What follows belongs to an exercise in optimizing a design on an open flow for small area; a production flow would make more cautious choices.
Where RTL was checked, it was by simulation tests only, not by an equivalence proof against the original.
The series may have gaps, and a smaller design here may also do less where the tests do not look.
Function not checked in runs 1, 2, 6 and 12 to 14: the RTL went through the layout flow alone.

## design/flow/config.mk

```make
export PLATFORM = sky130hd
export DESIGN_NAME = lif_neuron
export DESIGN_NICKNAME = lif_neuron
export VERILOG_FILES = /design/flow/design.v
export SDC_FILE = /design/flow/constraint.sdc
export NUM_CORES = 4
export LEC_CHECK = 0
export CAP_MARGIN = 20
export CORE_MARGIN = 2
export CORE_UTILIZATION = 40
export GPL_TIMING_DRIVEN = 0
export SLEW_MARGIN = 20
export SYNTH_HIERARCHICAL = 1
export SYNTH_MINIMUM_KEEP_SIZE = 0
```

## design/flow/constraint.sdc

```tcl
create_clock -name core_clock -period 14.0 [get_ports {clk}]
set_input_delay 2.8000 -clock core_clock [delete_from_list [all_inputs] [get_ports {clk}]]
set_output_delay 2.8000 -clock core_clock [all_outputs]
set_load 0.01 [all_outputs]
```

## design/flow/design.v

```verilog
module lif_neuron (
    input  wire        clk,
    input  wire        rst,
    input  wire [15:0] threshold,
    input  wire [15:0] leak_rate,
    input  wire [7:0]  refractory,
    input  wire        leaky_enable,
    input  wire        reset_on_spike,
    input  wire [15:0] input_neuron_id,
    input  wire [7:0]  synapse_weight,
    input  wire        spike_in_valid,
    output wire        spike_in_ready,
    output reg  [15:0] output_neuron_id,
    output reg         spike_out_valid,
    input  wire        spike_out_ready,
    input  wire [15:0] neuron_id,
    output reg  [15:0] membrane_potential,
    output wire        in_refractory,
    output reg  [7:0]  refract_counter
);
    localparam S_IDLE = 2'd0, S_INT = 2'd1, S_SPK = 2'd2, S_REF = 2'd3;
    reg  [1:0] state;
    wire [15:0] m = membrane_potential;
    wire [7:0]  cnt = refract_counter;
    wire is_ref  = |cnt;
    wire st_idle = (state == S_IDLE);
    wire st_int  = (state == S_INT);
    wire st_spk  = (state == S_SPK);
    wire fire = st_spk & spike_out_ready;           
    wire nfire = ~fire;
    wire leak = st_idle & leaky_enable;
    wire [16:0] gc;
    assign gc[0] = 1'b1;
    genvar gi;
    generate
        for (gi = 0; gi < 15; gi = gi + 1) begin : g_cmp
            assign gc[gi + 1] = (m[gi] & ~threshold[gi]) | (m[gi] & gc[gi]) | (~threshold[gi] & gc[gi]);
        end
    endgenerate
    assign gc[16] = (~m[15] & threshold[15]) | (~m[15] & gc[15]) | (threshold[15] & gc[15]);
    wire ge = gc[16];
    wire take = st_int & ge;                        
    wire [14:0] leak_res;
    lif_leak u_leak (.m(m[14:0]), .l(leak_rate), .y(leak_res));
    wire [15:0] wext = {{8{synapse_weight[7]}}, synapse_weight};
    wire [15:0] addend, sum;
    wire [16:0] ac;
    assign ac[0] = fire;
    generate
        for (gi = 0; gi < 16; gi = gi + 1) begin : g_add
            lif_addend u_ad (.s(st_int), .w(wext[gi]), .nf(nfire), .t(threshold[gi]), .y(addend[gi]));
            lif_fa u_fa (.a(m[gi]), .b(addend[gi]), .c(ac[gi]), .s(sum[gi]), .co(ac[gi + 1]));
        end
    endgenerate
    wire k_leak = leak & ~rst & ~m[15];
    wire k_sum  = ~leak & ~rst & ~(fire & reset_on_spike);
    wire [15:0] m_next;
    generate
        for (gi = 0; gi < 15; gi = gi + 1) begin : g_mn
            lif_ao22 u_mn (.a(k_leak), .b(leak_res[gi]), .c(k_sum), .d(sum[gi]), .y(m_next[gi]));
        end
    endgenerate
    assign m_next[15] = k_sum & sum[15];
    wire k_id_ld = ~rst & take;
    wire k_id_hd = ~rst & ~take;
    wire [15:0] id_next;
    generate
        for (gi = 0; gi < 16; gi = gi + 1) begin : g_id
            lif_ao22 u_id (.a(k_id_ld), .b(neuron_id[gi]), .c(k_id_hd), .d(output_neuron_id[gi]), .y(id_next[gi]));
        end
    endgenerate
    wire [7:0] dec = cnt - {7'd0, is_ref};
    wire k_c_ld = ~rst & fire;
    wire k_c_dn = ~rst & ~fire;
    wire [7:0] cnt_next;
    generate
        for (gi = 0; gi < 8; gi = gi + 1) begin : g_cn
            lif_ao22 u_cn (.a(k_c_ld), .b(refractory[gi]), .c(k_c_dn), .d(dec[gi]), .y(cnt_next[gi]));
        end
    endgenerate
    reg [1:0] state_next;
    always @(*) begin
        case (state)
            S_IDLE:  state_next = spike_in_valid ? S_INT : S_IDLE;
            S_INT:   state_next = ge ? S_SPK : S_IDLE;
            S_SPK:   state_next = spike_out_ready ? S_REF : S_SPK;
            default: state_next = is_ref ? S_REF : S_IDLE;
        endcase
    end
    always @(posedge clk) begin
        membrane_potential <= m_next;
        output_neuron_id <= id_next;
        refract_counter <= cnt_next;
        spike_out_valid <= ~rst & st_spk & ~spike_out_ready;
        state <= rst ? S_IDLE : state_next;
    end
    assign spike_in_ready = ~is_ref & ~st_spk;
    assign in_refractory = is_ref;
endmodule
module lif_fa (
    input  wire a,
    input  wire b,
    input  wire c,
    output wire s,
    output wire co
);
    assign s = a ^ b ^ c;
    assign co = (a & b) | (a & c) | (b & c);
endmodule
module lif_ao22 (
    input  wire a,
    input  wire b,
    input  wire c,
    input  wire d,
    output wire y
);
    assign y = (a & b) | (c & d);
endmodule
module lif_addend (
    input  wire s,
    input  wire w,
    input  wire nf,
    input  wire t,
    output wire y
);
    assign y = (s & w) | ~(nf | t);
endmodule
module lif_leak (
    input  wire [14:0] m,
    input  wire [15:0] l,
    output wire [14:0] y
);
    wire pp_0_0 = ~(m[0] & l[0]);
    wire pp_0_1 = ~(m[0] & l[1]);
    wire pp_0_2 = ~(m[0] & l[2]);
    wire pp_0_3 = ~(m[0] & l[3]);
    wire pp_0_4 = ~(m[0] & l[4]);
    wire pp_0_5 = ~(m[0] & l[5]);
    wire pp_0_6 = ~(m[0] & l[6]);
    wire pp_0_7 = ~(m[0] & l[7]);
    wire pp_0_8 = ~(m[0] & l[8]);
    wire pp_0_9 = ~(m[0] & l[9]);
    wire pp_0_10 = ~(m[0] & l[10]);
    wire pp_0_11 = ~(m[0] & l[11]);
    wire pp_0_12 = ~(m[0] & l[12]);
    wire pp_0_13 = ~(m[0] & l[13]);
    wire pp_0_14 = ~(m[0] & l[14]);
    wire pp_0_15 = ~(m[0] & l[15]);
    wire pp_1_0 = ~(m[1] & l[0]);
    wire pp_1_1 = ~(m[1] & l[1]);
    wire pp_1_2 = ~(m[1] & l[2]);
    wire pp_1_3 = ~(m[1] & l[3]);
    wire pp_1_4 = ~(m[1] & l[4]);
    wire pp_1_5 = ~(m[1] & l[5]);
    wire pp_1_6 = ~(m[1] & l[6]);
    wire pp_1_7 = ~(m[1] & l[7]);
    wire pp_1_8 = ~(m[1] & l[8]);
    wire pp_1_9 = ~(m[1] & l[9]);
    wire pp_1_10 = ~(m[1] & l[10]);
    wire pp_1_11 = ~(m[1] & l[11]);
    wire pp_1_12 = ~(m[1] & l[12]);
    wire pp_1_13 = ~(m[1] & l[13]);
    wire pp_1_14 = ~(m[1] & l[14]);
    wire pp_1_15 = ~(m[1] & l[15]);
    wire pp_2_0 = ~(m[2] & l[0]);
    wire pp_2_1 = ~(m[2] & l[1]);
    wire pp_2_2 = ~(m[2] & l[2]);
    wire pp_2_3 = ~(m[2] & l[3]);
    wire pp_2_4 = ~(m[2] & l[4]);
    wire pp_2_5 = ~(m[2] & l[5]);
    wire pp_2_6 = ~(m[2] & l[6]);
    wire pp_2_7 = ~(m[2] & l[7]);
    wire pp_2_8 = ~(m[2] & l[8]);
    wire pp_2_9 = ~(m[2] & l[9]);
    wire pp_2_10 = ~(m[2] & l[10]);
    wire pp_2_11 = ~(m[2] & l[11]);
    wire pp_2_12 = ~(m[2] & l[12]);
    wire pp_2_13 = ~(m[2] & l[13]);
    wire pp_2_14 = ~(m[2] & l[14]);
    wire pp_2_15 = ~(m[2] & l[15]);
    wire pp_3_0 = ~(m[3] & l[0]);
    wire pp_3_1 = ~(m[3] & l[1]);
    wire pp_3_2 = ~(m[3] & l[2]);
    wire pp_3_3 = ~(m[3] & l[3]);
    wire pp_3_4 = ~(m[3] & l[4]);
    wire pp_3_5 = ~(m[3] & l[5]);
    wire pp_3_6 = ~(m[3] & l[6]);
    wire pp_3_7 = ~(m[3] & l[7]);
    wire pp_3_8 = ~(m[3] & l[8]);
    wire pp_3_9 = ~(m[3] & l[9]);
    wire pp_3_10 = ~(m[3] & l[10]);
    wire pp_3_11 = ~(m[3] & l[11]);
    wire pp_3_12 = ~(m[3] & l[12]);
    wire pp_3_13 = ~(m[3] & l[13]);
    wire pp_3_14 = ~(m[3] & l[14]);
    wire pp_3_15 = ~(m[3] & l[15]);
    wire pp_4_0 = ~(m[4] & l[0]);
    wire pp_4_1 = ~(m[4] & l[1]);
    wire pp_4_2 = ~(m[4] & l[2]);
    wire pp_4_3 = ~(m[4] & l[3]);
    wire pp_4_4 = ~(m[4] & l[4]);
    wire pp_4_5 = ~(m[4] & l[5]);
    wire pp_4_6 = ~(m[4] & l[6]);
    wire pp_4_7 = ~(m[4] & l[7]);
    wire pp_4_8 = ~(m[4] & l[8]);
    wire pp_4_9 = ~(m[4] & l[9]);
    wire pp_4_10 = ~(m[4] & l[10]);
    wire pp_4_11 = ~(m[4] & l[11]);
    wire pp_4_12 = ~(m[4] & l[12]);
    wire pp_4_13 = ~(m[4] & l[13]);
    wire pp_4_14 = ~(m[4] & l[14]);
    wire pp_4_15 = ~(m[4] & l[15]);
    wire pp_5_0 = ~(m[5] & l[0]);
    wire pp_5_1 = ~(m[5] & l[1]);
    wire pp_5_2 = ~(m[5] & l[2]);
    wire pp_5_3 = ~(m[5] & l[3]);
    wire pp_5_4 = ~(m[5] & l[4]);
    wire pp_5_5 = ~(m[5] & l[5]);
    wire pp_5_6 = ~(m[5] & l[6]);
    wire pp_5_7 = ~(m[5] & l[7]);
    wire pp_5_8 = ~(m[5] & l[8]);
    wire pp_5_9 = ~(m[5] & l[9]);
    wire pp_5_10 = ~(m[5] & l[10]);
    wire pp_5_11 = ~(m[5] & l[11]);
    wire pp_5_12 = ~(m[5] & l[12]);
    wire pp_5_13 = ~(m[5] & l[13]);
    wire pp_5_14 = ~(m[5] & l[14]);
    wire pp_5_15 = ~(m[5] & l[15]);
    wire pp_6_0 = ~(m[6] & l[0]);
    wire pp_6_1 = ~(m[6] & l[1]);
    wire pp_6_2 = ~(m[6] & l[2]);
    wire pp_6_3 = ~(m[6] & l[3]);
    wire pp_6_4 = ~(m[6] & l[4]);
    wire pp_6_5 = ~(m[6] & l[5]);
    wire pp_6_6 = ~(m[6] & l[6]);
    wire pp_6_7 = ~(m[6] & l[7]);
    wire pp_6_8 = ~(m[6] & l[8]);
    wire pp_6_9 = ~(m[6] & l[9]);
    wire pp_6_10 = ~(m[6] & l[10]);
    wire pp_6_11 = ~(m[6] & l[11]);
    wire pp_6_12 = ~(m[6] & l[12]);
    wire pp_6_13 = ~(m[6] & l[13]);
    wire pp_6_14 = ~(m[6] & l[14]);
    wire pp_6_15 = ~(m[6] & l[15]);
    wire pp_7_0 = ~(m[7] & l[0]);
    wire pp_7_1 = ~(m[7] & l[1]);
    wire pp_7_2 = ~(m[7] & l[2]);
    wire pp_7_3 = ~(m[7] & l[3]);
    wire pp_7_4 = ~(m[7] & l[4]);
    wire pp_7_5 = ~(m[7] & l[5]);
    wire pp_7_6 = ~(m[7] & l[6]);
    wire pp_7_7 = ~(m[7] & l[7]);
    wire pp_7_8 = ~(m[7] & l[8]);
    wire pp_7_9 = ~(m[7] & l[9]);
    wire pp_7_10 = ~(m[7] & l[10]);
    wire pp_7_11 = ~(m[7] & l[11]);
    wire pp_7_12 = ~(m[7] & l[12]);
    wire pp_7_13 = ~(m[7] & l[13]);
    wire pp_7_14 = ~(m[7] & l[14]);
    wire pp_7_15 = ~(m[7] & l[15]);
    wire pp_8_0 = ~(m[8] & l[0]);
    wire pp_8_1 = ~(m[8] & l[1]);
    wire pp_8_2 = ~(m[8] & l[2]);
    wire pp_8_3 = ~(m[8] & l[3]);
    wire pp_8_4 = ~(m[8] & l[4]);
    wire pp_8_5 = ~(m[8] & l[5]);
    wire pp_8_6 = ~(m[8] & l[6]);
    wire pp_8_7 = ~(m[8] & l[7]);
    wire pp_8_8 = ~(m[8] & l[8]);
    wire pp_8_9 = ~(m[8] & l[9]);
    wire pp_8_10 = ~(m[8] & l[10]);
    wire pp_8_11 = ~(m[8] & l[11]);
    wire pp_8_12 = ~(m[8] & l[12]);
    wire pp_8_13 = ~(m[8] & l[13]);
    wire pp_8_14 = ~(m[8] & l[14]);
    wire pp_8_15 = ~(m[8] & l[15]);
    wire pp_9_0 = ~(m[9] & l[0]);
    wire pp_9_1 = ~(m[9] & l[1]);
    wire pp_9_2 = ~(m[9] & l[2]);
    wire pp_9_3 = ~(m[9] & l[3]);
    wire pp_9_4 = ~(m[9] & l[4]);
    wire pp_9_5 = ~(m[9] & l[5]);
    wire pp_9_6 = ~(m[9] & l[6]);
    wire pp_9_7 = ~(m[9] & l[7]);
    wire pp_9_8 = ~(m[9] & l[8]);
    wire pp_9_9 = ~(m[9] & l[9]);
    wire pp_9_10 = ~(m[9] & l[10]);
    wire pp_9_11 = ~(m[9] & l[11]);
    wire pp_9_12 = ~(m[9] & l[12]);
    wire pp_9_13 = ~(m[9] & l[13]);
    wire pp_9_14 = ~(m[9] & l[14]);
    wire pp_9_15 = ~(m[9] & l[15]);
    wire pp_10_0 = ~(m[10] & l[0]);
    wire pp_10_1 = ~(m[10] & l[1]);
    wire pp_10_2 = ~(m[10] & l[2]);
    wire pp_10_3 = ~(m[10] & l[3]);
    wire pp_10_4 = ~(m[10] & l[4]);
    wire pp_10_5 = ~(m[10] & l[5]);
    wire pp_10_6 = ~(m[10] & l[6]);
    wire pp_10_7 = ~(m[10] & l[7]);
    wire pp_10_8 = ~(m[10] & l[8]);
    wire pp_10_9 = ~(m[10] & l[9]);
    wire pp_10_10 = ~(m[10] & l[10]);
    wire pp_10_11 = ~(m[10] & l[11]);
    wire pp_10_12 = ~(m[10] & l[12]);
    wire pp_10_13 = ~(m[10] & l[13]);
    wire pp_10_14 = ~(m[10] & l[14]);
    wire pp_10_15 = ~(m[10] & l[15]);
    wire pp_11_0 = ~(m[11] & l[0]);
    wire pp_11_1 = ~(m[11] & l[1]);
    wire pp_11_2 = ~(m[11] & l[2]);
    wire pp_11_3 = ~(m[11] & l[3]);
    wire pp_11_4 = ~(m[11] & l[4]);
    wire pp_11_5 = ~(m[11] & l[5]);
    wire pp_11_6 = ~(m[11] & l[6]);
    wire pp_11_7 = ~(m[11] & l[7]);
    wire pp_11_8 = ~(m[11] & l[8]);
    wire pp_11_9 = ~(m[11] & l[9]);
    wire pp_11_10 = ~(m[11] & l[10]);
    wire pp_11_11 = ~(m[11] & l[11]);
    wire pp_11_12 = ~(m[11] & l[12]);
    wire pp_11_13 = ~(m[11] & l[13]);
    wire pp_11_14 = ~(m[11] & l[14]);
    wire pp_11_15 = ~(m[11] & l[15]);
    wire pp_12_0 = ~(m[12] & l[0]);
    wire pp_12_1 = ~(m[12] & l[1]);
    wire pp_12_2 = ~(m[12] & l[2]);
    wire pp_12_3 = ~(m[12] & l[3]);
    wire pp_12_4 = ~(m[12] & l[4]);
    wire pp_12_5 = ~(m[12] & l[5]);
    wire pp_12_6 = ~(m[12] & l[6]);
    wire pp_12_7 = ~(m[12] & l[7]);
    wire pp_12_8 = ~(m[12] & l[8]);
    wire pp_12_9 = ~(m[12] & l[9]);
    wire pp_12_10 = ~(m[12] & l[10]);
    wire pp_12_11 = ~(m[12] & l[11]);
    wire pp_12_12 = ~(m[12] & l[12]);
    wire pp_12_13 = ~(m[12] & l[13]);
    wire pp_12_14 = ~(m[12] & l[14]);
    wire pp_12_15 = ~(m[12] & l[15]);
    wire pp_13_0 = ~(m[13] & l[0]);
    wire pp_13_1 = ~(m[13] & l[1]);
    wire pp_13_2 = ~(m[13] & l[2]);
    wire pp_13_3 = ~(m[13] & l[3]);
    wire pp_13_4 = ~(m[13] & l[4]);
    wire pp_13_5 = ~(m[13] & l[5]);
    wire pp_13_6 = ~(m[13] & l[6]);
    wire pp_13_7 = ~(m[13] & l[7]);
    wire pp_13_8 = ~(m[13] & l[8]);
    wire pp_13_9 = ~(m[13] & l[9]);
    wire pp_13_10 = ~(m[13] & l[10]);
    wire pp_13_11 = ~(m[13] & l[11]);
    wire pp_13_12 = ~(m[13] & l[12]);
    wire pp_13_13 = ~(m[13] & l[13]);
    wire pp_13_14 = ~(m[13] & l[14]);
    wire pp_13_15 = ~(m[13] & l[15]);
    wire pp_14_0 = ~(m[14] & l[0]);
    wire pp_14_1 = ~(m[14] & l[1]);
    wire pp_14_2 = ~(m[14] & l[2]);
    wire pp_14_3 = ~(m[14] & l[3]);
    wire pp_14_4 = ~(m[14] & l[4]);
    wire pp_14_5 = ~(m[14] & l[5]);
    wire pp_14_6 = ~(m[14] & l[6]);
    wire pp_14_7 = ~(m[14] & l[7]);
    wire pp_14_8 = ~(m[14] & l[8]);
    wire pp_14_9 = ~(m[14] & l[9]);
    wire pp_14_10 = ~(m[14] & l[10]);
    wire pp_14_11 = ~(m[14] & l[11]);
    wire pp_14_12 = ~(m[14] & l[12]);
    wire pp_14_13 = ~(m[14] & l[13]);
    wire pp_14_14 = ~(m[14] & l[14]);
    wire pp_14_15 = ~(m[14] & l[15]);
    wire hs1, hc2;
    lif_fa u_hs1 (.a(pp_0_13), .b(pp_1_12), .c(1'b1), .s(hs1), .co(hc2));
    wire fs3, fc4;
    lif_fa u_fs3 (.a(pp_0_14), .b(pp_1_13), .c(pp_2_12), .s(fs3), .co(fc4));
    wire hs5, hc6;
    lif_fa u_hs5 (.a(pp_3_11), .b(pp_4_10), .c(1'b1), .s(hs5), .co(hc6));
    wire fs7, fc8;
    lif_fa u_fs7 (.a(pp_0_15), .b(pp_1_14), .c(pp_2_13), .s(fs7), .co(fc8));
    wire fs9, fc10;
    lif_fa u_fs9 (.a(pp_3_12), .b(pp_4_11), .c(pp_5_10), .s(fs9), .co(fc10));
    wire fs11, fc12;
    lif_fa u_fs11 (.a(m[0]), .b(pp_1_15), .c(pp_2_14), .s(fs11), .co(fc12));
    wire fs13, fc14;
    lif_fa u_fs13 (.a(pp_3_13), .b(pp_4_12), .c(pp_5_11), .s(fs13), .co(fc14));
    wire fs15, fc16;
    lif_fa u_fs15 (.a(m[1]), .b(pp_2_15), .c(pp_3_14), .s(fs15), .co(fc16));
    wire hs17, hc18;
    lif_fa u_hs17 (.a(pp_4_13), .b(pp_5_12), .c(1'b1), .s(hs17), .co(hc18));
    wire fs19, fc20;
    lif_fa u_fs19 (.a(m[2]), .b(pp_3_15), .c(pp_4_14), .s(fs19), .co(fc20));
    wire hs21, hc22;
    lif_fa u_hs21 (.a(pp_0_9), .b(pp_1_8), .c(1'b1), .s(hs21), .co(hc22));
    wire fs23, fc24;
    lif_fa u_fs23 (.a(pp_0_10), .b(pp_1_9), .c(pp_2_8), .s(fs23), .co(fc24));
    wire hs25, hc26;
    lif_fa u_hs25 (.a(pp_3_7), .b(pp_4_6), .c(1'b1), .s(hs25), .co(hc26));
    wire fs27, fc28;
    lif_fa u_fs27 (.a(pp_0_11), .b(pp_1_10), .c(pp_2_9), .s(fs27), .co(fc28));
    wire fs29, fc30;
    lif_fa u_fs29 (.a(pp_3_8), .b(pp_4_7), .c(pp_5_6), .s(fs29), .co(fc30));
    wire hs31, hc32;
    lif_fa u_hs31 (.a(pp_6_5), .b(pp_7_4), .c(1'b1), .s(hs31), .co(hc32));
    wire fs33, fc34;
    lif_fa u_fs33 (.a(pp_0_12), .b(pp_1_11), .c(pp_2_10), .s(fs33), .co(fc34));
    wire fs35, fc36;
    lif_fa u_fs35 (.a(pp_3_9), .b(pp_4_8), .c(pp_5_7), .s(fs35), .co(fc36));
    wire fs37, fc38;
    lif_fa u_fs37 (.a(pp_6_6), .b(pp_7_5), .c(pp_8_4), .s(fs37), .co(fc38));
    wire hs39, hc40;
    lif_fa u_hs39 (.a(pp_9_3), .b(pp_10_2), .c(1'b1), .s(hs39), .co(hc40));
    wire fs41, fc42;
    lif_fa u_fs41 (.a(pp_2_11), .b(pp_3_10), .c(pp_4_9), .s(fs41), .co(fc42));
    wire fs43, fc44;
    lif_fa u_fs43 (.a(pp_5_8), .b(pp_6_7), .c(pp_7_6), .s(fs43), .co(fc44));
    wire fs45, fc46;
    lif_fa u_fs45 (.a(pp_8_5), .b(pp_9_4), .c(pp_10_3), .s(fs45), .co(fc46));
    wire fs47, fc48;
    lif_fa u_fs47 (.a(pp_11_2), .b(pp_12_1), .c(pp_13_0), .s(fs47), .co(fc48));
    wire fs49, fc50;
    lif_fa u_fs49 (.a(pp_5_9), .b(pp_6_8), .c(pp_7_7), .s(fs49), .co(fc50));
    wire fs51, fc52;
    lif_fa u_fs51 (.a(pp_8_6), .b(pp_9_5), .c(pp_10_4), .s(fs51), .co(fc52));
    wire fs53, fc54;
    lif_fa u_fs53 (.a(pp_11_3), .b(pp_12_2), .c(pp_13_1), .s(fs53), .co(fc54));
    wire fs55, fc56;
    lif_fa u_fs55 (.a(pp_14_0), .b(hs5), .c(hc2), .s(fs55), .co(fc56));
    wire fs57, fc58;
    lif_fa u_fs57 (.a(pp_6_9), .b(pp_7_8), .c(pp_8_7), .s(fs57), .co(fc58));
    wire fs59, fc60;
    lif_fa u_fs59 (.a(pp_9_6), .b(pp_10_5), .c(pp_11_4), .s(fs59), .co(fc60));
    wire fs61, fc62;
    lif_fa u_fs61 (.a(pp_12_3), .b(pp_13_2), .c(pp_14_1), .s(fs61), .co(fc62));
    wire fs63, fc64;
    lif_fa u_fs63 (.a(hc6), .b(fs7), .c(fs9), .s(fs63), .co(fc64));
    wire fs65, fc66;
    lif_fa u_fs65 (.a(pp_6_10), .b(pp_7_9), .c(pp_8_8), .s(fs65), .co(fc66));
    wire fs67, fc68;
    lif_fa u_fs67 (.a(pp_9_7), .b(pp_10_6), .c(pp_11_5), .s(fs67), .co(fc68));
    wire fs69, fc70;
    lif_fa u_fs69 (.a(pp_12_4), .b(pp_13_3), .c(pp_14_2), .s(fs69), .co(fc70));
    wire fs71, fc72;
    lif_fa u_fs71 (.a(fs11), .b(fs13), .c(fc8), .s(fs71), .co(fc72));
    wire fs73, fc74;
    lif_fa u_fs73 (.a(pp_6_11), .b(pp_7_10), .c(pp_8_9), .s(fs73), .co(fc74));
    wire fs75, fc76;
    lif_fa u_fs75 (.a(pp_9_8), .b(pp_10_7), .c(pp_11_6), .s(fs75), .co(fc76));
    wire fs77, fc78;
    lif_fa u_fs77 (.a(pp_12_5), .b(pp_13_4), .c(pp_14_3), .s(fs77), .co(fc78));
    wire fs79, fc80;
    lif_fa u_fs79 (.a(hs17), .b(fs15), .c(fc12), .s(fs79), .co(fc80));
    wire fs81, fc82;
    lif_fa u_fs81 (.a(pp_5_13), .b(pp_6_12), .c(pp_7_11), .s(fs81), .co(fc82));
    wire fs83, fc84;
    lif_fa u_fs83 (.a(pp_8_10), .b(pp_9_9), .c(pp_10_8), .s(fs83), .co(fc84));
    wire fs85, fc86;
    lif_fa u_fs85 (.a(pp_11_7), .b(pp_12_6), .c(pp_13_5), .s(fs85), .co(fc86));
    wire fs87, fc88;
    lif_fa u_fs87 (.a(pp_14_4), .b(hc18), .c(fs19), .s(fs87), .co(fc88));
    wire fs89, fc90;
    lif_fa u_fs89 (.a(m[3]), .b(pp_4_15), .c(pp_5_14), .s(fs89), .co(fc90));
    wire fs91, fc92;
    lif_fa u_fs91 (.a(pp_6_13), .b(pp_7_12), .c(pp_8_11), .s(fs91), .co(fc92));
    wire fs93, fc94;
    lif_fa u_fs93 (.a(pp_9_10), .b(pp_10_9), .c(pp_11_8), .s(fs93), .co(fc94));
    wire fs95, fc96;
    lif_fa u_fs95 (.a(pp_12_7), .b(pp_13_6), .c(pp_14_5), .s(fs95), .co(fc96));
    wire fs97, fc98;
    lif_fa u_fs97 (.a(m[4]), .b(pp_5_15), .c(pp_6_14), .s(fs97), .co(fc98));
    wire fs99, fc100;
    lif_fa u_fs99 (.a(pp_7_13), .b(pp_8_12), .c(pp_9_11), .s(fs99), .co(fc100));
    wire fs101, fc102;
    lif_fa u_fs101 (.a(pp_10_10), .b(pp_11_9), .c(pp_12_8), .s(fs101), .co(fc102));
    wire fs103, fc104;
    lif_fa u_fs103 (.a(m[5]), .b(pp_6_15), .c(pp_7_14), .s(fs103), .co(fc104));
    wire fs105, fc106;
    lif_fa u_fs105 (.a(pp_8_13), .b(pp_9_12), .c(pp_10_11), .s(fs105), .co(fc106));
    wire fs107, fc108;
    lif_fa u_fs107 (.a(m[6]), .b(pp_7_15), .c(pp_8_14), .s(fs107), .co(fc108));
    wire hs109, hc110;
    lif_fa u_hs109 (.a(pp_0_6), .b(pp_1_5), .c(1'b1), .s(hs109), .co(hc110));
    wire fs111, fc112;
    lif_fa u_fs111 (.a(pp_0_7), .b(pp_1_6), .c(pp_2_5), .s(fs111), .co(fc112));
    wire hs113, hc114;
    lif_fa u_hs113 (.a(pp_3_4), .b(pp_4_3), .c(1'b1), .s(hs113), .co(hc114));
    wire fs115, fc116;
    lif_fa u_fs115 (.a(pp_0_8), .b(pp_1_7), .c(pp_2_6), .s(fs115), .co(fc116));
    wire fs117, fc118;
    lif_fa u_fs117 (.a(pp_3_5), .b(pp_4_4), .c(pp_5_3), .s(fs117), .co(fc118));
    wire hs119, hc120;
    lif_fa u_hs119 (.a(pp_6_2), .b(pp_7_1), .c(1'b1), .s(hs119), .co(hc120));
    wire fs121, fc122;
    lif_fa u_fs121 (.a(pp_2_7), .b(pp_3_6), .c(pp_4_5), .s(fs121), .co(fc122));
    wire fs123, fc124;
    lif_fa u_fs123 (.a(pp_5_4), .b(pp_6_3), .c(pp_7_2), .s(fs123), .co(fc124));
    wire fs125, fc126;
    lif_fa u_fs125 (.a(pp_8_1), .b(pp_9_0), .c(hs21), .s(fs125), .co(fc126));
    wire fs127, fc128;
    lif_fa u_fs127 (.a(pp_5_5), .b(pp_6_4), .c(pp_7_3), .s(fs127), .co(fc128));
    wire fs129, fc130;
    lif_fa u_fs129 (.a(pp_8_2), .b(pp_9_1), .c(pp_10_0), .s(fs129), .co(fc130));
    wire fs131, fc132;
    lif_fa u_fs131 (.a(hs25), .b(hc22), .c(fs23), .s(fs131), .co(fc132));
    wire fs133, fc134;
    lif_fa u_fs133 (.a(pp_8_3), .b(pp_9_2), .c(pp_10_1), .s(fs133), .co(fc134));
    wire fs135, fc136;
    lif_fa u_fs135 (.a(pp_11_0), .b(hs31), .c(hc26), .s(fs135), .co(fc136));
    wire fs137, fc138;
    lif_fa u_fs137 (.a(fs27), .b(fs29), .c(fc24), .s(fs137), .co(fc138));
    wire fs139, fc140;
    lif_fa u_fs139 (.a(pp_11_1), .b(pp_12_0), .c(hs39), .s(fs139), .co(fc140));
    wire fs141, fc142;
    lif_fa u_fs141 (.a(hc32), .b(fs33), .c(fs35), .s(fs141), .co(fc142));
    wire fs143, fc144;
    lif_fa u_fs143 (.a(fs37), .b(fc28), .c(fc30), .s(fs143), .co(fc144));
    wire fs145, fc146;
    lif_fa u_fs145 (.a(hs1), .b(hc40), .c(fs41), .s(fs145), .co(fc146));
    wire fs147, fc148;
    lif_fa u_fs147 (.a(fs43), .b(fs45), .c(fs47), .s(fs147), .co(fc148));
    wire fs149, fc150;
    lif_fa u_fs149 (.a(fc34), .b(fc36), .c(fc38), .s(fs149), .co(fc150));
    wire fs151, fc152;
    lif_fa u_fs151 (.a(fs3), .b(fs49), .c(fs51), .s(fs151), .co(fc152));
    wire fs153, fc154;
    lif_fa u_fs153 (.a(fs53), .b(fc42), .c(fc44), .s(fs153), .co(fc154));
    wire fs155, fc156;
    lif_fa u_fs155 (.a(fc46), .b(fc48), .c(fs55), .s(fs155), .co(fc156));
    wire fs157, fc158;
    lif_fa u_fs157 (.a(fc4), .b(fs57), .c(fs59), .s(fs157), .co(fc158));
    wire fs159, fc160;
    lif_fa u_fs159 (.a(fs61), .b(fc50), .c(fc52), .s(fs159), .co(fc160));
    wire fs161, fc162;
    lif_fa u_fs161 (.a(fc54), .b(fc56), .c(fs63), .s(fs161), .co(fc162));
    wire fs163, fc164;
    lif_fa u_fs163 (.a(fc10), .b(fs65), .c(fs67), .s(fs163), .co(fc164));
    wire fs165, fc166;
    lif_fa u_fs165 (.a(fs69), .b(fc58), .c(fc60), .s(fs165), .co(fc166));
    wire fs167, fc168;
    lif_fa u_fs167 (.a(fc62), .b(fs71), .c(fc64), .s(fs167), .co(fc168));
    wire fs169, fc170;
    lif_fa u_fs169 (.a(fc14), .b(fs73), .c(fs75), .s(fs169), .co(fc170));
    wire fs171, fc172;
    lif_fa u_fs171 (.a(fs77), .b(fc66), .c(fc68), .s(fs171), .co(fc172));
    wire fs173, fc174;
    lif_fa u_fs173 (.a(fc70), .b(fs79), .c(fc72), .s(fs173), .co(fc174));
    wire fs175, fc176;
    lif_fa u_fs175 (.a(fc16), .b(fs81), .c(fs83), .s(fs175), .co(fc176));
    wire fs177, fc178;
    lif_fa u_fs177 (.a(fs85), .b(fc74), .c(fc76), .s(fs177), .co(fc178));
    wire fs179, fc180;
    lif_fa u_fs179 (.a(fc78), .b(fs87), .c(fc80), .s(fs179), .co(fc180));
    wire fs181, fc182;
    lif_fa u_fs181 (.a(fc20), .b(fs89), .c(fs91), .s(fs181), .co(fc182));
    wire fs183, fc184;
    lif_fa u_fs183 (.a(fs93), .b(fs95), .c(fc82), .s(fs183), .co(fc184));
    wire fs185, fc186;
    lif_fa u_fs185 (.a(fc84), .b(fc86), .c(fc88), .s(fs185), .co(fc186));
    wire fs187, fc188;
    lif_fa u_fs187 (.a(pp_13_7), .b(pp_14_6), .c(fs97), .s(fs187), .co(fc188));
    wire fs189, fc190;
    lif_fa u_fs189 (.a(fs99), .b(fs101), .c(fc90), .s(fs189), .co(fc190));
    wire fs191, fc192;
    lif_fa u_fs191 (.a(fc92), .b(fc94), .c(fc96), .s(fs191), .co(fc192));
    wire fs193, fc194;
    lif_fa u_fs193 (.a(pp_11_10), .b(pp_12_9), .c(pp_13_8), .s(fs193), .co(fc194));
    wire fs195, fc196;
    lif_fa u_fs195 (.a(pp_14_7), .b(fs103), .c(fs105), .s(fs195), .co(fc196));
    wire fs197, fc198;
    lif_fa u_fs197 (.a(fc98), .b(fc100), .c(fc102), .s(fs197), .co(fc198));
    wire fs199, fc200;
    lif_fa u_fs199 (.a(pp_9_13), .b(pp_10_12), .c(pp_11_11), .s(fs199), .co(fc200));
    wire fs201, fc202;
    lif_fa u_fs201 (.a(pp_12_10), .b(pp_13_9), .c(pp_14_8), .s(fs201), .co(fc202));
    wire fs203, fc204;
    lif_fa u_fs203 (.a(fs107), .b(fc104), .c(fc106), .s(fs203), .co(fc204));
    wire fs205, fc206;
    lif_fa u_fs205 (.a(m[7]), .b(pp_8_15), .c(pp_9_14), .s(fs205), .co(fc206));
    wire fs207, fc208;
    lif_fa u_fs207 (.a(pp_10_13), .b(pp_11_12), .c(pp_12_11), .s(fs207), .co(fc208));
    wire fs209, fc210;
    lif_fa u_fs209 (.a(pp_13_10), .b(pp_14_9), .c(fc108), .s(fs209), .co(fc210));
    wire fs211, fc212;
    lif_fa u_fs211 (.a(m[8]), .b(pp_9_15), .c(pp_10_14), .s(fs211), .co(fc212));
    wire fs213, fc214;
    lif_fa u_fs213 (.a(pp_11_13), .b(pp_12_12), .c(pp_13_11), .s(fs213), .co(fc214));
    wire fs215, fc216;
    lif_fa u_fs215 (.a(m[9]), .b(pp_10_15), .c(pp_11_14), .s(fs215), .co(fc216));
    wire hs217, hc218;
    lif_fa u_hs217 (.a(pp_0_4), .b(pp_1_3), .c(1'b1), .s(hs217), .co(hc218));
    wire fs219, fc220;
    lif_fa u_fs219 (.a(pp_0_5), .b(pp_1_4), .c(pp_2_3), .s(fs219), .co(fc220));
    wire hs221, hc222;
    lif_fa u_hs221 (.a(pp_3_2), .b(pp_4_1), .c(1'b1), .s(hs221), .co(hc222));
    wire fs223, fc224;
    lif_fa u_fs223 (.a(pp_2_4), .b(pp_3_3), .c(pp_4_2), .s(fs223), .co(fc224));
    wire fs225, fc226;
    lif_fa u_fs225 (.a(pp_5_1), .b(pp_6_0), .c(hs109), .s(fs225), .co(fc226));
    wire fs227, fc228;
    lif_fa u_fs227 (.a(pp_5_2), .b(pp_6_1), .c(pp_7_0), .s(fs227), .co(fc228));
    wire fs229, fc230;
    lif_fa u_fs229 (.a(hs113), .b(hc110), .c(fs111), .s(fs229), .co(fc230));
    wire fs231, fc232;
    lif_fa u_fs231 (.a(pp_8_0), .b(hs119), .c(hc114), .s(fs231), .co(fc232));
    wire fs233, fc234;
    lif_fa u_fs233 (.a(fs115), .b(fs117), .c(fc112), .s(fs233), .co(fc234));
    wire fs235, fc236;
    lif_fa u_fs235 (.a(hc120), .b(fs121), .c(fs123), .s(fs235), .co(fc236));
    wire fs237, fc238;
    lif_fa u_fs237 (.a(fc116), .b(fc118), .c(fs125), .s(fs237), .co(fc238));
    wire fs239, fc240;
    lif_fa u_fs239 (.a(fs127), .b(fs129), .c(fc122), .s(fs239), .co(fc240));
    wire fs241, fc242;
    lif_fa u_fs241 (.a(fc124), .b(fc126), .c(fs131), .s(fs241), .co(fc242));
    wire fs243, fc244;
    lif_fa u_fs243 (.a(fs133), .b(fc128), .c(fc130), .s(fs243), .co(fc244));
    wire fs245, fc246;
    lif_fa u_fs245 (.a(fs135), .b(fs137), .c(fc132), .s(fs245), .co(fc246));
    wire fs247, fc248;
    lif_fa u_fs247 (.a(fc134), .b(fs139), .c(fc136), .s(fs247), .co(fc248));
    wire fs249, fc250;
    lif_fa u_fs249 (.a(fs141), .b(fs143), .c(fc138), .s(fs249), .co(fc250));
    wire fs251, fc252;
    lif_fa u_fs251 (.a(fc140), .b(fs145), .c(fs147), .s(fs251), .co(fc252));
    wire fs253, fc254;
    lif_fa u_fs253 (.a(fs149), .b(fc142), .c(fc144), .s(fs253), .co(fc254));
    wire fs255, fc256;
    lif_fa u_fs255 (.a(fs151), .b(fs153), .c(fc146), .s(fs255), .co(fc256));
    wire fs257, fc258;
    lif_fa u_fs257 (.a(fc148), .b(fc150), .c(fs155), .s(fs257), .co(fc258));
    wire fs259, fc260;
    lif_fa u_fs259 (.a(fs157), .b(fs159), .c(fc152), .s(fs259), .co(fc260));
    wire fs261, fc262;
    lif_fa u_fs261 (.a(fc154), .b(fc156), .c(fs161), .s(fs261), .co(fc262));
    wire fs263, fc264;
    lif_fa u_fs263 (.a(fs163), .b(fs165), .c(fc158), .s(fs263), .co(fc264));
    wire fs265, fc266;
    lif_fa u_fs265 (.a(fc160), .b(fs167), .c(fc162), .s(fs265), .co(fc266));
    wire fs267, fc268;
    lif_fa u_fs267 (.a(fs169), .b(fs171), .c(fc164), .s(fs267), .co(fc268));
    wire fs269, fc270;
    lif_fa u_fs269 (.a(fc166), .b(fs173), .c(fc168), .s(fs269), .co(fc270));
    wire fs271, fc272;
    lif_fa u_fs271 (.a(fs175), .b(fs177), .c(fc170), .s(fs271), .co(fc272));
    wire fs273, fc274;
    lif_fa u_fs273 (.a(fc172), .b(fs179), .c(fc174), .s(fs273), .co(fc274));
    wire fs275, fc276;
    lif_fa u_fs275 (.a(fs181), .b(fs183), .c(fc176), .s(fs275), .co(fc276));
    wire fs277, fc278;
    lif_fa u_fs277 (.a(fc178), .b(fs185), .c(fc180), .s(fs277), .co(fc278));
    wire fs279, fc280;
    lif_fa u_fs279 (.a(fs187), .b(fs189), .c(fs191), .s(fs279), .co(fc280));
    wire fs281, fc282;
    lif_fa u_fs281 (.a(fc182), .b(fc184), .c(fc186), .s(fs281), .co(fc282));
    wire fs283, fc284;
    lif_fa u_fs283 (.a(fs193), .b(fs195), .c(fs197), .s(fs283), .co(fc284));
    wire fs285, fc286;
    lif_fa u_fs285 (.a(fc188), .b(fc190), .c(fc192), .s(fs285), .co(fc286));
    wire fs287, fc288;
    lif_fa u_fs287 (.a(fs199), .b(fs201), .c(fc194), .s(fs287), .co(fc288));
    wire fs289, fc290;
    lif_fa u_fs289 (.a(fs203), .b(fc196), .c(fc198), .s(fs289), .co(fc290));
    wire fs291, fc292;
    lif_fa u_fs291 (.a(fs205), .b(fs207), .c(fc200), .s(fs291), .co(fc292));
    wire fs293, fc294;
    lif_fa u_fs293 (.a(fc202), .b(fs209), .c(fc204), .s(fs293), .co(fc294));
    wire fs295, fc296;
    lif_fa u_fs295 (.a(pp_14_10), .b(fs211), .c(fs213), .s(fs295), .co(fc296));
    wire fs297, fc298;
    lif_fa u_fs297 (.a(fc206), .b(fc208), .c(fc210), .s(fs297), .co(fc298));
    wire fs299, fc300;
    lif_fa u_fs299 (.a(pp_12_13), .b(pp_13_12), .c(pp_14_11), .s(fs299), .co(fc300));
    wire fs301, fc302;
    lif_fa u_fs301 (.a(fs215), .b(fc212), .c(fc214), .s(fs301), .co(fc302));
    wire fs303, fc304;
    lif_fa u_fs303 (.a(m[10]), .b(pp_11_15), .c(pp_12_14), .s(fs303), .co(fc304));
    wire fs305, fc306;
    lif_fa u_fs305 (.a(pp_13_13), .b(pp_14_12), .c(fc216), .s(fs305), .co(fc306));
    wire fs307, fc308;
    lif_fa u_fs307 (.a(m[11]), .b(pp_12_15), .c(pp_13_14), .s(fs307), .co(fc308));
    wire hs309, hc310;
    lif_fa u_hs309 (.a(pp_0_3), .b(pp_1_2), .c(1'b1), .s(hs309), .co(hc310));
    wire fs311, fc312;
    lif_fa u_fs311 (.a(pp_2_2), .b(pp_3_1), .c(pp_4_0), .s(fs311), .co(fc312));
    wire fs313, fc314;
    lif_fa u_fs313 (.a(pp_5_0), .b(hs221), .c(hc218), .s(fs313), .co(fc314));
    wire fs315, fc316;
    lif_fa u_fs315 (.a(hc222), .b(fs223), .c(fc220), .s(fs315), .co(fc316));
    wire fs317, fc318;
    lif_fa u_fs317 (.a(fs227), .b(fc224), .c(fc226), .s(fs317), .co(fc318));
    wire fs319, fc320;
    lif_fa u_fs319 (.a(fc228), .b(fs231), .c(fs233), .s(fs319), .co(fc320));
    wire fs321, fc322;
    lif_fa u_fs321 (.a(fc232), .b(fs235), .c(fc234), .s(fs321), .co(fc322));
    wire fs323, fc324;
    lif_fa u_fs323 (.a(fs239), .b(fc236), .c(fc238), .s(fs323), .co(fc324));
    wire fs325, fc326;
    lif_fa u_fs325 (.a(fs243), .b(fc240), .c(fs245), .s(fs325), .co(fc326));
    wire fs327, fc328;
    lif_fa u_fs327 (.a(fc244), .b(fs247), .c(fs249), .s(fs327), .co(fc328));
    wire fs329, fc330;
    lif_fa u_fs329 (.a(fc248), .b(fs251), .c(fs253), .s(fs329), .co(fc330));
    wire fs331, fc332;
    lif_fa u_fs331 (.a(fs255), .b(fc252), .c(fc254), .s(fs331), .co(fc332));
    wire fs333, fc334;
    lif_fa u_fs333 (.a(fs259), .b(fc256), .c(fc258), .s(fs333), .co(fc334));
    wire fs335, fc336;
    lif_fa u_fs335 (.a(fs263), .b(fc260), .c(fs265), .s(fs335), .co(fc336));
    wire fs337, fc338;
    lif_fa u_fs337 (.a(fs267), .b(fc264), .c(fs269), .s(fs337), .co(fc338));
    wire fs339, fc340;
    lif_fa u_fs339 (.a(fs271), .b(fc268), .c(fs273), .s(fs339), .co(fc340));
    wire fs341, fc342;
    lif_fa u_fs341 (.a(fs275), .b(fc272), .c(fs277), .s(fs341), .co(fc342));
    wire fs343, fc344;
    lif_fa u_fs343 (.a(fs279), .b(fc276), .c(fs281), .s(fs343), .co(fc344));
    wire fs345, fc346;
    lif_fa u_fs345 (.a(fs283), .b(fs285), .c(fc280), .s(fs345), .co(fc346));
    wire fs347, fc348;
    lif_fa u_fs347 (.a(fs287), .b(fs289), .c(fc284), .s(fs347), .co(fc348));
    wire fs349, fc350;
    lif_fa u_fs349 (.a(fs291), .b(fc288), .c(fs293), .s(fs349), .co(fc350));
    wire fs351, fc352;
    lif_fa u_fs351 (.a(fs295), .b(fc292), .c(fs297), .s(fs351), .co(fc352));
    wire fs353, fc354;
    lif_fa u_fs353 (.a(fs299), .b(fs301), .c(fc296), .s(fs353), .co(fc354));
    wire fs355, fc356;
    lif_fa u_fs355 (.a(fs303), .b(fc300), .c(fs305), .s(fs355), .co(fc356));
    wire fs357, fc358;
    lif_fa u_fs357 (.a(pp_14_13), .b(fs307), .c(fc304), .s(fs357), .co(fc358));
    wire fs359, fc360;
    lif_fa u_fs359 (.a(m[12]), .b(pp_13_15), .c(pp_14_14), .s(fs359), .co(fc360));
    wire hs361, hc362;
    lif_fa u_hs361 (.a(pp_0_2), .b(pp_1_1), .c(1'b1), .s(hs361), .co(hc362));
    wire fs363, fc364;
    lif_fa u_fs363 (.a(pp_2_1), .b(pp_3_0), .c(hs309), .s(fs363), .co(fc364));
    wire fs365, fc366;
    lif_fa u_fs365 (.a(hs217), .b(hc310), .c(fs311), .s(fs365), .co(fc366));
    wire fs367, fc368;
    lif_fa u_fs367 (.a(fs219), .b(fc312), .c(fs313), .s(fs367), .co(fc368));
    wire fs369, fc370;
    lif_fa u_fs369 (.a(fs225), .b(fc314), .c(fs315), .s(fs369), .co(fc370));
    wire fs371, fc372;
    lif_fa u_fs371 (.a(fs229), .b(fc316), .c(fs317), .s(fs371), .co(fc372));
    wire fs373, fc374;
    lif_fa u_fs373 (.a(fc230), .b(fc318), .c(fs319), .s(fs373), .co(fc374));
    wire fs375, fc376;
    lif_fa u_fs375 (.a(fs237), .b(fs321), .c(fc320), .s(fs375), .co(fc376));
    wire fs377, fc378;
    lif_fa u_fs377 (.a(fs241), .b(fc322), .c(fs323), .s(fs377), .co(fc378));
    wire fs379, fc380;
    lif_fa u_fs379 (.a(fc242), .b(fc324), .c(fs325), .s(fs379), .co(fc380));
    wire fs381, fc382;
    lif_fa u_fs381 (.a(fc246), .b(fs327), .c(fc326), .s(fs381), .co(fc382));
    wire fs383, fc384;
    lif_fa u_fs383 (.a(fc250), .b(fs329), .c(fc328), .s(fs383), .co(fc384));
    wire fs385, fc386;
    lif_fa u_fs385 (.a(fs257), .b(fs331), .c(fc330), .s(fs385), .co(fc386));
    wire fs387, fc388;
    lif_fa u_fs387 (.a(fs261), .b(fc332), .c(fs333), .s(fs387), .co(fc388));
    wire fs389, fc390;
    lif_fa u_fs389 (.a(fc262), .b(fc334), .c(fs335), .s(fs389), .co(fc390));
    wire fs391, fc392;
    lif_fa u_fs391 (.a(fc266), .b(fs337), .c(fc336), .s(fs391), .co(fc392));
    wire fs393, fc394;
    lif_fa u_fs393 (.a(fc270), .b(fs339), .c(fc338), .s(fs393), .co(fc394));
    wire fs395, fc396;
    lif_fa u_fs395 (.a(fc274), .b(fs341), .c(fc340), .s(fs395), .co(fc396));
    wire fs397, fc398;
    lif_fa u_fs397 (.a(fc278), .b(fs343), .c(fc342), .s(fs397), .co(fc398));
    wire fs399, fc400;
    lif_fa u_fs399 (.a(fc282), .b(fs345), .c(fc344), .s(fs399), .co(fc400));
    wire fs401, fc402;
    lif_fa u_fs401 (.a(fc286), .b(fs347), .c(fc346), .s(fs401), .co(fc402));
    wire fs403, fc404;
    lif_fa u_fs403 (.a(fc290), .b(fs349), .c(fc348), .s(fs403), .co(fc404));
    wire fs405, fc406;
    lif_fa u_fs405 (.a(fc294), .b(fs351), .c(fc350), .s(fs405), .co(fc406));
    wire fs407, fc408;
    lif_fa u_fs407 (.a(fc298), .b(fs353), .c(fc352), .s(fs407), .co(fc408));
    wire fs409, fc410;
    lif_fa u_fs409 (.a(fc302), .b(fs355), .c(fc354), .s(fs409), .co(fc410));
    wire fs411, fc412;
    lif_fa u_fs411 (.a(fc306), .b(fs357), .c(fc356), .s(fs411), .co(fc412));
    wire fs413, fc414;
    lif_fa u_fs413 (.a(fc308), .b(fs359), .c(fc358), .s(fs413), .co(fc414));
    wire fs415, fc416;
    lif_fa u_fs415 (.a(m[13]), .b(pp_14_15), .c(fc360), .s(fs415), .co(fc416));
    wire lc417 = (pp_0_0 & 1'b1) | (pp_0_0 & 1'b1) | (1'b1 & 1'b1);
    wire lc418 = (pp_0_1 & pp_1_0) | (pp_0_1 & lc417) | (pp_1_0 & lc417);
    wire lc419 = (pp_2_0 & hs361) | (pp_2_0 & lc418) | (hs361 & lc418);
    wire lc420 = (fs363 & hc362) | (fs363 & lc419) | (hc362 & lc419);
    wire lc421 = (fs365 & fc364) | (fs365 & lc420) | (fc364 & lc420);
    wire lc422 = (fs367 & fc366) | (fs367 & lc421) | (fc366 & lc421);
    wire lc423 = (fs369 & fc368) | (fs369 & lc422) | (fc368 & lc422);
    wire lc424 = (fs371 & fc370) | (fs371 & lc423) | (fc370 & lc423);
    wire lc425 = (fs373 & fc372) | (fs373 & lc424) | (fc372 & lc424);
    wire lc426 = (fs375 & fc374) | (fs375 & lc425) | (fc374 & lc425);
    wire lc427 = (fs377 & fc376) | (fs377 & lc426) | (fc376 & lc426);
    wire lc428 = (fs379 & fc378) | (fs379 & lc427) | (fc378 & lc427);
    wire lc429 = (fs381 & fc380) | (fs381 & lc428) | (fc380 & lc428);
    wire lc430 = (fs383 & fc382) | (fs383 & lc429) | (fc382 & lc429);
    wire lc431 = (fs385 & fc384) | (fs385 & lc430) | (fc384 & lc430);
    wire lc432 = (fs387 & fc386) | (fs387 & lc431) | (fc386 & lc431);
    wire hc433;
    lif_fa u_hc433 (.a(fs389), .b(fc388), .c(lc432), .s(y[0]), .co(hc433));
    wire hc434;
    lif_fa u_hc434 (.a(fs391), .b(fc390), .c(hc433), .s(y[1]), .co(hc434));
    wire hc435;
    lif_fa u_hc435 (.a(fs393), .b(fc392), .c(hc434), .s(y[2]), .co(hc435));
    wire hc436;
    lif_fa u_hc436 (.a(fs395), .b(fc394), .c(hc435), .s(y[3]), .co(hc436));
    wire hc437;
    lif_fa u_hc437 (.a(fs397), .b(fc396), .c(hc436), .s(y[4]), .co(hc437));
    wire hc438;
    lif_fa u_hc438 (.a(fs399), .b(fc398), .c(hc437), .s(y[5]), .co(hc438));
    wire hc439;
    lif_fa u_hc439 (.a(fs401), .b(fc400), .c(hc438), .s(y[6]), .co(hc439));
    wire hc440;
    lif_fa u_hc440 (.a(fs403), .b(fc402), .c(hc439), .s(y[7]), .co(hc440));
    wire hc441;
    lif_fa u_hc441 (.a(fs405), .b(fc404), .c(hc440), .s(y[8]), .co(hc441));
    wire hc442;
    lif_fa u_hc442 (.a(fs407), .b(fc406), .c(hc441), .s(y[9]), .co(hc442));
    wire hc443;
    lif_fa u_hc443 (.a(fs409), .b(fc408), .c(hc442), .s(y[10]), .co(hc443));
    wire hc444;
    lif_fa u_hc444 (.a(fs411), .b(fc410), .c(hc443), .s(y[11]), .co(hc444));
    wire hc445;
    lif_fa u_hc445 (.a(fs413), .b(fc412), .c(hc444), .s(y[12]), .co(hc445));
    wire hc446;
    lif_fa u_hc446 (.a(fs415), .b(fc414), .c(hc445), .s(y[13]), .co(hc446));
    assign y[14] = (m[14] ^ fc416 ^ hc446);
endmodule
```

## design/flow/flow/run.sh

```bash
#!/bin/bash
# Standard ORFS layout (standard.sh: standard synthesis, floorplan,
# placement, CTS, routing) with two changes:
# - the buffers that buffer_ports puts on every input and output port are the
#   smallest plain buffer (sky130_fd_sc_hd__buf_1) instead of the cell the
#   resizer picks by default;
# - clock tree synthesis uses small clock buffers and no dummy loads.
set -euo pipefail
cd "$(dirname "$0")/.."
bash standard.sh \
  "BUFFER_PORTS_ARGS=-buffer_cell sky130_fd_sc_hd__buf_1" \
  "CTS_ARGS=-sink_clustering_enable -repair_clock_nets -dont_use_dummy_load -buf_list sky130_fd_sc_hd__clkbuf_4 -root_buf sky130_fd_sc_hd__clkbuf_8" \
  finish > make_finish.log 2>&1
```

## design/flow/standard.sh

```bash
#!/bin/bash
# synth_recipe.tcl (not shown) runs the flow's synth.tcl, then flattens the netlist and writes it again
# the make line also repeats each setting of config.mk as NAME=value (left out here)
make -C /OpenROAD-flow-scripts/flow DESIGN_CONFIG=/design/flow/config.mk WORK_HOME=/design/flow/orfs CLKGATE_MAP_FILE= SYNTH_SCRIPT=/design/flow/synth_recipe.tcl "${@:-finish}"
```

### Power grid, run 1

Pins as bars on the die edge.
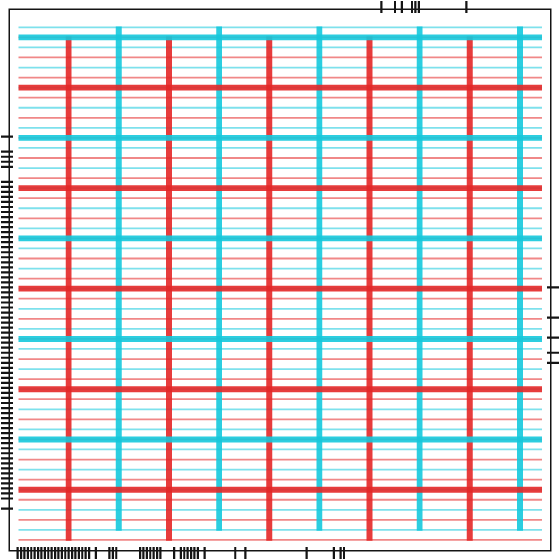
- cyan: VDD
- red: VSS
- met4 straps: 10
- rows: 51

### Placement by cell class, run 1

Bar = 50 microns.
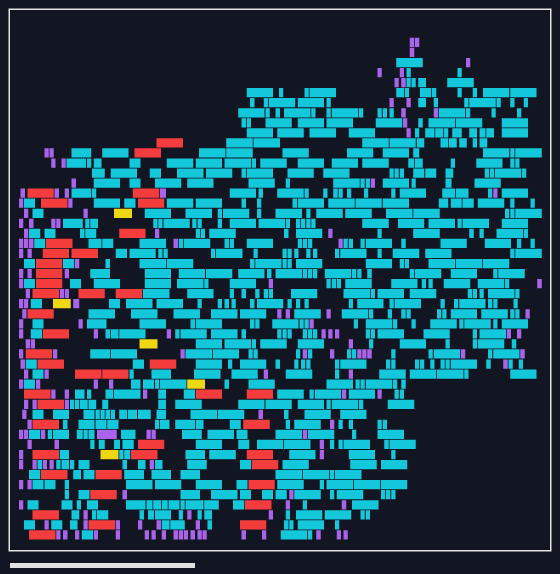
- purple: remaining buffers and delay cells (cells 159)
- yellow: clock drivers (cells 5)
- red: sequential cells (cells 43)
- cyan: combinational and other logic (cells 670)

### Routed clock nets over the placement, run 1

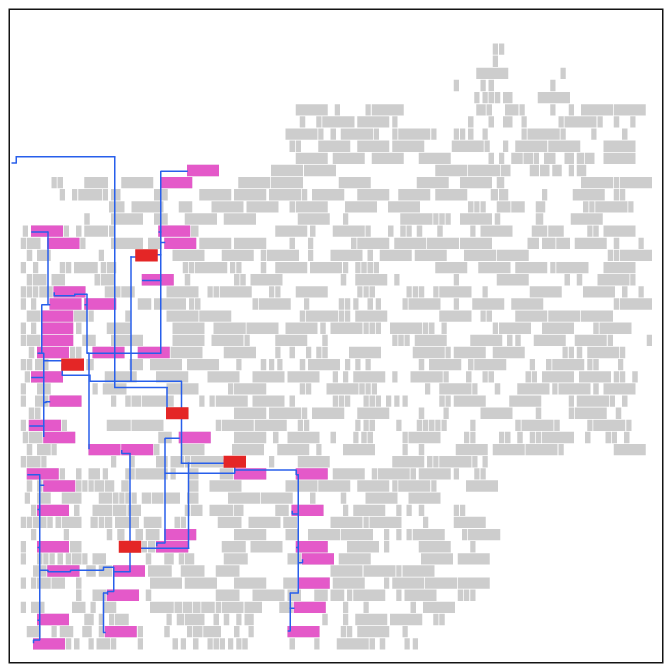
- red: clock drivers (count 5)
- blue: clock wires (length 625 microns)
- magenta: flip-flops (count 43)
- routed clock nets: 6
Worst Skew: 0.00750 ns
clock insertion delay at the later pin of the skew report: 0.30 ns

==> results_dict.tcl, run 1 <==
set metrics [dict create \
    grt_max_degree 20 \
    crit_required_ns 14.20 \
    clock-sinks 43 \
    rsz0062_at_grt "false" \
    drive_above_1_share_pct 4.10 \
    yosysWarnings 7 \
    path_clk_slew_ns 0.08 \
    min-delay-start "output_neuron_id[4]" \
    max_slew_margin_pct 33.5 \
    nClkBuffers 5 \
    synthFlopType "dfxtp_1" \
    reg2reg_slack_ns 2.60 \
    critPathMaxFanout 10 \
    rows 51 \
    yosysSeqAreaShare_pct 10.7 \
    synthArstFlopShare_pct 0 \
    synthCells 746 \
    drt-pass1-iter-count 4 \
    outcome "no timing/DRC/antenna violations" \
    cts.path.max_buffers 2 \
    wl_per_cell_microns 18.6 \
    cts_hold_buf 0 \
    start_kind "input pin" \
    antenna_left 0 \
    cp-end-kind "register" \
    place_area_sq_um 8910 \
    dpl.cell_count 1137 \
]
[run 1: registers in the layout, indices dropped and copies added, names as in the netlist]
name	count
membrane_potential	16
output_neuron_id	16
refract_counter	8
state	2
spike_out_valid	1
[run 1: layer usage]
layer / routed length [microns] / global-route usage, % / share of wire, % / vias up
li1: - / - / - / 2649
met1: 8890 / 29.2 / 42 / 3097
met2: 10600 / 35.7 / 50 / 198
met3: 1400 / 3.62 / 6.6 / 25
met4: 321 / 5.10 / 1.5 / 0
met5: 0 / 0 / 0 / -
[run 1: synthesized netlist by cell type, drive strengths merged (3+ instances only)]
library cell / n / area [sq um]
xor2: 4 / 35.0
o221ai: 3 / 26.3
nor2b: 6 / 45.0
a22o: 39 / 342
o21ai: 5 / 25.0
inv: 21 / 78.8
xnor2: 4 / 35.0
maj3: 5 / 53.8
clkbuf: 45 / 169
fa: 238 / 4760
a31oi: 3 / 18.8
nand2b: 7 / 43.8
nand2: 243 / 912
dfxtp: 43 / 861
nand3: 3 / 15.0
o2111ai: 3 / 26.3
o22ai: 5 / 31.3
nor2: 10 / 37.5
nor4: 6 / 37.5
a221oi: 3 / 32.5
a21oi: 6 / 30.0
o2bb2ai: 16 / 240
==> run 2, diff against run 1 <==
==> design/flow/flow/run.sh (replaced) <==
#!/bin/bash
# Standard ORFS layout (standard.sh: standard synthesis, floorplan,
# placement, CTS, routing) with these changes:
# - the buffers that buffer_ports puts on every input and output port are the
#   smallest plain buffer (sky130_fd_sc_hd__buf_1) instead of the cell the
#   resizer picks by default;
# - clock tree synthesis uses small clock buffers and no dummy loads;
# - after global routing, repair_timing -recover_power downsizes gates that
#   have timing slack to spare.
set -euo pipefail
cd "$(dirname "$0")/.."
bash standard.sh \
  "BUFFER_PORTS_ARGS=-buffer_cell sky130_fd_sc_hd__buf_1" \
  "CTS_ARGS=-sink_clustering_enable -repair_clock_nets -dont_use_dummy_load -buf_list sky130_fd_sc_hd__clkbuf_8" \
  "RECOVER_POWER=100" \
  finish > make_finish.log 2>&1
### Routed clock nets over the placement, run 2

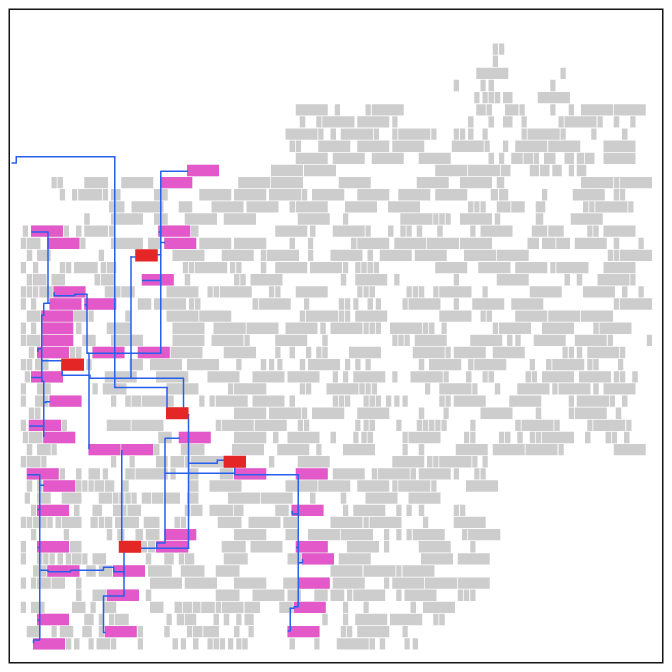
- red: clock drivers (count 5)
- magenta: flip-flops (count 43)
- blue: clock wires (length 622 microns)
- routed clock nets: 6

### Finished layout with every layer on, run 2

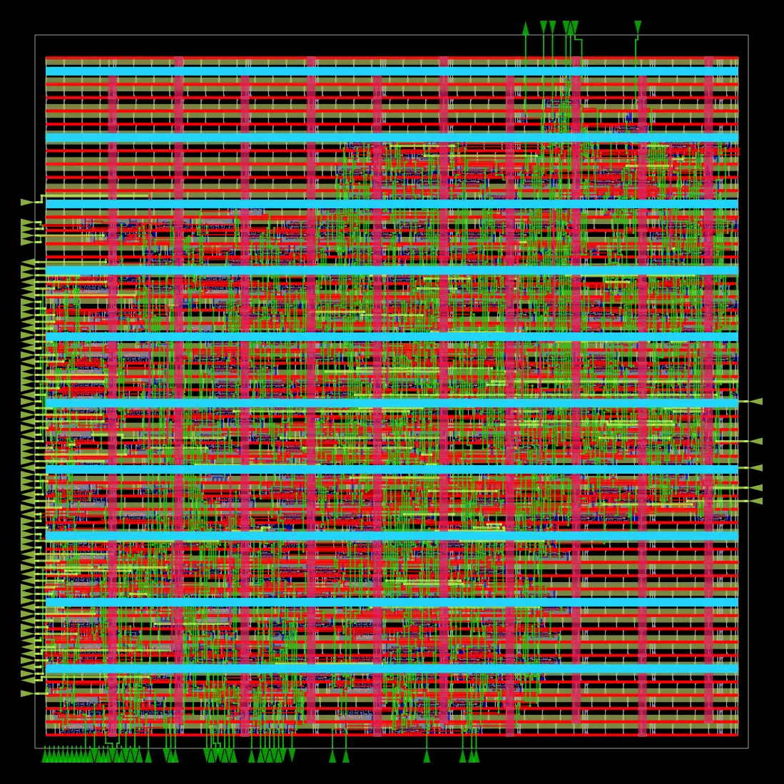
die width: 146 microns
fin util: 45.6%
area of the die: 21400 sq um

==> run 2 against run 1 <==
  * Largest cell class unchanged
  * Synthesized area unchanged
  * Critical path type unchanged
  * Hold slack got worse by 0.0013 ns
  * First-iteration DRC count decreased by 4.0%
  * Register-to-register slack about the same
  * Wire length increased by 0.10%
  * Critical endpoint unchanged
  * Synthesized cell count unchanged
  * Final cell count unchanged
==> results_dict.tcl, run 2 <==
set metrics [dict create \
    outcome "no timing/DRC/antenna violations" \
    wl_per_cell_microns 18.6 \
    cts.path.max_buffers 2 \
    routed.top_layer "met4" \
    grt_max_degree 20 \
    place_area_sq_um 8910 \
    synthCells 746 \
    drt-met1-wl_mm 8.93 \
    nClkBuffers 5 \
    reg_top3 "membrane_potential: 16 flops, output_neuron_id: 16 flops, refract_counter: 8 flops" \
    critPathMaxFanout 10 \
    path_clk_slew_ns 0.08 \
    yosysWarnings 7 \
    yosysSeqAreaShare_pct 10.7 \
    drt-pass1-iter-count 8 \
    dr_wl_met3_mm 1.38 \
    start_kind "input pin" \
    cp-end-kind "register" \
    drive_above_1_share_pct 3.19 \
    grt.busiest_layer "met2" \
    max_slew_margin_pct 17.3 \
    synth_top_area_share_pct 59.0 \
    antenna_left 0 \
    cts_hold_buf 0 \
    ys_top_cells_by_count "nand2_1, fa_1, clkbuf_1" \
    clock-sinks 43 \
    synthFlopType "dfxtp_1" \
    rows 51 \
    finalClockSkew_ns 0.00611 \
    dpl.cell_count 1137 \
    crit_required_ns 14.20 \
    yosysTopAreaCell "fa_1" \
    rsz0062_at_grt "false" \
    synth_most_common_cell "nand2_1" \
    wl_met2_mm 10.6 \
]
### Routing congestion map, run 2

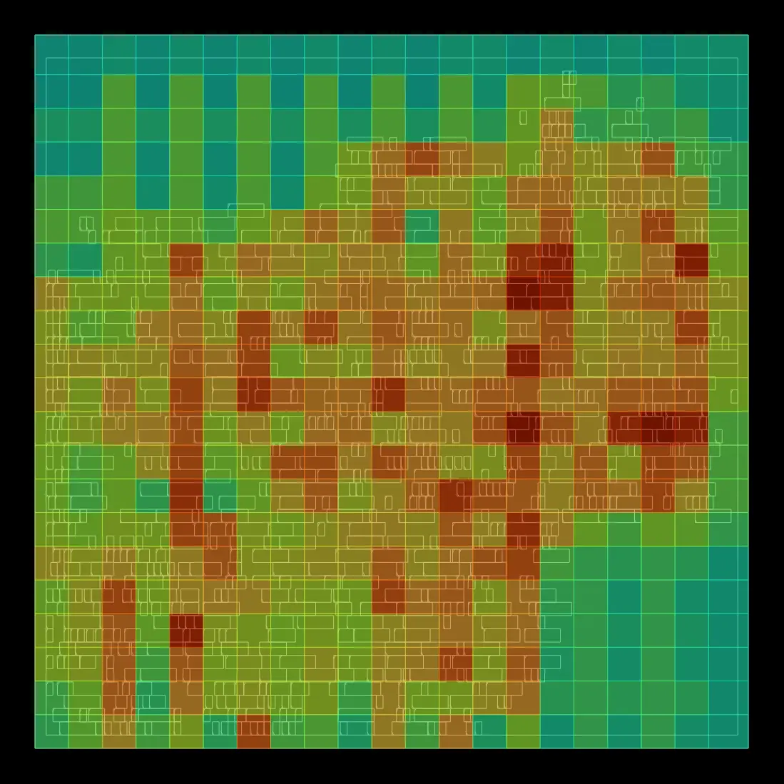
GR met2 Demand/Resource: 35.7%
met1 usage: 29.2%

### Placement by cell class, run 2

Bar = 50 microns.
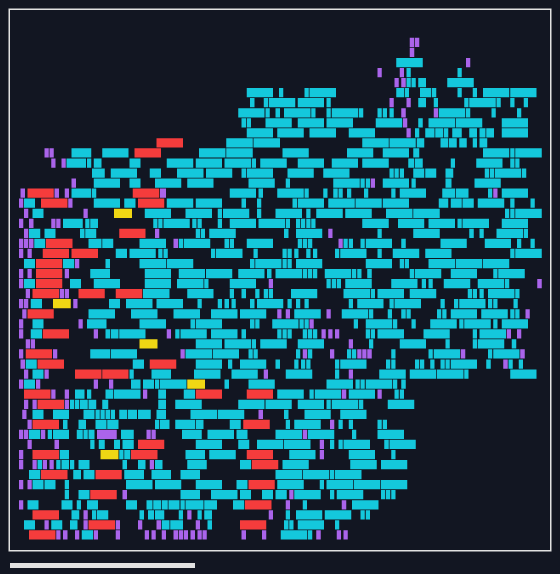
- yellow: clock drivers (cells 5)
- purple: remaining buffers and delay cells (cells 159)
- red: sequential cells (cells 43)
- cyan: combinational and other logic (cells 670)

## run 2: cell counts after synthesis
Identical to the previous run, type by type.
## run 2: critical path: cells and delay by family
family                   cells  cell delay (ns)
XOR/XNOR                     2             0.29
AND/OR/NAND/NOR              2             0.29
buffers and inverters        2             0.88
adder cells (fa/ha/maj)     19             8.21
AO/OA/AOI/OAI                4             1.01
## run 2: logic make-up after synthesis
family                     after synthesis
and+or+nand+nor                        284
AOI/OAI and AO/OA                       97
other                                    1
DFF                                     43
xor gates and xnor gates                 8
adders and majority gates              245
buffers and inverters                   68
## run 2: worst paths after layout
path | cells past startpoint | slack [ns] | from | end
setup / recovery | 29 | 0.67 | leak_rate[5] | membrane_potential[14]
hold / removal | 1 | 0.47 | output_neuron_id[6] | output_neuron_id[6]
setup reg to reg | 29 | 2.59 | membrane_potential[5] | membrane_potential[14]
hold reg to reg | 1 | 0.47 | output_neuron_id[6] | output_neuron_id[6]
==> run 3, diff against run 2 <==
--- a/design/flow/design.v
+++ b/design/flow/design.v
@@ -28,5 +28,6 @@
     wire st_spk  = (state == S_SPK);
-    wire fire = st_spk & spike_out_ready;           
-    wire nfire = ~fire;
-    wire leak = st_idle & leaky_enable;
+    wire fire  = st_spk & spike_out_ready;          
+    wire leak  = st_idle & leaky_enable;            
+    wire nleak = ~leak;
+    wire [15:0] nt = ~threshold;
     wire [16:0] gc;
@@ -36,3 +37,3 @@
         for (gi = 0; gi < 15; gi = gi + 1) begin : g_cmp
-            assign gc[gi + 1] = (m[gi] & ~threshold[gi]) | (m[gi] & gc[gi]) | (~threshold[gi] & gc[gi]);
+            assign gc[gi + 1] = (m[gi] & nt[gi]) | (m[gi] & gc[gi]) | (nt[gi] & gc[gi]);
         end
@@ -42,16 +43,48 @@
     wire take = st_int & ge;                        
-    wire [14:0] leak_res;
-    lif_leak u_leak (.m(m[14:0]), .l(leak_rate), .y(leak_res));
+    wire [14:0] xa, xb;
+    wire nc;
+    lif_leak u_leak (.m(m[14:0]), .l(leak_rate), .xa(xa), .xb(xb), .nc(nc));
     wire [15:0] wext = {{8{synapse_weight[7]}}, synapse_weight};
-    wire [15:0] addend, sum;
-    wire [16:0] ac;
-    assign ac[0] = fire;
+    wire [15:0] nx, ny, nz;
+    wire [16:0] nci;
+    lif_aoi22 u_nx0 (.a(leak), .b(xa[0]), .c(nleak), .d(m[0]), .y(nx[0]));
+    lif_aoi222 u_ny0 (.a(st_int), .b(wext[0]), .c(fire), .d(nt[0]), .e(leak), .f(xb[0]), .y(ny[0]));
+    lif_aoi22 u_nx1 (.a(leak), .b(xa[1]), .c(nleak), .d(m[1]), .y(nx[1]));
+    lif_aoi222 u_ny1 (.a(st_int), .b(wext[1]), .c(fire), .d(nt[1]), .e(leak), .f(xb[1]), .y(ny[1]));
+    lif_aoi22 u_nx2 (.a(leak), .b(xa[2]), .c(nleak), .d(m[2]), .y(nx[2]));
+    lif_aoi222 u_ny2 (.a(st_int), .b(wext[2]), .c(fire), .d(nt[2]), .e(leak), .f(xb[2]), .y(ny[2]));
+    lif_aoi22 u_nx3 (.a(leak), .b(xa[3]), .c(nleak), .d(m[3]), .y(nx[3]));
+    lif_aoi222 u_ny3 (.a(st_int), .b(wext[3]), .c(fire), .d(nt[3]), .e(leak), .f(xb[3]), .y(ny[3]));
+    lif_aoi22 u_nx4 (.a(leak), .b(xa[4]), .c(nleak), .d(m[4]), .y(nx[4]));
+    lif_aoi222 u_ny4 (.a(st_int), .b(wext[4]), .c(fire), .d(nt[4]), .e(leak), .f(xb[4]), .y(ny[4]));
+    lif_aoi22 u_nx5 (.a(leak), .b(xa[5]), .c(nleak), .d(m[5]), .y(nx[5]));
+    lif_aoi222 u_ny5 (.a(st_int), .b(wext[5]), .c(fire), .d(nt[5]), .e(leak), .f(xb[5]), .y(ny[5]));
+    lif_aoi22 u_nx6 (.a(leak), .b(xa[6]), .c(nleak), .d(m[6]), .y(nx[6]));
+    lif_aoi222 u_ny6 (.a(st_int), .b(wext[6]), .c(fire), .d(nt[6]), .e(leak), .f(xb[6]), .y(ny[6]));
+    lif_aoi22 u_nx7 (.a(leak), .b(xa[7]), .c(nleak), .d(m[7]), .y(nx[7]));
+    lif_aoi222 u_ny7 (.a(st_int), .b(wext[7]), .c(fire), .d(nt[7]), .e(leak), .f(xb[7]), .y(ny[7]));
+    lif_aoi22 u_nx8 (.a(leak), .b(xa[8]), .c(nleak), .d(m[8]), .y(nx[8]));
+    lif_aoi222 u_ny8 (.a(st_int), .b(wext[8]), .c(fire), .d(nt[8]), .e(leak), .f(xb[8]), .y(ny[8]));
+    lif_aoi22 u_nx9 (.a(leak), .b(xa[9]), .c(nleak), .d(m[9]), .y(nx[9]));
+    lif_aoi222 u_ny9 (.a(st_int), .b(wext[9]), .c(fire), .d(nt[9]), .e(leak), .f(xb[9]), .y(ny[9]));
+    lif_aoi22 u_nx10 (.a(leak), .b(xa[10]), .c(nleak), .d(m[10]), .y(nx[10]));
+    lif_aoi222 u_ny10 (.a(st_int), .b(wext[10]), .c(fire), .d(nt[10]), .e(leak), .f(xb[10]), .y(ny[10]));
+    lif_aoi22 u_nx11 (.a(leak), .b(xa[11]), .c(nleak), .d(m[11]), .y(nx[11]));
+    lif_aoi222 u_ny11 (.a(st_int), .b(wext[11]), .c(fire), .d(nt[11]), .e(leak), .f(xb[11]), .y(ny[11]));
+    lif_aoi22 u_nx12 (.a(leak), .b(xa[12]), .c(nleak), .d(m[12]), .y(nx[12]));
+    lif_aoi222 u_ny12 (.a(st_int), .b(wext[12]), .c(fire), .d(nt[12]), .e(leak), .f(xb[12]), .y(ny[12]));
+    lif_aoi22 u_nx13 (.a(leak), .b(xa[13]), .c(nleak), .d(m[13]), .y(nx[13]));
+    lif_aoi222 u_ny13 (.a(st_int), .b(wext[13]), .c(fire), .d(nt[13]), .e(leak), .f(xb[13]), .y(ny[13]));
+    lif_aoi22 u_nx14 (.a(leak), .b(m[14]), .c(nleak), .d(m[14]), .y(nx[14]));
+    lif_aoi222 u_ny14 (.a(st_int), .b(wext[14]), .c(fire), .d(nt[14]), .e(leak), .f(xb[14]), .y(ny[14]));
+    lif_inv u_nx15 (.a(m[15]), .y(nx[15]));
+    lif_aoi22 u_ny15 (.a(st_int), .b(wext[15]), .c(fire), .d(nt[15]), .y(ny[15]));
+    lif_aoi21 u_nci (.a(leak), .b(nc), .c(fire), .y(nci[0]));
     generate
         for (gi = 0; gi < 16; gi = gi + 1) begin : g_add
-            lif_addend u_ad (.s(st_int), .w(wext[gi]), .nf(nfire), .t(threshold[gi]), .y(addend[gi]));
-            lif_fa u_fa (.a(m[gi]), .b(addend[gi]), .c(ac[gi]), .s(sum[gi]), .co(ac[gi + 1]));
+            lif_fa u_fa (.a(nx[gi]), .b(ny[gi]), .c(nci[gi]), .s(nz[gi]), .co(nci[gi + 1]));
         end
     endgenerate
-    wire k_leak = leak & ~rst & ~m[15];
-    wire k_sum  = ~leak & ~rst & ~(fire & reset_on_spike);
+    wire clr = rst | (leak & m[15]) | (fire & reset_on_spike);
+    wire clr15 = clr | leak;
     wire [15:0] m_next;
@@ -59,6 +92,6 @@
         for (gi = 0; gi < 15; gi = gi + 1) begin : g_mn
-            lif_ao22 u_mn (.a(k_leak), .b(leak_res[gi]), .c(k_sum), .d(sum[gi]), .y(m_next[gi]));
+            lif_nor2 u_mn (.a(clr), .b(nz[gi]), .y(m_next[gi]));
         end
     endgenerate
-    assign m_next[15] = k_sum & sum[15];
+    lif_nor2 u_mn15 (.a(clr15), .b(nz[15]), .y(m_next[15]));
     wire k_id_ld = ~rst & take;
@@ -99,30 +132,2 @@
 endmodule
-module lif_fa (
-    input  wire a,
-    input  wire b,
-    input  wire c,
-    output wire s,
-    output wire co
-);
-    assign s = a ^ b ^ c;
-    assign co = (a & b) | (a & c) | (b & c);
-endmodule
-module lif_ao22 (
-    input  wire a,
-    input  wire b,
-    input  wire c,
-    input  wire d,
-    output wire y
-);
-    assign y = (a & b) | (c & d);
-endmodule
-module lif_addend (
-    input  wire s,
-    input  wire w,
-    input  wire nf,
-    input  wire t,
-    output wire y
-);
-    assign y = (s & w) | ~(nf | t);
-endmodule
 module lif_leak (
@@ -130,3 +135,5 @@
     input  wire [15:0] l,
-    output wire [14:0] y
+    output wire [14:0] xa,
+    output wire [14:0] xb,
+    output wire        nc
 );
@@ -372,8 +379,10 @@
     wire pp_14_15 = ~(m[14] & l[15]);
-    wire hs1, hc2;
-    lif_fa u_hs1 (.a(pp_0_13), .b(pp_1_12), .c(1'b1), .s(hs1), .co(hc2));
+    wire fs1, fc2;
+    lif_xnor2 u_fs1 (.a(pp_0_13), .b(pp_1_12), .y(fs1));
+    lif_or2 u_fc2 (.a(pp_0_13), .b(pp_1_12), .y(fc2));
     wire fs3, fc4;
     lif_fa u_fs3 (.a(pp_0_14), .b(pp_1_13), .c(pp_2_12), .s(fs3), .co(fc4));
-    wire hs5, hc6;
-    lif_fa u_hs5 (.a(pp_3_11), .b(pp_4_10), .c(1'b1), .s(hs5), .co(hc6));
+    wire fs5, fc6;
+    lif_xnor2 u_fs5 (.a(pp_3_11), .b(pp_4_10), .y(fs5));
+    lif_or2 u_fc6 (.a(pp_3_11), .b(pp_4_10), .y(fc6));
     wire fs7, fc8;
@@ -388,12 +397,15 @@
     lif_fa u_fs15 (.a(m[1]), .b(pp_2_15), .c(pp_3_14), .s(fs15), .co(fc16));
-    wire hs17, hc18;
-    lif_fa u_hs17 (.a(pp_4_13), .b(pp_5_12), .c(1'b1), .s(hs17), .co(hc18));
+    wire fs17, fc18;
+    lif_xnor2 u_fs17 (.a(pp_4_13), .b(pp_5_12), .y(fs17));
+    lif_or2 u_fc18 (.a(pp_4_13), .b(pp_5_12), .y(fc18));
     wire fs19, fc20;
     lif_fa u_fs19 (.a(m[2]), .b(pp_3_15), .c(pp_4_14), .s(fs19), .co(fc20));
-    wire hs21, hc22;
-    lif_fa u_hs21 (.a(pp_0_9), .b(pp_1_8), .c(1'b1), .s(hs21), .co(hc22));
+    wire fs21, fc22;
+    lif_xnor2 u_fs21 (.a(pp_0_9), .b(pp_1_8), .y(fs21));
+    lif_or2 u_fc22 (.a(pp_0_9), .b(pp_1_8), .y(fc22));
     wire fs23, fc24;
     lif_fa u_fs23 (.a(pp_0_10), .b(pp_1_9), .c(pp_2_8), .s(fs23), .co(fc24));
-    wire hs25, hc26;
-    lif_fa u_hs25 (.a(pp_3_7), .b(pp_4_6), .c(1'b1), .s(hs25), .co(hc26));
+    wire fs25, fc26;
+    lif_xnor2 u_fs25 (.a(pp_3_7), .b(pp_4_6), .y(fs25));
+    lif_or2 u_fc26 (.a(pp_3_7), .b(pp_4_6), .y(fc26));
     wire fs27, fc28;
@@ -402,4 +414,5 @@
     lif_fa u_fs29 (.a(pp_3_8), .b(pp_4_7), .c(pp_5_6), .s(fs29), .co(fc30));
-    wire hs31, hc32;
-    lif_fa u_hs31 (.a(pp_6_5), .b(pp_7_4), .c(1'b1), .s(hs31), .co(hc32));
+    wire fs31, fc32;
+    lif_xnor2 u_fs31 (.a(pp_6_5), .b(pp_7_4), .y(fs31));
+    lif_or2 u_fc32 (.a(pp_6_5), .b(pp_7_4), .y(fc32));
     wire fs33, fc34;
@@ -410,4 +423,5 @@
     lif_fa u_fs37 (.a(pp_6_6), .b(pp_7_5), .c(pp_8_4), .s(fs37), .co(fc38));
-    wire hs39, hc40;
-    lif_fa u_hs39 (.a(pp_9_3), .b(pp_10_2), .c(1'b1), .s(hs39), .co(hc40));
+    wire fs39, fc40;
+    lif_xnor2 u_fs39 (.a(pp_9_3), .b(pp_10_2), .y(fs39));
+    lif_or2 u_fc40 (.a(pp_9_3), .b(pp_10_2), .y(fc40));
     wire fs41, fc42;
@@ -427,3 +441,3 @@
     wire fs55, fc56;
-    lif_fa u_fs55 (.a(pp_14_0), .b(hs5), .c(hc2), .s(fs55), .co(fc56));
+    lif_fa u_fs55 (.a(pp_14_0), .b(fs5), .c(fc2), .s(fs55), .co(fc56));
     wire fs57, fc58;
@@ -435,3 +449,3 @@
     wire fs63, fc64;
-    lif_fa u_fs63 (.a(hc6), .b(fs7), .c(fs9), .s(fs63), .co(fc64));
+    lif_fa u_fs63 (.a(fc6), .b(fs7), .c(fs9), .s(fs63), .co(fc64));
     wire fs65, fc66;
@@ -451,3 +465,3 @@
     wire fs79, fc80;
-    lif_fa u_fs79 (.a(hs17), .b(fs15), .c(fc12), .s(fs79), .co(fc80));
+    lif_fa u_fs79 (.a(fs17), .b(fs15), .c(fc12), .s(fs79), .co(fc80));
     wire fs81, fc82;
@@ -459,3 +473,3 @@
     wire fs87, fc88;
-    lif_fa u_fs87 (.a(pp_14_4), .b(hc18), .c(fs19), .s(fs87), .co(fc88));
+    lif_fa u_fs87 (.a(pp_14_4), .b(fc18), .c(fs19), .s(fs87), .co(fc88));
     wire fs89, fc90;
@@ -480,8 +494,10 @@
     lif_fa u_fs107 (.a(m[6]), .b(pp_7_15), .c(pp_8_14), .s(fs107), .co(fc108));
-    wire hs109, hc110;
-    lif_fa u_hs109 (.a(pp_0_6), .b(pp_1_5), .c(1'b1), .s(hs109), .co(hc110));
+    wire fs109, fc110;
+    lif_xnor2 u_fs109 (.a(pp_0_6), .b(pp_1_5), .y(fs109));
+    lif_or2 u_fc110 (.a(pp_0_6), .b(pp_1_5), .y(fc110));
     wire fs111, fc112;
     lif_fa u_fs111 (.a(pp_0_7), .b(pp_1_6), .c(pp_2_5), .s(fs111), .co(fc112));
-    wire hs113, hc114;
-    lif_fa u_hs113 (.a(pp_3_4), .b(pp_4_3), .c(1'b1), .s(hs113), .co(hc114));
+    wire fs113, fc114;
+    lif_xnor2 u_fs113 (.a(pp_3_4), .b(pp_4_3), .y(fs113));
+    lif_or2 u_fc114 (.a(pp_3_4), .b(pp_4_3), .y(fc114));
     wire fs115, fc116;
@@ -490,4 +506,5 @@
     lif_fa u_fs117 (.a(pp_3_5), .b(pp_4_4), .c(pp_5_3), .s(fs117), .co(fc118));
-    wire hs119, hc120;
-    lif_fa u_hs119 (.a(pp_6_2), .b(pp_7_1), .c(1'b1), .s(hs119), .co(hc120));
+    wire fs119, fc120;
+    lif_xnor2 u_fs119 (.a(pp_6_2), .b(pp_7_1), .y(fs119));
+    lif_or2 u_fc120 (.a(pp_6_2), .b(pp_7_1), .y(fc120));
     wire fs121, fc122;
@@ -497,3 +514,3 @@
     wire fs125, fc126;
-    lif_fa u_fs125 (.a(pp_8_1), .b(pp_9_0), .c(hs21), .s(fs125), .co(fc126));
+    lif_fa u_fs125 (.a(pp_8_1), .b(pp_9_0), .c(fs21), .s(fs125), .co(fc126));
     wire fs127, fc128;
@@ -503,3 +520,3 @@
     wire fs131, fc132;
-    lif_fa u_fs131 (.a(hs25), .b(hc22), .c(fs23), .s(fs131), .co(fc132));
+    lif_fa u_fs131 (.a(fs25), .b(fc22), .c(fs23), .s(fs131), .co(fc132));
     wire fs133, fc134;
@@ -507,3 +524,3 @@
     wire fs135, fc136;
-    lif_fa u_fs135 (.a(pp_11_0), .b(hs31), .c(hc26), .s(fs135), .co(fc136));
+    lif_fa u_fs135 (.a(pp_11_0), .b(fs31), .c(fc26), .s(fs135), .co(fc136));
     wire fs137, fc138;
@@ -511,5 +528,5 @@
     wire fs139, fc140;
-    lif_fa u_fs139 (.a(pp_11_1), .b(pp_12_0), .c(hs39), .s(fs139), .co(fc140));
+    lif_fa u_fs139 (.a(pp_11_1), .b(pp_12_0), .c(fs39), .s(fs139), .co(fc140));
     wire fs141, fc142;
-    lif_fa u_fs141 (.a(hc32), .b(fs33), .c(fs35), .s(fs141), .co(fc142));
+    lif_fa u_fs141 (.a(fc32), .b(fs33), .c(fs35), .s(fs141), .co(fc142));
     wire fs143, fc144;
@@ -517,3 +534,3 @@
     wire fs145, fc146;
-    lif_fa u_fs145 (.a(hs1), .b(hc40), .c(fs41), .s(fs145), .co(fc146));
+    lif_fa u_fs145 (.a(fs1), .b(fc40), .c(fs41), .s(fs145), .co(fc146));
     wire fs147, fc148;
@@ -588,8 +605,10 @@
     lif_fa u_fs215 (.a(m[9]), .b(pp_10_15), .c(pp_11_14), .s(fs215), .co(fc216));
-    wire hs217, hc218;
-    lif_fa u_hs217 (.a(pp_0_4), .b(pp_1_3), .c(1'b1), .s(hs217), .co(hc218));
+    wire fs217, fc218;
+    lif_xnor2 u_fs217 (.a(pp_0_4), .b(pp_1_3), .y(fs217));
+    lif_or2 u_fc218 (.a(pp_0_4), .b(pp_1_3), .y(fc218));
     wire fs219, fc220;
     lif_fa u_fs219 (.a(pp_0_5), .b(pp_1_4), .c(pp_2_3), .s(fs219), .co(fc220));
-    wire hs221, hc222;
-    lif_fa u_hs221 (.a(pp_3_2), .b(pp_4_1), .c(1'b1), .s(hs221), .co(hc222));
+    wire fs221, fc222;
+    lif_xnor2 u_fs221 (.a(pp_3_2), .b(pp_4_1), .y(fs221));
+    lif_or2 u_fc222 (.a(pp_3_2), .b(pp_4_1), .y(fc222));
     wire fs223, fc224;
@@ -597,3 +616,3 @@
     wire fs225, fc226;
-    lif_fa u_fs225 (.a(pp_5_1), .b(pp_6_0), .c(hs109), .s(fs225), .co(fc226));
+    lif_fa u_fs225 (.a(pp_5_1), .b(pp_6_0), .c(fs109), .s(fs225), .co(fc226));
     wire fs227, fc228;
@@ -601,5 +620,5 @@
     wire fs229, fc230;
-    lif_fa u_fs229 (.a(hs113), .b(hc110), .c(fs111), .s(fs229), .co(fc230));
+    lif_fa u_fs229 (.a(fs113), .b(fc110), .c(fs111), .s(fs229), .co(fc230));
     wire fs231, fc232;
-    lif_fa u_fs231 (.a(pp_8_0), .b(hs119), .c(hc114), .s(fs231), .co(fc232));
+    lif_fa u_fs231 (.a(pp_8_0), .b(fs119), .c(fc114), .s(fs231), .co(fc232));
     wire fs233, fc234;
@@ -607,3 +626,3 @@
     wire fs235, fc236;
-    lif_fa u_fs235 (.a(hc120), .b(fs121), .c(fs123), .s(fs235), .co(fc236));
+    lif_fa u_fs235 (.a(fc120), .b(fs121), .c(fs123), .s(fs235), .co(fc236));
     wire fs237, fc238;
@@ -680,4 +699,5 @@
     lif_fa u_fs307 (.a(m[11]), .b(pp_12_15), .c(pp_13_14), .s(fs307), .co(fc308));
-    wire hs309, hc310;
-    lif_fa u_hs309 (.a(pp_0_3), .b(pp_1_2), .c(1'b1), .s(hs309), .co(hc310));
+    wire fs309, fc310;
+    lif_xnor2 u_fs309 (.a(pp_0_3), .b(pp_1_2), .y(fs309));
+    lif_or2 u_fc310 (.a(pp_0_3), .b(pp_1_2), .y(fc310));
     wire fs311, fc312;
@@ -685,5 +705,5 @@
     wire fs313, fc314;
-    lif_fa u_fs313 (.a(pp_5_0), .b(hs221), .c(hc218), .s(fs313), .co(fc314));
+    lif_fa u_fs313 (.a(pp_5_0), .b(fs221), .c(fc218), .s(fs313), .co(fc314));
     wire fs315, fc316;
-    lif_fa u_fs315 (.a(hc222), .b(fs223), .c(fc220), .s(fs315), .co(fc316));
+    lif_fa u_fs315 (.a(fc222), .b(fs223), .c(fc220), .s(fs315), .co(fc316));
     wire fs317, fc318;
@@ -732,8 +752,9 @@
     lif_fa u_fs359 (.a(m[12]), .b(pp_13_15), .c(pp_14_14), .s(fs359), .co(fc360));
-    wire hs361, hc362;
-    lif_fa u_hs361 (.a(pp_0_2), .b(pp_1_1), .c(1'b1), .s(hs361), .co(hc362));
+    wire fs361, fc362;
+    lif_xnor2 u_fs361 (.a(pp_0_2), .b(pp_1_1), .y(fs361));
+    lif_or2 u_fc362 (.a(pp_0_2), .b(pp_1_1), .y(fc362));
     wire fs363, fc364;
-    lif_fa u_fs363 (.a(pp_2_1), .b(pp_3_0), .c(hs309), .s(fs363), .co(fc364));
+    lif_fa u_fs363 (.a(pp_2_1), .b(pp_3_0), .c(fs309), .s(fs363), .co(fc364));
     wire fs365, fc366;
-    lif_fa u_fs365 (.a(hs217), .b(hc310), .c(fs311), .s(fs365), .co(fc366));
+    lif_fa u_fs365 (.a(fs217), .b(fc310), .c(fs311), .s(fs365), .co(fc366));
     wire fs367, fc368;
@@ -758,36 +779,22 @@
     lif_fa u_fs385 (.a(fs257), .b(fs331), .c(fc330), .s(fs385), .co(fc386));
-    wire fs387, fc388;
-    lif_fa u_fs387 (.a(fs261), .b(fc332), .c(fs333), .s(fs387), .co(fc388));
-    wire fs389, fc390;
-    lif_fa u_fs389 (.a(fc262), .b(fc334), .c(fs335), .s(fs389), .co(fc390));
-    wire fs391, fc392;
-    lif_fa u_fs391 (.a(fc266), .b(fs337), .c(fc336), .s(fs391), .co(fc392));
-    wire fs393, fc394;
-    lif_fa u_fs393 (.a(fc270), .b(fs339), .c(fc338), .s(fs393), .co(fc394));
-    wire fs395, fc396;
-    lif_fa u_fs395 (.a(fc274), .b(fs341), .c(fc340), .s(fs395), .co(fc396));
-    wire fs397, fc398;
-    lif_fa u_fs397 (.a(fc278), .b(fs343), .c(fc342), .s(fs397), .co(fc398));
-    wire fs399, fc400;
-    lif_fa u_fs399 (.a(fc282), .b(fs345), .c(fc344), .s(fs399), .co(fc400));
-    wire fs401, fc402;
-    lif_fa u_fs401 (.a(fc286), .b(fs347), .c(fc346), .s(fs401), .co(fc402));
-    wire fs403, fc404;
-    lif_fa u_fs403 (.a(fc290), .b(fs349), .c(fc348), .s(fs403), .co(fc404));
-    wire fs405, fc406;
-    lif_fa u_fs405 (.a(fc294), .b(fs351), .c(fc350), .s(fs405), .co(fc406));
-    wire fs407, fc408;
-    lif_fa u_fs407 (.a(fc298), .b(fs353), .c(fc352), .s(fs407), .co(fc408));
-    wire fs409, fc410;
-    lif_fa u_fs409 (.a(fc302), .b(fs355), .c(fc354), .s(fs409), .co(fc410));
-    wire fs411, fc412;
-    lif_fa u_fs411 (.a(fc306), .b(fs357), .c(fc356), .s(fs411), .co(fc412));
-    wire fs413, fc414;
-    lif_fa u_fs413 (.a(fc308), .b(fs359), .c(fc358), .s(fs413), .co(fc414));
-    wire fs415, fc416;
-    lif_fa u_fs415 (.a(m[13]), .b(pp_14_15), .c(fc360), .s(fs415), .co(fc416));
+    wire fs387;
+    lif_fa u_fs387 (.a(fs261), .b(fc332), .c(fs333), .s(fs387), .co(xb[0]));
+    lif_fa u_fs389 (.a(fc262), .b(fc334), .c(fs335), .s(xa[0]), .co(xb[1]));
+    lif_fa u_fs391 (.a(fc266), .b(fs337), .c(fc336), .s(xa[1]), .co(xb[2]));
+    lif_fa u_fs393 (.a(fc270), .b(fs339), .c(fc338), .s(xa[2]), .co(xb[3]));
+    lif_fa u_fs395 (.a(fc274), .b(fs341), .c(fc340), .s(xa[3]), .co(xb[4]));
+    lif_fa u_fs397 (.a(fc278), .b(fs343), .c(fc342), .s(xa[4]), .co(xb[5]));
+    lif_fa u_fs399 (.a(fc282), .b(fs345), .c(fc344), .s(xa[5]), .co(xb[6]));
+    lif_fa u_fs401 (.a(fc286), .b(fs347), .c(fc346), .s(xa[6]), .co(xb[7]));
+    lif_fa u_fs403 (.a(fc290), .b(fs349), .c(fc348), .s(xa[7]), .co(xb[8]));
+    lif_fa u_fs405 (.a(fc294), .b(fs351), .c(fc350), .s(xa[8]), .co(xb[9]));
+    lif_fa u_fs407 (.a(fc298), .b(fs353), .c(fc352), .s(xa[9]), .co(xb[10]));
+    lif_fa u_fs409 (.a(fc302), .b(fs355), .c(fc354), .s(xa[10]), .co(xb[11]));
+    lif_fa u_fs411 (.a(fc306), .b(fs357), .c(fc356), .s(xa[11]), .co(xb[12]));
+    lif_fa u_fs413 (.a(fc308), .b(fs359), .c(fc358), .s(xa[12]), .co(xb[13]));
+    lif_fa u_fs415 (.a(m[13]), .b(pp_14_15), .c(fc360), .s(xa[13]), .co(xb[14]));
     wire lc417 = (pp_0_0 & 1'b1) | (pp_0_0 & 1'b1) | (1'b1 & 1'b1);
     wire lc418 = (pp_0_1 & pp_1_0) | (pp_0_1 & lc417) | (pp_1_0 & lc417);
-    wire lc419 = (pp_2_0 & hs361) | (pp_2_0 & lc418) | (hs361 & lc418);
-    wire lc420 = (fs363 & hc362) | (fs363 & lc419) | (hc362 & lc419);
+    wire lc419 = (pp_2_0 & fs361) | (pp_2_0 & lc418) | (fs361 & lc418);
+    wire lc420 = (fs363 & fc362) | (fs363 & lc419) | (fc362 & lc419);
     wire lc421 = (fs365 & fc364) | (fs365 & lc420) | (fc364 & lc420);
@@ -804,31 +811,88 @@
     wire lc432 = (fs387 & fc386) | (fs387 & lc431) | (fc386 & lc431);
-    wire hc433;
-    lif_fa u_hc433 (.a(fs389), .b(fc388), .c(lc432), .s(y[0]), .co(hc433));
-    wire hc434;
-    lif_fa u_hc434 (.a(fs391), .b(fc390), .c(hc433), .s(y[1]), .co(hc434));
-    wire hc435;
-    lif_fa u_hc435 (.a(fs393), .b(fc392), .c(hc434), .s(y[2]), .co(hc435));
-    wire hc436;
-    lif_fa u_hc436 (.a(fs395), .b(fc394), .c(hc435), .s(y[3]), .co(hc436));
-    wire hc437;
-    lif_fa u_hc437 (.a(fs397), .b(fc396), .c(hc436), .s(y[4]), .co(hc437));
-    wire hc438;
-    lif_fa u_hc438 (.a(fs399), .b(fc398), .c(hc437), .s(y[5]), .co(hc438));
-    wire hc439;
-    lif_fa u_hc439 (.a(fs401), .b(fc400), .c(hc438), .s(y[6]), .co(hc439));
-    wire hc440;
-    lif_fa u_hc440 (.a(fs403), .b(fc402), .c(hc439), .s(y[7]), .co(hc440));
-    wire hc441;
-    lif_fa u_hc441 (.a(fs405), .b(fc404), .c(hc440), .s(y[8]), .co(hc441));
-    wire hc442;
-    lif_fa u_hc442 (.a(fs407), .b(fc406), .c(hc441), .s(y[9]), .co(hc442));
-    wire hc443;
-    lif_fa u_hc443 (.a(fs409), .b(fc408), .c(hc442), .s(y[10]), .co(hc443));
-    wire hc444;
-    lif_fa u_hc444 (.a(fs411), .b(fc410), .c(hc443), .s(y[11]), .co(hc444));
-    wire hc445;
-    lif_fa u_hc445 (.a(fs413), .b(fc412), .c(hc444), .s(y[12]), .co(hc445));
-    wire hc446;
-    lif_fa u_hc446 (.a(fs415), .b(fc414), .c(hc445), .s(y[13]), .co(hc446));
-    assign y[14] = (m[14] ^ fc416 ^ hc446);
+    assign nc = lc432;
+    assign xa[14] = 1'b1;   
+endmodule
+module lif_fa (
+    input  wire a,
+    input  wire b,
+    input  wire c,
+    output wire s,
+    output wire co
+);
+    assign s = a ^ b ^ c;
+    assign co = (a & b) | (a & c) | (b & c);
+endmodule
+module lif_ao22 (
+    input  wire a,
+    input  wire b,
+    input  wire c,
+    input  wire d,
+    output wire y
+);
+    assign y = (a & b) | (c & d);
+endmodule
+module lif_aoi22 (
+    input  wire a,
+    input  wire b,
+    input  wire c,
+    input  wire d,
+    output wire y
+);
+    assign y = ~((a & b) | (c & d));
+endmodule
+module lif_aoi221 (
+    input  wire a,
+    input  wire b,
+    input  wire c,
+    input  wire d,
+    input  wire e,
+    output wire y
+);
+    assign y = ~((a & b) | (c & d) | e);
+endmodule
+module lif_aoi222 (
+    input  wire a,
+    input  wire b,
+    input  wire c,
+    input  wire d,
+    input  wire e,
+    input  wire f,
+    output wire y
+);
+    assign y = ~((a & b) | (c & d) | (e & f));
+endmodule
+module lif_aoi21 (
+    input  wire a,
+    input  wire b,
+    input  wire c,
+    output wire y
+);
+    assign y = ~((a & b) | c);
+endmodule
+module lif_nor2 (
+    input  wire a,
+    input  wire b,
+    output wire y
+);
+    assign y = ~(a | b);
+endmodule
+module lif_xnor2 (
+    input  wire a,
+    input  wire b,
+    output wire y
+);
+    assign y = ~(a ^ b);
+endmodule
+module lif_or2 (
+    input  wire a,
+    input  wire b,
+    output wire y
+);
+    assign y = a | b;
+endmodule
+module lif_inv (
+    input  wire a,
+    output wire y
+);
+    assign y = ~a;
 endmodule
--- a/design/flow/flow/run.sh
+++ b/design/flow/flow/run.sh
@@ -3,2 +3,4 @@
 # placement, CTS, routing) with these changes:
+# - after floorplan, flow/downsize.tcl sets combinational cells that synthesis
+#   upsized back to drive strength 1 (repair steps size up what needs it);
 # - the buffers that buffer_ports puts on every input and output port are the
@@ -6,5 +8,7 @@
 #   resizer picks by default;
-# - clock tree synthesis uses small clock buffers and no dummy loads;
+# - clock tree synthesis uses clkbuf_8 buffers and no dummy loads;
 # - after global routing, repair_timing -recover_power downsizes gates that
 #   have timing slack to spare.
+# make's whole output goes to make_finish.log; each ORFS step keeps its own
+# log under orfs/logs/.
 set -euo pipefail
@@ -12,2 +16,3 @@
 bash standard.sh \
+  "POST_FLOORPLAN_TCL=$PWD/flow/downsize.tcl" \
   "BUFFER_PORTS_ARGS=-buffer_cell sky130_fd_sc_hd__buf_1" \
==> design/flow/flow/downsize.tcl (new file) <==
# Sourced by ORFS at the end of floorplan (POST_FLOORPLAN_TCL).  Synthesis
# (ABC) maps small helper modules on their own and often picks a larger drive
# strength than the layout needs; set every combinational cell that has a
# size-1 variant of the same function back to size 1.  The later repair steps
# (repair_design, repair_timing) size cells up again where timing, slew or
# capacitance need it.  Flip-flops and clock cells are left alone.
set db [ord::get_db]
set block [ord::get_db_block]
set swapped 0
foreach inst [$block getInsts] {
  set master [$inst getMaster]
  set name [$master getName]
  if {![regexp {^(sky130_fd_sc_hd__[a-z0-9]+)_([0-9]+)$} $name -> base size]} { continue }
  if {$size <= 1} { continue }
  if {[regexp {__(df|sdf|edf|dl|clk|dly|conb|tap|fill|decap|diode)} $base]} { continue }
  set small [$db findMaster ${base}_1]
  if {$small eq "NULL" || $small eq ""} { continue }
  if {[$small getWidth] >= [$master getWidth]} { continue }
  $inst swapMaster $small
  incr swapped
}
puts "downsize.tcl: $swapped cells set to drive strength 1"
### Metal layers overlaid, run 3

Bar = 50 microns.
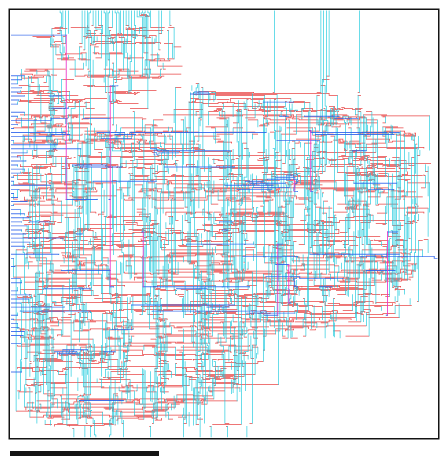
- magenta: metal 4 (wire length 230 microns)
- cyan: metal 2 (wire length 10700 microns)
- blue: metal 3 (wire length 1190 microns)
- red: metal 1 (wire length 9130 microns)
Tot GR Track Use: 22.1%
routed wire length: 21.3 mm

### Finished layout with every layer on, run 3

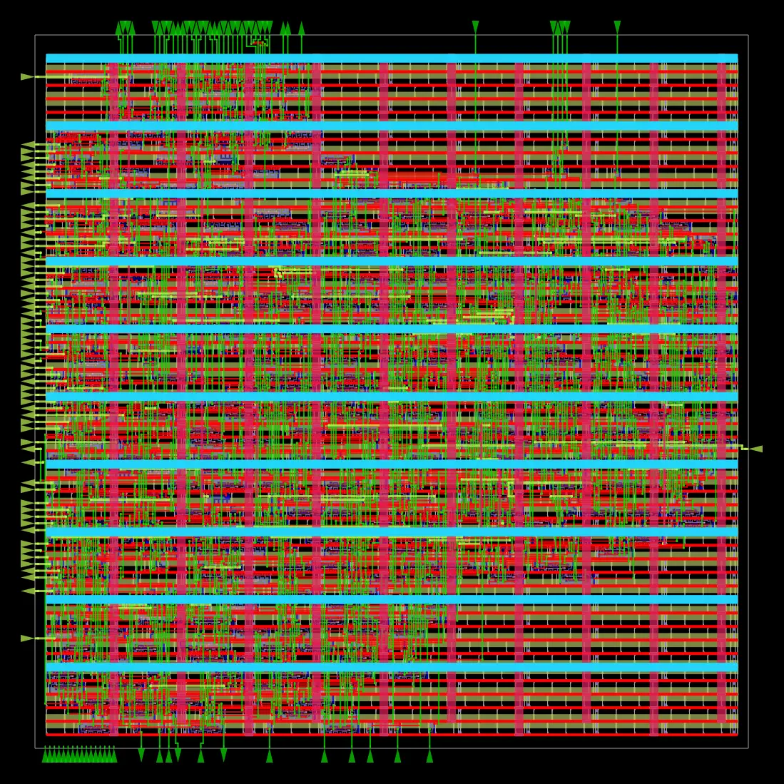
fin util: 45.0%
post-layout instance area: 8500 sq um
area of the die: 20600 sq um
die width: 143 microns
io pins: 129

==> run 3 against run 2 <==
  * Largest cell class unchanged
  * Synthesized area fell by 3.8%
  * Still clean on timing, DRC and antenna
  * Setup slack got worse by 0.26 ns
  * Sequential cell count did not move
  * Clock-buffer cell count did not move
  * Hold slack improved by 0.0010 ns
  * Via count rose by 2.6%
==> results_dict.tcl, run 3 <==
set metrics [dict create \
    crit_cells 31 \
    drt-met1-wl_mm 9.13 \
    max_slew_margin_pct 18.6 \
    critPathCapture "membrane_potential[15]" \
    met2_usage_pct 37.7 \
    met1_usage_pct 30.8 \
    r2r-end "membrane_potential[15]" \
    start_kind "input pin" \
    synthCells 764 \
    drive_above_1_share_pct 1.81 \
    min_to "output_neuron_id[8]" \
    routed.top_layer "met4" \
    dr_wl_met3_mm 1.19 \
    path_buf_inv 2 \
    path_clk_slew_ns 0.07 \
    rsz0062_at_grt "false" \
    wl_met2_mm 10.7 \
    finalClockSkew_ns 0.0172 \
    cts.path.max_buffers 2 \
    place_area_sq_um 8430 \
    r2r-start "membrane_potential[5]" \
    yosysWarnings 7 \
    r2r_cells 31 \
    outcome "no timing/DRC/antenna violations" \
    drt-pass1-iter-count 6 \
    reg2reg_slack_ns 2.23 \
    critPathMaxFanout 10 \
    holdPathStages 1 \
    cp-end-kind "register" \
    cp_top_family "adder cells" \
    cts_hold_buf 0 \
    rows 50 \
    min-delay-start "output_neuron_id[8]" \
]
### Routing congestion map, run 3

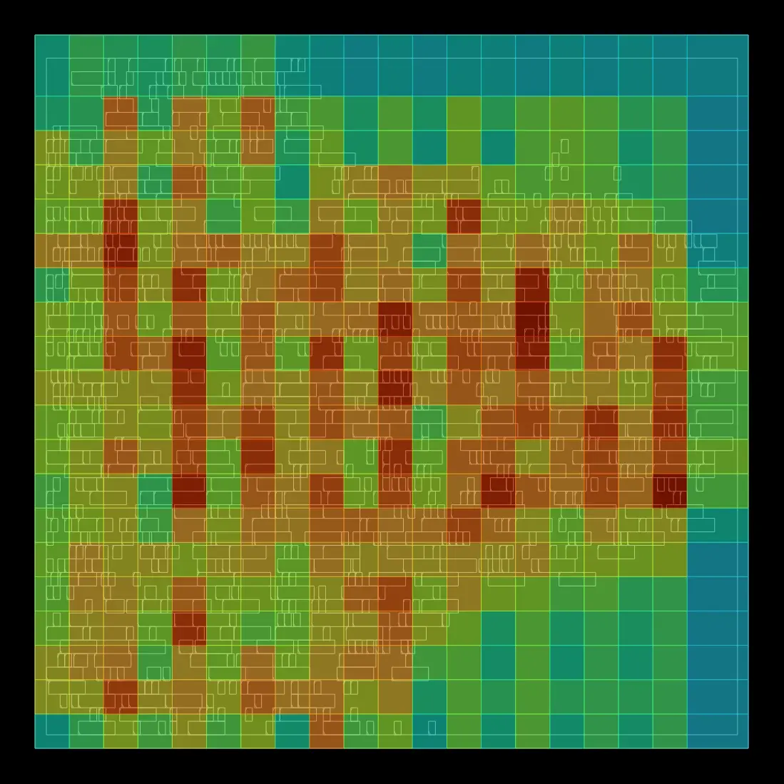
drt wl/cell: 18.6 microns
met3 Use GR: 2.50%
most used routing layer: met2

### Power grid, run 3

Pins as bars on the die edge.
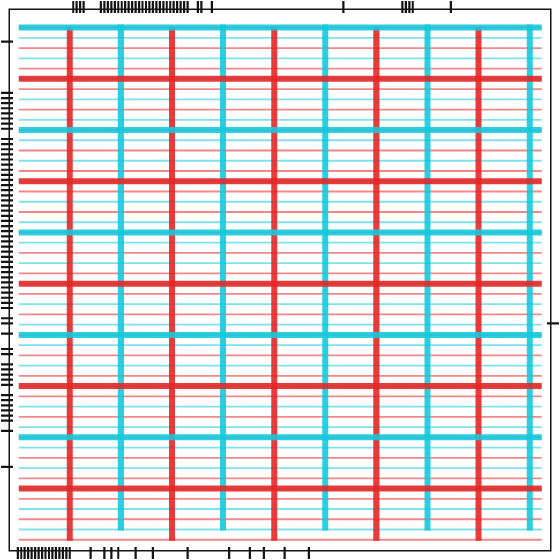
Placeable Area: 18900 sq um
Die Y: 143 microns

[run 3: per-stage QoR]
step / setup slack, ns / std cells
after floorplan: 1.26 / 764
after global placement: 0.0688 / 1136
after detailed placement: 0.0510 / 1138
after CTS: 0.359 / 1143
after global routing: 0.0202 / 1143
final: 0.418 / 1143
[run 3: cell type report]
| cell class | count | area, sq um | area share (%) |
|---|---|---|---|
| plain buffers | 44 | 170 | 2.00 |
| clock buffers | 5 | 68.8 | 0.810 |
| inverters | 29 | 109 | 1.28 |
| multi-input cells | 648 | 6530 | 76.9 |
| flip-flops and latches | 43 | 861 | 10.1 |
| well taps | 260 | 325 | 3.83 |
| repair buffers | 114 | 433 | 5.09 |
[run 3: repair_timing]
| action | CTS | global route |
|---|---|---|
| hold endpoints to repair | 0 | 0 |
| setup endpoints to repair | 0 | 1 |
| gates resized for setup | 0 | 8 |
==> run 4, diff against run 3 <==
--- a/design/flow/flow/run.sh
+++ b/design/flow/flow/run.sh
@@ -9,2 +9,3 @@
 # - clock tree synthesis uses clkbuf_8 buffers and no dummy loads;
+# - synthesis (ABC) buffers are removed at floorplan (REMOVE_ABC_BUFFERS);
 # - after global routing, repair_timing -recover_power downsizes gates that
@@ -20,2 +21,3 @@
   "RECOVER_POWER=100" \
+  "REMOVE_ABC_BUFFERS=1" \
   finish > make_finish.log 2>&1
### Routed clock nets over the placement, run 4

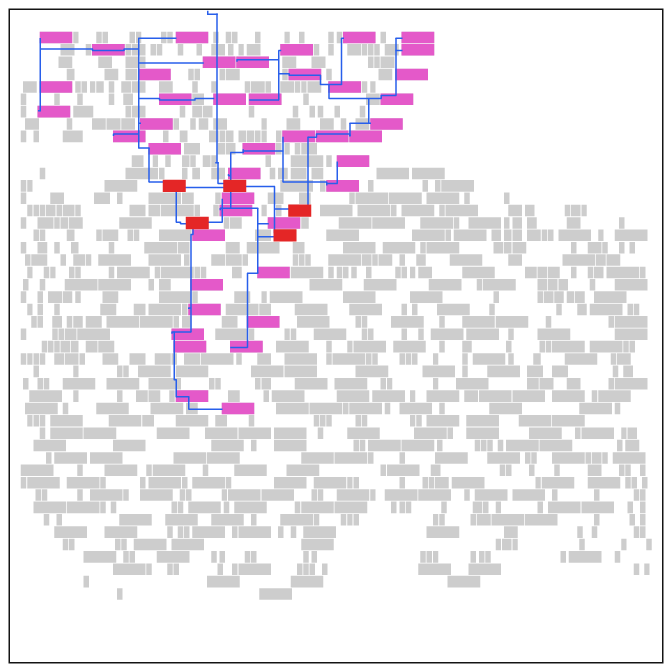
- magenta: flip-flops (count 43)
- blue: clock wires (length 519 microns)
- red: clock drivers (count 5)
- routed clock nets: 6
Worst Skew: 0.0234 ns
clock insertion delay at the later pin of the skew report: 0.29 ns

### Finished layout with every layer on, run 4

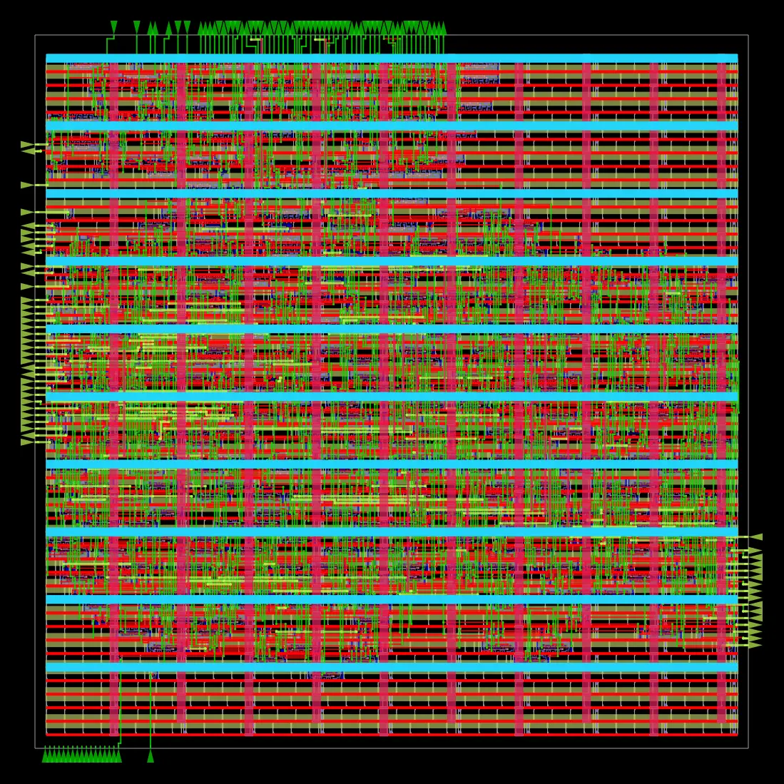
fin util: 44.0%
post-layout instance area: 8320 sq um
routed wire length: 22.2 mm
Non-Filler Instances: 1100
Rows: 50

### Metal layers overlaid, run 4

Bar = 50 microns.
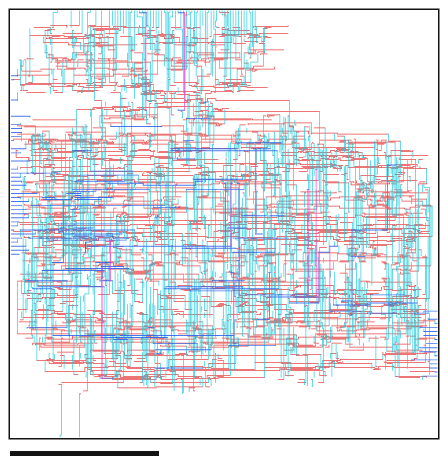
Tot GR Track Use: 22.7%
vias after detailed routing: 6141

### Routing congestion map, run 4

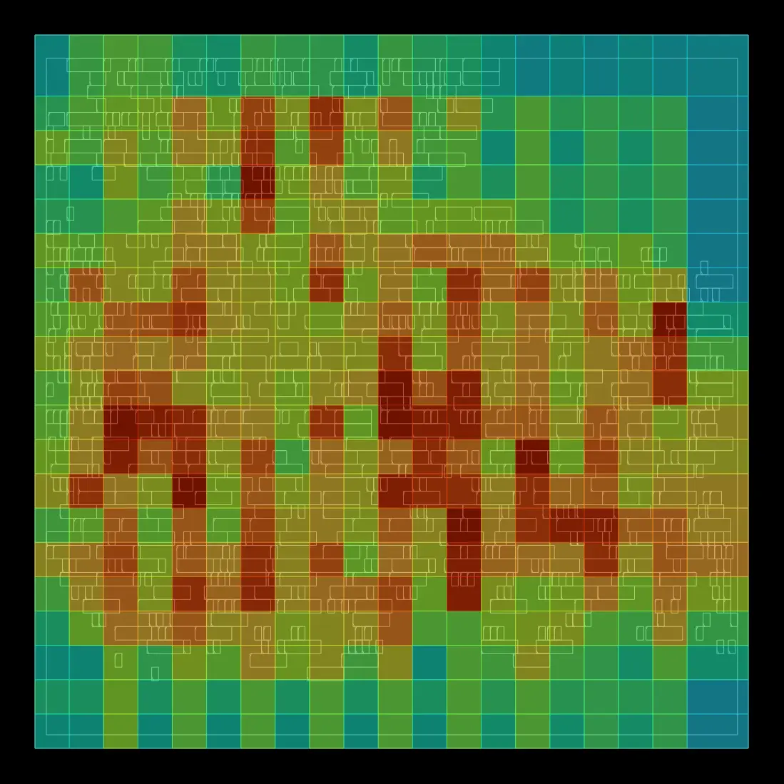
drt wl/cell: 20.2 microns
GR met2 Demand/Resource: 39.0%

==> run 4 against run 3 <==
  * First-iteration DRC count rose by 11%
  * Clock-buffer cell count is the same
  * Cell area is 2.1% lower
  * Synthesized cell count did not move
  * Clock skew grew 0.0062 ns
  * Fmax increased by 0.19%
  * Sequential share of layout area up 0.22 points
  * Synthesized area is the same
  * Via count is 0.13% higher
  * Die area is the same
  * Critical endpoint unchanged
  * Highest routed layer unchanged
==> results_dict.tcl, run 4 <==
set metrics [dict create \
    outcome "no timing/DRC/antenna violations" \
    cts_setup_buffers 0 \
    cts_hold_buf 0 \
    clock-sinks 43 \
    grt_pass1_vias 6710 \
    drtIter0Drc 384 \
    grt_max_degree 32 \
    post-route-period-util_pct 96.8 \
    start_kind "input pin" \
    fill_cells 1908 \
    path_buf_inv 1 \
    cp_top_family "adder cells" \
    cts_root_buf "clkbuf_8" \
    area_growth_pct 7.07 \
    drc_errors 0 \
    min-delay-start "output_neuron_id[4]" \
    crit_required_ns 14.19 \
    cp_data_arrival_time_ns 13.74 \
    cts-resized-gates 0 \
    rsz0062_at_grt "false" \
    worstMarginPinSlew_ns 1.28 \
    r2r-start "membrane_potential[7]" \
    start_util_pct 41.1 \
    hold_viol 0 \
    cts.path.max_buffers 2 \
    max_slew_margin_pct 13.9 \
    cp-end-kind "register" \
    fmax_ghz 0.0738 \
    dp_slack_ns 0.125 \
    final.min_clock_period_ns 13.56 \
    max_stage_delay_ns 0.70 \
    dpl.hpwl_mm 15.6 \
    hold_class "register to register" \
    h-tree-depth 2 \
    drt-pass1-iter-count 9 \
    io_buffer_count 112 \
    dieArea_sq_um 20600 \
    numCtsBuffers 5 \
    multi_input_area_sq_um 6520 \
    cp_slowest_cell "clkbuf_1" \
    die_y_microns 143 \
    critPathMaxFanout 15 \
    synthCells 764 \
    grt.overflow.total 0 \
    core_area_sq_um 18900 \
    reg_top3 "membrane_potential: 16 flops, output_neuron_id: 16 flops, refract_counter: 8 flops" \
    die_w_microns 143 \
    drive_above_1_share_pct 1.07 \
    seq_area_sq_um 861 \
    gp_congestion 0.834 \
    io-pin-count 129 \
    yosysWarnings 7 \
    antenna_left 0 \
    layout_setup_ws_ns 0.444 \
    path_clk_slew_ns 0.09 \
    drt-vias-per-instance 5.58 \
    finalSetupTns_ns 0 \
]
## run 4: final cells by class
class,count,share of cell area [%]
Tap cell,260,3.91
Inverter,29,1.31
Timing Repair Buffer,115,5.23
Clock buffer,5,0.827
Multi-Input combinational cell,648,78.4
Sequential cell,43,10.3
## run 4: layer usage
layer	vias up	part of all wire, %	GRT usage [%]
li1	2643	-	-
met1	3206	42	30.9
met2	255	50	39.0
met3	37	6.2	2.57
met4	0	2.0	5.37
met5	-	0	0
## run 4: path summary, 6_finish.rpt
path / depth (start not counted) / to / slack (ns)
worst min register to register: 1 / output_neuron_id[4] / 0.48
worst min-delay path: 1 / output_neuron_id[4] / 0.48
worst max-delay path: 30 / membrane_potential[15] / 0.44
worst max register to register: 30 / membrane_potential[15] / 2.45
## run 4: metrics by stage
stage               area [sq um]  hold slack [ns]  cells
finish                      8320            0.479   1100
global route                8320            0.493   1100
CTS                         8320            0.479   1099
detailed placement          8250            0.451   1094
global placement            8240            0.451   1092
floorplan                   7610            0.464    720
==> run 5, diff against run 4 <==
--- a/design/flow/flow/run.sh
+++ b/design/flow/flow/run.sh
@@ -10,4 +10,2 @@
 # - synthesis (ABC) buffers are removed at floorplan (REMOVE_ABC_BUFFERS);
-# - after global routing, repair_timing -recover_power downsizes gates that
-#   have timing slack to spare.
 # make's whole output goes to make_finish.log; each ORFS step keeps its own
@@ -20,3 +18,2 @@
   "CTS_ARGS=-sink_clustering_enable -repair_clock_nets -dont_use_dummy_load -buf_list sky130_fd_sc_hd__clkbuf_8" \
-  "RECOVER_POWER=100" \
   "REMOVE_ABC_BUFFERS=1" \
--- a/design/flow/config.mk
+++ b/design/flow/config.mk
@@ -7,3 +7,3 @@
 export LEC_CHECK = 0
-export CAP_MARGIN = 20
+export CAP_MARGIN = 5
 export CORE_MARGIN = 2
@@ -11,3 +11,3 @@
 export GPL_TIMING_DRIVEN = 0
-export SLEW_MARGIN = 20
+export SLEW_MARGIN = 5
 export SYNTH_HIERARCHICAL = 1
### Finished layout with every layer on, run 5

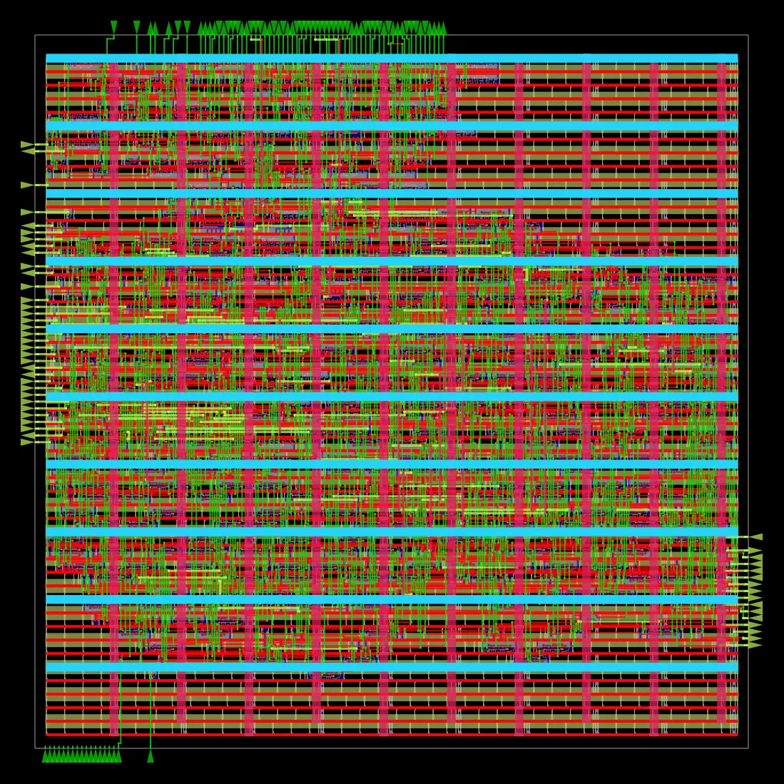
fin util: 44.1%
Non-Filler Instances: 1099
routed wire length: 22.1 mm
post-layout instance area: 8330 sq um

### Metal layers overlaid, run 5

Bar = 50 microns.
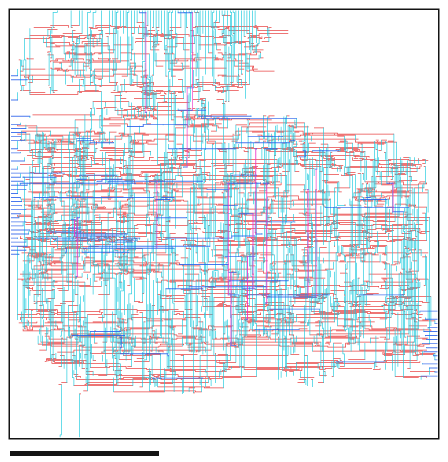
- magenta: metal 4 (wire length 405 microns)
- blue: metal 3 (wire length 1130 microns)
- cyan: metal 2 (wire length 11100 microns)
- red: metal 1 (wire length 9430 microns)
drt wl/cell: 20.1 microns
Tot GR Track Use: 22.4%
vias after detailed routing: 6126

==> run 5 against run 4 <==
  * Clock skew down 0.0032 ns
  * Clock-buffer cell count unchanged
  * Die area stayed put
  * Non-clock buffer count decreased by 1
  * Final cell count barely moved
  * Synthesized cell count stayed put
  * Core utilization is essentially flat
  * Fmax rose by 0.25%
==> results_dict.tcl, run 5 <==
set metrics [dict create \
    cts_setup_buffers 0 \
    critPathMaxFanout 15 \
    fmax_ghz 0.0740 \
    cts_root_buf "clkbuf_8" \
    crit_required_ns 14.19 \
    dpl.hpwl_mm 15.7 \
    grt.busiest_layer "met2" \
    clock_latency_ns 0.29 \
    path_clk_slew_ns 0.08 \
    worstMarginPinSlew_ns 1.19 \
    outcome "no timing/DRC/antenna violations" \
    die_w_microns 143 \
    core_area_sq_um 18900 \
    finalSetupTns_ns 0 \
    drtIter0Drc 459 \
    antenna_left 0 \
    synthCells 764 \
    area_growth_pct 7.12 \
    io_buffer_count 112 \
    final.min_clock_period_ns 13.52 \
    start_util_pct 41.1 \
    holdWs_ns 0.471 \
    yosysWarnings 7 \
    drt-met1-wl_mm 9.43 \
    grt_pass1_vias 6562 \
    cts.path.max_buffers 2 \
]
### Routing congestion map, run 5

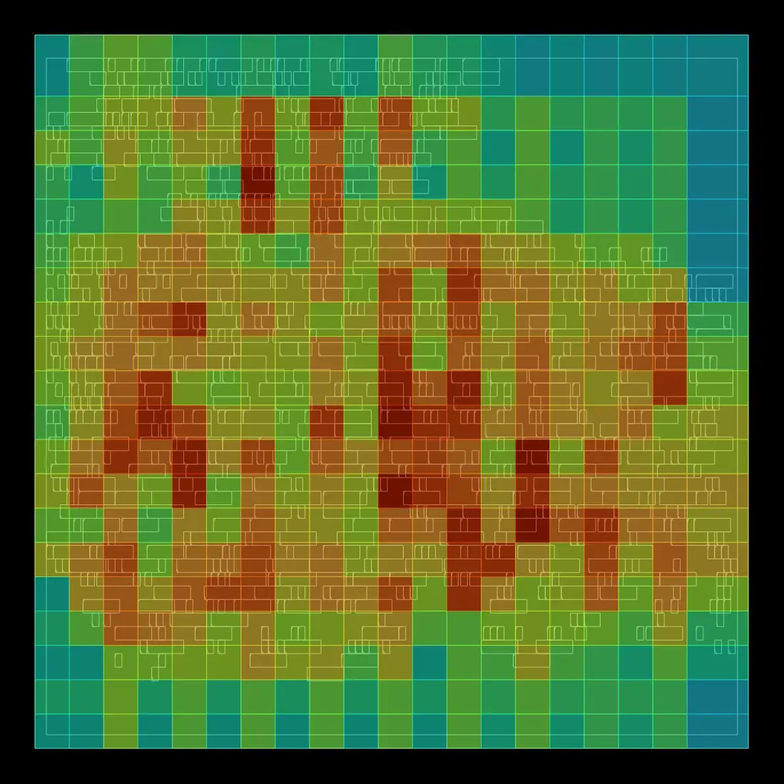
met3 Use GR: 2.07%
met1 usage: 30.9%
GR met2 Demand/Resource: 38.9%

### Placement by cell class, run 5

Bar = 50 microns.
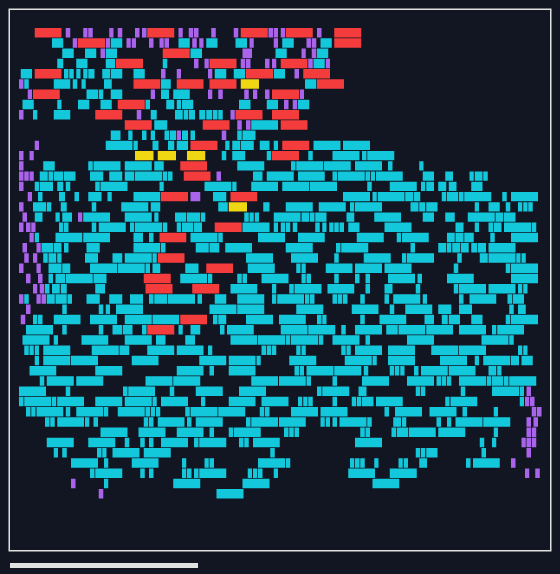
Seq/total area: 10.3%

-- run 5: cell count changes in the layout (fill, tap and decap cells not counted), sizes merged --
cell,change
buf,+3
clkbuf,-4
-- run 5: path summary, 6_finish.rpt --
check	endpoint	slack (ns)	depth (start not counted)
max	membrane_potential[15]	0.48	30
min	output_neuron_id[15]	0.47	1
max reg2reg	membrane_potential[15]	2.56	29
min reg2reg	output_neuron_id[15]	0.47	1
-- run 5: area by class of cell --
cell class,instances,area (sq um)
fillers,1890,10600
multi-input cells,648,6530
flip-flops and latches,43,861
repair buffers,114,435
well taps,260,325
inverters,29,109
clock buffers,5,68.8
-- run 5: metrics by stage --
stage,cells,util (%)
after CTS,1099,44.1
after global routing,1099,44.1
final,1099,44.1
after floorplan,720,-
after detailed placement,1094,43.7
after global placement,1092,43.6
-- run 5: worst max-delay path, delay by kind of cell --
family	cells	cell delay (ns)
AOI/OAI and AO/OA	3	0.35
adders and majority gates	21	9.09
and+or+nand+nor	5	0.74
buffers and inverters	1	0.73
==> run 6, diff against run 5 <==
--- a/design/flow/design.v
+++ b/design/flow/design.v
@@ -380,4 +380,3 @@
     wire fs1, fc2;
-    lif_xnor2 u_fs1 (.a(pp_0_13), .b(pp_1_12), .y(fs1));
-    lif_or2 u_fc2 (.a(pp_0_13), .b(pp_1_12), .y(fc2));
+    lif_fa u_fs1 (.a(pp_0_13), .b(pp_1_12), .c(1'b1), .s(fs1), .co(fc2));
     wire fs3, fc4;
@@ -385,4 +384,3 @@
     wire fs5, fc6;
-    lif_xnor2 u_fs5 (.a(pp_3_11), .b(pp_4_10), .y(fs5));
-    lif_or2 u_fc6 (.a(pp_3_11), .b(pp_4_10), .y(fc6));
+    lif_fa u_fs5 (.a(pp_3_11), .b(pp_4_10), .c(1'b1), .s(fs5), .co(fc6));
     wire fs7, fc8;
@@ -398,4 +396,3 @@
     wire fs17, fc18;
-    lif_xnor2 u_fs17 (.a(pp_4_13), .b(pp_5_12), .y(fs17));
-    lif_or2 u_fc18 (.a(pp_4_13), .b(pp_5_12), .y(fc18));
+    lif_fa u_fs17 (.a(pp_4_13), .b(pp_5_12), .c(1'b1), .s(fs17), .co(fc18));
     wire fs19, fc20;
@@ -403,4 +400,3 @@
     wire fs21, fc22;
-    lif_xnor2 u_fs21 (.a(pp_0_9), .b(pp_1_8), .y(fs21));
-    lif_or2 u_fc22 (.a(pp_0_9), .b(pp_1_8), .y(fc22));
+    lif_fa u_fs21 (.a(pp_0_9), .b(pp_1_8), .c(1'b1), .s(fs21), .co(fc22));
     wire fs23, fc24;
@@ -408,4 +404,3 @@
     wire fs25, fc26;
-    lif_xnor2 u_fs25 (.a(pp_3_7), .b(pp_4_6), .y(fs25));
-    lif_or2 u_fc26 (.a(pp_3_7), .b(pp_4_6), .y(fc26));
+    lif_fa u_fs25 (.a(pp_3_7), .b(pp_4_6), .c(1'b1), .s(fs25), .co(fc26));
     wire fs27, fc28;
@@ -415,4 +410,3 @@
     wire fs31, fc32;
-    lif_xnor2 u_fs31 (.a(pp_6_5), .b(pp_7_4), .y(fs31));
-    lif_or2 u_fc32 (.a(pp_6_5), .b(pp_7_4), .y(fc32));
+    lif_fa u_fs31 (.a(pp_6_5), .b(pp_7_4), .c(1'b1), .s(fs31), .co(fc32));
     wire fs33, fc34;
@@ -424,4 +418,3 @@
     wire fs39, fc40;
-    lif_xnor2 u_fs39 (.a(pp_9_3), .b(pp_10_2), .y(fs39));
-    lif_or2 u_fc40 (.a(pp_9_3), .b(pp_10_2), .y(fc40));
+    lif_fa u_fs39 (.a(pp_9_3), .b(pp_10_2), .c(1'b1), .s(fs39), .co(fc40));
     wire fs41, fc42;
@@ -441,3 +434,3 @@
     wire fs55, fc56;
-    lif_fa u_fs55 (.a(pp_14_0), .b(fs5), .c(fc2), .s(fs55), .co(fc56));
+    lif_fa u_fs55 (.a(pp_14_0), .b(fs3), .c(fs5), .s(fs55), .co(fc56));
     wire fs57, fc58;
@@ -449,3 +442,3 @@
     wire fs63, fc64;
-    lif_fa u_fs63 (.a(fc6), .b(fs7), .c(fs9), .s(fs63), .co(fc64));
+    lif_fa u_fs63 (.a(fs7), .b(fs9), .c(fc4), .s(fs63), .co(fc64));
     wire fs65, fc66;
@@ -465,3 +458,3 @@
     wire fs79, fc80;
-    lif_fa u_fs79 (.a(fs17), .b(fs15), .c(fc12), .s(fs79), .co(fc80));
+    lif_fa u_fs79 (.a(fs15), .b(fs17), .c(fc12), .s(fs79), .co(fc80));
     wire fs81, fc82;
@@ -473,3 +466,3 @@
     wire fs87, fc88;
-    lif_fa u_fs87 (.a(pp_14_4), .b(fc18), .c(fs19), .s(fs87), .co(fc88));
+    lif_fa u_fs87 (.a(pp_14_4), .b(fs19), .c(fc16), .s(fs87), .co(fc88));
     wire fs89, fc90;
@@ -495,4 +488,3 @@
     wire fs109, fc110;
-    lif_xnor2 u_fs109 (.a(pp_0_6), .b(pp_1_5), .y(fs109));
-    lif_or2 u_fc110 (.a(pp_0_6), .b(pp_1_5), .y(fc110));
+    lif_fa u_fs109 (.a(pp_0_6), .b(pp_1_5), .c(1'b1), .s(fs109), .co(fc110));
     wire fs111, fc112;
@@ -500,4 +492,3 @@
     wire fs113, fc114;
-    lif_xnor2 u_fs113 (.a(pp_3_4), .b(pp_4_3), .y(fs113));
-    lif_or2 u_fc114 (.a(pp_3_4), .b(pp_4_3), .y(fc114));
+    lif_fa u_fs113 (.a(pp_3_4), .b(pp_4_3), .c(1'b1), .s(fs113), .co(fc114));
     wire fs115, fc116;
@@ -507,4 +498,3 @@
     wire fs119, fc120;
-    lif_xnor2 u_fs119 (.a(pp_6_2), .b(pp_7_1), .y(fs119));
-    lif_or2 u_fc120 (.a(pp_6_2), .b(pp_7_1), .y(fc120));
+    lif_fa u_fs119 (.a(pp_6_2), .b(pp_7_1), .c(1'b1), .s(fs119), .co(fc120));
     wire fs121, fc122;
@@ -520,3 +510,3 @@
     wire fs131, fc132;
-    lif_fa u_fs131 (.a(fs25), .b(fc22), .c(fs23), .s(fs131), .co(fc132));
+    lif_fa u_fs131 (.a(fs23), .b(fs25), .c(fc22), .s(fs131), .co(fc132));
     wire fs133, fc134;
@@ -524,19 +514,19 @@
     wire fs135, fc136;
-    lif_fa u_fs135 (.a(pp_11_0), .b(fs31), .c(fc26), .s(fs135), .co(fc136));
+    lif_fa u_fs135 (.a(pp_11_0), .b(fs27), .c(fs29), .s(fs135), .co(fc136));
     wire fs137, fc138;
-    lif_fa u_fs137 (.a(fs27), .b(fs29), .c(fc24), .s(fs137), .co(fc138));
+    lif_fa u_fs137 (.a(fs31), .b(fc24), .c(fc26), .s(fs137), .co(fc138));
     wire fs139, fc140;
-    lif_fa u_fs139 (.a(pp_11_1), .b(pp_12_0), .c(fs39), .s(fs139), .co(fc140));
+    lif_fa u_fs139 (.a(pp_11_1), .b(pp_12_0), .c(fs33), .s(fs139), .co(fc140));
     wire fs141, fc142;
-    lif_fa u_fs141 (.a(fc32), .b(fs33), .c(fs35), .s(fs141), .co(fc142));
+    lif_fa u_fs141 (.a(fs35), .b(fs37), .c(fs39), .s(fs141), .co(fc142));
     wire fs143, fc144;
-    lif_fa u_fs143 (.a(fs37), .b(fc28), .c(fc30), .s(fs143), .co(fc144));
+    lif_fa u_fs143 (.a(fc28), .b(fc30), .c(fc32), .s(fs143), .co(fc144));
     wire fs145, fc146;
-    lif_fa u_fs145 (.a(fs1), .b(fc40), .c(fs41), .s(fs145), .co(fc146));
+    lif_fa u_fs145 (.a(fs1), .b(fs41), .c(fs43), .s(fs145), .co(fc146));
     wire fs147, fc148;
-    lif_fa u_fs147 (.a(fs43), .b(fs45), .c(fs47), .s(fs147), .co(fc148));
+    lif_fa u_fs147 (.a(fs45), .b(fs47), .c(fc34), .s(fs147), .co(fc148));
     wire fs149, fc150;
-    lif_fa u_fs149 (.a(fc34), .b(fc36), .c(fc38), .s(fs149), .co(fc150));
+    lif_fa u_fs149 (.a(fc36), .b(fc38), .c(fc40), .s(fs149), .co(fc150));
     wire fs151, fc152;
-    lif_fa u_fs151 (.a(fs3), .b(fs49), .c(fs51), .s(fs151), .co(fc152));
+    lif_fa u_fs151 (.a(fc2), .b(fs49), .c(fs51), .s(fs151), .co(fc152));
     wire fs153, fc154;
@@ -546,3 +536,3 @@
     wire fs157, fc158;
-    lif_fa u_fs157 (.a(fc4), .b(fs57), .c(fs59), .s(fs157), .co(fc158));
+    lif_fa u_fs157 (.a(fc6), .b(fs57), .c(fs59), .s(fs157), .co(fc158));
     wire fs159, fc160;
@@ -550,3 +540,3 @@
     wire fs161, fc162;
-    lif_fa u_fs161 (.a(fc54), .b(fc56), .c(fs63), .s(fs161), .co(fc162));
+    lif_fa u_fs161 (.a(fc54), .b(fs63), .c(fc56), .s(fs161), .co(fc162));
     wire fs163, fc164;
@@ -564,3 +554,3 @@
     wire fs175, fc176;
-    lif_fa u_fs175 (.a(fc16), .b(fs81), .c(fs83), .s(fs175), .co(fc176));
+    lif_fa u_fs175 (.a(fc18), .b(fs81), .c(fs83), .s(fs175), .co(fc176));
     wire fs177, fc178;
@@ -606,4 +596,3 @@
     wire fs217, fc218;
-    lif_xnor2 u_fs217 (.a(pp_0_4), .b(pp_1_3), .y(fs217));
-    lif_or2 u_fc218 (.a(pp_0_4), .b(pp_1_3), .y(fc218));
+    lif_fa u_fs217 (.a(pp_0_4), .b(pp_1_3), .c(1'b1), .s(fs217), .co(fc218));
     wire fs219, fc220;
@@ -611,4 +600,3 @@
     wire fs221, fc222;
-    lif_xnor2 u_fs221 (.a(pp_3_2), .b(pp_4_1), .y(fs221));
-    lif_or2 u_fc222 (.a(pp_3_2), .b(pp_4_1), .y(fc222));
+    lif_fa u_fs221 (.a(pp_3_2), .b(pp_4_1), .c(1'b1), .s(fs221), .co(fc222));
     wire fs223, fc224;
@@ -620,11 +608,11 @@
     wire fs229, fc230;
-    lif_fa u_fs229 (.a(fs113), .b(fc110), .c(fs111), .s(fs229), .co(fc230));
+    lif_fa u_fs229 (.a(fs111), .b(fs113), .c(fc110), .s(fs229), .co(fc230));
     wire fs231, fc232;
-    lif_fa u_fs231 (.a(pp_8_0), .b(fs119), .c(fc114), .s(fs231), .co(fc232));
+    lif_fa u_fs231 (.a(pp_8_0), .b(fs115), .c(fs117), .s(fs231), .co(fc232));
     wire fs233, fc234;
-    lif_fa u_fs233 (.a(fs115), .b(fs117), .c(fc112), .s(fs233), .co(fc234));
+    lif_fa u_fs233 (.a(fs119), .b(fc112), .c(fc114), .s(fs233), .co(fc234));
     wire fs235, fc236;
-    lif_fa u_fs235 (.a(fc120), .b(fs121), .c(fs123), .s(fs235), .co(fc236));
+    lif_fa u_fs235 (.a(fs121), .b(fs123), .c(fc116), .s(fs235), .co(fc236));
     wire fs237, fc238;
-    lif_fa u_fs237 (.a(fc116), .b(fc118), .c(fs125), .s(fs237), .co(fc238));
+    lif_fa u_fs237 (.a(fc118), .b(fc120), .c(fs125), .s(fs237), .co(fc238));
     wire fs239, fc240;
@@ -632,3 +620,3 @@
     wire fs241, fc242;
-    lif_fa u_fs241 (.a(fc124), .b(fc126), .c(fs131), .s(fs241), .co(fc242));
+    lif_fa u_fs241 (.a(fc124), .b(fs131), .c(fc126), .s(fs241), .co(fc242));
     wire fs243, fc244;
@@ -638,9 +626,9 @@
     wire fs247, fc248;
-    lif_fa u_fs247 (.a(fc134), .b(fs139), .c(fc136), .s(fs247), .co(fc248));
+    lif_fa u_fs247 (.a(fc134), .b(fs139), .c(fs141), .s(fs247), .co(fc248));
     wire fs249, fc250;
-    lif_fa u_fs249 (.a(fs141), .b(fs143), .c(fc138), .s(fs249), .co(fc250));
+    lif_fa u_fs249 (.a(fs143), .b(fc136), .c(fc138), .s(fs249), .co(fc250));
     wire fs251, fc252;
-    lif_fa u_fs251 (.a(fc140), .b(fs145), .c(fs147), .s(fs251), .co(fc252));
+    lif_fa u_fs251 (.a(fs145), .b(fs147), .c(fs149), .s(fs251), .co(fc252));
     wire fs253, fc254;
-    lif_fa u_fs253 (.a(fs149), .b(fc142), .c(fc144), .s(fs253), .co(fc254));
+    lif_fa u_fs253 (.a(fc140), .b(fc142), .c(fc144), .s(fs253), .co(fc254));
     wire fs255, fc256;
@@ -652,3 +640,3 @@
     wire fs261, fc262;
-    lif_fa u_fs261 (.a(fc154), .b(fc156), .c(fs161), .s(fs261), .co(fc262));
+    lif_fa u_fs261 (.a(fc154), .b(fs161), .c(fc156), .s(fs261), .co(fc262));
     wire fs263, fc264;
@@ -700,4 +688,3 @@
     wire fs309, fc310;
-    lif_xnor2 u_fs309 (.a(pp_0_3), .b(pp_1_2), .y(fs309));
-    lif_or2 u_fc310 (.a(pp_0_3), .b(pp_1_2), .y(fc310));
+    lif_fa u_fs309 (.a(pp_0_3), .b(pp_1_2), .c(1'b1), .s(fs309), .co(fc310));
     wire fs311, fc312;
@@ -705,7 +692,7 @@
     wire fs313, fc314;
-    lif_fa u_fs313 (.a(pp_5_0), .b(fs221), .c(fc218), .s(fs313), .co(fc314));
+    lif_fa u_fs313 (.a(pp_5_0), .b(fs219), .c(fs221), .s(fs313), .co(fc314));
     wire fs315, fc316;
-    lif_fa u_fs315 (.a(fc222), .b(fs223), .c(fc220), .s(fs315), .co(fc316));
+    lif_fa u_fs315 (.a(fs223), .b(fc220), .c(fc222), .s(fs315), .co(fc316));
     wire fs317, fc318;
-    lif_fa u_fs317 (.a(fs227), .b(fc224), .c(fc226), .s(fs317), .co(fc318));
+    lif_fa u_fs317 (.a(fs227), .b(fc224), .c(fs229), .s(fs317), .co(fc318));
     wire fs319, fc320;
@@ -713,5 +700,5 @@
     wire fs321, fc322;
-    lif_fa u_fs321 (.a(fc232), .b(fs235), .c(fc234), .s(fs321), .co(fc322));
+    lif_fa u_fs321 (.a(fs235), .b(fc232), .c(fc234), .s(fs321), .co(fc322));
     wire fs323, fc324;
-    lif_fa u_fs323 (.a(fs239), .b(fc236), .c(fc238), .s(fs323), .co(fc324));
+    lif_fa u_fs323 (.a(fs239), .b(fc236), .c(fs241), .s(fs323), .co(fc324));
     wire fs325, fc326;
@@ -721,3 +708,3 @@
     wire fs329, fc330;
-    lif_fa u_fs329 (.a(fc248), .b(fs251), .c(fs253), .s(fs329), .co(fc330));
+    lif_fa u_fs329 (.a(fs251), .b(fs253), .c(fc248), .s(fs329), .co(fc330));
     wire fs331, fc332;
@@ -725,3 +712,3 @@
     wire fs333, fc334;
-    lif_fa u_fs333 (.a(fs259), .b(fc256), .c(fc258), .s(fs333), .co(fc334));
+    lif_fa u_fs333 (.a(fs259), .b(fc256), .c(fs261), .s(fs333), .co(fc334));
     wire fs335, fc336;
@@ -753,4 +740,3 @@
     wire fs361, fc362;
-    lif_xnor2 u_fs361 (.a(pp_0_2), .b(pp_1_1), .y(fs361));
-    lif_or2 u_fc362 (.a(pp_0_2), .b(pp_1_1), .y(fc362));
+    lif_fa u_fs361 (.a(pp_0_2), .b(pp_1_1), .c(1'b1), .s(fs361), .co(fc362));
     wire fs363, fc364;
@@ -758,11 +744,11 @@
     wire fs365, fc366;
-    lif_fa u_fs365 (.a(fs217), .b(fc310), .c(fs311), .s(fs365), .co(fc366));
+    lif_fa u_fs365 (.a(fs217), .b(fs311), .c(fc310), .s(fs365), .co(fc366));
     wire fs367, fc368;
-    lif_fa u_fs367 (.a(fs219), .b(fc312), .c(fs313), .s(fs367), .co(fc368));
+    lif_fa u_fs367 (.a(fc218), .b(fc312), .c(fs313), .s(fs367), .co(fc368));
     wire fs369, fc370;
-    lif_fa u_fs369 (.a(fs225), .b(fc314), .c(fs315), .s(fs369), .co(fc370));
+    lif_fa u_fs369 (.a(fs225), .b(fs315), .c(fc314), .s(fs369), .co(fc370));
     wire fs371, fc372;
-    lif_fa u_fs371 (.a(fs229), .b(fc316), .c(fs317), .s(fs371), .co(fc372));
+    lif_fa u_fs371 (.a(fc226), .b(fc316), .c(fs317), .s(fs371), .co(fc372));
     wire fs373, fc374;
-    lif_fa u_fs373 (.a(fc230), .b(fc318), .c(fs319), .s(fs373), .co(fc374));
+    lif_fa u_fs373 (.a(fc230), .b(fs319), .c(fc318), .s(fs373), .co(fc374));
     wire fs375, fc376;
@@ -770,5 +756,5 @@
     wire fs377, fc378;
-    lif_fa u_fs377 (.a(fs241), .b(fc322), .c(fs323), .s(fs377), .co(fc378));
+    lif_fa u_fs377 (.a(fc238), .b(fc322), .c(fs323), .s(fs377), .co(fc378));
     wire fs379, fc380;
-    lif_fa u_fs379 (.a(fc242), .b(fc324), .c(fs325), .s(fs379), .co(fc380));
+    lif_fa u_fs379 (.a(fc242), .b(fs325), .c(fc324), .s(fs379), .co(fc380));
     wire fs381, fc382;
@@ -780,4 +766,4 @@
     wire fs387;
-    lif_fa u_fs387 (.a(fs261), .b(fc332), .c(fs333), .s(fs387), .co(xb[0]));
-    lif_fa u_fs389 (.a(fc262), .b(fc334), .c(fs335), .s(xa[0]), .co(xb[1]));
+    lif_fa u_fs387 (.a(fc258), .b(fc332), .c(fs333), .s(fs387), .co(xb[0]));
+    lif_fa u_fs389 (.a(fc262), .b(fs335), .c(fc334), .s(xa[0]), .co(xb[1]));
     lif_fa u_fs391 (.a(fc266), .b(fs337), .c(fc336), .s(xa[1]), .co(xb[2]));
@@ -878,16 +864,2 @@
 endmodule
-module lif_xnor2 (
-    input  wire a,
-    input  wire b,
-    output wire y
-);
-    assign y = ~(a ^ b);
-endmodule
-module lif_or2 (
-    input  wire a,
-    input  wire b,
-    output wire y
-);
-    assign y = a | b;
-endmodule
 module lif_inv (
--- a/design/flow/flow/run.sh
+++ b/design/flow/flow/run.sh
@@ -9,3 +9,4 @@
 # - clock tree synthesis uses clkbuf_8 buffers and no dummy loads;
-# - synthesis (ABC) buffers are removed at floorplan (REMOVE_ABC_BUFFERS);
+# - after global routing, repair_timing -recover_power downsizes gates that
+#   have timing slack to spare.
 # make's whole output goes to make_finish.log; each ORFS step keeps its own
@@ -18,3 +19,3 @@
   "CTS_ARGS=-sink_clustering_enable -repair_clock_nets -dont_use_dummy_load -buf_list sky130_fd_sc_hd__clkbuf_8" \
-  "REMOVE_ABC_BUFFERS=1" \
+  "RECOVER_POWER=100" \
   finish > make_finish.log 2>&1
--- a/design/flow/config.mk
+++ b/design/flow/config.mk
@@ -7,3 +7,3 @@
 export LEC_CHECK = 0
-export CAP_MARGIN = 5
+export CAP_MARGIN = 20
 export CORE_MARGIN = 2
@@ -11,3 +11,3 @@
 export GPL_TIMING_DRIVEN = 0
-export SLEW_MARGIN = 5
+export SLEW_MARGIN = 20
 export SYNTH_HIERARCHICAL = 1
### Placement by cell class, run 6

Bar = 50 microns.
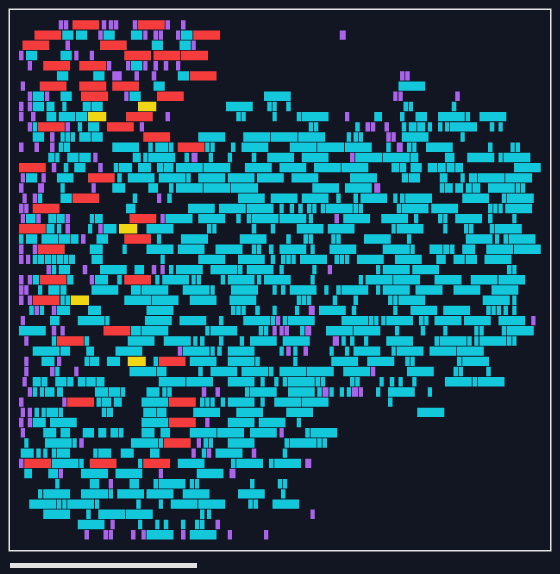
- purple: remaining buffers and delay cells (cells 158)
- red: sequential cells (cells 43)
- cyan: combinational and other logic (cells 677)
- yellow: clock drivers (cells 5)
Rows: 51
fin util: 44.7%
Placeable Area: 19300 sq um

### Power grid, run 6

Pins as bars on the die edge.
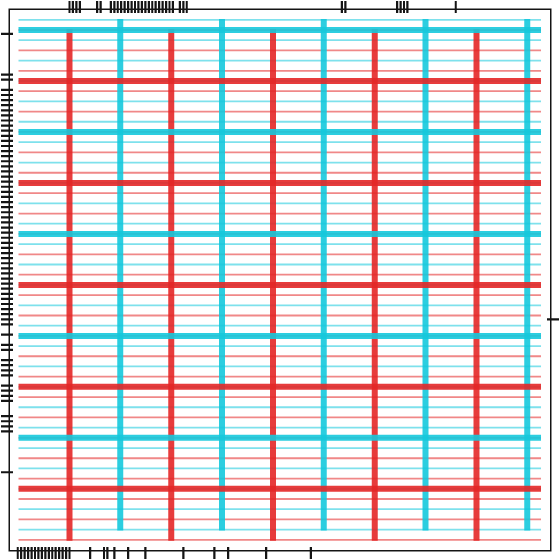
die width: 144 microns
Die Y: 144 microns

### Routing congestion map, run 6

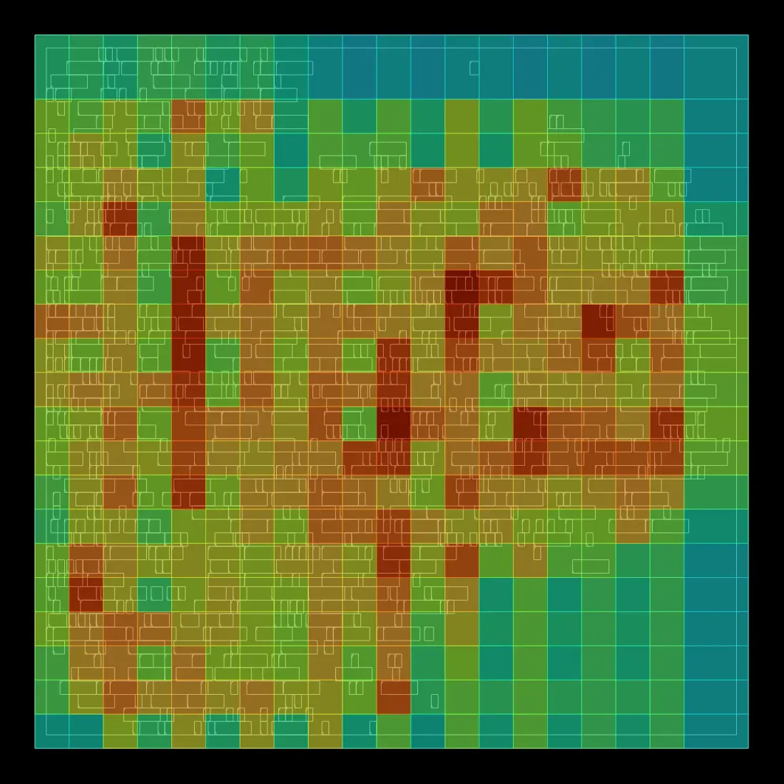
met1 usage: 30.9%
GR met2 Demand/Resource: 35.8%
Tot GR Track Use: 21.8%
met3 Use GR: 2.62%

### Routed clock nets over the placement, run 6

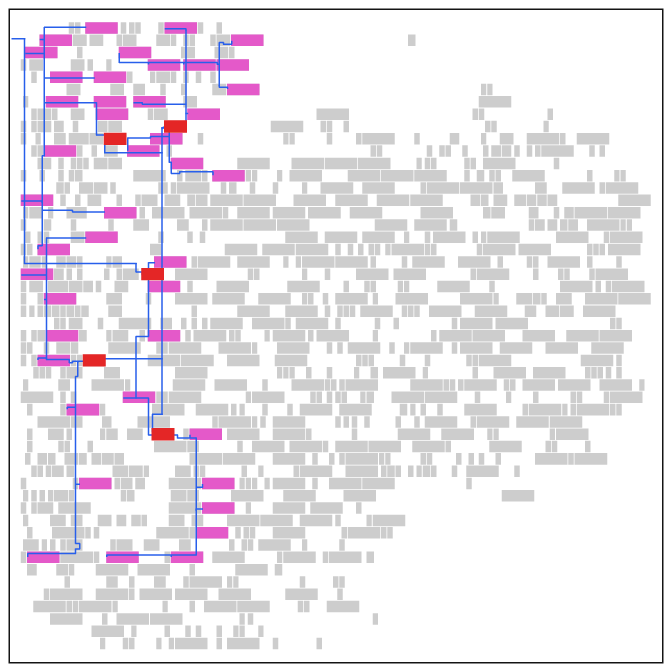
- red: clock drivers (count 5)
- blue: clock wires (length 646 microns)
- magenta: flip-flops (count 43)
- routed clock nets: 6
Worst Skew: 0.0113 ns

==> run 6 against run 5 <==
  * Fmax shrank 0.55%
  * Synthesized cell count decreased by 1.7%
  * Register-to-register slack got worse by 0.38 ns
  * Global-route usage is 0.63 points lower
  * Critical endpoint unchanged
  * Largest cell class unchanged
==> results_dict.tcl, run 6 <==
set metrics [dict create \
    vias 6133 \
    wl_per_cell_microns 18.5 \
    outcome "no timing/DRC/antenna violations" \
    stdcell_count 1148 \
    antenna_left 0 \
    dp_slack_ns -0.0782 \
    drt-met1-wl_mm 9.14 \
    yosysWarnings 7 \
    holdPathStages 1 \
    crit_required_ns 14.19 \
    final.min_clock_period_ns 13.60 \
    r2r-end "membrane_potential[15]" \
    grt.busiest_layer "met2" \
    layout_commonest_cell "nand2_1" \
    path_clk_slew_ns 0.08 \
    reg2reg_slack_ns 2.18 \
    cts.path.max_buffers 2 \
    dpl.cell_count 1143 \
    max_stage_delay_ns 0.57 \
    fin_area_sq_um 8640 \
    finalSetupTns_ns 0 \
    critPathMaxFanout 10 \
    clock_latency_ns 0.30 \
    r2r_cells 31 \
    synthCells 751 \
    io_buffer_count 112 \
    fmax_ghz 0.0735 \
    cp_data_arrival_time_ns 13.79 \
    cp_top_family "adder cells" \
    drive_above_1_share_pct 2.60 \
    cpMostUsedCell "fa_1" \
    cts_setup_buffers 0 \
    dpl.hpwl_mm 17.3 \
    routed_wl_mm 21.3 \
    drtIter0Drc 382 \
    area_growth_pct 10.1 \
    holdWs_ns 0.474 \
    rsz0062_at_grt "false" \
    worstMarginPinSlew_ns 1.01 \
    grt_pass1_vias 6457 \
]
-- run 6: final cells by class --
class	instances	area, sq um
Inverter	29	109
Sequential cell	43	861
Multi-Input combinational cell	648	6660
Clock buffer	5	68.8
Fill cell	1935	10700
Timing Repair Buffer	114	434
Buffer	44	178
Tap cell	265	332
-- run 6: repair_timing --
action | CTS | global route
setup endpoints to repair | 0 | 1
hold buffers | 0 | 0
gates resized for setup | 0 | 21
-- run 6: worst max path at each step --
stage	depth (start not counted)	to	slack, ns	from
after floorplan	30	membrane_potential[15]	1.13	leak_rate[12]
after global placement	31	membrane_potential[15]	-0.05	leak_rate[5]
after detailed placement	31	membrane_potential[15]	-0.08	leak_rate[5]
after CTS	31	membrane_potential[15]	0.24	leak_rate[5]
after global routing	31	membrane_potential[15]	0.006	leak_rate[9]
final	31	membrane_potential[15]	0.40	leak_rate[14]
## Run 7: large edit since run 6, in outline
design/flow/design.v: 870 -> 1043 lines; modules unchanged: 8
  lif_neuron: edited, 132 -> 132 lines
  lif_leak: edited, 668 -> 811 lines
  lif_ha: new, 9 lines
  lif_xor2: new, 7 lines
  lif_xnor2: new, 7 lines
  lif_or2: new, 7 lines
==> module lif_xnor2 as of run 7 <==
module lif_xnor2 (
    input  wire a,
    input  wire b,
    output wire y
);
    assign y = ~(a ^ b);
endmodule
==> module lif_xor2 as of run 7 <==
module lif_xor2 (
    input  wire a,
    input  wire b,
    output wire y
);
    assign y = a ^ b;
endmodule
==> module lif_ha as of run 7 <==
module lif_ha (
    input  wire a,
    input  wire b,
    output wire s,
    output wire co
);
    assign s = a ^ b;
    assign co = a & b;
endmodule
==> module lif_neuron as of run 7 <==
module lif_neuron (
    input  wire        clk,
    input  wire        rst,
    input  wire [15:0] threshold,
    input  wire [15:0] leak_rate,
    input  wire [7:0]  refractory,
    input  wire        leaky_enable,
    input  wire        reset_on_spike,
    input  wire [15:0] input_neuron_id,
    input  wire [7:0]  synapse_weight,
    input  wire        spike_in_valid,
    output wire        spike_in_ready,
    output reg  [15:0] output_neuron_id,
    output reg         spike_out_valid,
    input  wire        spike_out_ready,
    input  wire [15:0] neuron_id,
    output reg  [15:0] membrane_potential,
    output wire        in_refractory,
    output reg  [7:0]  refract_counter
);
    localparam S_IDLE = 2'd0, S_INT = 2'd1, S_SPK = 2'd2, S_REF = 2'd3;
    reg  [1:0] state;
    wire [15:0] m = membrane_potential;
    wire [7:0]  cnt = refract_counter;
    wire is_ref  = |cnt;
    wire st_idle = (state == S_IDLE);
    wire st_int  = (state == S_INT);
    wire st_spk  = (state == S_SPK);
    wire fire  = st_spk & spike_out_ready;          
    wire leak  = st_idle & leaky_enable;            
    wire nleak = ~leak;
    wire [15:0] nt = ~threshold;
    wire [16:0] gc;
    assign gc[0] = 1'b1;
    genvar gi;
    generate
        for (gi = 0; gi < 15; gi = gi + 1) begin : g_cmp
            assign gc[gi + 1] = (m[gi] & nt[gi]) | (m[gi] & gc[gi]) | (nt[gi] & gc[gi]);
        end
    endgenerate
    assign gc[16] = (~m[15] & threshold[15]) | (~m[15] & gc[15]) | (threshold[15] & gc[15]);
    wire ge = gc[16];
    wire take = st_int & ge;                        
    wire [14:0] xa, xb;
    wire nc;
    lif_leak u_leak (.m(m[14:0]), .l(leak_rate), .xa(xa), .xb(xb), .nc(nc));
    wire [15:0] wext = {{8{synapse_weight[7]}}, synapse_weight};
    wire [15:0] nx, ny, nz;
    wire [16:0] nci;
    lif_aoi22 u_nx0 (.a(leak), .b(xa[0]), .c(nleak), .d(m[0]), .y(nx[0]));
    lif_aoi222 u_ny0 (.a(st_int), .b(wext[0]), .c(fire), .d(nt[0]), .e(leak), .f(xb[0]), .y(ny[0]));
    lif_aoi22 u_nx1 (.a(leak), .b(xa[1]), .c(nleak), .d(m[1]), .y(nx[1]));
    lif_aoi222 u_ny1 (.a(st_int), .b(wext[1]), .c(fire), .d(nt[1]), .e(leak), .f(xb[1]), .y(ny[1]));
    lif_aoi22 u_nx2 (.a(leak), .b(xa[2]), .c(nleak), .d(m[2]), .y(nx[2]));
    lif_aoi222 u_ny2 (.a(st_int), .b(wext[2]), .c(fire), .d(nt[2]), .e(leak), .f(xb[2]), .y(ny[2]));
    lif_aoi22 u_nx3 (.a(leak), .b(xa[3]), .c(nleak), .d(m[3]), .y(nx[3]));
    lif_aoi222 u_ny3 (.a(st_int), .b(wext[3]), .c(fire), .d(nt[3]), .e(leak), .f(xb[3]), .y(ny[3]));
    lif_aoi22 u_nx4 (.a(leak), .b(xa[4]), .c(nleak), .d(m[4]), .y(nx[4]));
    lif_aoi222 u_ny4 (.a(st_int), .b(wext[4]), .c(fire), .d(nt[4]), .e(leak), .f(xb[4]), .y(ny[4]));
    lif_aoi22 u_nx5 (.a(leak), .b(xa[5]), .c(nleak), .d(m[5]), .y(nx[5]));
    lif_aoi222 u_ny5 (.a(st_int), .b(wext[5]), .c(fire), .d(nt[5]), .e(leak), .f(xb[5]), .y(ny[5]));
    lif_aoi22 u_nx6 (.a(leak), .b(xa[6]), .c(nleak), .d(m[6]), .y(nx[6]));
    lif_aoi222 u_ny6 (.a(st_int), .b(wext[6]), .c(fire), .d(nt[6]), .e(leak), .f(xb[6]), .y(ny[6]));
    lif_aoi22 u_nx7 (.a(leak), .b(xa[7]), .c(nleak), .d(m[7]), .y(nx[7]));
    lif_aoi222 u_ny7 (.a(st_int), .b(wext[7]), .c(fire), .d(nt[7]), .e(leak), .f(xb[7]), .y(ny[7]));
    lif_aoi22 u_nx8 (.a(leak), .b(xa[8]), .c(nleak), .d(m[8]), .y(nx[8]));
    lif_aoi222 u_ny8 (.a(st_int), .b(wext[8]), .c(fire), .d(nt[8]), .e(leak), .f(xb[8]), .y(ny[8]));
    lif_aoi22 u_nx9 (.a(leak), .b(xa[9]), .c(nleak), .d(m[9]), .y(nx[9]));
    lif_aoi222 u_ny9 (.a(st_int), .b(wext[9]), .c(fire), .d(nt[9]), .e(leak), .f(xb[9]), .y(ny[9]));
    lif_aoi22 u_nx10 (.a(leak), .b(xa[10]), .c(nleak), .d(m[10]), .y(nx[10]));
    lif_aoi222 u_ny10 (.a(st_int), .b(wext[10]), .c(fire), .d(nt[10]), .e(leak), .f(xb[10]), .y(ny[10]));
    lif_aoi22 u_nx11 (.a(leak), .b(xa[11]), .c(nleak), .d(m[11]), .y(nx[11]));
    lif_aoi222 u_ny11 (.a(st_int), .b(wext[11]), .c(fire), .d(nt[11]), .e(leak), .f(xb[11]), .y(ny[11]));
    lif_aoi22 u_nx12 (.a(leak), .b(xa[12]), .c(nleak), .d(m[12]), .y(nx[12]));
    lif_aoi222 u_ny12 (.a(st_int), .b(wext[12]), .c(fire), .d(nt[12]), .e(leak), .f(xb[12]), .y(ny[12]));
    lif_aoi22 u_nx13 (.a(leak), .b(xa[13]), .c(nleak), .d(m[13]), .y(nx[13]));
    lif_aoi222 u_ny13 (.a(st_int), .b(wext[13]), .c(fire), .d(nt[13]), .e(leak), .f(xb[13]), .y(ny[13]));
    lif_aoi22 u_nx14 (.a(leak), .b(xa[14]), .c(nleak), .d(m[14]), .y(nx[14]));
    lif_aoi222 u_ny14 (.a(st_int), .b(wext[14]), .c(fire), .d(nt[14]), .e(leak), .f(xb[14]), .y(ny[14]));
    lif_inv u_nx15 (.a(m[15]), .y(nx[15]));
    lif_aoi22 u_ny15 (.a(st_int), .b(wext[15]), .c(fire), .d(nt[15]), .y(ny[15]));
    lif_aoi21 u_nci (.a(leak), .b(nc), .c(fire), .y(nci[0]));
    generate
        for (gi = 0; gi < 16; gi = gi + 1) begin : g_add
            lif_fa u_fa (.a(nx[gi]), .b(ny[gi]), .c(nci[gi]), .s(nz[gi]), .co(nci[gi + 1]));
        end
    endgenerate
    wire clr = rst | (leak & m[15]) | (fire & reset_on_spike);
    wire clr15 = clr | leak;
    wire [15:0] m_next;
    generate
        for (gi = 0; gi < 15; gi = gi + 1) begin : g_mn
            lif_nor2 u_mn (.a(clr), .b(nz[gi]), .y(m_next[gi]));
        end
    endgenerate
    lif_nor2 u_mn15 (.a(clr15), .b(nz[15]), .y(m_next[15]));
    wire k_id_ld = ~rst & take;
    wire k_id_hd = ~rst & ~take;
    wire [15:0] id_next;
    generate
        for (gi = 0; gi < 16; gi = gi + 1) begin : g_id
            lif_ao22 u_id (.a(k_id_ld), .b(neuron_id[gi]), .c(k_id_hd), .d(output_neuron_id[gi]), .y(id_next[gi]));
        end
    endgenerate
    wire [7:0] dec = cnt - {7'd0, is_ref};
    wire k_c_ld = ~rst & fire;
    wire k_c_dn = ~rst & ~fire;
    wire [7:0] cnt_next;
    generate
        for (gi = 0; gi < 8; gi = gi + 1) begin : g_cn
            lif_ao22 u_cn (.a(k_c_ld), .b(refractory[gi]), .c(k_c_dn), .d(dec[gi]), .y(cnt_next[gi]));
        end
    endgenerate
    reg [1:0] state_next;
    always @(*) begin
        case (state)
            S_IDLE:  state_next = spike_in_valid ? S_INT : S_IDLE;
            S_INT:   state_next = ge ? S_SPK : S_IDLE;
            S_SPK:   state_next = spike_out_ready ? S_REF : S_SPK;
            default: state_next = is_ref ? S_REF : S_IDLE;
        endcase
    end
    always @(posedge clk) begin
        membrane_potential <= m_next;
        output_neuron_id <= id_next;
        refract_counter <= cnt_next;
        spike_out_valid <= ~rst & st_spk & ~spike_out_ready;
        state <= rst ? S_IDLE : state_next;
    end
    assign spike_in_ready = ~is_ref & ~st_spk;
    assign in_refractory = is_ref;
endmodule
==> module lif_or2 as of run 7 <==
module lif_or2 (
    input  wire a,
    input  wire b,
    output wire y
);
    assign y = a | b;
endmodule
--- a/design/flow/flow/run.sh
+++ b/design/flow/flow/run.sh
@@ -8,4 +8,5 @@
 #   resizer picks by default;
 # - clock tree synthesis uses clkbuf_8 buffers and no dummy loads;
+# - synthesis (ABC) buffers are removed at floorplan (REMOVE_ABC_BUFFERS);
 # - after global routing, repair_timing -recover_power downsizes gates that
 #   have timing slack to spare.
@@ -19,3 +20,4 @@
   "CTS_ARGS=-sink_clustering_enable -repair_clock_nets -dont_use_dummy_load -buf_list sky130_fd_sc_hd__clkbuf_8" \
   "RECOVER_POWER=100" \
+  "REMOVE_ABC_BUFFERS=1" \
   finish > make_finish.log 2>&1
### Placement by cell class, run 7

Bar = 50 microns.
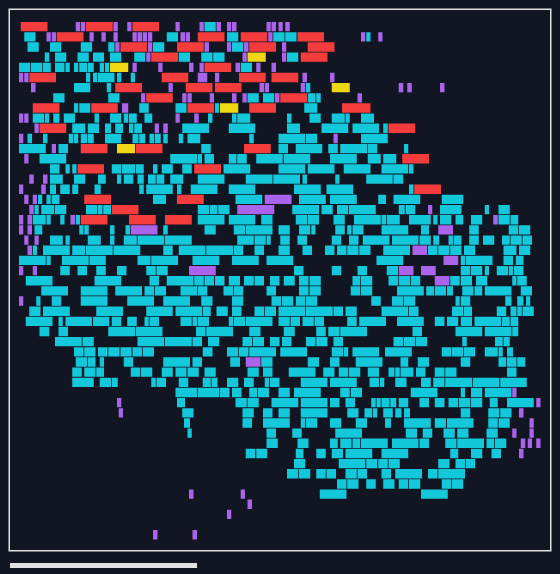
- red: sequential cells (cells 43)
- cyan: combinational and other logic (cells 661)
- purple: remaining buffers and delay cells (cells 126)
- yellow: clock drivers (cells 5)

### Finished layout with every layer on, run 7

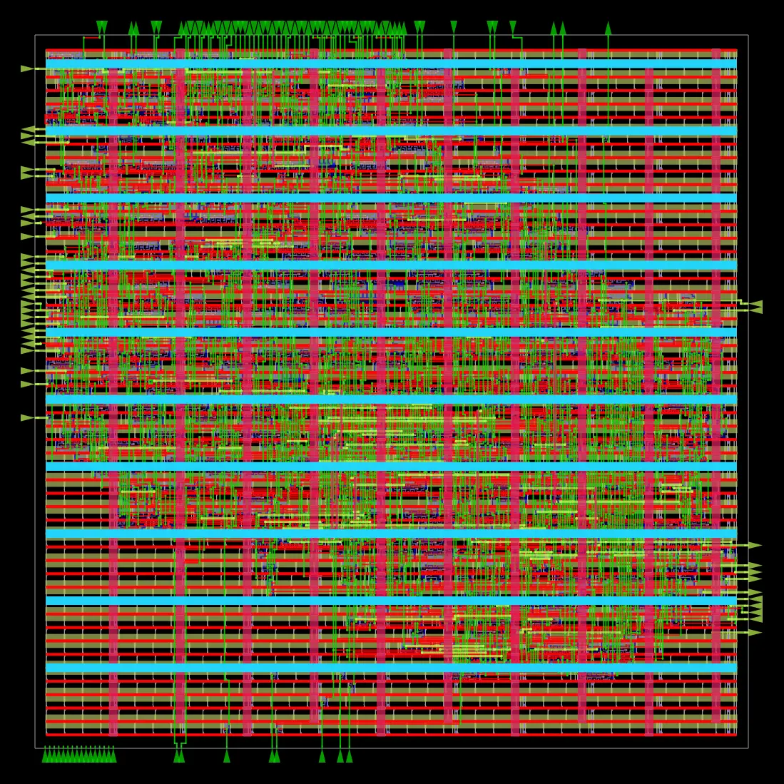
fin util: 42.6%
post-layout instance area: 8260 sq um

==> run 7 against run 6 <==
  * Now fails the layout checks on capacitance limit, slew limit
  * Final cell count down 4.2%
  * Die area grew 0.68%
  * First-iteration DRC count rose by 47%
  * Clock skew rose by 0.0089 ns
  * Register-to-register slack worse by 0.86 ns
  * Critical endpoint unchanged
==> results_dict.tcl, run 7 <==
set metrics [dict create \
    outcome "failed layout checks" \
    grt.busiest_layer "met2" \
    setup.worst_path.start "leak_rate[8]" \
    cpMostUsedCell "fa_1" \
    core_area_sq_um 19400 \
    cts_hold_buf 0 \
    drv_slew 53 \
    r2r-end "membrane_potential[15]" \
    yosysWarnings 7 \
    met1_usage_pct 30.3 \
    worstMarginPinSlew_ns 1.79 \
    dpl.hpwl_mm 16.0 \
    failed_checks "capacitance limit, slew limit" \
    cp_top_family "adder cells" \
    maxCapViolCount 2 \
    io_buffer_count 112 \
    cts.path.max_buffers 2 \
    area_growth_pct 4.53 \
    die_y_microns 145 \
    r2r_cells 34 \
    routed_wl_mm 22.0 \
    critPathMaxFanout 16 \
    crit_required_ns 14.20 \
]
### Routing congestion map, run 7

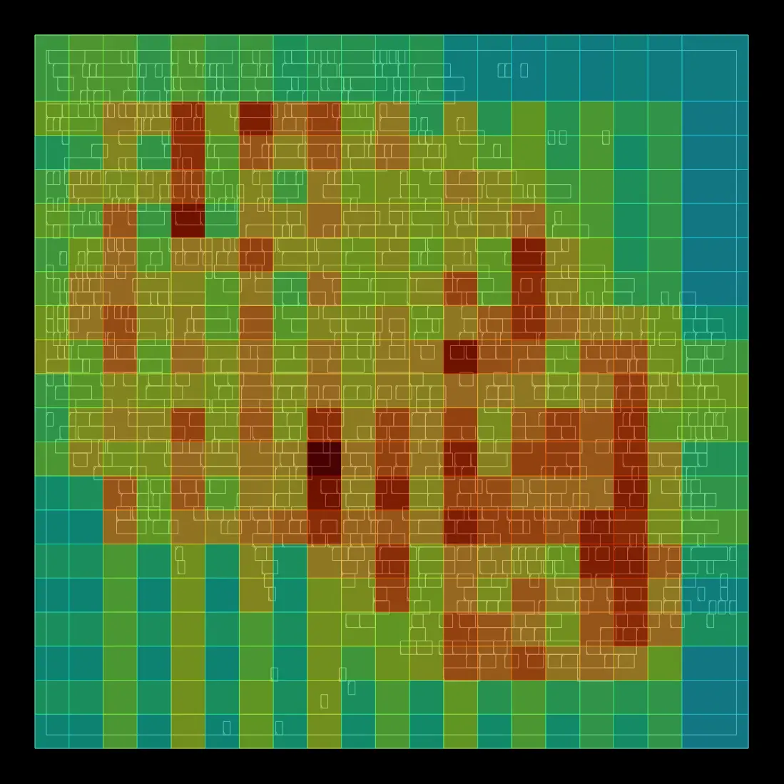
drt wl/cell: 20.0 microns
Tot GR Track Use: 21.4%

### Metal layers overlaid, run 7

Bar = 50 microns.
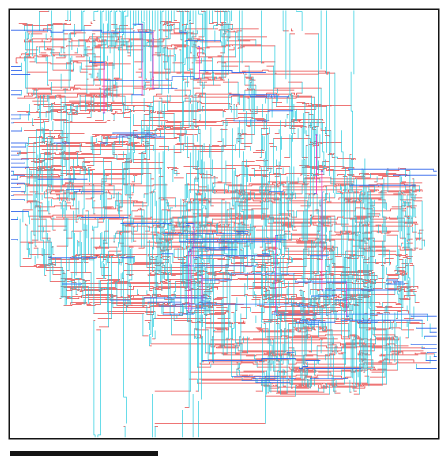
- red: metal 1 (wire length 9630 microns)
- cyan: metal 2 (wire length 10900 microns)
- magenta: metal 4 (wire length 229 microns)
- blue: metal 3 (wire length 1190 microns)

-- run 7: logic make-up (layout without fill, tap and decap cells) --
logic type	after synthesis	after routing	synth area share (%)
AOI/OAI and AO/OA	235	235	31.3
buffers and inverters	42	171	2.00
DFF	43	43	10.9
and+or+nand+nor	104	104	6.60
adders and majority gates	135	135	32.9
xor gates and xnor gates	147	147	16.3
-- run 7: stage by stage --
step	hold WS (ns)	instance area [sq um]	setup slack, ns
final	0.474	8260	0.690
after global routing	0.494	8260	0.309
after CTS	0.475	8280	0.762
after detailed placement	0.453	8210	0.457
after global placement	0.452	7920	0.385
after floorplan	0.464	7890	1.82
-- run 7: modules after synthesis, one instance, submodules excluded, excerpt --
module,copies in the design,cells,area (sq um),flip-flops and latches
lif_nor2,16,1,3.75,0
lif_aoi21,1,1,8.76,0
lif_aoi22,136,1,12.5,0
lif_ha,3,1,12.5,0
lif_inv,6,1,3.75,0
lif_xnor2,16,1,8.76,0
lif_or2,16,1,6.26,0
lif_ao22,24,1,8.76,0
-- run 7: layout make-up --
cell class	instances	share of cell area [%]
timing repair buffer	126	7.30
clock buffer	5	0.833
sequential	43	10.4
inverter	40	1.82
tap	265	4.01
multi-input combinational	621	75.6
==> run 8, diff against run 7 <==
--- a/design/flow/flow/run.sh
+++ b/design/flow/flow/run.sh
@@ -10,4 +10,2 @@
 # - synthesis (ABC) buffers are removed at floorplan (REMOVE_ABC_BUFFERS);
-# - after global routing, repair_timing -recover_power downsizes gates that
-#   have timing slack to spare.
 # make's whole output goes to make_finish.log; each ORFS step keeps its own
@@ -20,3 +18,2 @@
   "CTS_ARGS=-sink_clustering_enable -repair_clock_nets -dont_use_dummy_load -buf_list sky130_fd_sc_hd__clkbuf_8" \
-  "RECOVER_POWER=100" \
   "REMOVE_ABC_BUFFERS=1" \
### Routing congestion map, run 8

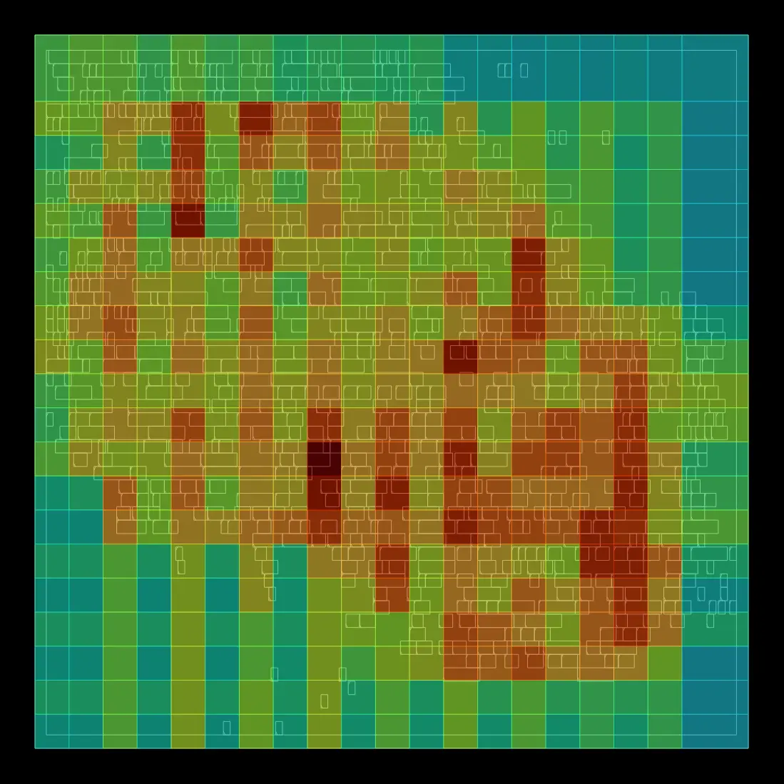
met3 Use GR: 2.15%
drt wl/cell: 20.0 microns
fin util: 42.7%
GR met2 Demand/Resource: 36.2%
met1 usage: 30.3%

### Placement by cell class, run 8

Bar = 50 microns.
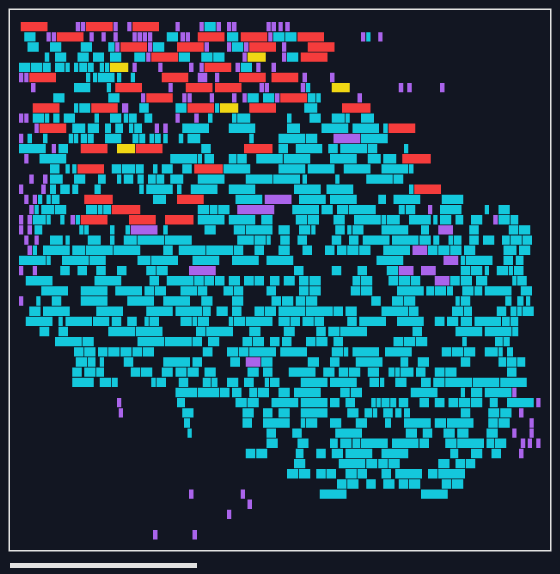
- red: sequential cells (cells 43)
- cyan: combinational and other logic (cells 661)
- yellow: clock drivers (cells 5)
- purple: remaining buffers and delay cells (cells 126)

### Routed clock nets over the placement, run 8

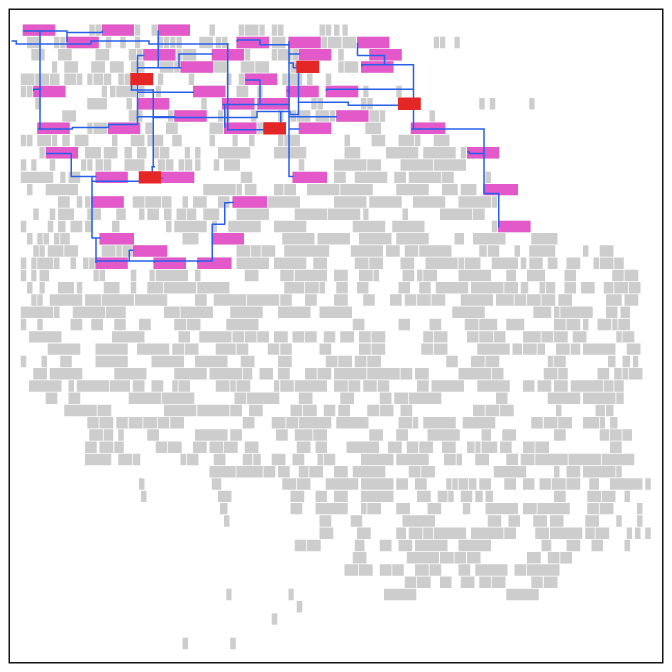
- red: clock drivers (count 5)
- magenta: flip-flops (count 43)
- blue: clock wires (length 611 microns)
- routed clock nets: 6

### Metal layers overlaid, run 8

Bar = 50 microns.
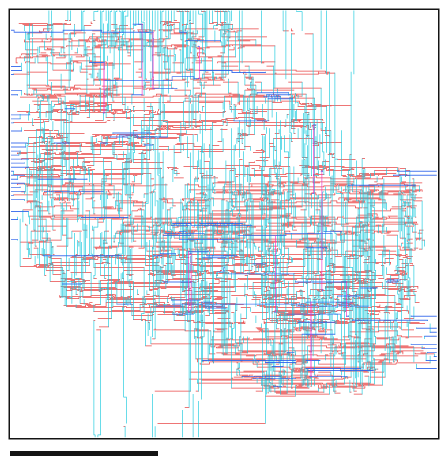
- cyan: metal 2 (wire length 10900 microns)
- red: metal 1 (wire length 9760 microns)
- magenta: metal 4 (wire length 236 microns)
- blue: metal 3 (wire length 1090 microns)

==> run 8 against run 7 <==
  * The run now finishes clean
  * Core utilization grew 0.12 points
  * Fmax grew 0.25%
  * Non-clock buffer count is the same
  * Via count is essentially flat
  * Register-to-register slack gained 1.0 ns
==> results_dict.tcl, run 8 <==
set metrics [dict create \
    yosysWarnings 7 \
    synth_top_family_by_area "adder cells" \
    fin_area_sq_um 8280 \
    place_area_sq_um 8210 \
    routed_wl_mm 22.0 \
    dp_slack_ns 0.457 \
    synth_xor_xnor_area_share_pct 16.3 \
    synth_compound_area_share_pct 31.3 \
    cpMostUsedCell "fa_1" \
    rows 51 \
    cp_top_family "adder cells" \
    holdWs_ns 0.474 \
    cts_hold_buf 0 \
    synth-simple-area-share_pct 6.60 \
    worstMarginPinSlew_ns 0.993 \
    grt_pass1_vias 6433 \
    cts.path.max_buffers 2 \
    cp_slowest_cell "buf_1" \
    grt.overflow.total 0 \
    synth_fa_ha_area_share_pct 32.9 \
    grt_use_total_pct 21.4 \
    layout_commonest_cell "a22oi_1" \
    layout_setup_ws_ns 0.723 \
    drv_slew 0 \
    yosysSeqAreaShare_pct 10.9 \
    critPathMaxFanout 16 \
    outcome "no timing/DRC/antenna violations" \
    drt-pass1-iter-count 5 \
    io_buffer_count 112 \
    die_y_microns 145 \
    dpl.hpwl_mm 16.0 \
    antenna_left 0 \
    crit_required_ns 14.20 \
    area_growth_pct 4.83 \
    fill_cells 1947 \
    core_area_sq_um 19400 \
    maxCapViolCount 0 \
    muxShareOfSynthArea_pct 0 \
]
[run 8: worst register-to-register path: cells and delay by family, from the launching register on]
family / cells / cell delay (ns)
AO/OA/AOI/OAI: 7 / 1.13
AND/OR/NAND/NOR: 1 / 0.04
flip-flops: 1 / 0.66
adder cells (fa/ha/maj): 20 / 8.48
XOR/XNOR: 2 / 1.01
buffers and inverters: 1 / 0.23
[run 8: worst paths after layout]
path	slack (ns)	end	depth (start not counted)	start
max reg2reg	2.32	membrane_potential[15]	31	membrane_potential[7]
min reg2reg	0.47	output_neuron_id[10]	1	output_neuron_id[10]
max	0.72	membrane_potential[15]	30	leak_rate[8]
min	0.47	output_neuron_id[10]	1	output_neuron_id[10]
[run 8: area by class of cell]
type / count / area share, %
well taps: 265 / 4.00
flip-flops and latches: 43 / 10.5
inverters: 40 / 1.81
clock buffers: 5 / 0.831
multi-input cells: 621 / 75.4
repair buffers: 126 / 7.48
[run 8: metal layers]
layer	vias to the layer above	wire, microns	GRT usage [%]
met5	-	0	0
met4	0	235	3.53
met3	24	1090	2.15
met2	218	10900	36.2
met1	3231	9760	30.3
li1	2858	-	-
==> run 9, diff against run 8 <==
--- a/design/flow/config.mk
+++ b/design/flow/config.mk
@@ -7,3 +7,3 @@
 export LEC_CHECK = 0
-export CAP_MARGIN = 20
+export CAP_MARGIN = 5
 export CORE_MARGIN = 2
@@ -11,3 +11,3 @@
 export GPL_TIMING_DRIVEN = 0
-export SLEW_MARGIN = 20
+export SLEW_MARGIN = 5
 export SYNTH_HIERARCHICAL = 1
### Placement by cell class, run 9

Bar = 50 microns.
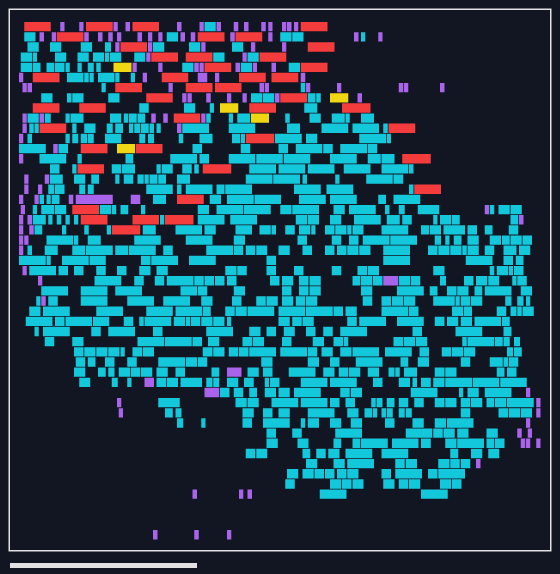
- yellow: clock drivers (cells 5)
- purple: remaining buffers and delay cells (cells 119)
- cyan: combinational and other logic (cells 661)
- red: sequential cells (cells 43)
post-layout instance area: 8140 sq um
Seq/total area: 10.7%
Placeable Area: 19400 sq um
fin util: 42.0%

### Routed clock nets over the placement, run 9

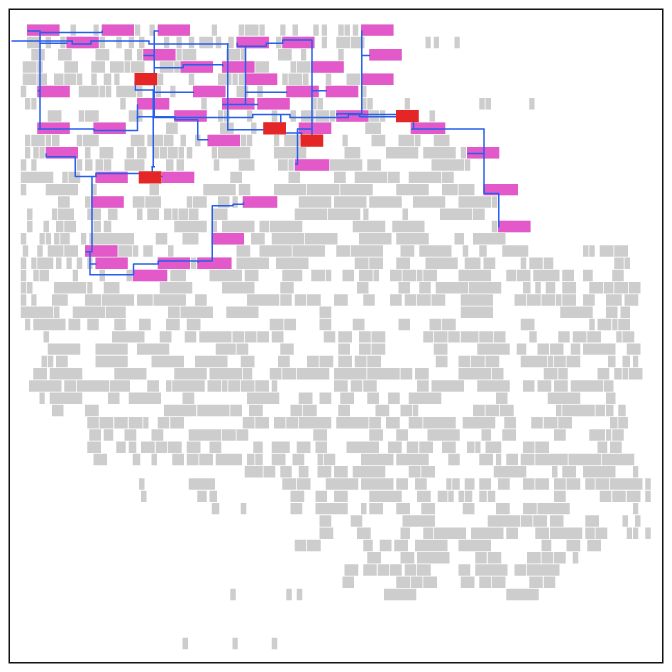
- blue: clock wires (length 593 microns)
- red: clock drivers (count 5)
- magenta: flip-flops (count 43)
- routed clock nets: 6
clock insertion delay at the later pin of the skew report: 0.30 ns
Worst Skew: 0.0246 ns

==> run 9 against run 8 <==
  * Core utilization decreased by 0.73 points
  * Wire length is 0.50% higher
  * Fmax is 0.35% lower
  * Cell area fell by 1.7%
  * Clock skew is 0.0041 ns higher
  * Sequential share of layout area grew 0.17 points
==> results_dict.tcl, run 9 <==
set metrics [dict create \
    yosysWarnings 7 \
    place_area_sq_um 8060 \
    crit_required_ns 14.19 \
    grt.busiest_layer "met2" \
    clk_share_pct 0.845 \
    reg2reg_slack_ns 1.93 \
    r2r-start "membrane_potential[1]" \
    seq_cells 43 \
    rows 51 \
    grt.overflow.total 0 \
    layout_commonest_cell "a22oi_1" \
    dr_wl_met3_mm 1.24 \
    use_met3_pct 2.68 \
    synth-simple-area-share_pct 6.60 \
    cts_hold_buf 0 \
    r2r_cells 30 \
    drt-met1-wl_mm 9.62 \
    dpl.hpwl_mm 15.8 \
    multi_input_comb_cells 621 \
    n_all_buffers 119 \
    area_growth_pct 3.04 \
    tapCellCount 265 \
    inv_count 40 \
    worstMarginPinSlew_ns 1.37 \
    grt_use_total_pct 21.5 \
    nClkBuffers 5 \
    drv_slew 0 \
    grt_pass1_vias 6505 \
    cp_slowest_cell "buf_1" \
    crit_cells 30 \
    synth_compound_area_share_pct 31.3 \
    outcome "no timing/DRC/antenna violations" \
    maxCapViolCount 0 \
    yosysSeqAreaShare_pct 10.9 \
    min_to "output_neuron_id[10]" \
    drt-pass1-iter-count 6 \
]
### Power grid, run 9

Pins as bars on the die edge.
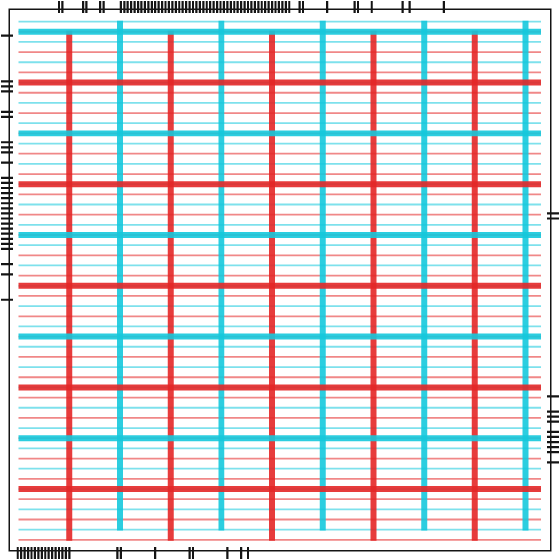
die width: 145 microns
Die Y: 145 microns

### Finished layout with every layer on, run 9

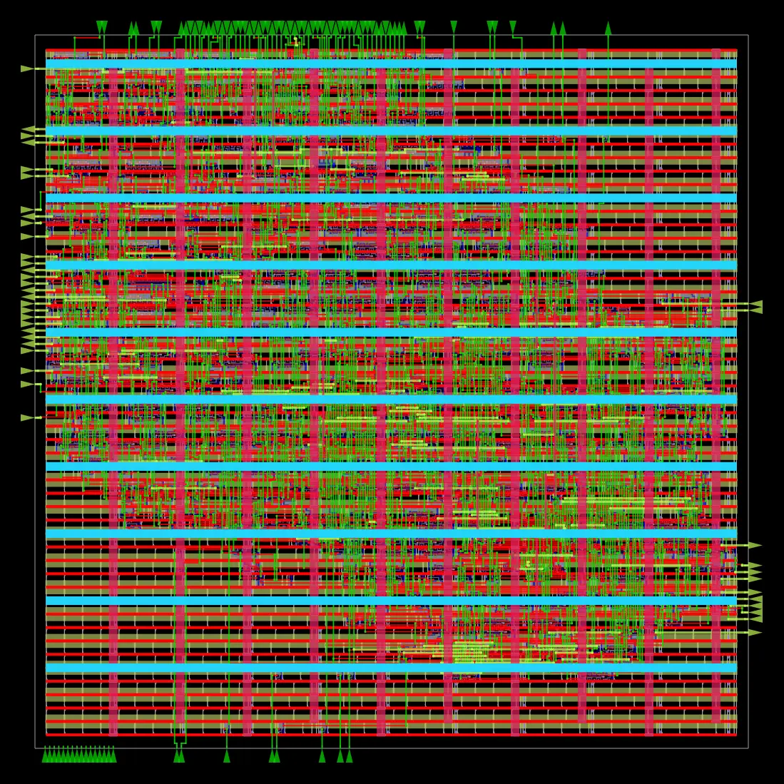
routed wire length: 22.1 mm
area of the die: 20900 sq um

run 9: cell counts after synthesis:
Identical to the previous run, type by type.
run 9: per-module statistics from Yosys (local to each module, per instance), a selection:
module      cells inside  times used  flip-flops and latches
lif_leak              89           1                       0
lif_ao22               1          24                       0
lif_aoi222             1          15                       0
lif_or2                1          16                       0
lif_xor2               1         119                       0
lif_fa                 1         123                       0
run 9: cell families after synthesis:
kind of cell    Yosys count
compound gates          235
xor+xnor                147
fa+ha+maj               135
buf+inv                  42
flops                    43
simple gates            104
run 9: per-stage QoR:
step                setup WS, ns  hold WS (ns)  utilization [%]  instances
global placement           0.385         0.452             40.8       1081
detailed placement         0.418         0.453             41.6       1088
finish                     0.677         0.473             42.0       1093
CTS                        0.729         0.474             41.9       1093
floorplan                   1.82         0.464                -        704
global route               0.313         0.490             42.0       1093
### Metal layers overlaid, run 9

Bar = 50 microns.
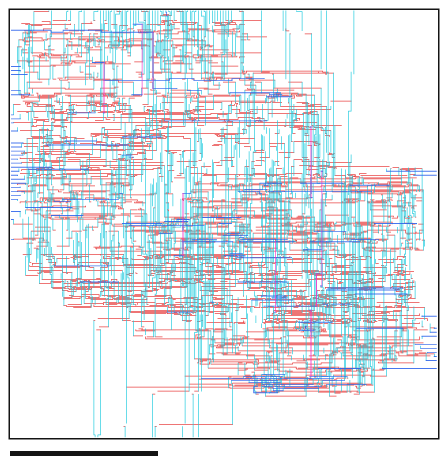

==> run 10, diff against run 9 <==
--- a/design/flow/config.mk
+++ b/design/flow/config.mk
@@ -7,3 +7,3 @@
 export LEC_CHECK = 0
-export CAP_MARGIN = 5
+export CAP_MARGIN = 0
 export CORE_MARGIN = 2
@@ -11,3 +11,3 @@
 export GPL_TIMING_DRIVEN = 0
-export SLEW_MARGIN = 5
+export SLEW_MARGIN = 0
 export SYNTH_HIERARCHICAL = 1
### Metal layers overlaid, run 10

Bar = 50 microns.
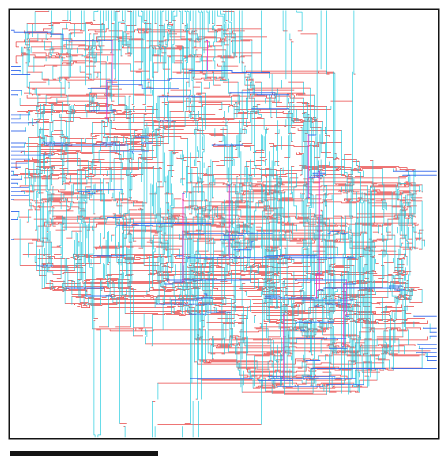
- magenta: metal 4 (wire length 218 microns)
- blue: metal 3 (wire length 1050 microns)
- red: metal 1 (wire length 9640 microns)
- cyan: metal 2 (wire length 10800 microns)
vias after detailed routing: 6259
routed wire length: 21.7 mm
Tot GR Track Use: 21.4%

### Finished layout with every layer on, run 10

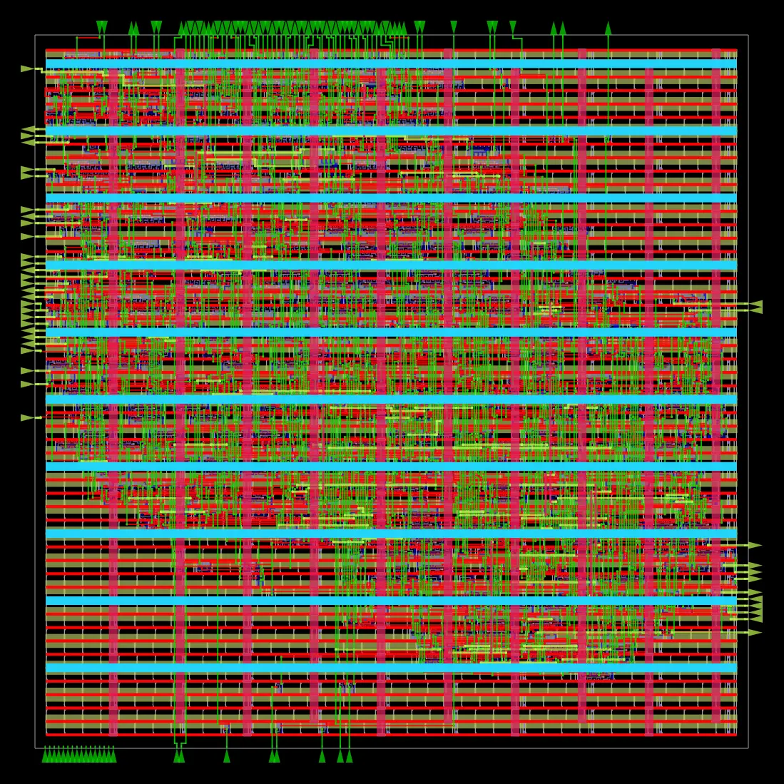
fin util: 41.9%
Non-Filler Instances: 1094

### Routing congestion map, run 10

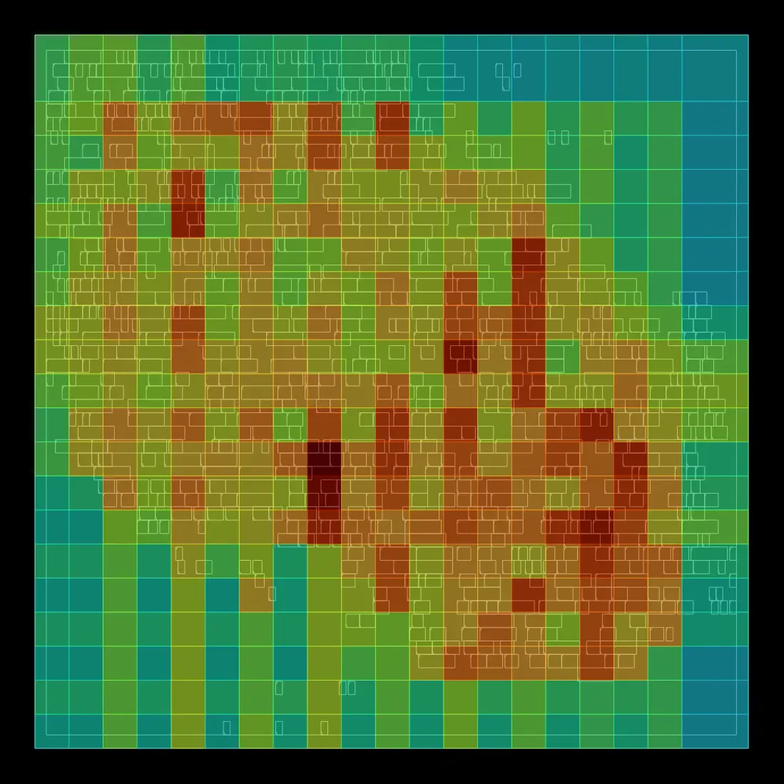
GR met2 Demand/Resource: 36.4%
met3 Use GR: 2.12%
met1 usage: 30.3%

### Placement by cell class, run 10

Bar = 50 microns.
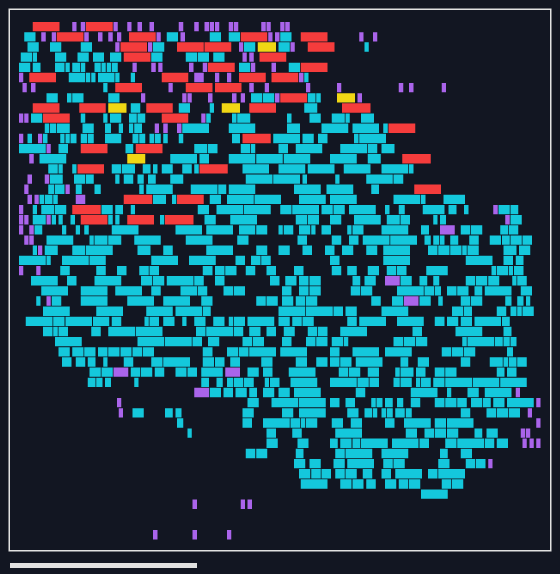
Seq/total area: 10.7%
post-layout instance area: 8120 sq um

==> run 10 against run 9 <==
  * Hold slack worse by 0.0033 ns
  * Die area stayed put
  * First-iteration DRC count grew 6.2%
  * Sequential share of layout area barely moved
  * Clock skew increased by 0.0057 ns
  * Setup slack better by 0.060 ns
  * Synthesized area unchanged
  * Cell area is 0.26% lower
  * Global-route usage shrank 0.17 points
  * Fmax increased by 0.45%
  * Final cell count is essentially flat
  * Critical endpoint unchanged
  * Highest routed layer unchanged
==> results_dict.tcl, run 10 <==
set metrics [dict create \
    synth_most_common_cell "a22oi_2" \
    drv_slew 0 \
    netlist_top_cells_area "fa_1, a22oi_2, xor2_1" \
    yosysWarnings 7 \
    synthArstFlopShare_pct 0 \
    holdWs_ns 0.470 \
    place_area_sq_um 8040 \
    yosysSeqAreaShare_pct 10.9 \
    die_y_microns 145 \
    rows 51 \
    critPathMaxFanout 16 \
    layout_commonest_cell "a22oi_1" \
    dp_slack_ns 0.447 \
    grt.overflow.total 0 \
    dpl.hpwl_mm 15.8 \
    grt_pass1_vias 6382 \
    cts_hold_buf 0 \
    area_growth_pct 2.77 \
    outcome "no timing/DRC/antenna violations" \
    drt-pass1-iter-count 7 \
    clock_latency_ns 0.31 \
    cp_slowest_cell "buf_1" \
    crit_required_ns 14.21 \
    grt_pass1_wl_mm 34.8 \
    dieArea_sq_um 20900 \
    maxCapViolCount 0 \
    core_area_sq_um 19400 \
    synth_seq_cells 43 \
    cp-end-kind "register" \
    dpl.cell_count 1089 \
    worstSetupPathType "input pin to register" \
    finalClockSkew_ns 0.0303 \
    worstMarginPinSlew_ns 1.35 \
    numCtsBuffers 5 \
    cpMostUsedCell "fa_1" \
    die_w_microns 145 \
    layout_setup_ws_ns 0.737 \
    antenna_found_initial 0 \
    final.min_clock_period_ns 13.26 \
    antenna_cells 0 \
]
[run 10: cell families after synthesis]
family                   share of synthesized area, %
XOR/XNOR                                         16.3
adder cells (fa/ha/maj)                          32.9
AND/OR/NAND/NOR                                  6.60
flip-flops                                       10.9
buffers and inverters                            2.00
AO/OA/AOI/OAI                                    31.3
[run 10: path summary, 6_finish.rpt]
path | from | endpoint | slack (ns) | cells after the start
setup / recovery | leak_rate[10] | membrane_potential[15] | 0.74 | 30
hold / removal | output_neuron_id[9] | output_neuron_id[9] | 0.47 | 1
setup reg to reg | membrane_potential[1] | membrane_potential[15] | 1.98 | 30
hold reg to reg | output_neuron_id[9] | output_neuron_id[9] | 0.47 | 1
[run 10: cell type report]
| class | count | area share (%) |
|---|---|---|
| flip-flops and latches | 43 | 10.7 |
| clock buffers | 5 | 0.847 |
| multi-input cells | 621 | 76.3 |
| inverters | 40 | 1.85 |
| repair buffers | 120 | 6.19 |
| well taps | 265 | 4.08 |
[run 10: layer usage]
layer,vias up,global-route usage [%],part of all wire [%]
met2,201,36.4,50
met3,24,2.12,4.8
li1,2837,-,-
met4,0,2.81,1.0
met5,-,0,0
met1,3197,30.3,44
==> run 11, diff against run 10 <==
--- a/design/flow/flow/run.sh
+++ b/design/flow/flow/run.sh
@@ -8,3 +8,3 @@
 #   resizer picks by default;
-# - clock tree synthesis uses clkbuf_8 buffers and no dummy loads;
+# - clock tree synthesis uses clkbuf_4 and clkbuf_8 buffers and no dummy loads;
 # - synthesis (ABC) buffers are removed at floorplan (REMOVE_ABC_BUFFERS);
@@ -17,3 +17,3 @@
   "BUFFER_PORTS_ARGS=-buffer_cell sky130_fd_sc_hd__buf_1" \
-  "CTS_ARGS=-sink_clustering_enable -repair_clock_nets -dont_use_dummy_load -buf_list sky130_fd_sc_hd__clkbuf_8" \
+  "CTS_ARGS=-sink_clustering_enable -repair_clock_nets -dont_use_dummy_load -buf_list sky130_fd_sc_hd__clkbuf_4 sky130_fd_sc_hd__clkbuf_8" \
   "REMOVE_ABC_BUFFERS=1" \
--- a/design/flow/config.mk
+++ b/design/flow/config.mk
@@ -7,3 +7,3 @@
 export LEC_CHECK = 0
-export CAP_MARGIN = 0
+export CAP_MARGIN = 5
 export CORE_MARGIN = 2
@@ -11,3 +11,3 @@
 export GPL_TIMING_DRIVEN = 0
-export SLEW_MARGIN = 0
+export SLEW_MARGIN = 5
 export SYNTH_HIERARCHICAL = 1
==> run 11 against run 10 <==
  * The run now fails in clock tree synthesis (4_1_cts)
  * Synthesized area stayed put
  * Synthesized cell count stayed put
==> results_dict.tcl, run 11 <==
set metrics [dict create \
    yosysSeqAreaShare_pct 10.9 \
    synthFlopType "dfxtp_1" \
    synth.avg_cell_area_sq_um 11.2 \
    yosysWarnings 7 \
    synth_fa_ha_area_share_pct 32.9 \
    netlist_top_cells_area "fa_1, a22oi_2, xor2_1" \
    yosysTopAreaCell "fa_1" \
    dpl.cell_count 1088 \
    synth_seq_cells 43 \
    synthArstFlopShare_pct 0 \
    dpl.hpwl_mm 15.8 \
    rows 51 \
    gp_congestion 0.810 \
    outcome "did not finish" \
    synth_top_family_by_area "adder cells" \
    die_y_microns 145 \
    muxShareOfSynthArea_pct 0 \
    first-error "[ERROR STA-0564] clock_tree_synthesis positional arguments not supported." \
    synth_xor_xnor_area_share_pct 16.3 \
    synth_edf_count 0 \
    synth-simple-area-share_pct 6.60 \
    synth_most_common_cell "a22oi_2" \
    synth_compound_area_share_pct 31.3 \
    lastStage "clock tree synthesis (4_1_cts)" \
    io-pin-count 129 \
    dp_slack_ns 0.418 \
    die_w_microns 145 \
    place_area_sq_um 8060 \
]
-- run 11: cell counts after synthesis --
No cell type changed its count.
-- run 11: how the worst max path moves through the flow --
stage / endpoint / slack, ns / cells past startpoint
after floorplan: membrane_potential[15] / 1.82 / 29
after detailed placement: membrane_potential[15] / 0.42 / 30
after global placement: membrane_potential[15] / 0.39 / 30
-- run 11: modules after synthesis (local to each module, per instance), excerpt --
module	copies in the design	cells	flops+latches
lif_nor2	16	1	0
lif_leak	1	89	0
lif_or2	16	1	0
lif_xor2	119	1	0
lif_ha	3	1	0
lif_neuron	1	142	43
-- run 11: cell families after synthesis --
| family | Yosys count |
|---|---|
| compound gates | 235 |
| xor+xnor | 147 |
| fa+ha+maj | 135 |
| buf+inv | 42 |
| flops | 43 |
| simple gates | 104 |
-- run 11: through the flow --
step           utilization, %  hold WS (ns)
3_5_place_dp             41.6         0.453
2_1_floorplan               -         0.464
3_3_place_gp             40.8         0.452
## Run 12: large edit since run 11, in outline
design/flow/design.v: 1043 -> 1108 lines; modules unchanged: 13
  lif_leak: edited, 811 -> 848 lines
  lif_benc: new, 10 lines
  lif_benc0: new, 9 lines
  lif_benc7: new, 9 lines
==> module lif_benc as of run 12 <==
module lif_benc (
    input  wire hi,
    input  wire mid,
    input  wire lo,
    output wire one,
    output wire two
);
    assign one = mid ^ lo;
    assign two = (hi & ~mid & ~lo) | (~hi & mid & lo);
endmodule
==> module lif_benc0 as of run 12 <==
module lif_benc0 (
    input  wire hi,
    input  wire mid,
    output wire one,
    output wire two
);
    assign one = mid;
    assign two = hi & ~mid;
endmodule
==> module lif_benc7 as of run 12 <==
module lif_benc7 (
    input  wire mid,
    input  wire lo,
    output wire one,
    output wire two
);
    assign one = mid ^ lo;
    assign two = mid & lo;
endmodule
--- a/design/flow/flow/run.sh
+++ b/design/flow/flow/run.sh
@@ -7,5 +7,5 @@
 #   smallest plain buffer (sky130_fd_sc_hd__buf_1) instead of the cell the
 #   resizer picks by default;
-# - clock tree synthesis uses clkbuf_4 and clkbuf_8 buffers and no dummy loads;
+# - clock tree synthesis uses clkbuf_8 buffers and no dummy loads;
 # - synthesis (ABC) buffers are removed at floorplan (REMOVE_ABC_BUFFERS);
 # make's whole output goes to make_finish.log; each ORFS step keeps its own
@@ -16,5 +16,5 @@
   "POST_FLOORPLAN_TCL=$PWD/flow/downsize.tcl" \
   "BUFFER_PORTS_ARGS=-buffer_cell sky130_fd_sc_hd__buf_1" \
-  "CTS_ARGS=-sink_clustering_enable -repair_clock_nets -dont_use_dummy_load -buf_list sky130_fd_sc_hd__clkbuf_4 sky130_fd_sc_hd__clkbuf_8" \
+  "CTS_ARGS=-sink_clustering_enable -repair_clock_nets -dont_use_dummy_load -buf_list sky130_fd_sc_hd__clkbuf_8" \
   "REMOVE_ABC_BUFFERS=1" \
   finish > make_finish.log 2>&1
--- a/design/flow/config.mk
+++ b/design/flow/config.mk
@@ -6,9 +6,9 @@
 export NUM_CORES = 4
 export LEC_CHECK = 0
-export CAP_MARGIN = 5
+export CAP_MARGIN = 20
 export CORE_MARGIN = 2
 export CORE_UTILIZATION = 40
 export GPL_TIMING_DRIVEN = 0
-export SLEW_MARGIN = 5
+export SLEW_MARGIN = 20
 export SYNTH_HIERARCHICAL = 1
 export SYNTH_MINIMUM_KEEP_SIZE = 0
### Finished layout with every layer on, run 12

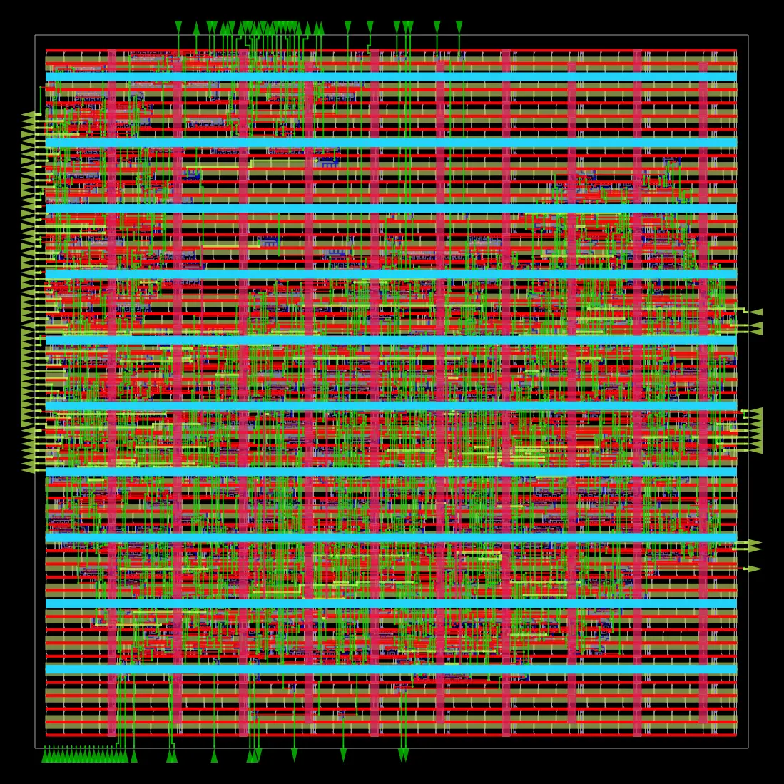
area of the die: 21700 sq um
post-layout instance area: 8240 sq um
die width: 147 microns
Die Y: 147 microns

### Power grid, run 12

Pins as bars on the die edge.
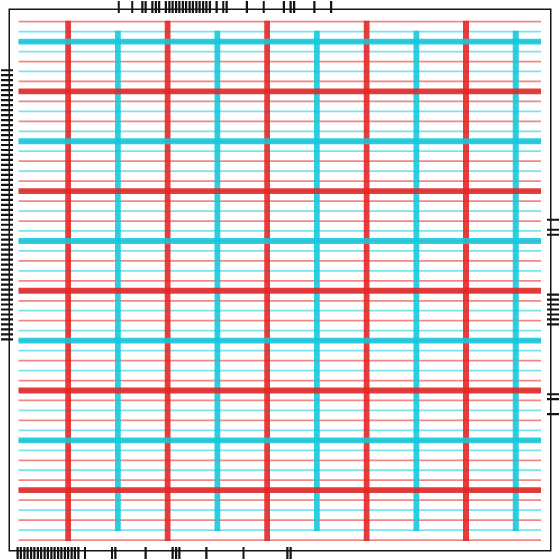
Placeable Area: 20200 sq um

### Placement by cell class, run 12

Bar = 50 microns.
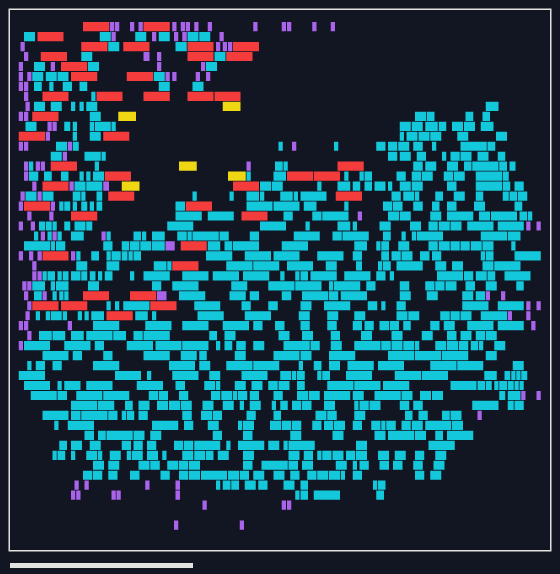
- cyan: combinational and other logic (cells 694)
- purple: remaining buffers and delay cells (cells 116)
- yellow: clock drivers (cells 5)
- red: sequential cells (cells 43)
fin util: 40.8%
Seq/total area: 10.4%
Rows: 52

### Routing congestion map, run 12

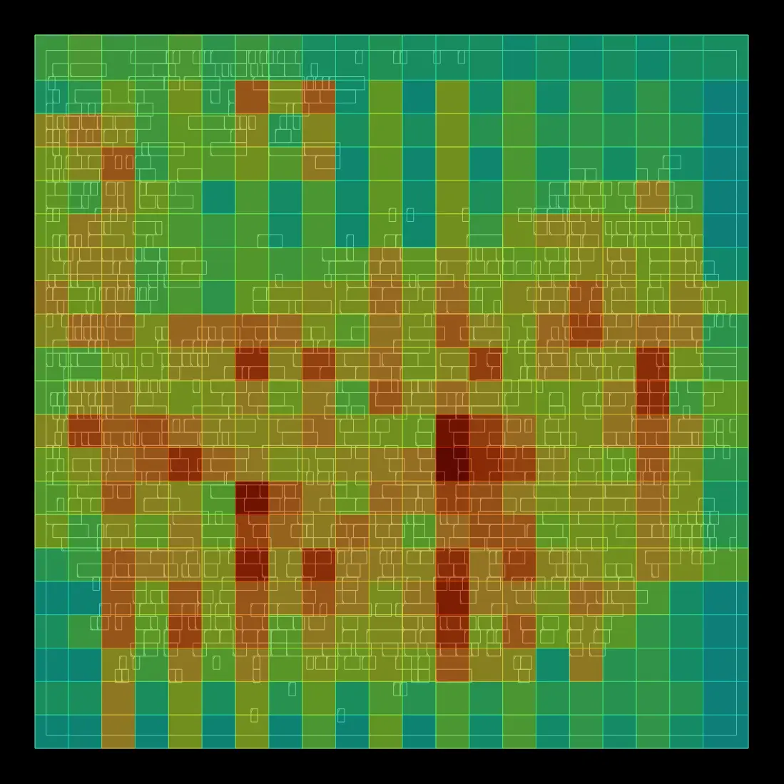
drt wl/cell: 18.5 microns
met3 Use GR: 1.83%
Tot GR Track Use: 19.5%
met1 usage: 27.9%
GR met2 Demand/Resource: 32.6%

==> run 12 against run 11 <==
  * Now clean on timing, DRC and antenna
  * Synthesized cell count grew 5.0%
  * Synthesized area grew 4.0%
==> results_dict.tcl, run 12 <==
set metrics [dict create \
    dp_slack_ns 0.643 \
    path_clk_slew_ns 0.09 \
    gp_congestion 0.824 \
    reg_top3 "membrane_potential: 16 flops, output_neuron_id: 16 flops, refract_counter: 8 flops" \
    nNetsFinal 1076 \
    synthCells 741 \
    routed_wl_mm 20.8 \
    cp-end-kind "register" \
    max_slew_margin_pct 37.0 \
    cts.path.max_buffers 2 \
    hold_viol 0 \
    start_util_pct 40.7 \
    antenna_found_initial 0 \
    h-tree-depth 2 \
    cts-resized-gates 0 \
    netlist_top_cells_area "fa_1, a22oi_2, xnor2_1" \
    grt_max_degree 32 \
    yosysTopAreaCell "fa_1" \
    crit_required_ns 14.20 \
    io-pin-count 129 \
    outcome "no timing/DRC/antenna violations" \
    grt.overflow.total 0 \
    cts_setup_buffers 0 \
    cp_top_family "adder cells" \
    drc_errors 0 \
    cts_hold_buf 0 \
    cp_slowest_cell "buf_1" \
    place_area_sq_um 8170 \
    netlist_area_sq_um 8220 \
    synthFlopType "dfxtp_1" \
    grt_pass1_wl_mm 33.7 \
    synth.avg_cell_area_sq_um 11.1 \
    synth_edf_count 0 \
    final.min_clock_period_ns 13.03 \
    holdPathStages 1 \
    layout_commonest_cell "a22oi_1" \
    critPathCapture "membrane_potential[15]" \
    ys_top_cells_by_count "a22oi_2, xnor2_1, fa_1" \
    drv_slew 0 \
    drt-vias-per-instance 5.67 \
    path_buf_inv 1 \
    fmax_ghz 0.0767 \
    dpl.hpwl_mm 16.3 \
    yosysWarnings 7 \
    yosysSeqAreaShare_pct 10.5 \
    synthArstFlopShare_pct 0 \
    cp_data_arrival_time_ns 13.23 \
    synth_seq_cells 43 \
    finalSetupTns_ns 0 \
    maxCapViolCount 0 \
]
==> run 12: per-stage QoR <==
stage | util [%] | instances
3_5_place_dp | 40.5 | 1123
2_1_floorplan | - | 737
5_1_grt | 40.8 | 1128
3_3_place_gp | 40.3 | 1119
6_report | 40.8 | 1128
4_1_cts | 40.8 | 1128
==> run 12: cells by family after synthesis <==
logic type,count (synthesis),synth area share [%]
AO/OA/AOI/OAI,235,31.1
XOR/XNOR,153,16.3
adder cells (fa/ha/maj),139,32.2
AND/OR/NAND/NOR,118,7.40
buffers and inverters,53,2.51
flip-flops,43,10.5
==> run 12: area by class of cell <==
| class | count | area (sq um) | area share (%) |
|---|---|---|---|
| inverter | 49 | 184 | 2.23 |
| timing repair buffer | 116 | 445 | 5.41 |
| clock buffer | 5 | 68.8 | 0.835 |
| sequential | 43 | 861 | 10.4 |
| multi-input combinational | 645 | 6340 | 77.0 |
| tap | 270 | 338 | 4.10 |
==> run 12: per-layer routing <==
metal  up-vias  wire [microns]  track usage [%]
li1       2941               -                -
met1      3221            9190             27.9
met2       214           10300             32.6
met3        18            1090             1.83
met4         0             292             3.27
met5         -               0                0
==> run 13, diff against run 12 <==
--- a/design/flow/config.mk
+++ b/design/flow/config.mk
@@ -7,3 +7,3 @@
 export LEC_CHECK = 0
-export CAP_MARGIN = 20
+export CAP_MARGIN = 5
 export CORE_MARGIN = 2
@@ -11,3 +11,3 @@
 export GPL_TIMING_DRIVEN = 0
-export SLEW_MARGIN = 20
+export SLEW_MARGIN = 5
 export SYNTH_HIERARCHICAL = 1
### Routing congestion map, run 13

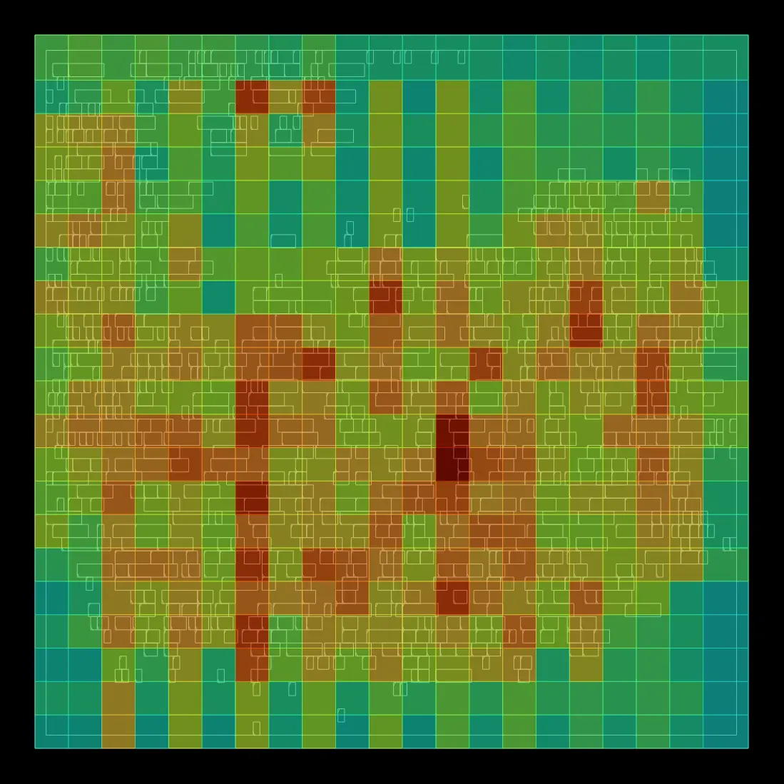
GR met2 Demand/Resource: 32.9%
fin util: 40.8%
Tot GR Track Use: 19.6%

### Routed clock nets over the placement, run 13

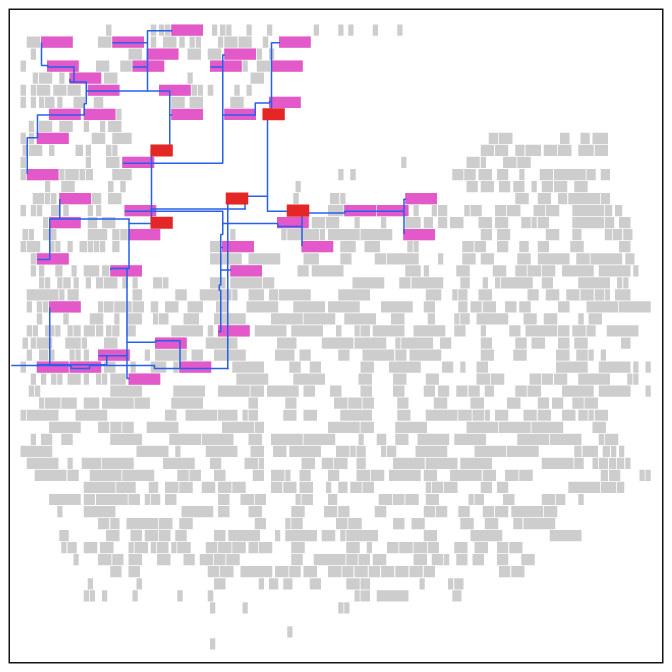
Worst Skew: 0.0274 ns
clock insertion delay at the later pin of the skew report: 0.29 ns

### Finished layout with every layer on, run 13

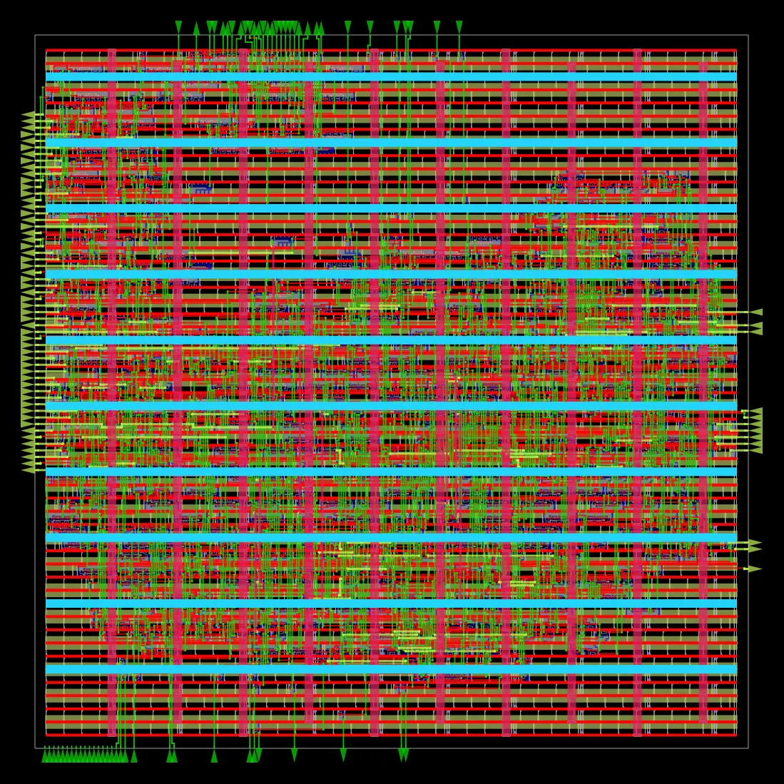
routed wire length: 21.0 mm
Non-Filler Instances: 1126

### Metal layers overlaid, run 13

Bar = 50 microns.
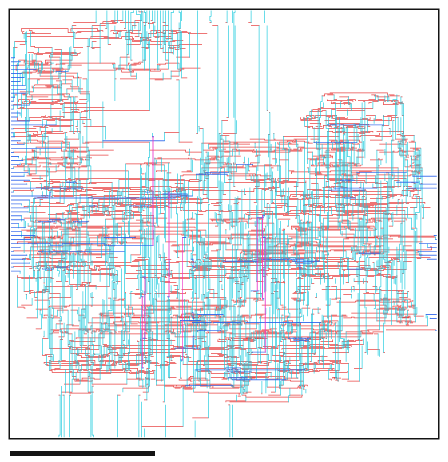
drt wl/cell: 18.7 microns
vias after detailed routing: 6360

==> run 13 against run 12 <==
  * Clock-buffer cell count did not move
  * Clock skew fell by 0.0060 ns
  * Global-route usage rose by 0.17 points
  * Largest cell class unchanged
  * Still clean on timing, DRC and antenna
==> results_dict.tcl, run 13 <==
set metrics [dict create \
    clk_share_pct 0.836 \
    cts_hold_buf 0 \
    fmax_ghz 0.0769 \
    inv_count 49 \
    synth.avg_cell_area_sq_um 11.1 \
    wl_met2_mm 10.4 \
    die_w_microns 147 \
    drv_slew 0 \
    grt.overflow.total 0 \
    use_met3_pct 1.80 \
    multi_input_comb_cells 645 \
    cts_setup_buffers 0 \
    nNetsFinal 1074 \
    yosysSeqAreaShare_pct 10.5 \
    drt-met1-wl_mm 9.50 \
    cp_data_arrival_time_ns 13.20 \
    rows 52 \
    cts.path.max_buffers 2 \
    h-tree-depth 2 \
    yosysTopAreaCell "fa_1" \
    synth_edf_count 0 \
    tapCellCount 270 \
    start_util_pct 40.7 \
    multi_input_area_share_pct 77.1 \
    cp-end-kind "register" \
    routed.top_layer "met4" \
    seq_share_pct 10.5 \
    nClkBuffers 5 \
    hold_viol 0 \
    die_y_microns 147 \
    netlist_top_cells_area "fa_1, a22oi_2, xnor2_1" \
    fin_area_sq_um 8230 \
    seq_area_sq_um 861 \
    ys_top_cells_by_count "a22oi_2, xnor2_1, fa_1" \
    met1_usage_pct 28.2 \
    dr_wl_met3_microns 897 \
    seq_cells 43 \
    synth_seq_cells 43 \
    grt_pass1_wl_mm 34.0 \
    core_area_sq_um 20200 \
    cp_top_family "adder cells" \
    cp_slowest_cell "buf_1" \
    synthCells 741 \
    outcome "no timing/DRC/antenna violations" \
    dpl.cell_count 1121 \
    maxCapViolCount 0 \
    cts-resized-gates 0 \
    place_area_sq_um 8160 \
]
run 13: cell counts after synthesis:
No cell type changed its count.
run 13: metrics by stage:
step / hold WS, ns / setup WS (ns) / util, %
after floorplan: 0.464 / 2.01 / -
after global placement: 0.453 / 0.699 / 40.3
after detailed placement: 0.451 / 0.665 / 40.5
after CTS: 0.477 / 0.988 / 40.8
after global routing: 0.486 / 0.588 / 40.8
final: 0.476 / 0.995 / 40.8
run 13: final timing paths:
check                   startpoint                      to  slack, ns  cells past startpoint
min reg2reg   output_neuron_id[11]    output_neuron_id[11]       0.48                      1
max reg2reg  membrane_potential[5]  membrane_potential[15]       2.59                     31
min           output_neuron_id[11]    output_neuron_id[11]       0.48                      1
max                   leak_rate[7]  membrane_potential[15]       0.99                     30
run 13: cell families (layout without fill, tap and decap cells):
group | count (synthesis) | in the layout | synth area share [%]
xor gates and xnor gates | 153 | 153 | 16.3
buffers and inverters | 53 | 168 | 2.51
and+or+nand+nor | 118 | 118 | 7.40
adders and majority gates | 139 | 139 | 32.2
DFF | 43 | 43 | 10.5
AOI/OAI and AO/OA | 235 | 235 | 31.1
## Run 14: large edit since run 13, in outline
design/flow/design.v: 1108 -> 1092 lines; modules unchanged: 16
  lif_leak: edited, 848 -> 832 lines
--- a/design/flow/config.mk
+++ b/design/flow/config.mk
@@ -6,9 +6,9 @@
 export NUM_CORES = 4
 export LEC_CHECK = 0
-export CAP_MARGIN = 5
+export CAP_MARGIN = 0
 export CORE_MARGIN = 2
 export CORE_UTILIZATION = 40
 export GPL_TIMING_DRIVEN = 0
-export SLEW_MARGIN = 5
+export SLEW_MARGIN = 0
 export SYNTH_HIERARCHICAL = 1
 export SYNTH_MINIMUM_KEEP_SIZE = 0
### Finished layout with every layer on, run 14

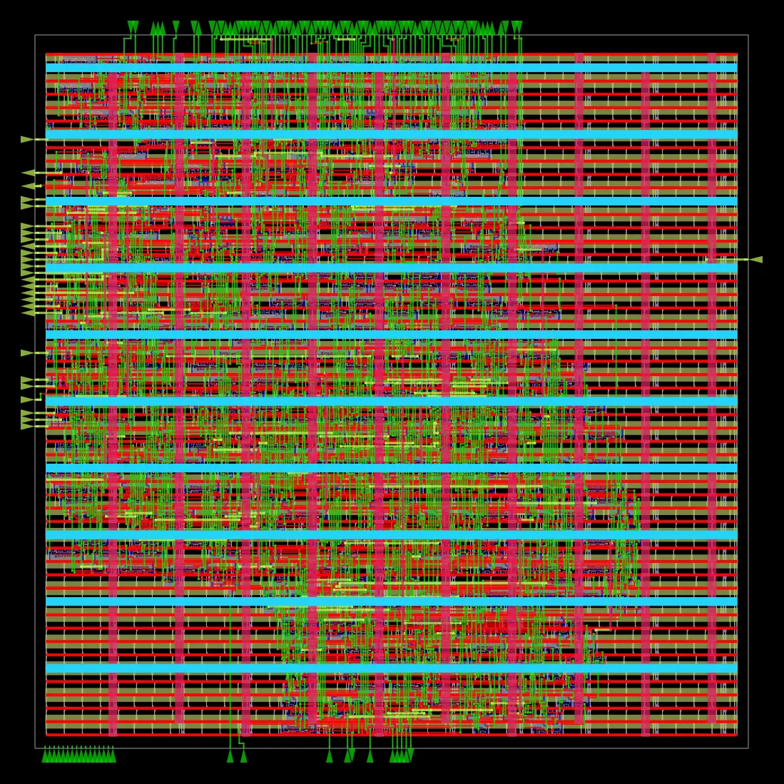
Die Y: 145 microns
area of the die: 21100 sq um
post-layout instance area: 8100 sq um
Rows: 51
fin util: 41.5%

### Power grid, run 14

Pins as bars on the die edge.
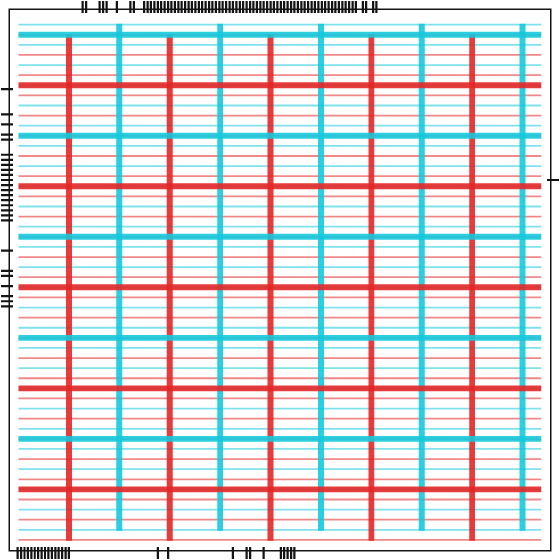
- red: VSS
- cyan: VDD
- met1 rails: 52
- signal pins: 129
- rows: 51

==> run 14 against run 13 <==
  * The layout now fails its checks (capacitance limit, slew limit)
  * Synthesized cell count is 3.6% lower
  * Hold slack worse by 0.0018 ns
  * Clock skew is 0.016 ns lower
  * Critical endpoint unchanged
  * Highest routed layer unchanged
==> results_dict.tcl, run 14 <==
set metrics [dict create \
    fmax_ghz 0.0762 \
    routed.top_layer "met4" \
    synth_top_family_by_area "adder cells" \
    layout_setup_ws_ns 0.873 \
    yosysSeqAreaShare_pct 10.8 \
    synth_fa_ha_area_share_pct 32.9 \
    cp_slowest_cell "buf_1" \
    cp-end-kind "register" \
    synth_xor_xnor_area_share_pct 16.1 \
    place_area_sq_um 8020 \
    yosysTopAreaCell "fa_1" \
    dr_wl_met3_microns 951 \
    die_w_microns 145 \
    synth_seq_cells 43 \
    setup.worst_path.start "leak_rate[9]" \
    cp_data_arrival_time_ns 13.32 \
    synthCells 714 \
    grt_pass1_wl_mm 34.6 \
    outcome "failed layout checks" \
    synth.avg_cell_area_sq_um 11.2 \
    core_area_sq_um 19500 \
    min-delay-start "output_neuron_id[14]" \
    cp_top_family "adder cells" \
    cts_setup_buffers 0 \
    hold_viol 0 \
    synth_compound_area_share_pct 31.0 \
    muxShareOfSynthArea_pct 0 \
    finalClockSkew_ns 0.0115 \
    netlist_top_cells_area "fa_1, a22oi_2, xnor2_1" \
    failed_checks "capacitance limit, slew limit" \
    clock_latency_ns 0.29 \
    maxCapViolCount 1 \
    drt-met1-wl_mm 9.21 \
    grt.overflow.total 0 \
    ys_top_cells_by_count "a22oi_2, xnor2_1, fa_1" \
    wl_met2_mm 10.8 \
    reg2reg_slack_ns 2.22 \
    crit_cells 30 \
    h-tree-depth 2 \
    drv_slew 17 \
    cts_hold_buf 0 \
    synth_edf_count 0 \
    nNetsFinal 1049 \
    r2r-end "membrane_potential[15]" \
    synth-simple-area-share_pct 6.68 \
    critPathCapture "membrane_potential[15]" \
]
### Metal layers overlaid, run 14

Bar = 50 microns.
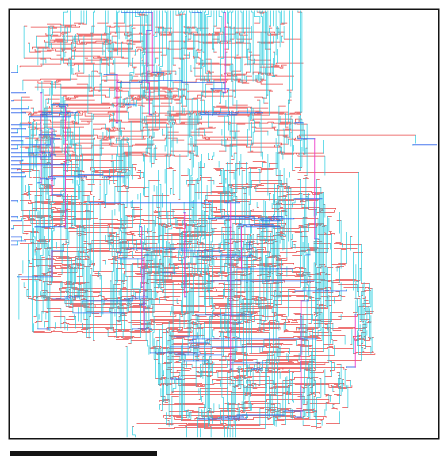
vias after detailed routing: 6211
drt wl/cell: 19.5 microns
routed wire length: 21.4 mm
Tot GR Track Use: 20.0%

### Routing congestion map, run 14

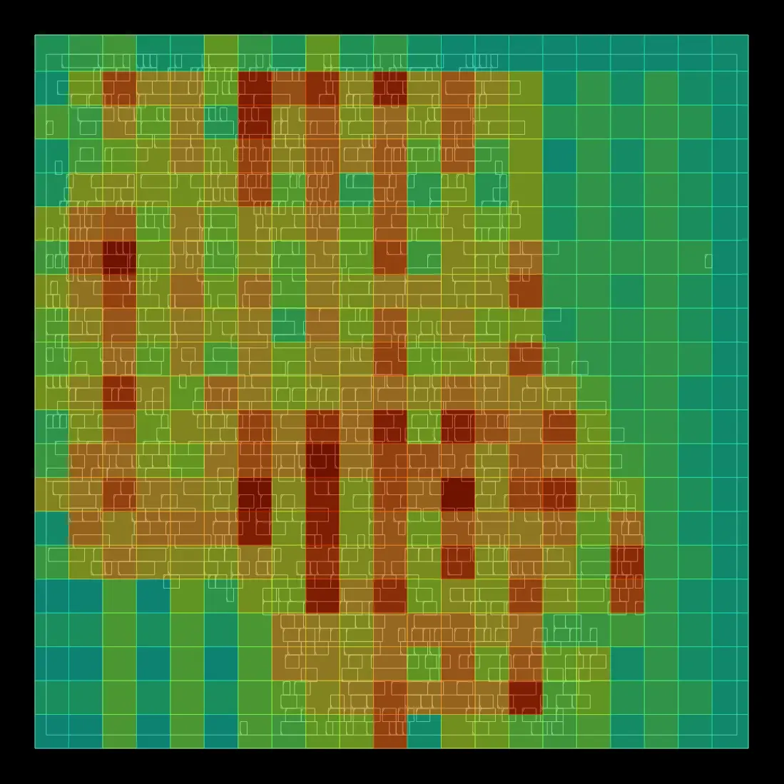
met1 usage: 27.1%
met3 Use GR: 1.88%
GR met2 Demand/Resource: 34.8%

## run 14: cell types whose count changed in the layout (fill, tap and decap cells not counted), sizes merged
cell,before,now
buf,114,116
ha,7,6
nand2,34,28
nand2b,17,11
nor2b,6,5
o22ai,18,12
xor2,17,11
## run 14: area by class of cell
class | instances | area (sq um) | area share [%]
Tap cell | 265 | 332 | 4.09
Clock buffer | 5 | 68.8 | 0.850
Multi-Input combinational cell | 619 | 6200 | 76.5
Sequential cell | 43 | 861 | 10.6
Timing Repair Buffer | 116 | 454 | 5.61
Inverter | 49 | 184 | 2.27
## run 14: per-stage QoR
step	hold WS, ns	instances
final	0.474	1097
after global routing	0.480	1097
after CTS	0.475	1096
after detailed placement	0.451	1091
after global placement	0.451	1088
after floorplan	0.464	711
## run 14: worst min-delay path by stage
stage                                 to  slack (ns)  cells after the start
detailed placement   output_neuron_id[5]        0.45                      1
floorplan                       state[0]        0.46                      2
global route        output_neuron_id[14]        0.48                      1
global placement     output_neuron_id[5]        0.45                      1
finish              output_neuron_id[14]        0.47                      1
CTS                 output_neuron_id[14]        0.47                      1
### Routed clock nets over the placement, run 14

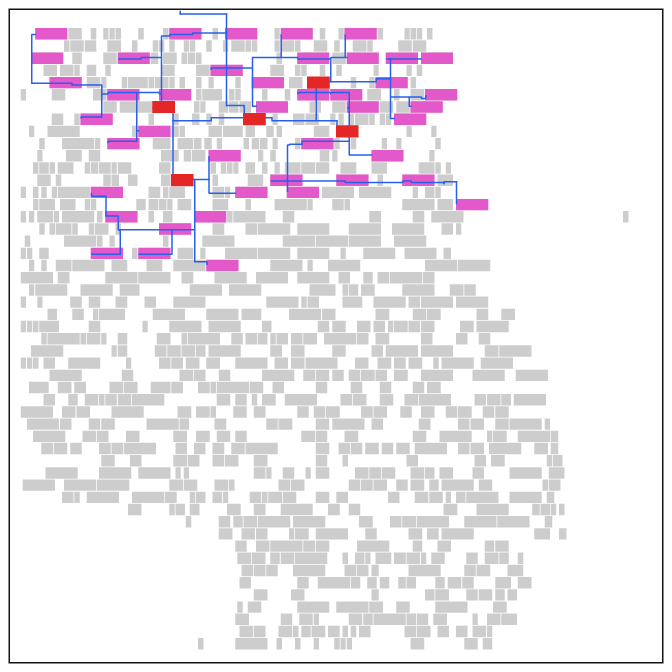

==> run 15: too many edits to list; what changed since run 14 <==
design/flow/design.v: 1092 -> 1078 lines; modules unchanged: 16
  lif_leak: edited, 832 -> 818 lines
--- a/design/flow/config.mk
+++ b/design/flow/config.mk
@@ -6,9 +6,9 @@
 export NUM_CORES = 4
 export LEC_CHECK = 0
-export CAP_MARGIN = 0
+export CAP_MARGIN = 10
 export CORE_MARGIN = 2
 export CORE_UTILIZATION = 40
 export GPL_TIMING_DRIVEN = 0
-export SLEW_MARGIN = 0
+export SLEW_MARGIN = 10
 export SYNTH_HIERARCHICAL = 1
 export SYNTH_MINIMUM_KEEP_SIZE = 0
### Routed clock nets over the placement, run 15

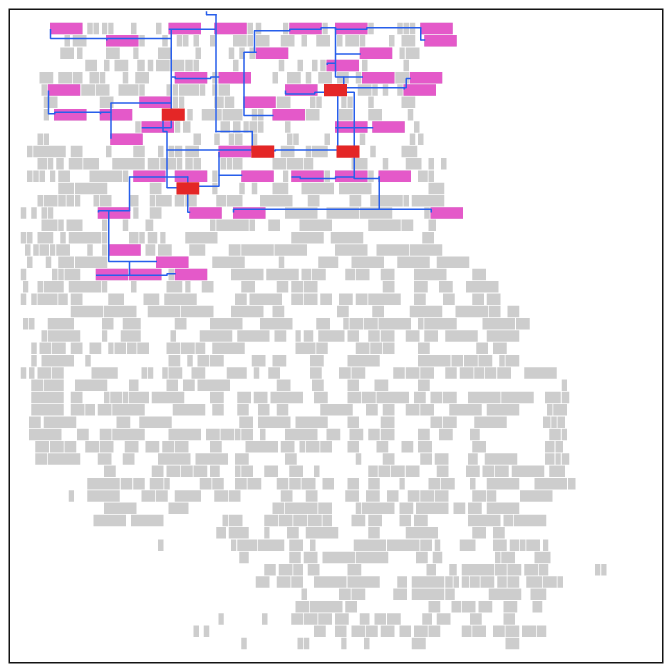
- magenta: flip-flops (count 43)
- red: clock drivers (count 5)
- blue: clock wires (length 565 microns)
- routed clock nets: 6
Worst Skew: 0.00909 ns

### Placement by cell class, run 15

Bar = 50 microns.
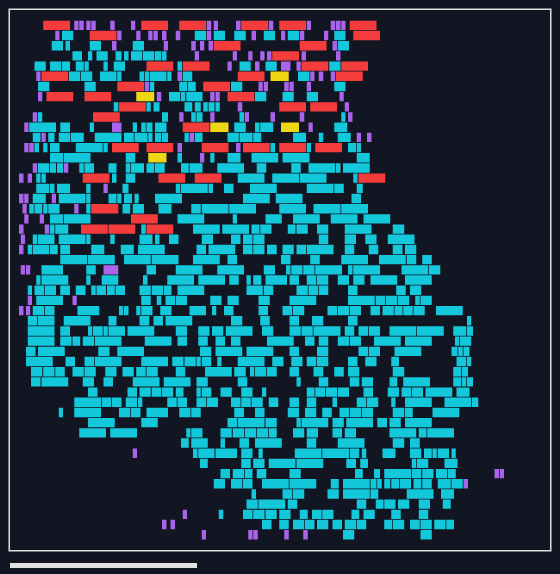
- cyan: combinational and other logic (cells 662)
- yellow: clock drivers (cells 5)
- red: sequential cells (cells 43)
- purple: remaining buffers and delay cells (cells 115)

==> run 15 against run 14 <==
  * Now clean on timing, DRC and antenna
  * Final cell count decreased by 0.64%
  * Clock-buffer cell count unchanged
  * Critical path depth unchanged
  * Largest cell class unchanged
==> results_dict.tcl, run 15 <==
set metrics [dict create \
    outcome "no timing/DRC/antenna violations" \
    synthCells 708 \
    synth.avg_cell_area_sq_um 11.1 \
    cts_setup_buffers 0 \
    cts.path.max_buffers 2 \
    cp_top_family "adder cells" \
    hold_viol 0 \
    setup.worst_path.start "leak_rate[11]" \
    synth_seq_cells 43 \
    routed_wl_mm 21.5 \
    grt_use_total_pct 20.6 \
    grt_pass1_wl_mm 34.0 \
    cp_slowest_cell "buf_1" \
    cts_hold_buf 0 \
    antenna_found_initial 0 \
    rows 51 \
    drv_slew 0 \
    layout_setup_ws_ns 0.897 \
    drt-met1-wl_mm 9.27 \
    cp_data_arrival_time_ns 13.29 \
    r2r-end "membrane_potential[15]" \
    critPathCapture "membrane_potential[15]" \
    wl_per_cell_microns 19.7 \
    clock_latency_ns 0.29 \
    cp-end-kind "register" \
    synth_edf_count 0 \
    routed.top_layer "met4" \
    nNetsFinal 1035 \
    crit_cells 30 \
    grt.overflow.total 0 \
    maxCapViolCount 0 \
    met1_usage_pct 29.2 \
    holdWs_ns 0.475 \
    fmax_ghz 0.0763 \
    stdcell_count 1090 \
    core_area_sq_um 19400 \
    met2_usage_pct 35.0 \
    ys_top_cells_by_count "xnor2_1, a22oi_2, fa_1" \
    wl_met2_mm 10.7 \
    grt_pass1_vias 6265 \
    final_core_util_pct 41.3 \
    yosysSeqAreaShare_pct 11.0 \
    dr_wl_met3_mm 1.26 \
    dpl.cell_count 1085 \
]
### Finished layout with every layer on, run 15

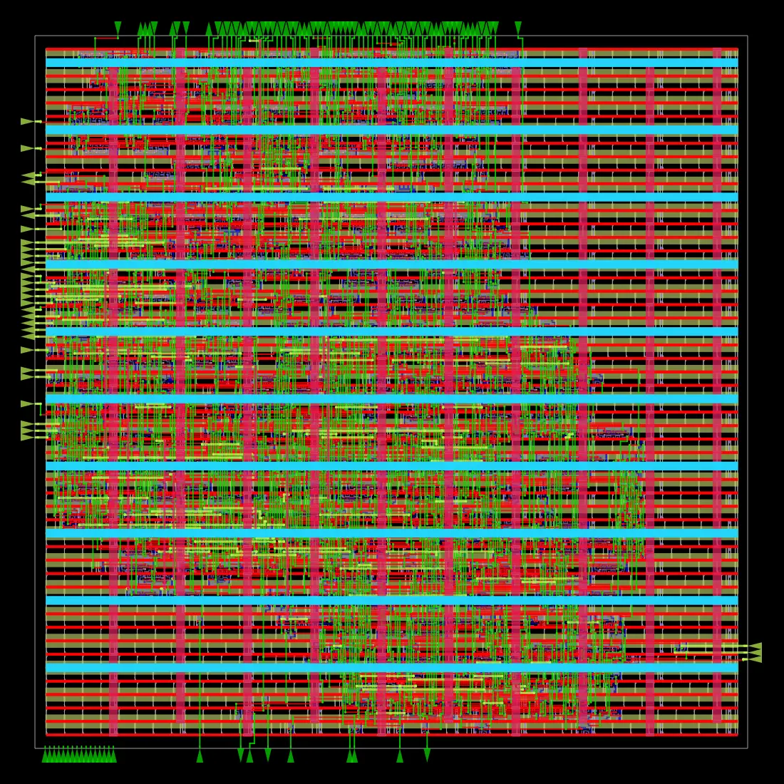
post-layout instance area: 8010 sq um
area of the die: 20800 sq um

### Power grid, run 15

Pins as bars on the die edge.
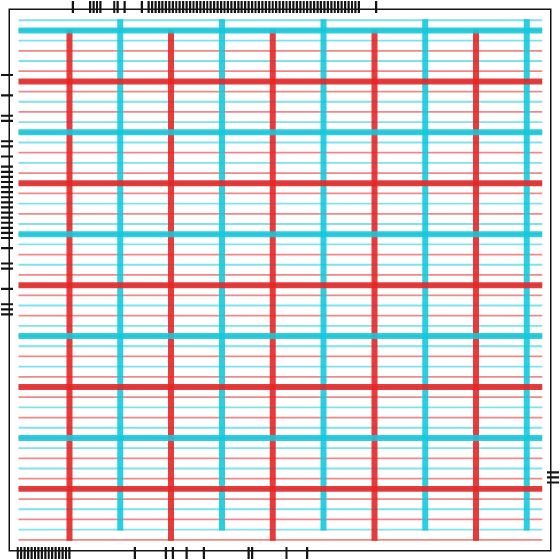
- red: VSS
- cyan: VDD
- signal pins: 129
- met5 straps: 10

[run 15: cell types whose count changed in the layout (fill, tap and decap cells not counted), sizes merged]
cell,change
fa,-8
buf,-1
ha,+1
xnor2,+1
or2,+1
inv,-1
[run 15: cells by family after synthesis]
| family | share of synthesized area [%] |
|---|---|
| flops | 11.0 |
| simple gates | 6.88 |
| xor+xnor | 16.5 |
| compound gates | 31.6 |
| buf+inv | 2.48 |
| fa+ha+maj | 31.6 |
[run 15: cell type report]
type | count | area (sq um)
Inverter | 48 | 180
Sequential cell | 43 | 861
Fill cell | 2008 | 11400
Multi-Input combinational cell | 614 | 6120
Clock buffer | 5 | 68.8
Timing Repair Buffer | 115 | 447
Tap cell | 265 | 332
[run 15: how the worst min path moves through the flow]
stage                      endpoint  cells past startpoint                  from  slack, ns
2_1_floorplan              state[0]                      2              state[0]       0.46
3_3_place_gp    output_neuron_id[0]                      1   output_neuron_id[0]       0.45
3_5_place_dp   output_neuron_id[12]                      1  output_neuron_id[12]       0.45
4_1_cts         output_neuron_id[3]                      1   output_neuron_id[3]       0.47
5_1_grt         output_neuron_id[3]                      1   output_neuron_id[3]       0.48
6_report       output_neuron_id[12]                      1  output_neuron_id[12]       0.48
==> run 16, diff against run 15 <==
--- a/design/flow/config.mk
+++ b/design/flow/config.mk
@@ -7,3 +7,3 @@
 export LEC_CHECK = 0
-export CAP_MARGIN = 10
+export CAP_MARGIN = 5
 export CORE_MARGIN = 2
@@ -11,3 +11,3 @@
 export GPL_TIMING_DRIVEN = 0
-export SLEW_MARGIN = 10
+export SLEW_MARGIN = 5
 export SYNTH_HIERARCHICAL = 1
### Finished layout with every layer on, run 16

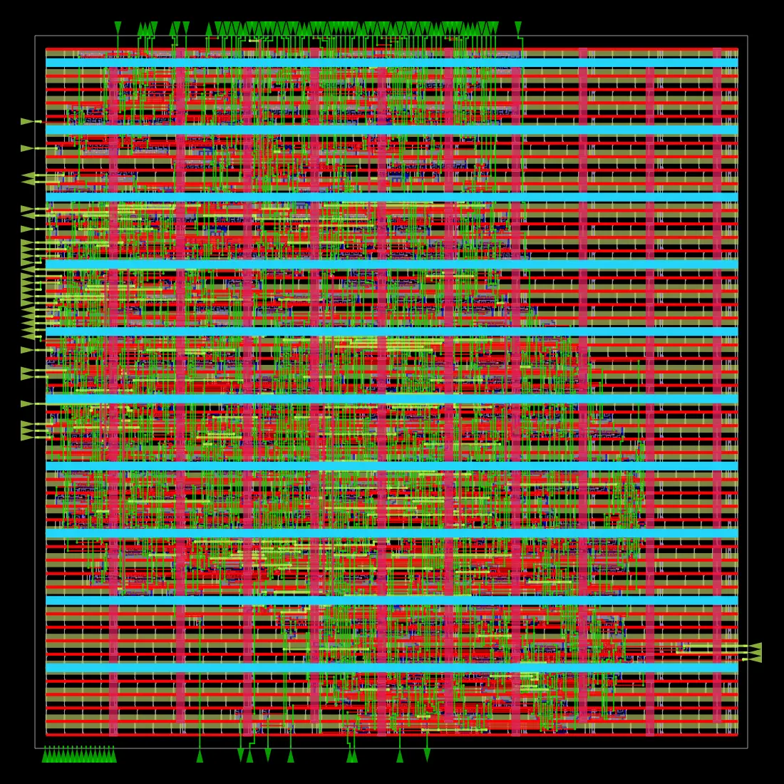
routed wire length: 21.6 mm
fin util: 41.2%
Non-Filler Instances: 1090
post-layout instance area: 7990 sq um

### Routing congestion map, run 16

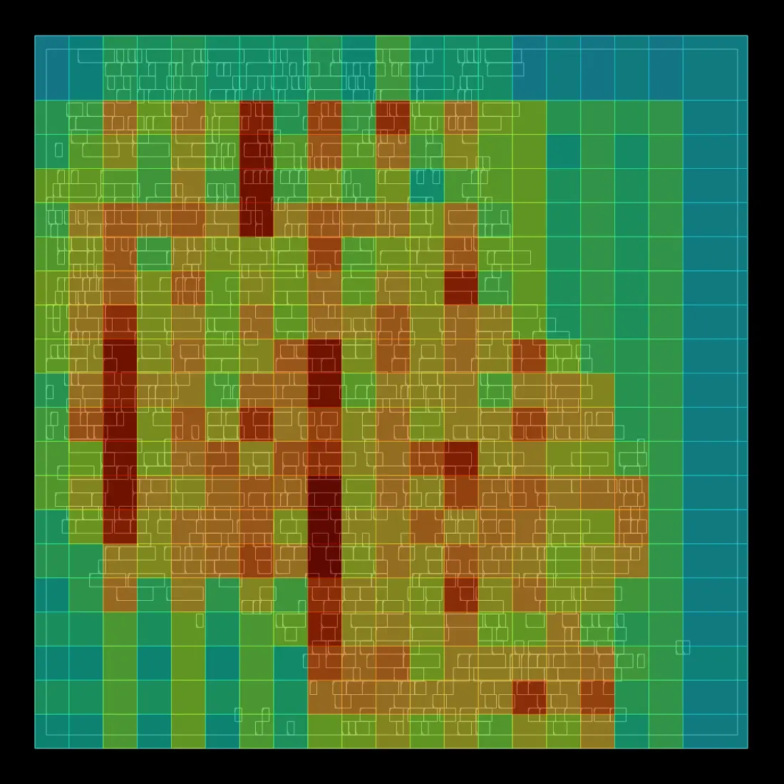
met1 usage: 29.1%
drt wl/cell: 19.8 microns
Tot GR Track Use: 20.5%
met3 Use GR: 1.56%
GR met2 Demand/Resource: 34.4%

### Routed clock nets over the placement, run 16

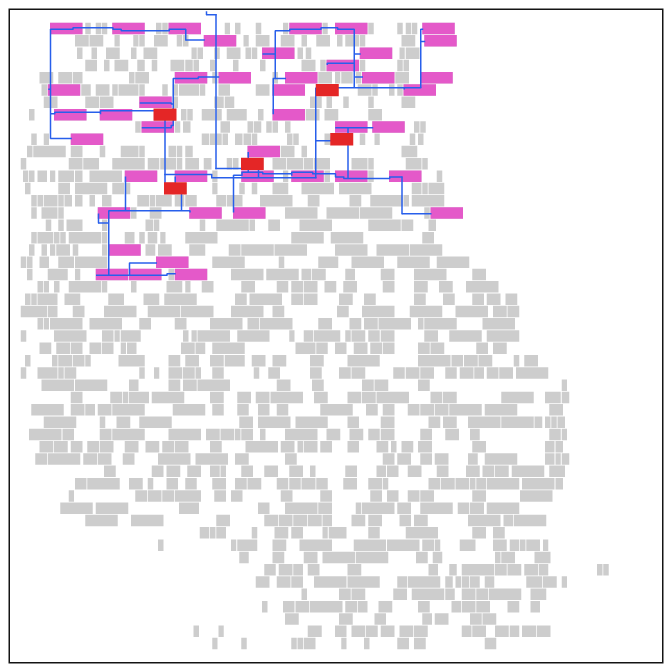
- magenta: flip-flops (count 43)
- red: clock drivers (count 5)
- blue: clock wires (length 520 microns)
- routed clock nets: 6
Worst Skew: 0.0171 ns

### Metal layers overlaid, run 16

Bar = 50 microns.
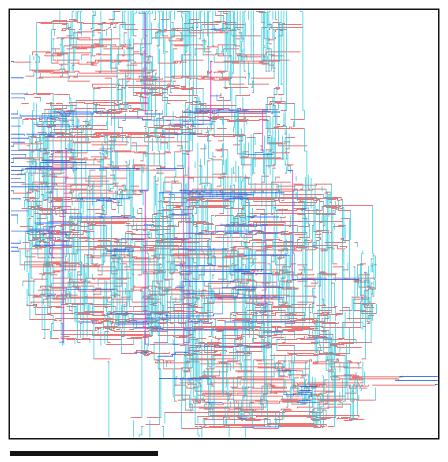
- magenta: metal 4 (wire length 421 microns)
- blue: metal 3 (wire length 1310 microns)
- red: metal 1 (wire length 9200 microns)
- cyan: metal 2 (wire length 10600 microns)

==> run 16 against run 15 <==
  * Synthesized area unchanged
  * Clock skew increased by 0.0080 ns
  * Sequential share of layout area about the same
  * Register-to-register slack got worse by 0.12 ns
  * First-iteration DRC count grew 17%
  * Critical endpoint unchanged
  * Largest cell class unchanged
==> results_dict.tcl, run 16 <==
set metrics [dict create \
    seq_cells 43 \
    min_to "output_neuron_id[0]" \
    min-delay-start "output_neuron_id[0]" \
    antenna_found_initial 0 \
    cp_slowest_cell "buf_1" \
    cts.path.max_buffers 2 \
    cp_data_arrival_time_ns 13.29 \
    dr_wl_met3_mm 1.31 \
    outcome "no timing/DRC/antenna violations" \
    nNetsFinal 1035 \
    holdPathStages 1 \
    grt.overflow.total 0 \
    drv_slew 0 \
    seq_share_pct 10.8 \
    r2r-end "membrane_potential[15]" \
    largest_cell_class "multi-input gates" \
    multi_input_area_sq_um 6100 \
    routed.top_layer "met4" \
    n_all_buffers 115 \
    rows 51 \
    yosysSeqAreaShare_pct 11.0 \
    cts_setup_buffers 0 \
    synth_xor_xnor_area_share_pct 16.5 \
    fill_cells 1977 \
    synth.avg_cell_area_sq_um 11.1 \
    ys_top_cells_by_count "xnor2_1, a22oi_2, fa_1" \
    tapCellCount 265 \
    wl_met2_mm 10.6 \
]
==> run 16: changes by cell type in the layout (fill, tap and decap cells not counted) <==
cell	before	now
buf_4	2	1
buf_6	1	2
nor2_1	28	29
nor2_2	1	0
o22ai_1	6	7
o22ai_2	6	5
xor2_1	6	7
xor2_2	5	4
==> run 16: through the flow <==
stage	std cells	utilization [%]	hold WS, ns	setup WS, ns
floorplan	705	-	0.464	2.01
global placement	1082	40.3	0.451	0.605
detailed placement	1085	40.8	0.453	0.553
CTS	1090	41.2	0.478	0.871
global route	1090	41.2	0.487	0.487
finish	1090	41.2	0.476	0.908
==> run 16: cells by family (layout without fill, tap and decap cells) <==
group / Yosys count / after routing
buf+inv: 51 / 168
fa+ha+maj: 131 / 131
flops: 43 / 43
xor+xnor: 148 / 148
simple gates: 106 / 106
compound gates: 229 / 229
==> run 16: modules after synthesis (local to each module, per instance), a selection <==
module      copies in the design  area, sq um
lif_xnor2                    136         8.76
lif_leak                       1          317
lif_nor2                      16         3.75
lif_neuron                     1         1470
lif_inv                       19         3.75
lif_benc7                      1         12.5
lif_aoi22                    136         12.5
lif_or2                       17         6.26
==> run 17, diff against run 16 <==
--- a/design/flow/design.v
+++ b/design/flow/design.v
@@ -37,3 +37,3 @@
         for (gi = 0; gi < 15; gi = gi + 1) begin : g_cmp
-            assign gc[gi + 1] = (m[gi] & nt[gi]) | (m[gi] & gc[gi]) | (nt[gi] & gc[gi]);
+            lif_maj u_cmp (.a(m[gi]), .b(nt[gi]), .c(gc[gi]), .y(gc[gi + 1]));
         end
@@ -960,2 +960,10 @@
 endmodule
+module lif_maj (
+    input  wire a,
+    input  wire b,
+    input  wire c,
+    output wire y
+);
+    assign y = (a & b) | (a & c) | (b & c);
+endmodule
 module lif_ao22 (
### Routing congestion map, run 17

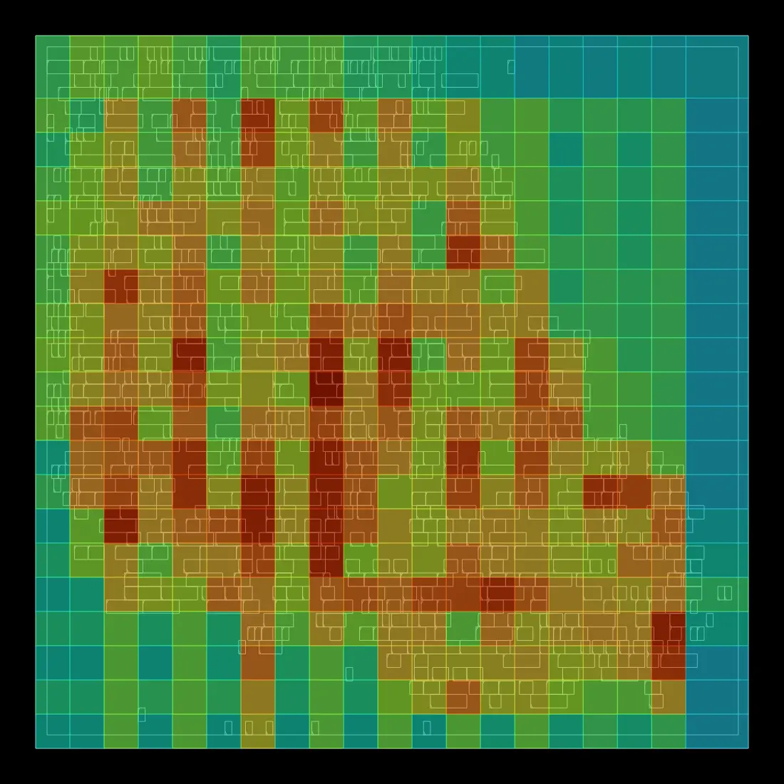
drt wl/cell: 19.6 microns
met3 Use GR: 2.07%
fin util: 41.2%

### Finished layout with every layer on, run 17

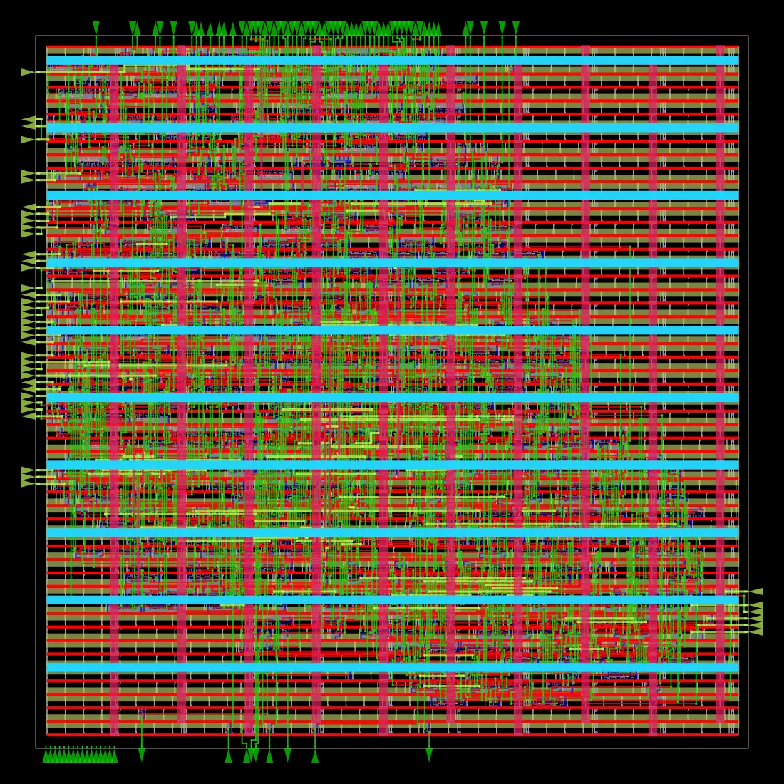
die width: 144 microns
routed wire length: 21.1 mm
area of the die: 20600 sq um

### Power grid, run 17

Pins as bars on the die edge.
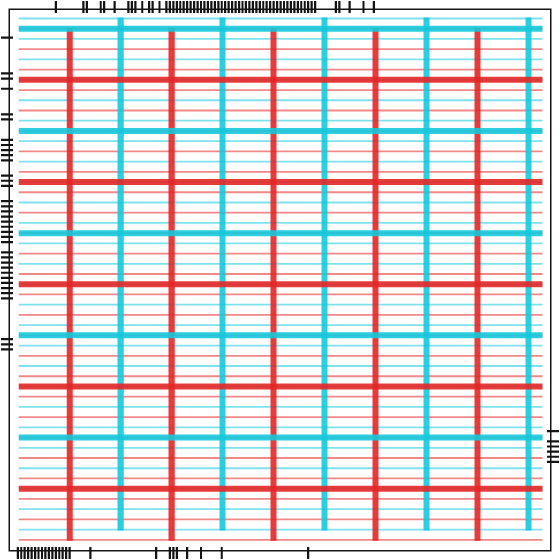
- red: VSS
- cyan: VDD
- met1 rails: 52
- signal pins: 129
- rows: 51
- met5 straps: 10
- met4 straps: 10
Die Y: 144 microns
Placeable Area: 19300 sq um

### Metal layers overlaid, run 17

Bar = 50 microns.
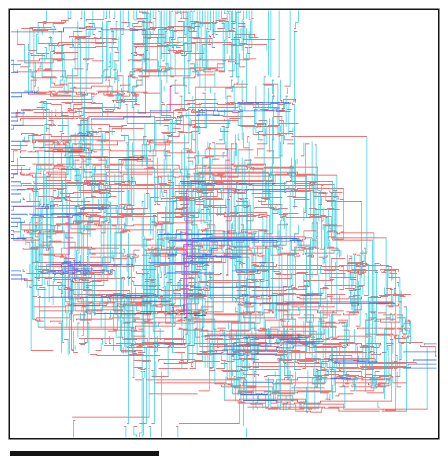
Tot GR Track Use: 20.7%
vias after detailed routing: 6099

==> run 17 against run 16 <==
  * Still clean on timing, DRC and antenna
  * Register-to-register slack better by 0.30 ns
  * Via count is 3.0% lower
  * Hold slack worse by 0.0024 ns
  * Sequential cell count did not move
  * Global-route usage rose by 0.12 points
  * Fmax shrank 0.60%
  * Wire length shrank 2.4%
  * Cell area shrank 0.31%
  * Largest cell class unchanged
  * Highest routed layer unchanged
==> results_dict.tcl, run 17 <==
set metrics [dict create \
    cp_data_arrival_time_ns 13.35 \
    min_to "output_neuron_id[13]" \
    max_slew_margin_pct 19.1 \
    outcome "no timing/DRC/antenna violations" \
    io-pin-count 129 \
    drc_errors 0 \
    dpl.hpwl_mm 15.4 \
    dpl.cell_count 1068 \
    finalClockSkew_ns 0.0121 \
    netlist_area_sq_um 7810 \
    cts_setup_buffers 0 \
    drtIter0Drc 527 \
    numCtsBuffers 5 \
    cts_root_buf "clkbuf_8" \
    grt.overflow.total 0 \
    drt-pass1-iter-count 10 \
    synth.avg_cell_area_sq_um 11.3 \
    critPathMaxFanout 16 \
    synth_cell_type_count 46 \
    r2r-start "membrane_potential[7]" \
    worstMarginPinSlew_ns 1.21 \
    grt_pass1_wl_mm 33.6 \
    netlist_top_cells_area "fa_1, a22oi_2, xnor2_1" \
    min-delay-start "output_neuron_id[13]" \
    yosysWarnings 7 \
    drv_slew 0 \
    holdPathStages 1 \
    final_cell_mix "xnor2_1, a22oi_1, fa_1, buf_1" \
    max_stage_delay_ns 0.71 \
    dp_slack_ns 0.426 \
    start_kind "input pin" \
    layout_setup_ws_ns 0.829 \
    crit_cells 30 \
    clock_latency_ns 0.29 \
    holdWs_ns 0.474 \
    area_growth_pct 2.07 \
    nNetsFinal 1019 \
    reg2reg_slack_ns 2.56 \
    cp_slowest_cell "buf_1" \
    start_util_pct 40.4 \
    rsz0062_at_grt "false" \
    hold_class "register to register" \
    rows 51 \
    fin_area_sq_um 7970 \
    synth_most_common_cell "xnor2_1" \
    ys_top_cells_by_count "xnor2_1, a22oi_2, fa_1" \
    cp-end-kind "register" \
    antenna_found_initial 0 \
    clock-sinks 43 \
    finalSetupTns_ns 0 \
    yosysSeqAreaShare_pct 11.0 \
    stdcell_count 1073 \
    cts.path.max_buffers 2 \
    r2r-end "membrane_potential[15]" \
    hold_viol 0 \
]
==> run 17: cell types whose count changed after synthesis, moves of 2 or more <==
cell / change
maj3_2: +12
o21ai_0: -4
a21oi_1: -3
inv_1: -3
nand2b_1: -3
a221oi_1: -2
maj3_1: -2
nand2_1: -2
nor2_1: -2
o221ai_1: -2
or3_1: -2
==> run 17: per-layer routing <==
metal	global-route usage [%]	vias to the layer above	wire [microns]
met5	0	-	0
met4	3.46	0	214
met3	2.07	23	1270
met2	35.2	213	10600
met1	29.0	3114	8960
li1	-	2749	-
==> run 17: area by class of cell <==
class	instances	area, sq um
sequential	43	861
timing repair buffer	116	462
fill	1964	11400
tap	265	332
clock buffer	5	68.8
inverter	43	161
multi-input combinational	601	6080
==> run 17: cells by family (layout without fill, tap and decap cells) <==
family	Yosys count	in the layout	synth area share, %
other cells	1	1	0.0480
buf+inv	46	164	2.26
mux	1	1	0.144
xor+xnor	148	148	16.6
compound gates	213	213	30.2
flops	43	43	11.0
fa+ha+maj	142	142	33.5
simple gates	96	96	6.24

## static timing again, ports no longer ideal
The results above use ideal ports. As a check the final layouts listed here were re-extracted and re-timed, cells and wires unchanged.
Step 1 (the two cells are an assumption about what drives the block):
set clk [get_ports {clk}]
set_driving_cell -lib_cell sky130_fd_sc_hd__clkbuf_16 $clk
set_driving_cell -lib_cell sky130_fd_sc_hd__buf_2 [delete_from_list [all_inputs] $clk]
Step 2 adds t to the input delays and takes it off the output delays; t is the mean of the earliest and latest rising clock arrival at the registers after step 1. Input paths then give back, and output paths get back, about the clock's delay inside the block.
Three values: ideal, step 1, step 2; two values: the first two.
run | t (ns) | setup slack, ns | worst setup path at the end | worst register clock-pin slew, ns | worst slew at a driven data input, ns
run 1 | 0.331 | 0.689 / 0.699 / 0.368 | input to register | 0.08 / 0.08 | 0.05
run 2 | 0.329 | 0.675 / 0.684 / 0.356 | input to register | 0.08 / 0.08 | 0.05
run 3 | 0.331 | 0.418 / 0.428 / 0.097 | input to register | 0.09 / 0.09 | 0.05
run 4 | 0.302 | 0.444 / 0.443 / 0.141 | input to register | 0.09 / 0.09 | 0.06
run 5 | 0.307 | 0.478 / 0.476 / 0.169 | input to register | 0.08 / 0.08 | 0.06
run 6 | 0.329 | 0.403 / 0.409 / 0.080 | input to register | 0.08 / 0.08 | 0.04
run 7 | 0.326 | 0.690 / 0.694 / 0.368 | input to register | 0.09 / 0.09 | 0.05
run 8 | 0.326 | 0.723 / 0.727 / 0.401 | input to register | 0.09 / 0.09 | 0.05
run 9 | 0.322 | 0.677 / 0.681 / 0.359 | input to register | 0.09 / 0.09 | 0.05
run 10 | 0.321 | 0.737 / 0.720 / 0.399 | input to register | 0.09 / 0.09 | 0.04
run 12 | 0.311 | 0.965 / 0.962 / 0.651 | input to register | 0.09 / 0.09 | 0.06
run 13 | 0.312 | 0.995 / 0.998 / 0.686 | input to register | 0.09 / 0.09 | 0.06
run 14 | 0.308 | 0.873 / 0.870 / 0.562 | input to register | 0.08 / 0.08 | 0.05
run 15 | 0.310 | 0.897 / 0.895 / 0.585 | input to register | 0.08 / 0.08 | 0.05
run 16 | 0.310 | 0.908 / 0.908 / 0.598 | input to register | 0.08 / 0.08 | 0.05
run 17 | 0.315 | 0.829 / 0.831 / 0.516 | input to register | 0.09 / 0.09 | 0.05
The setup slack of run 10, which loses most, moves by -0.017 ns with the drivers and by -0.338 ns with both steps.
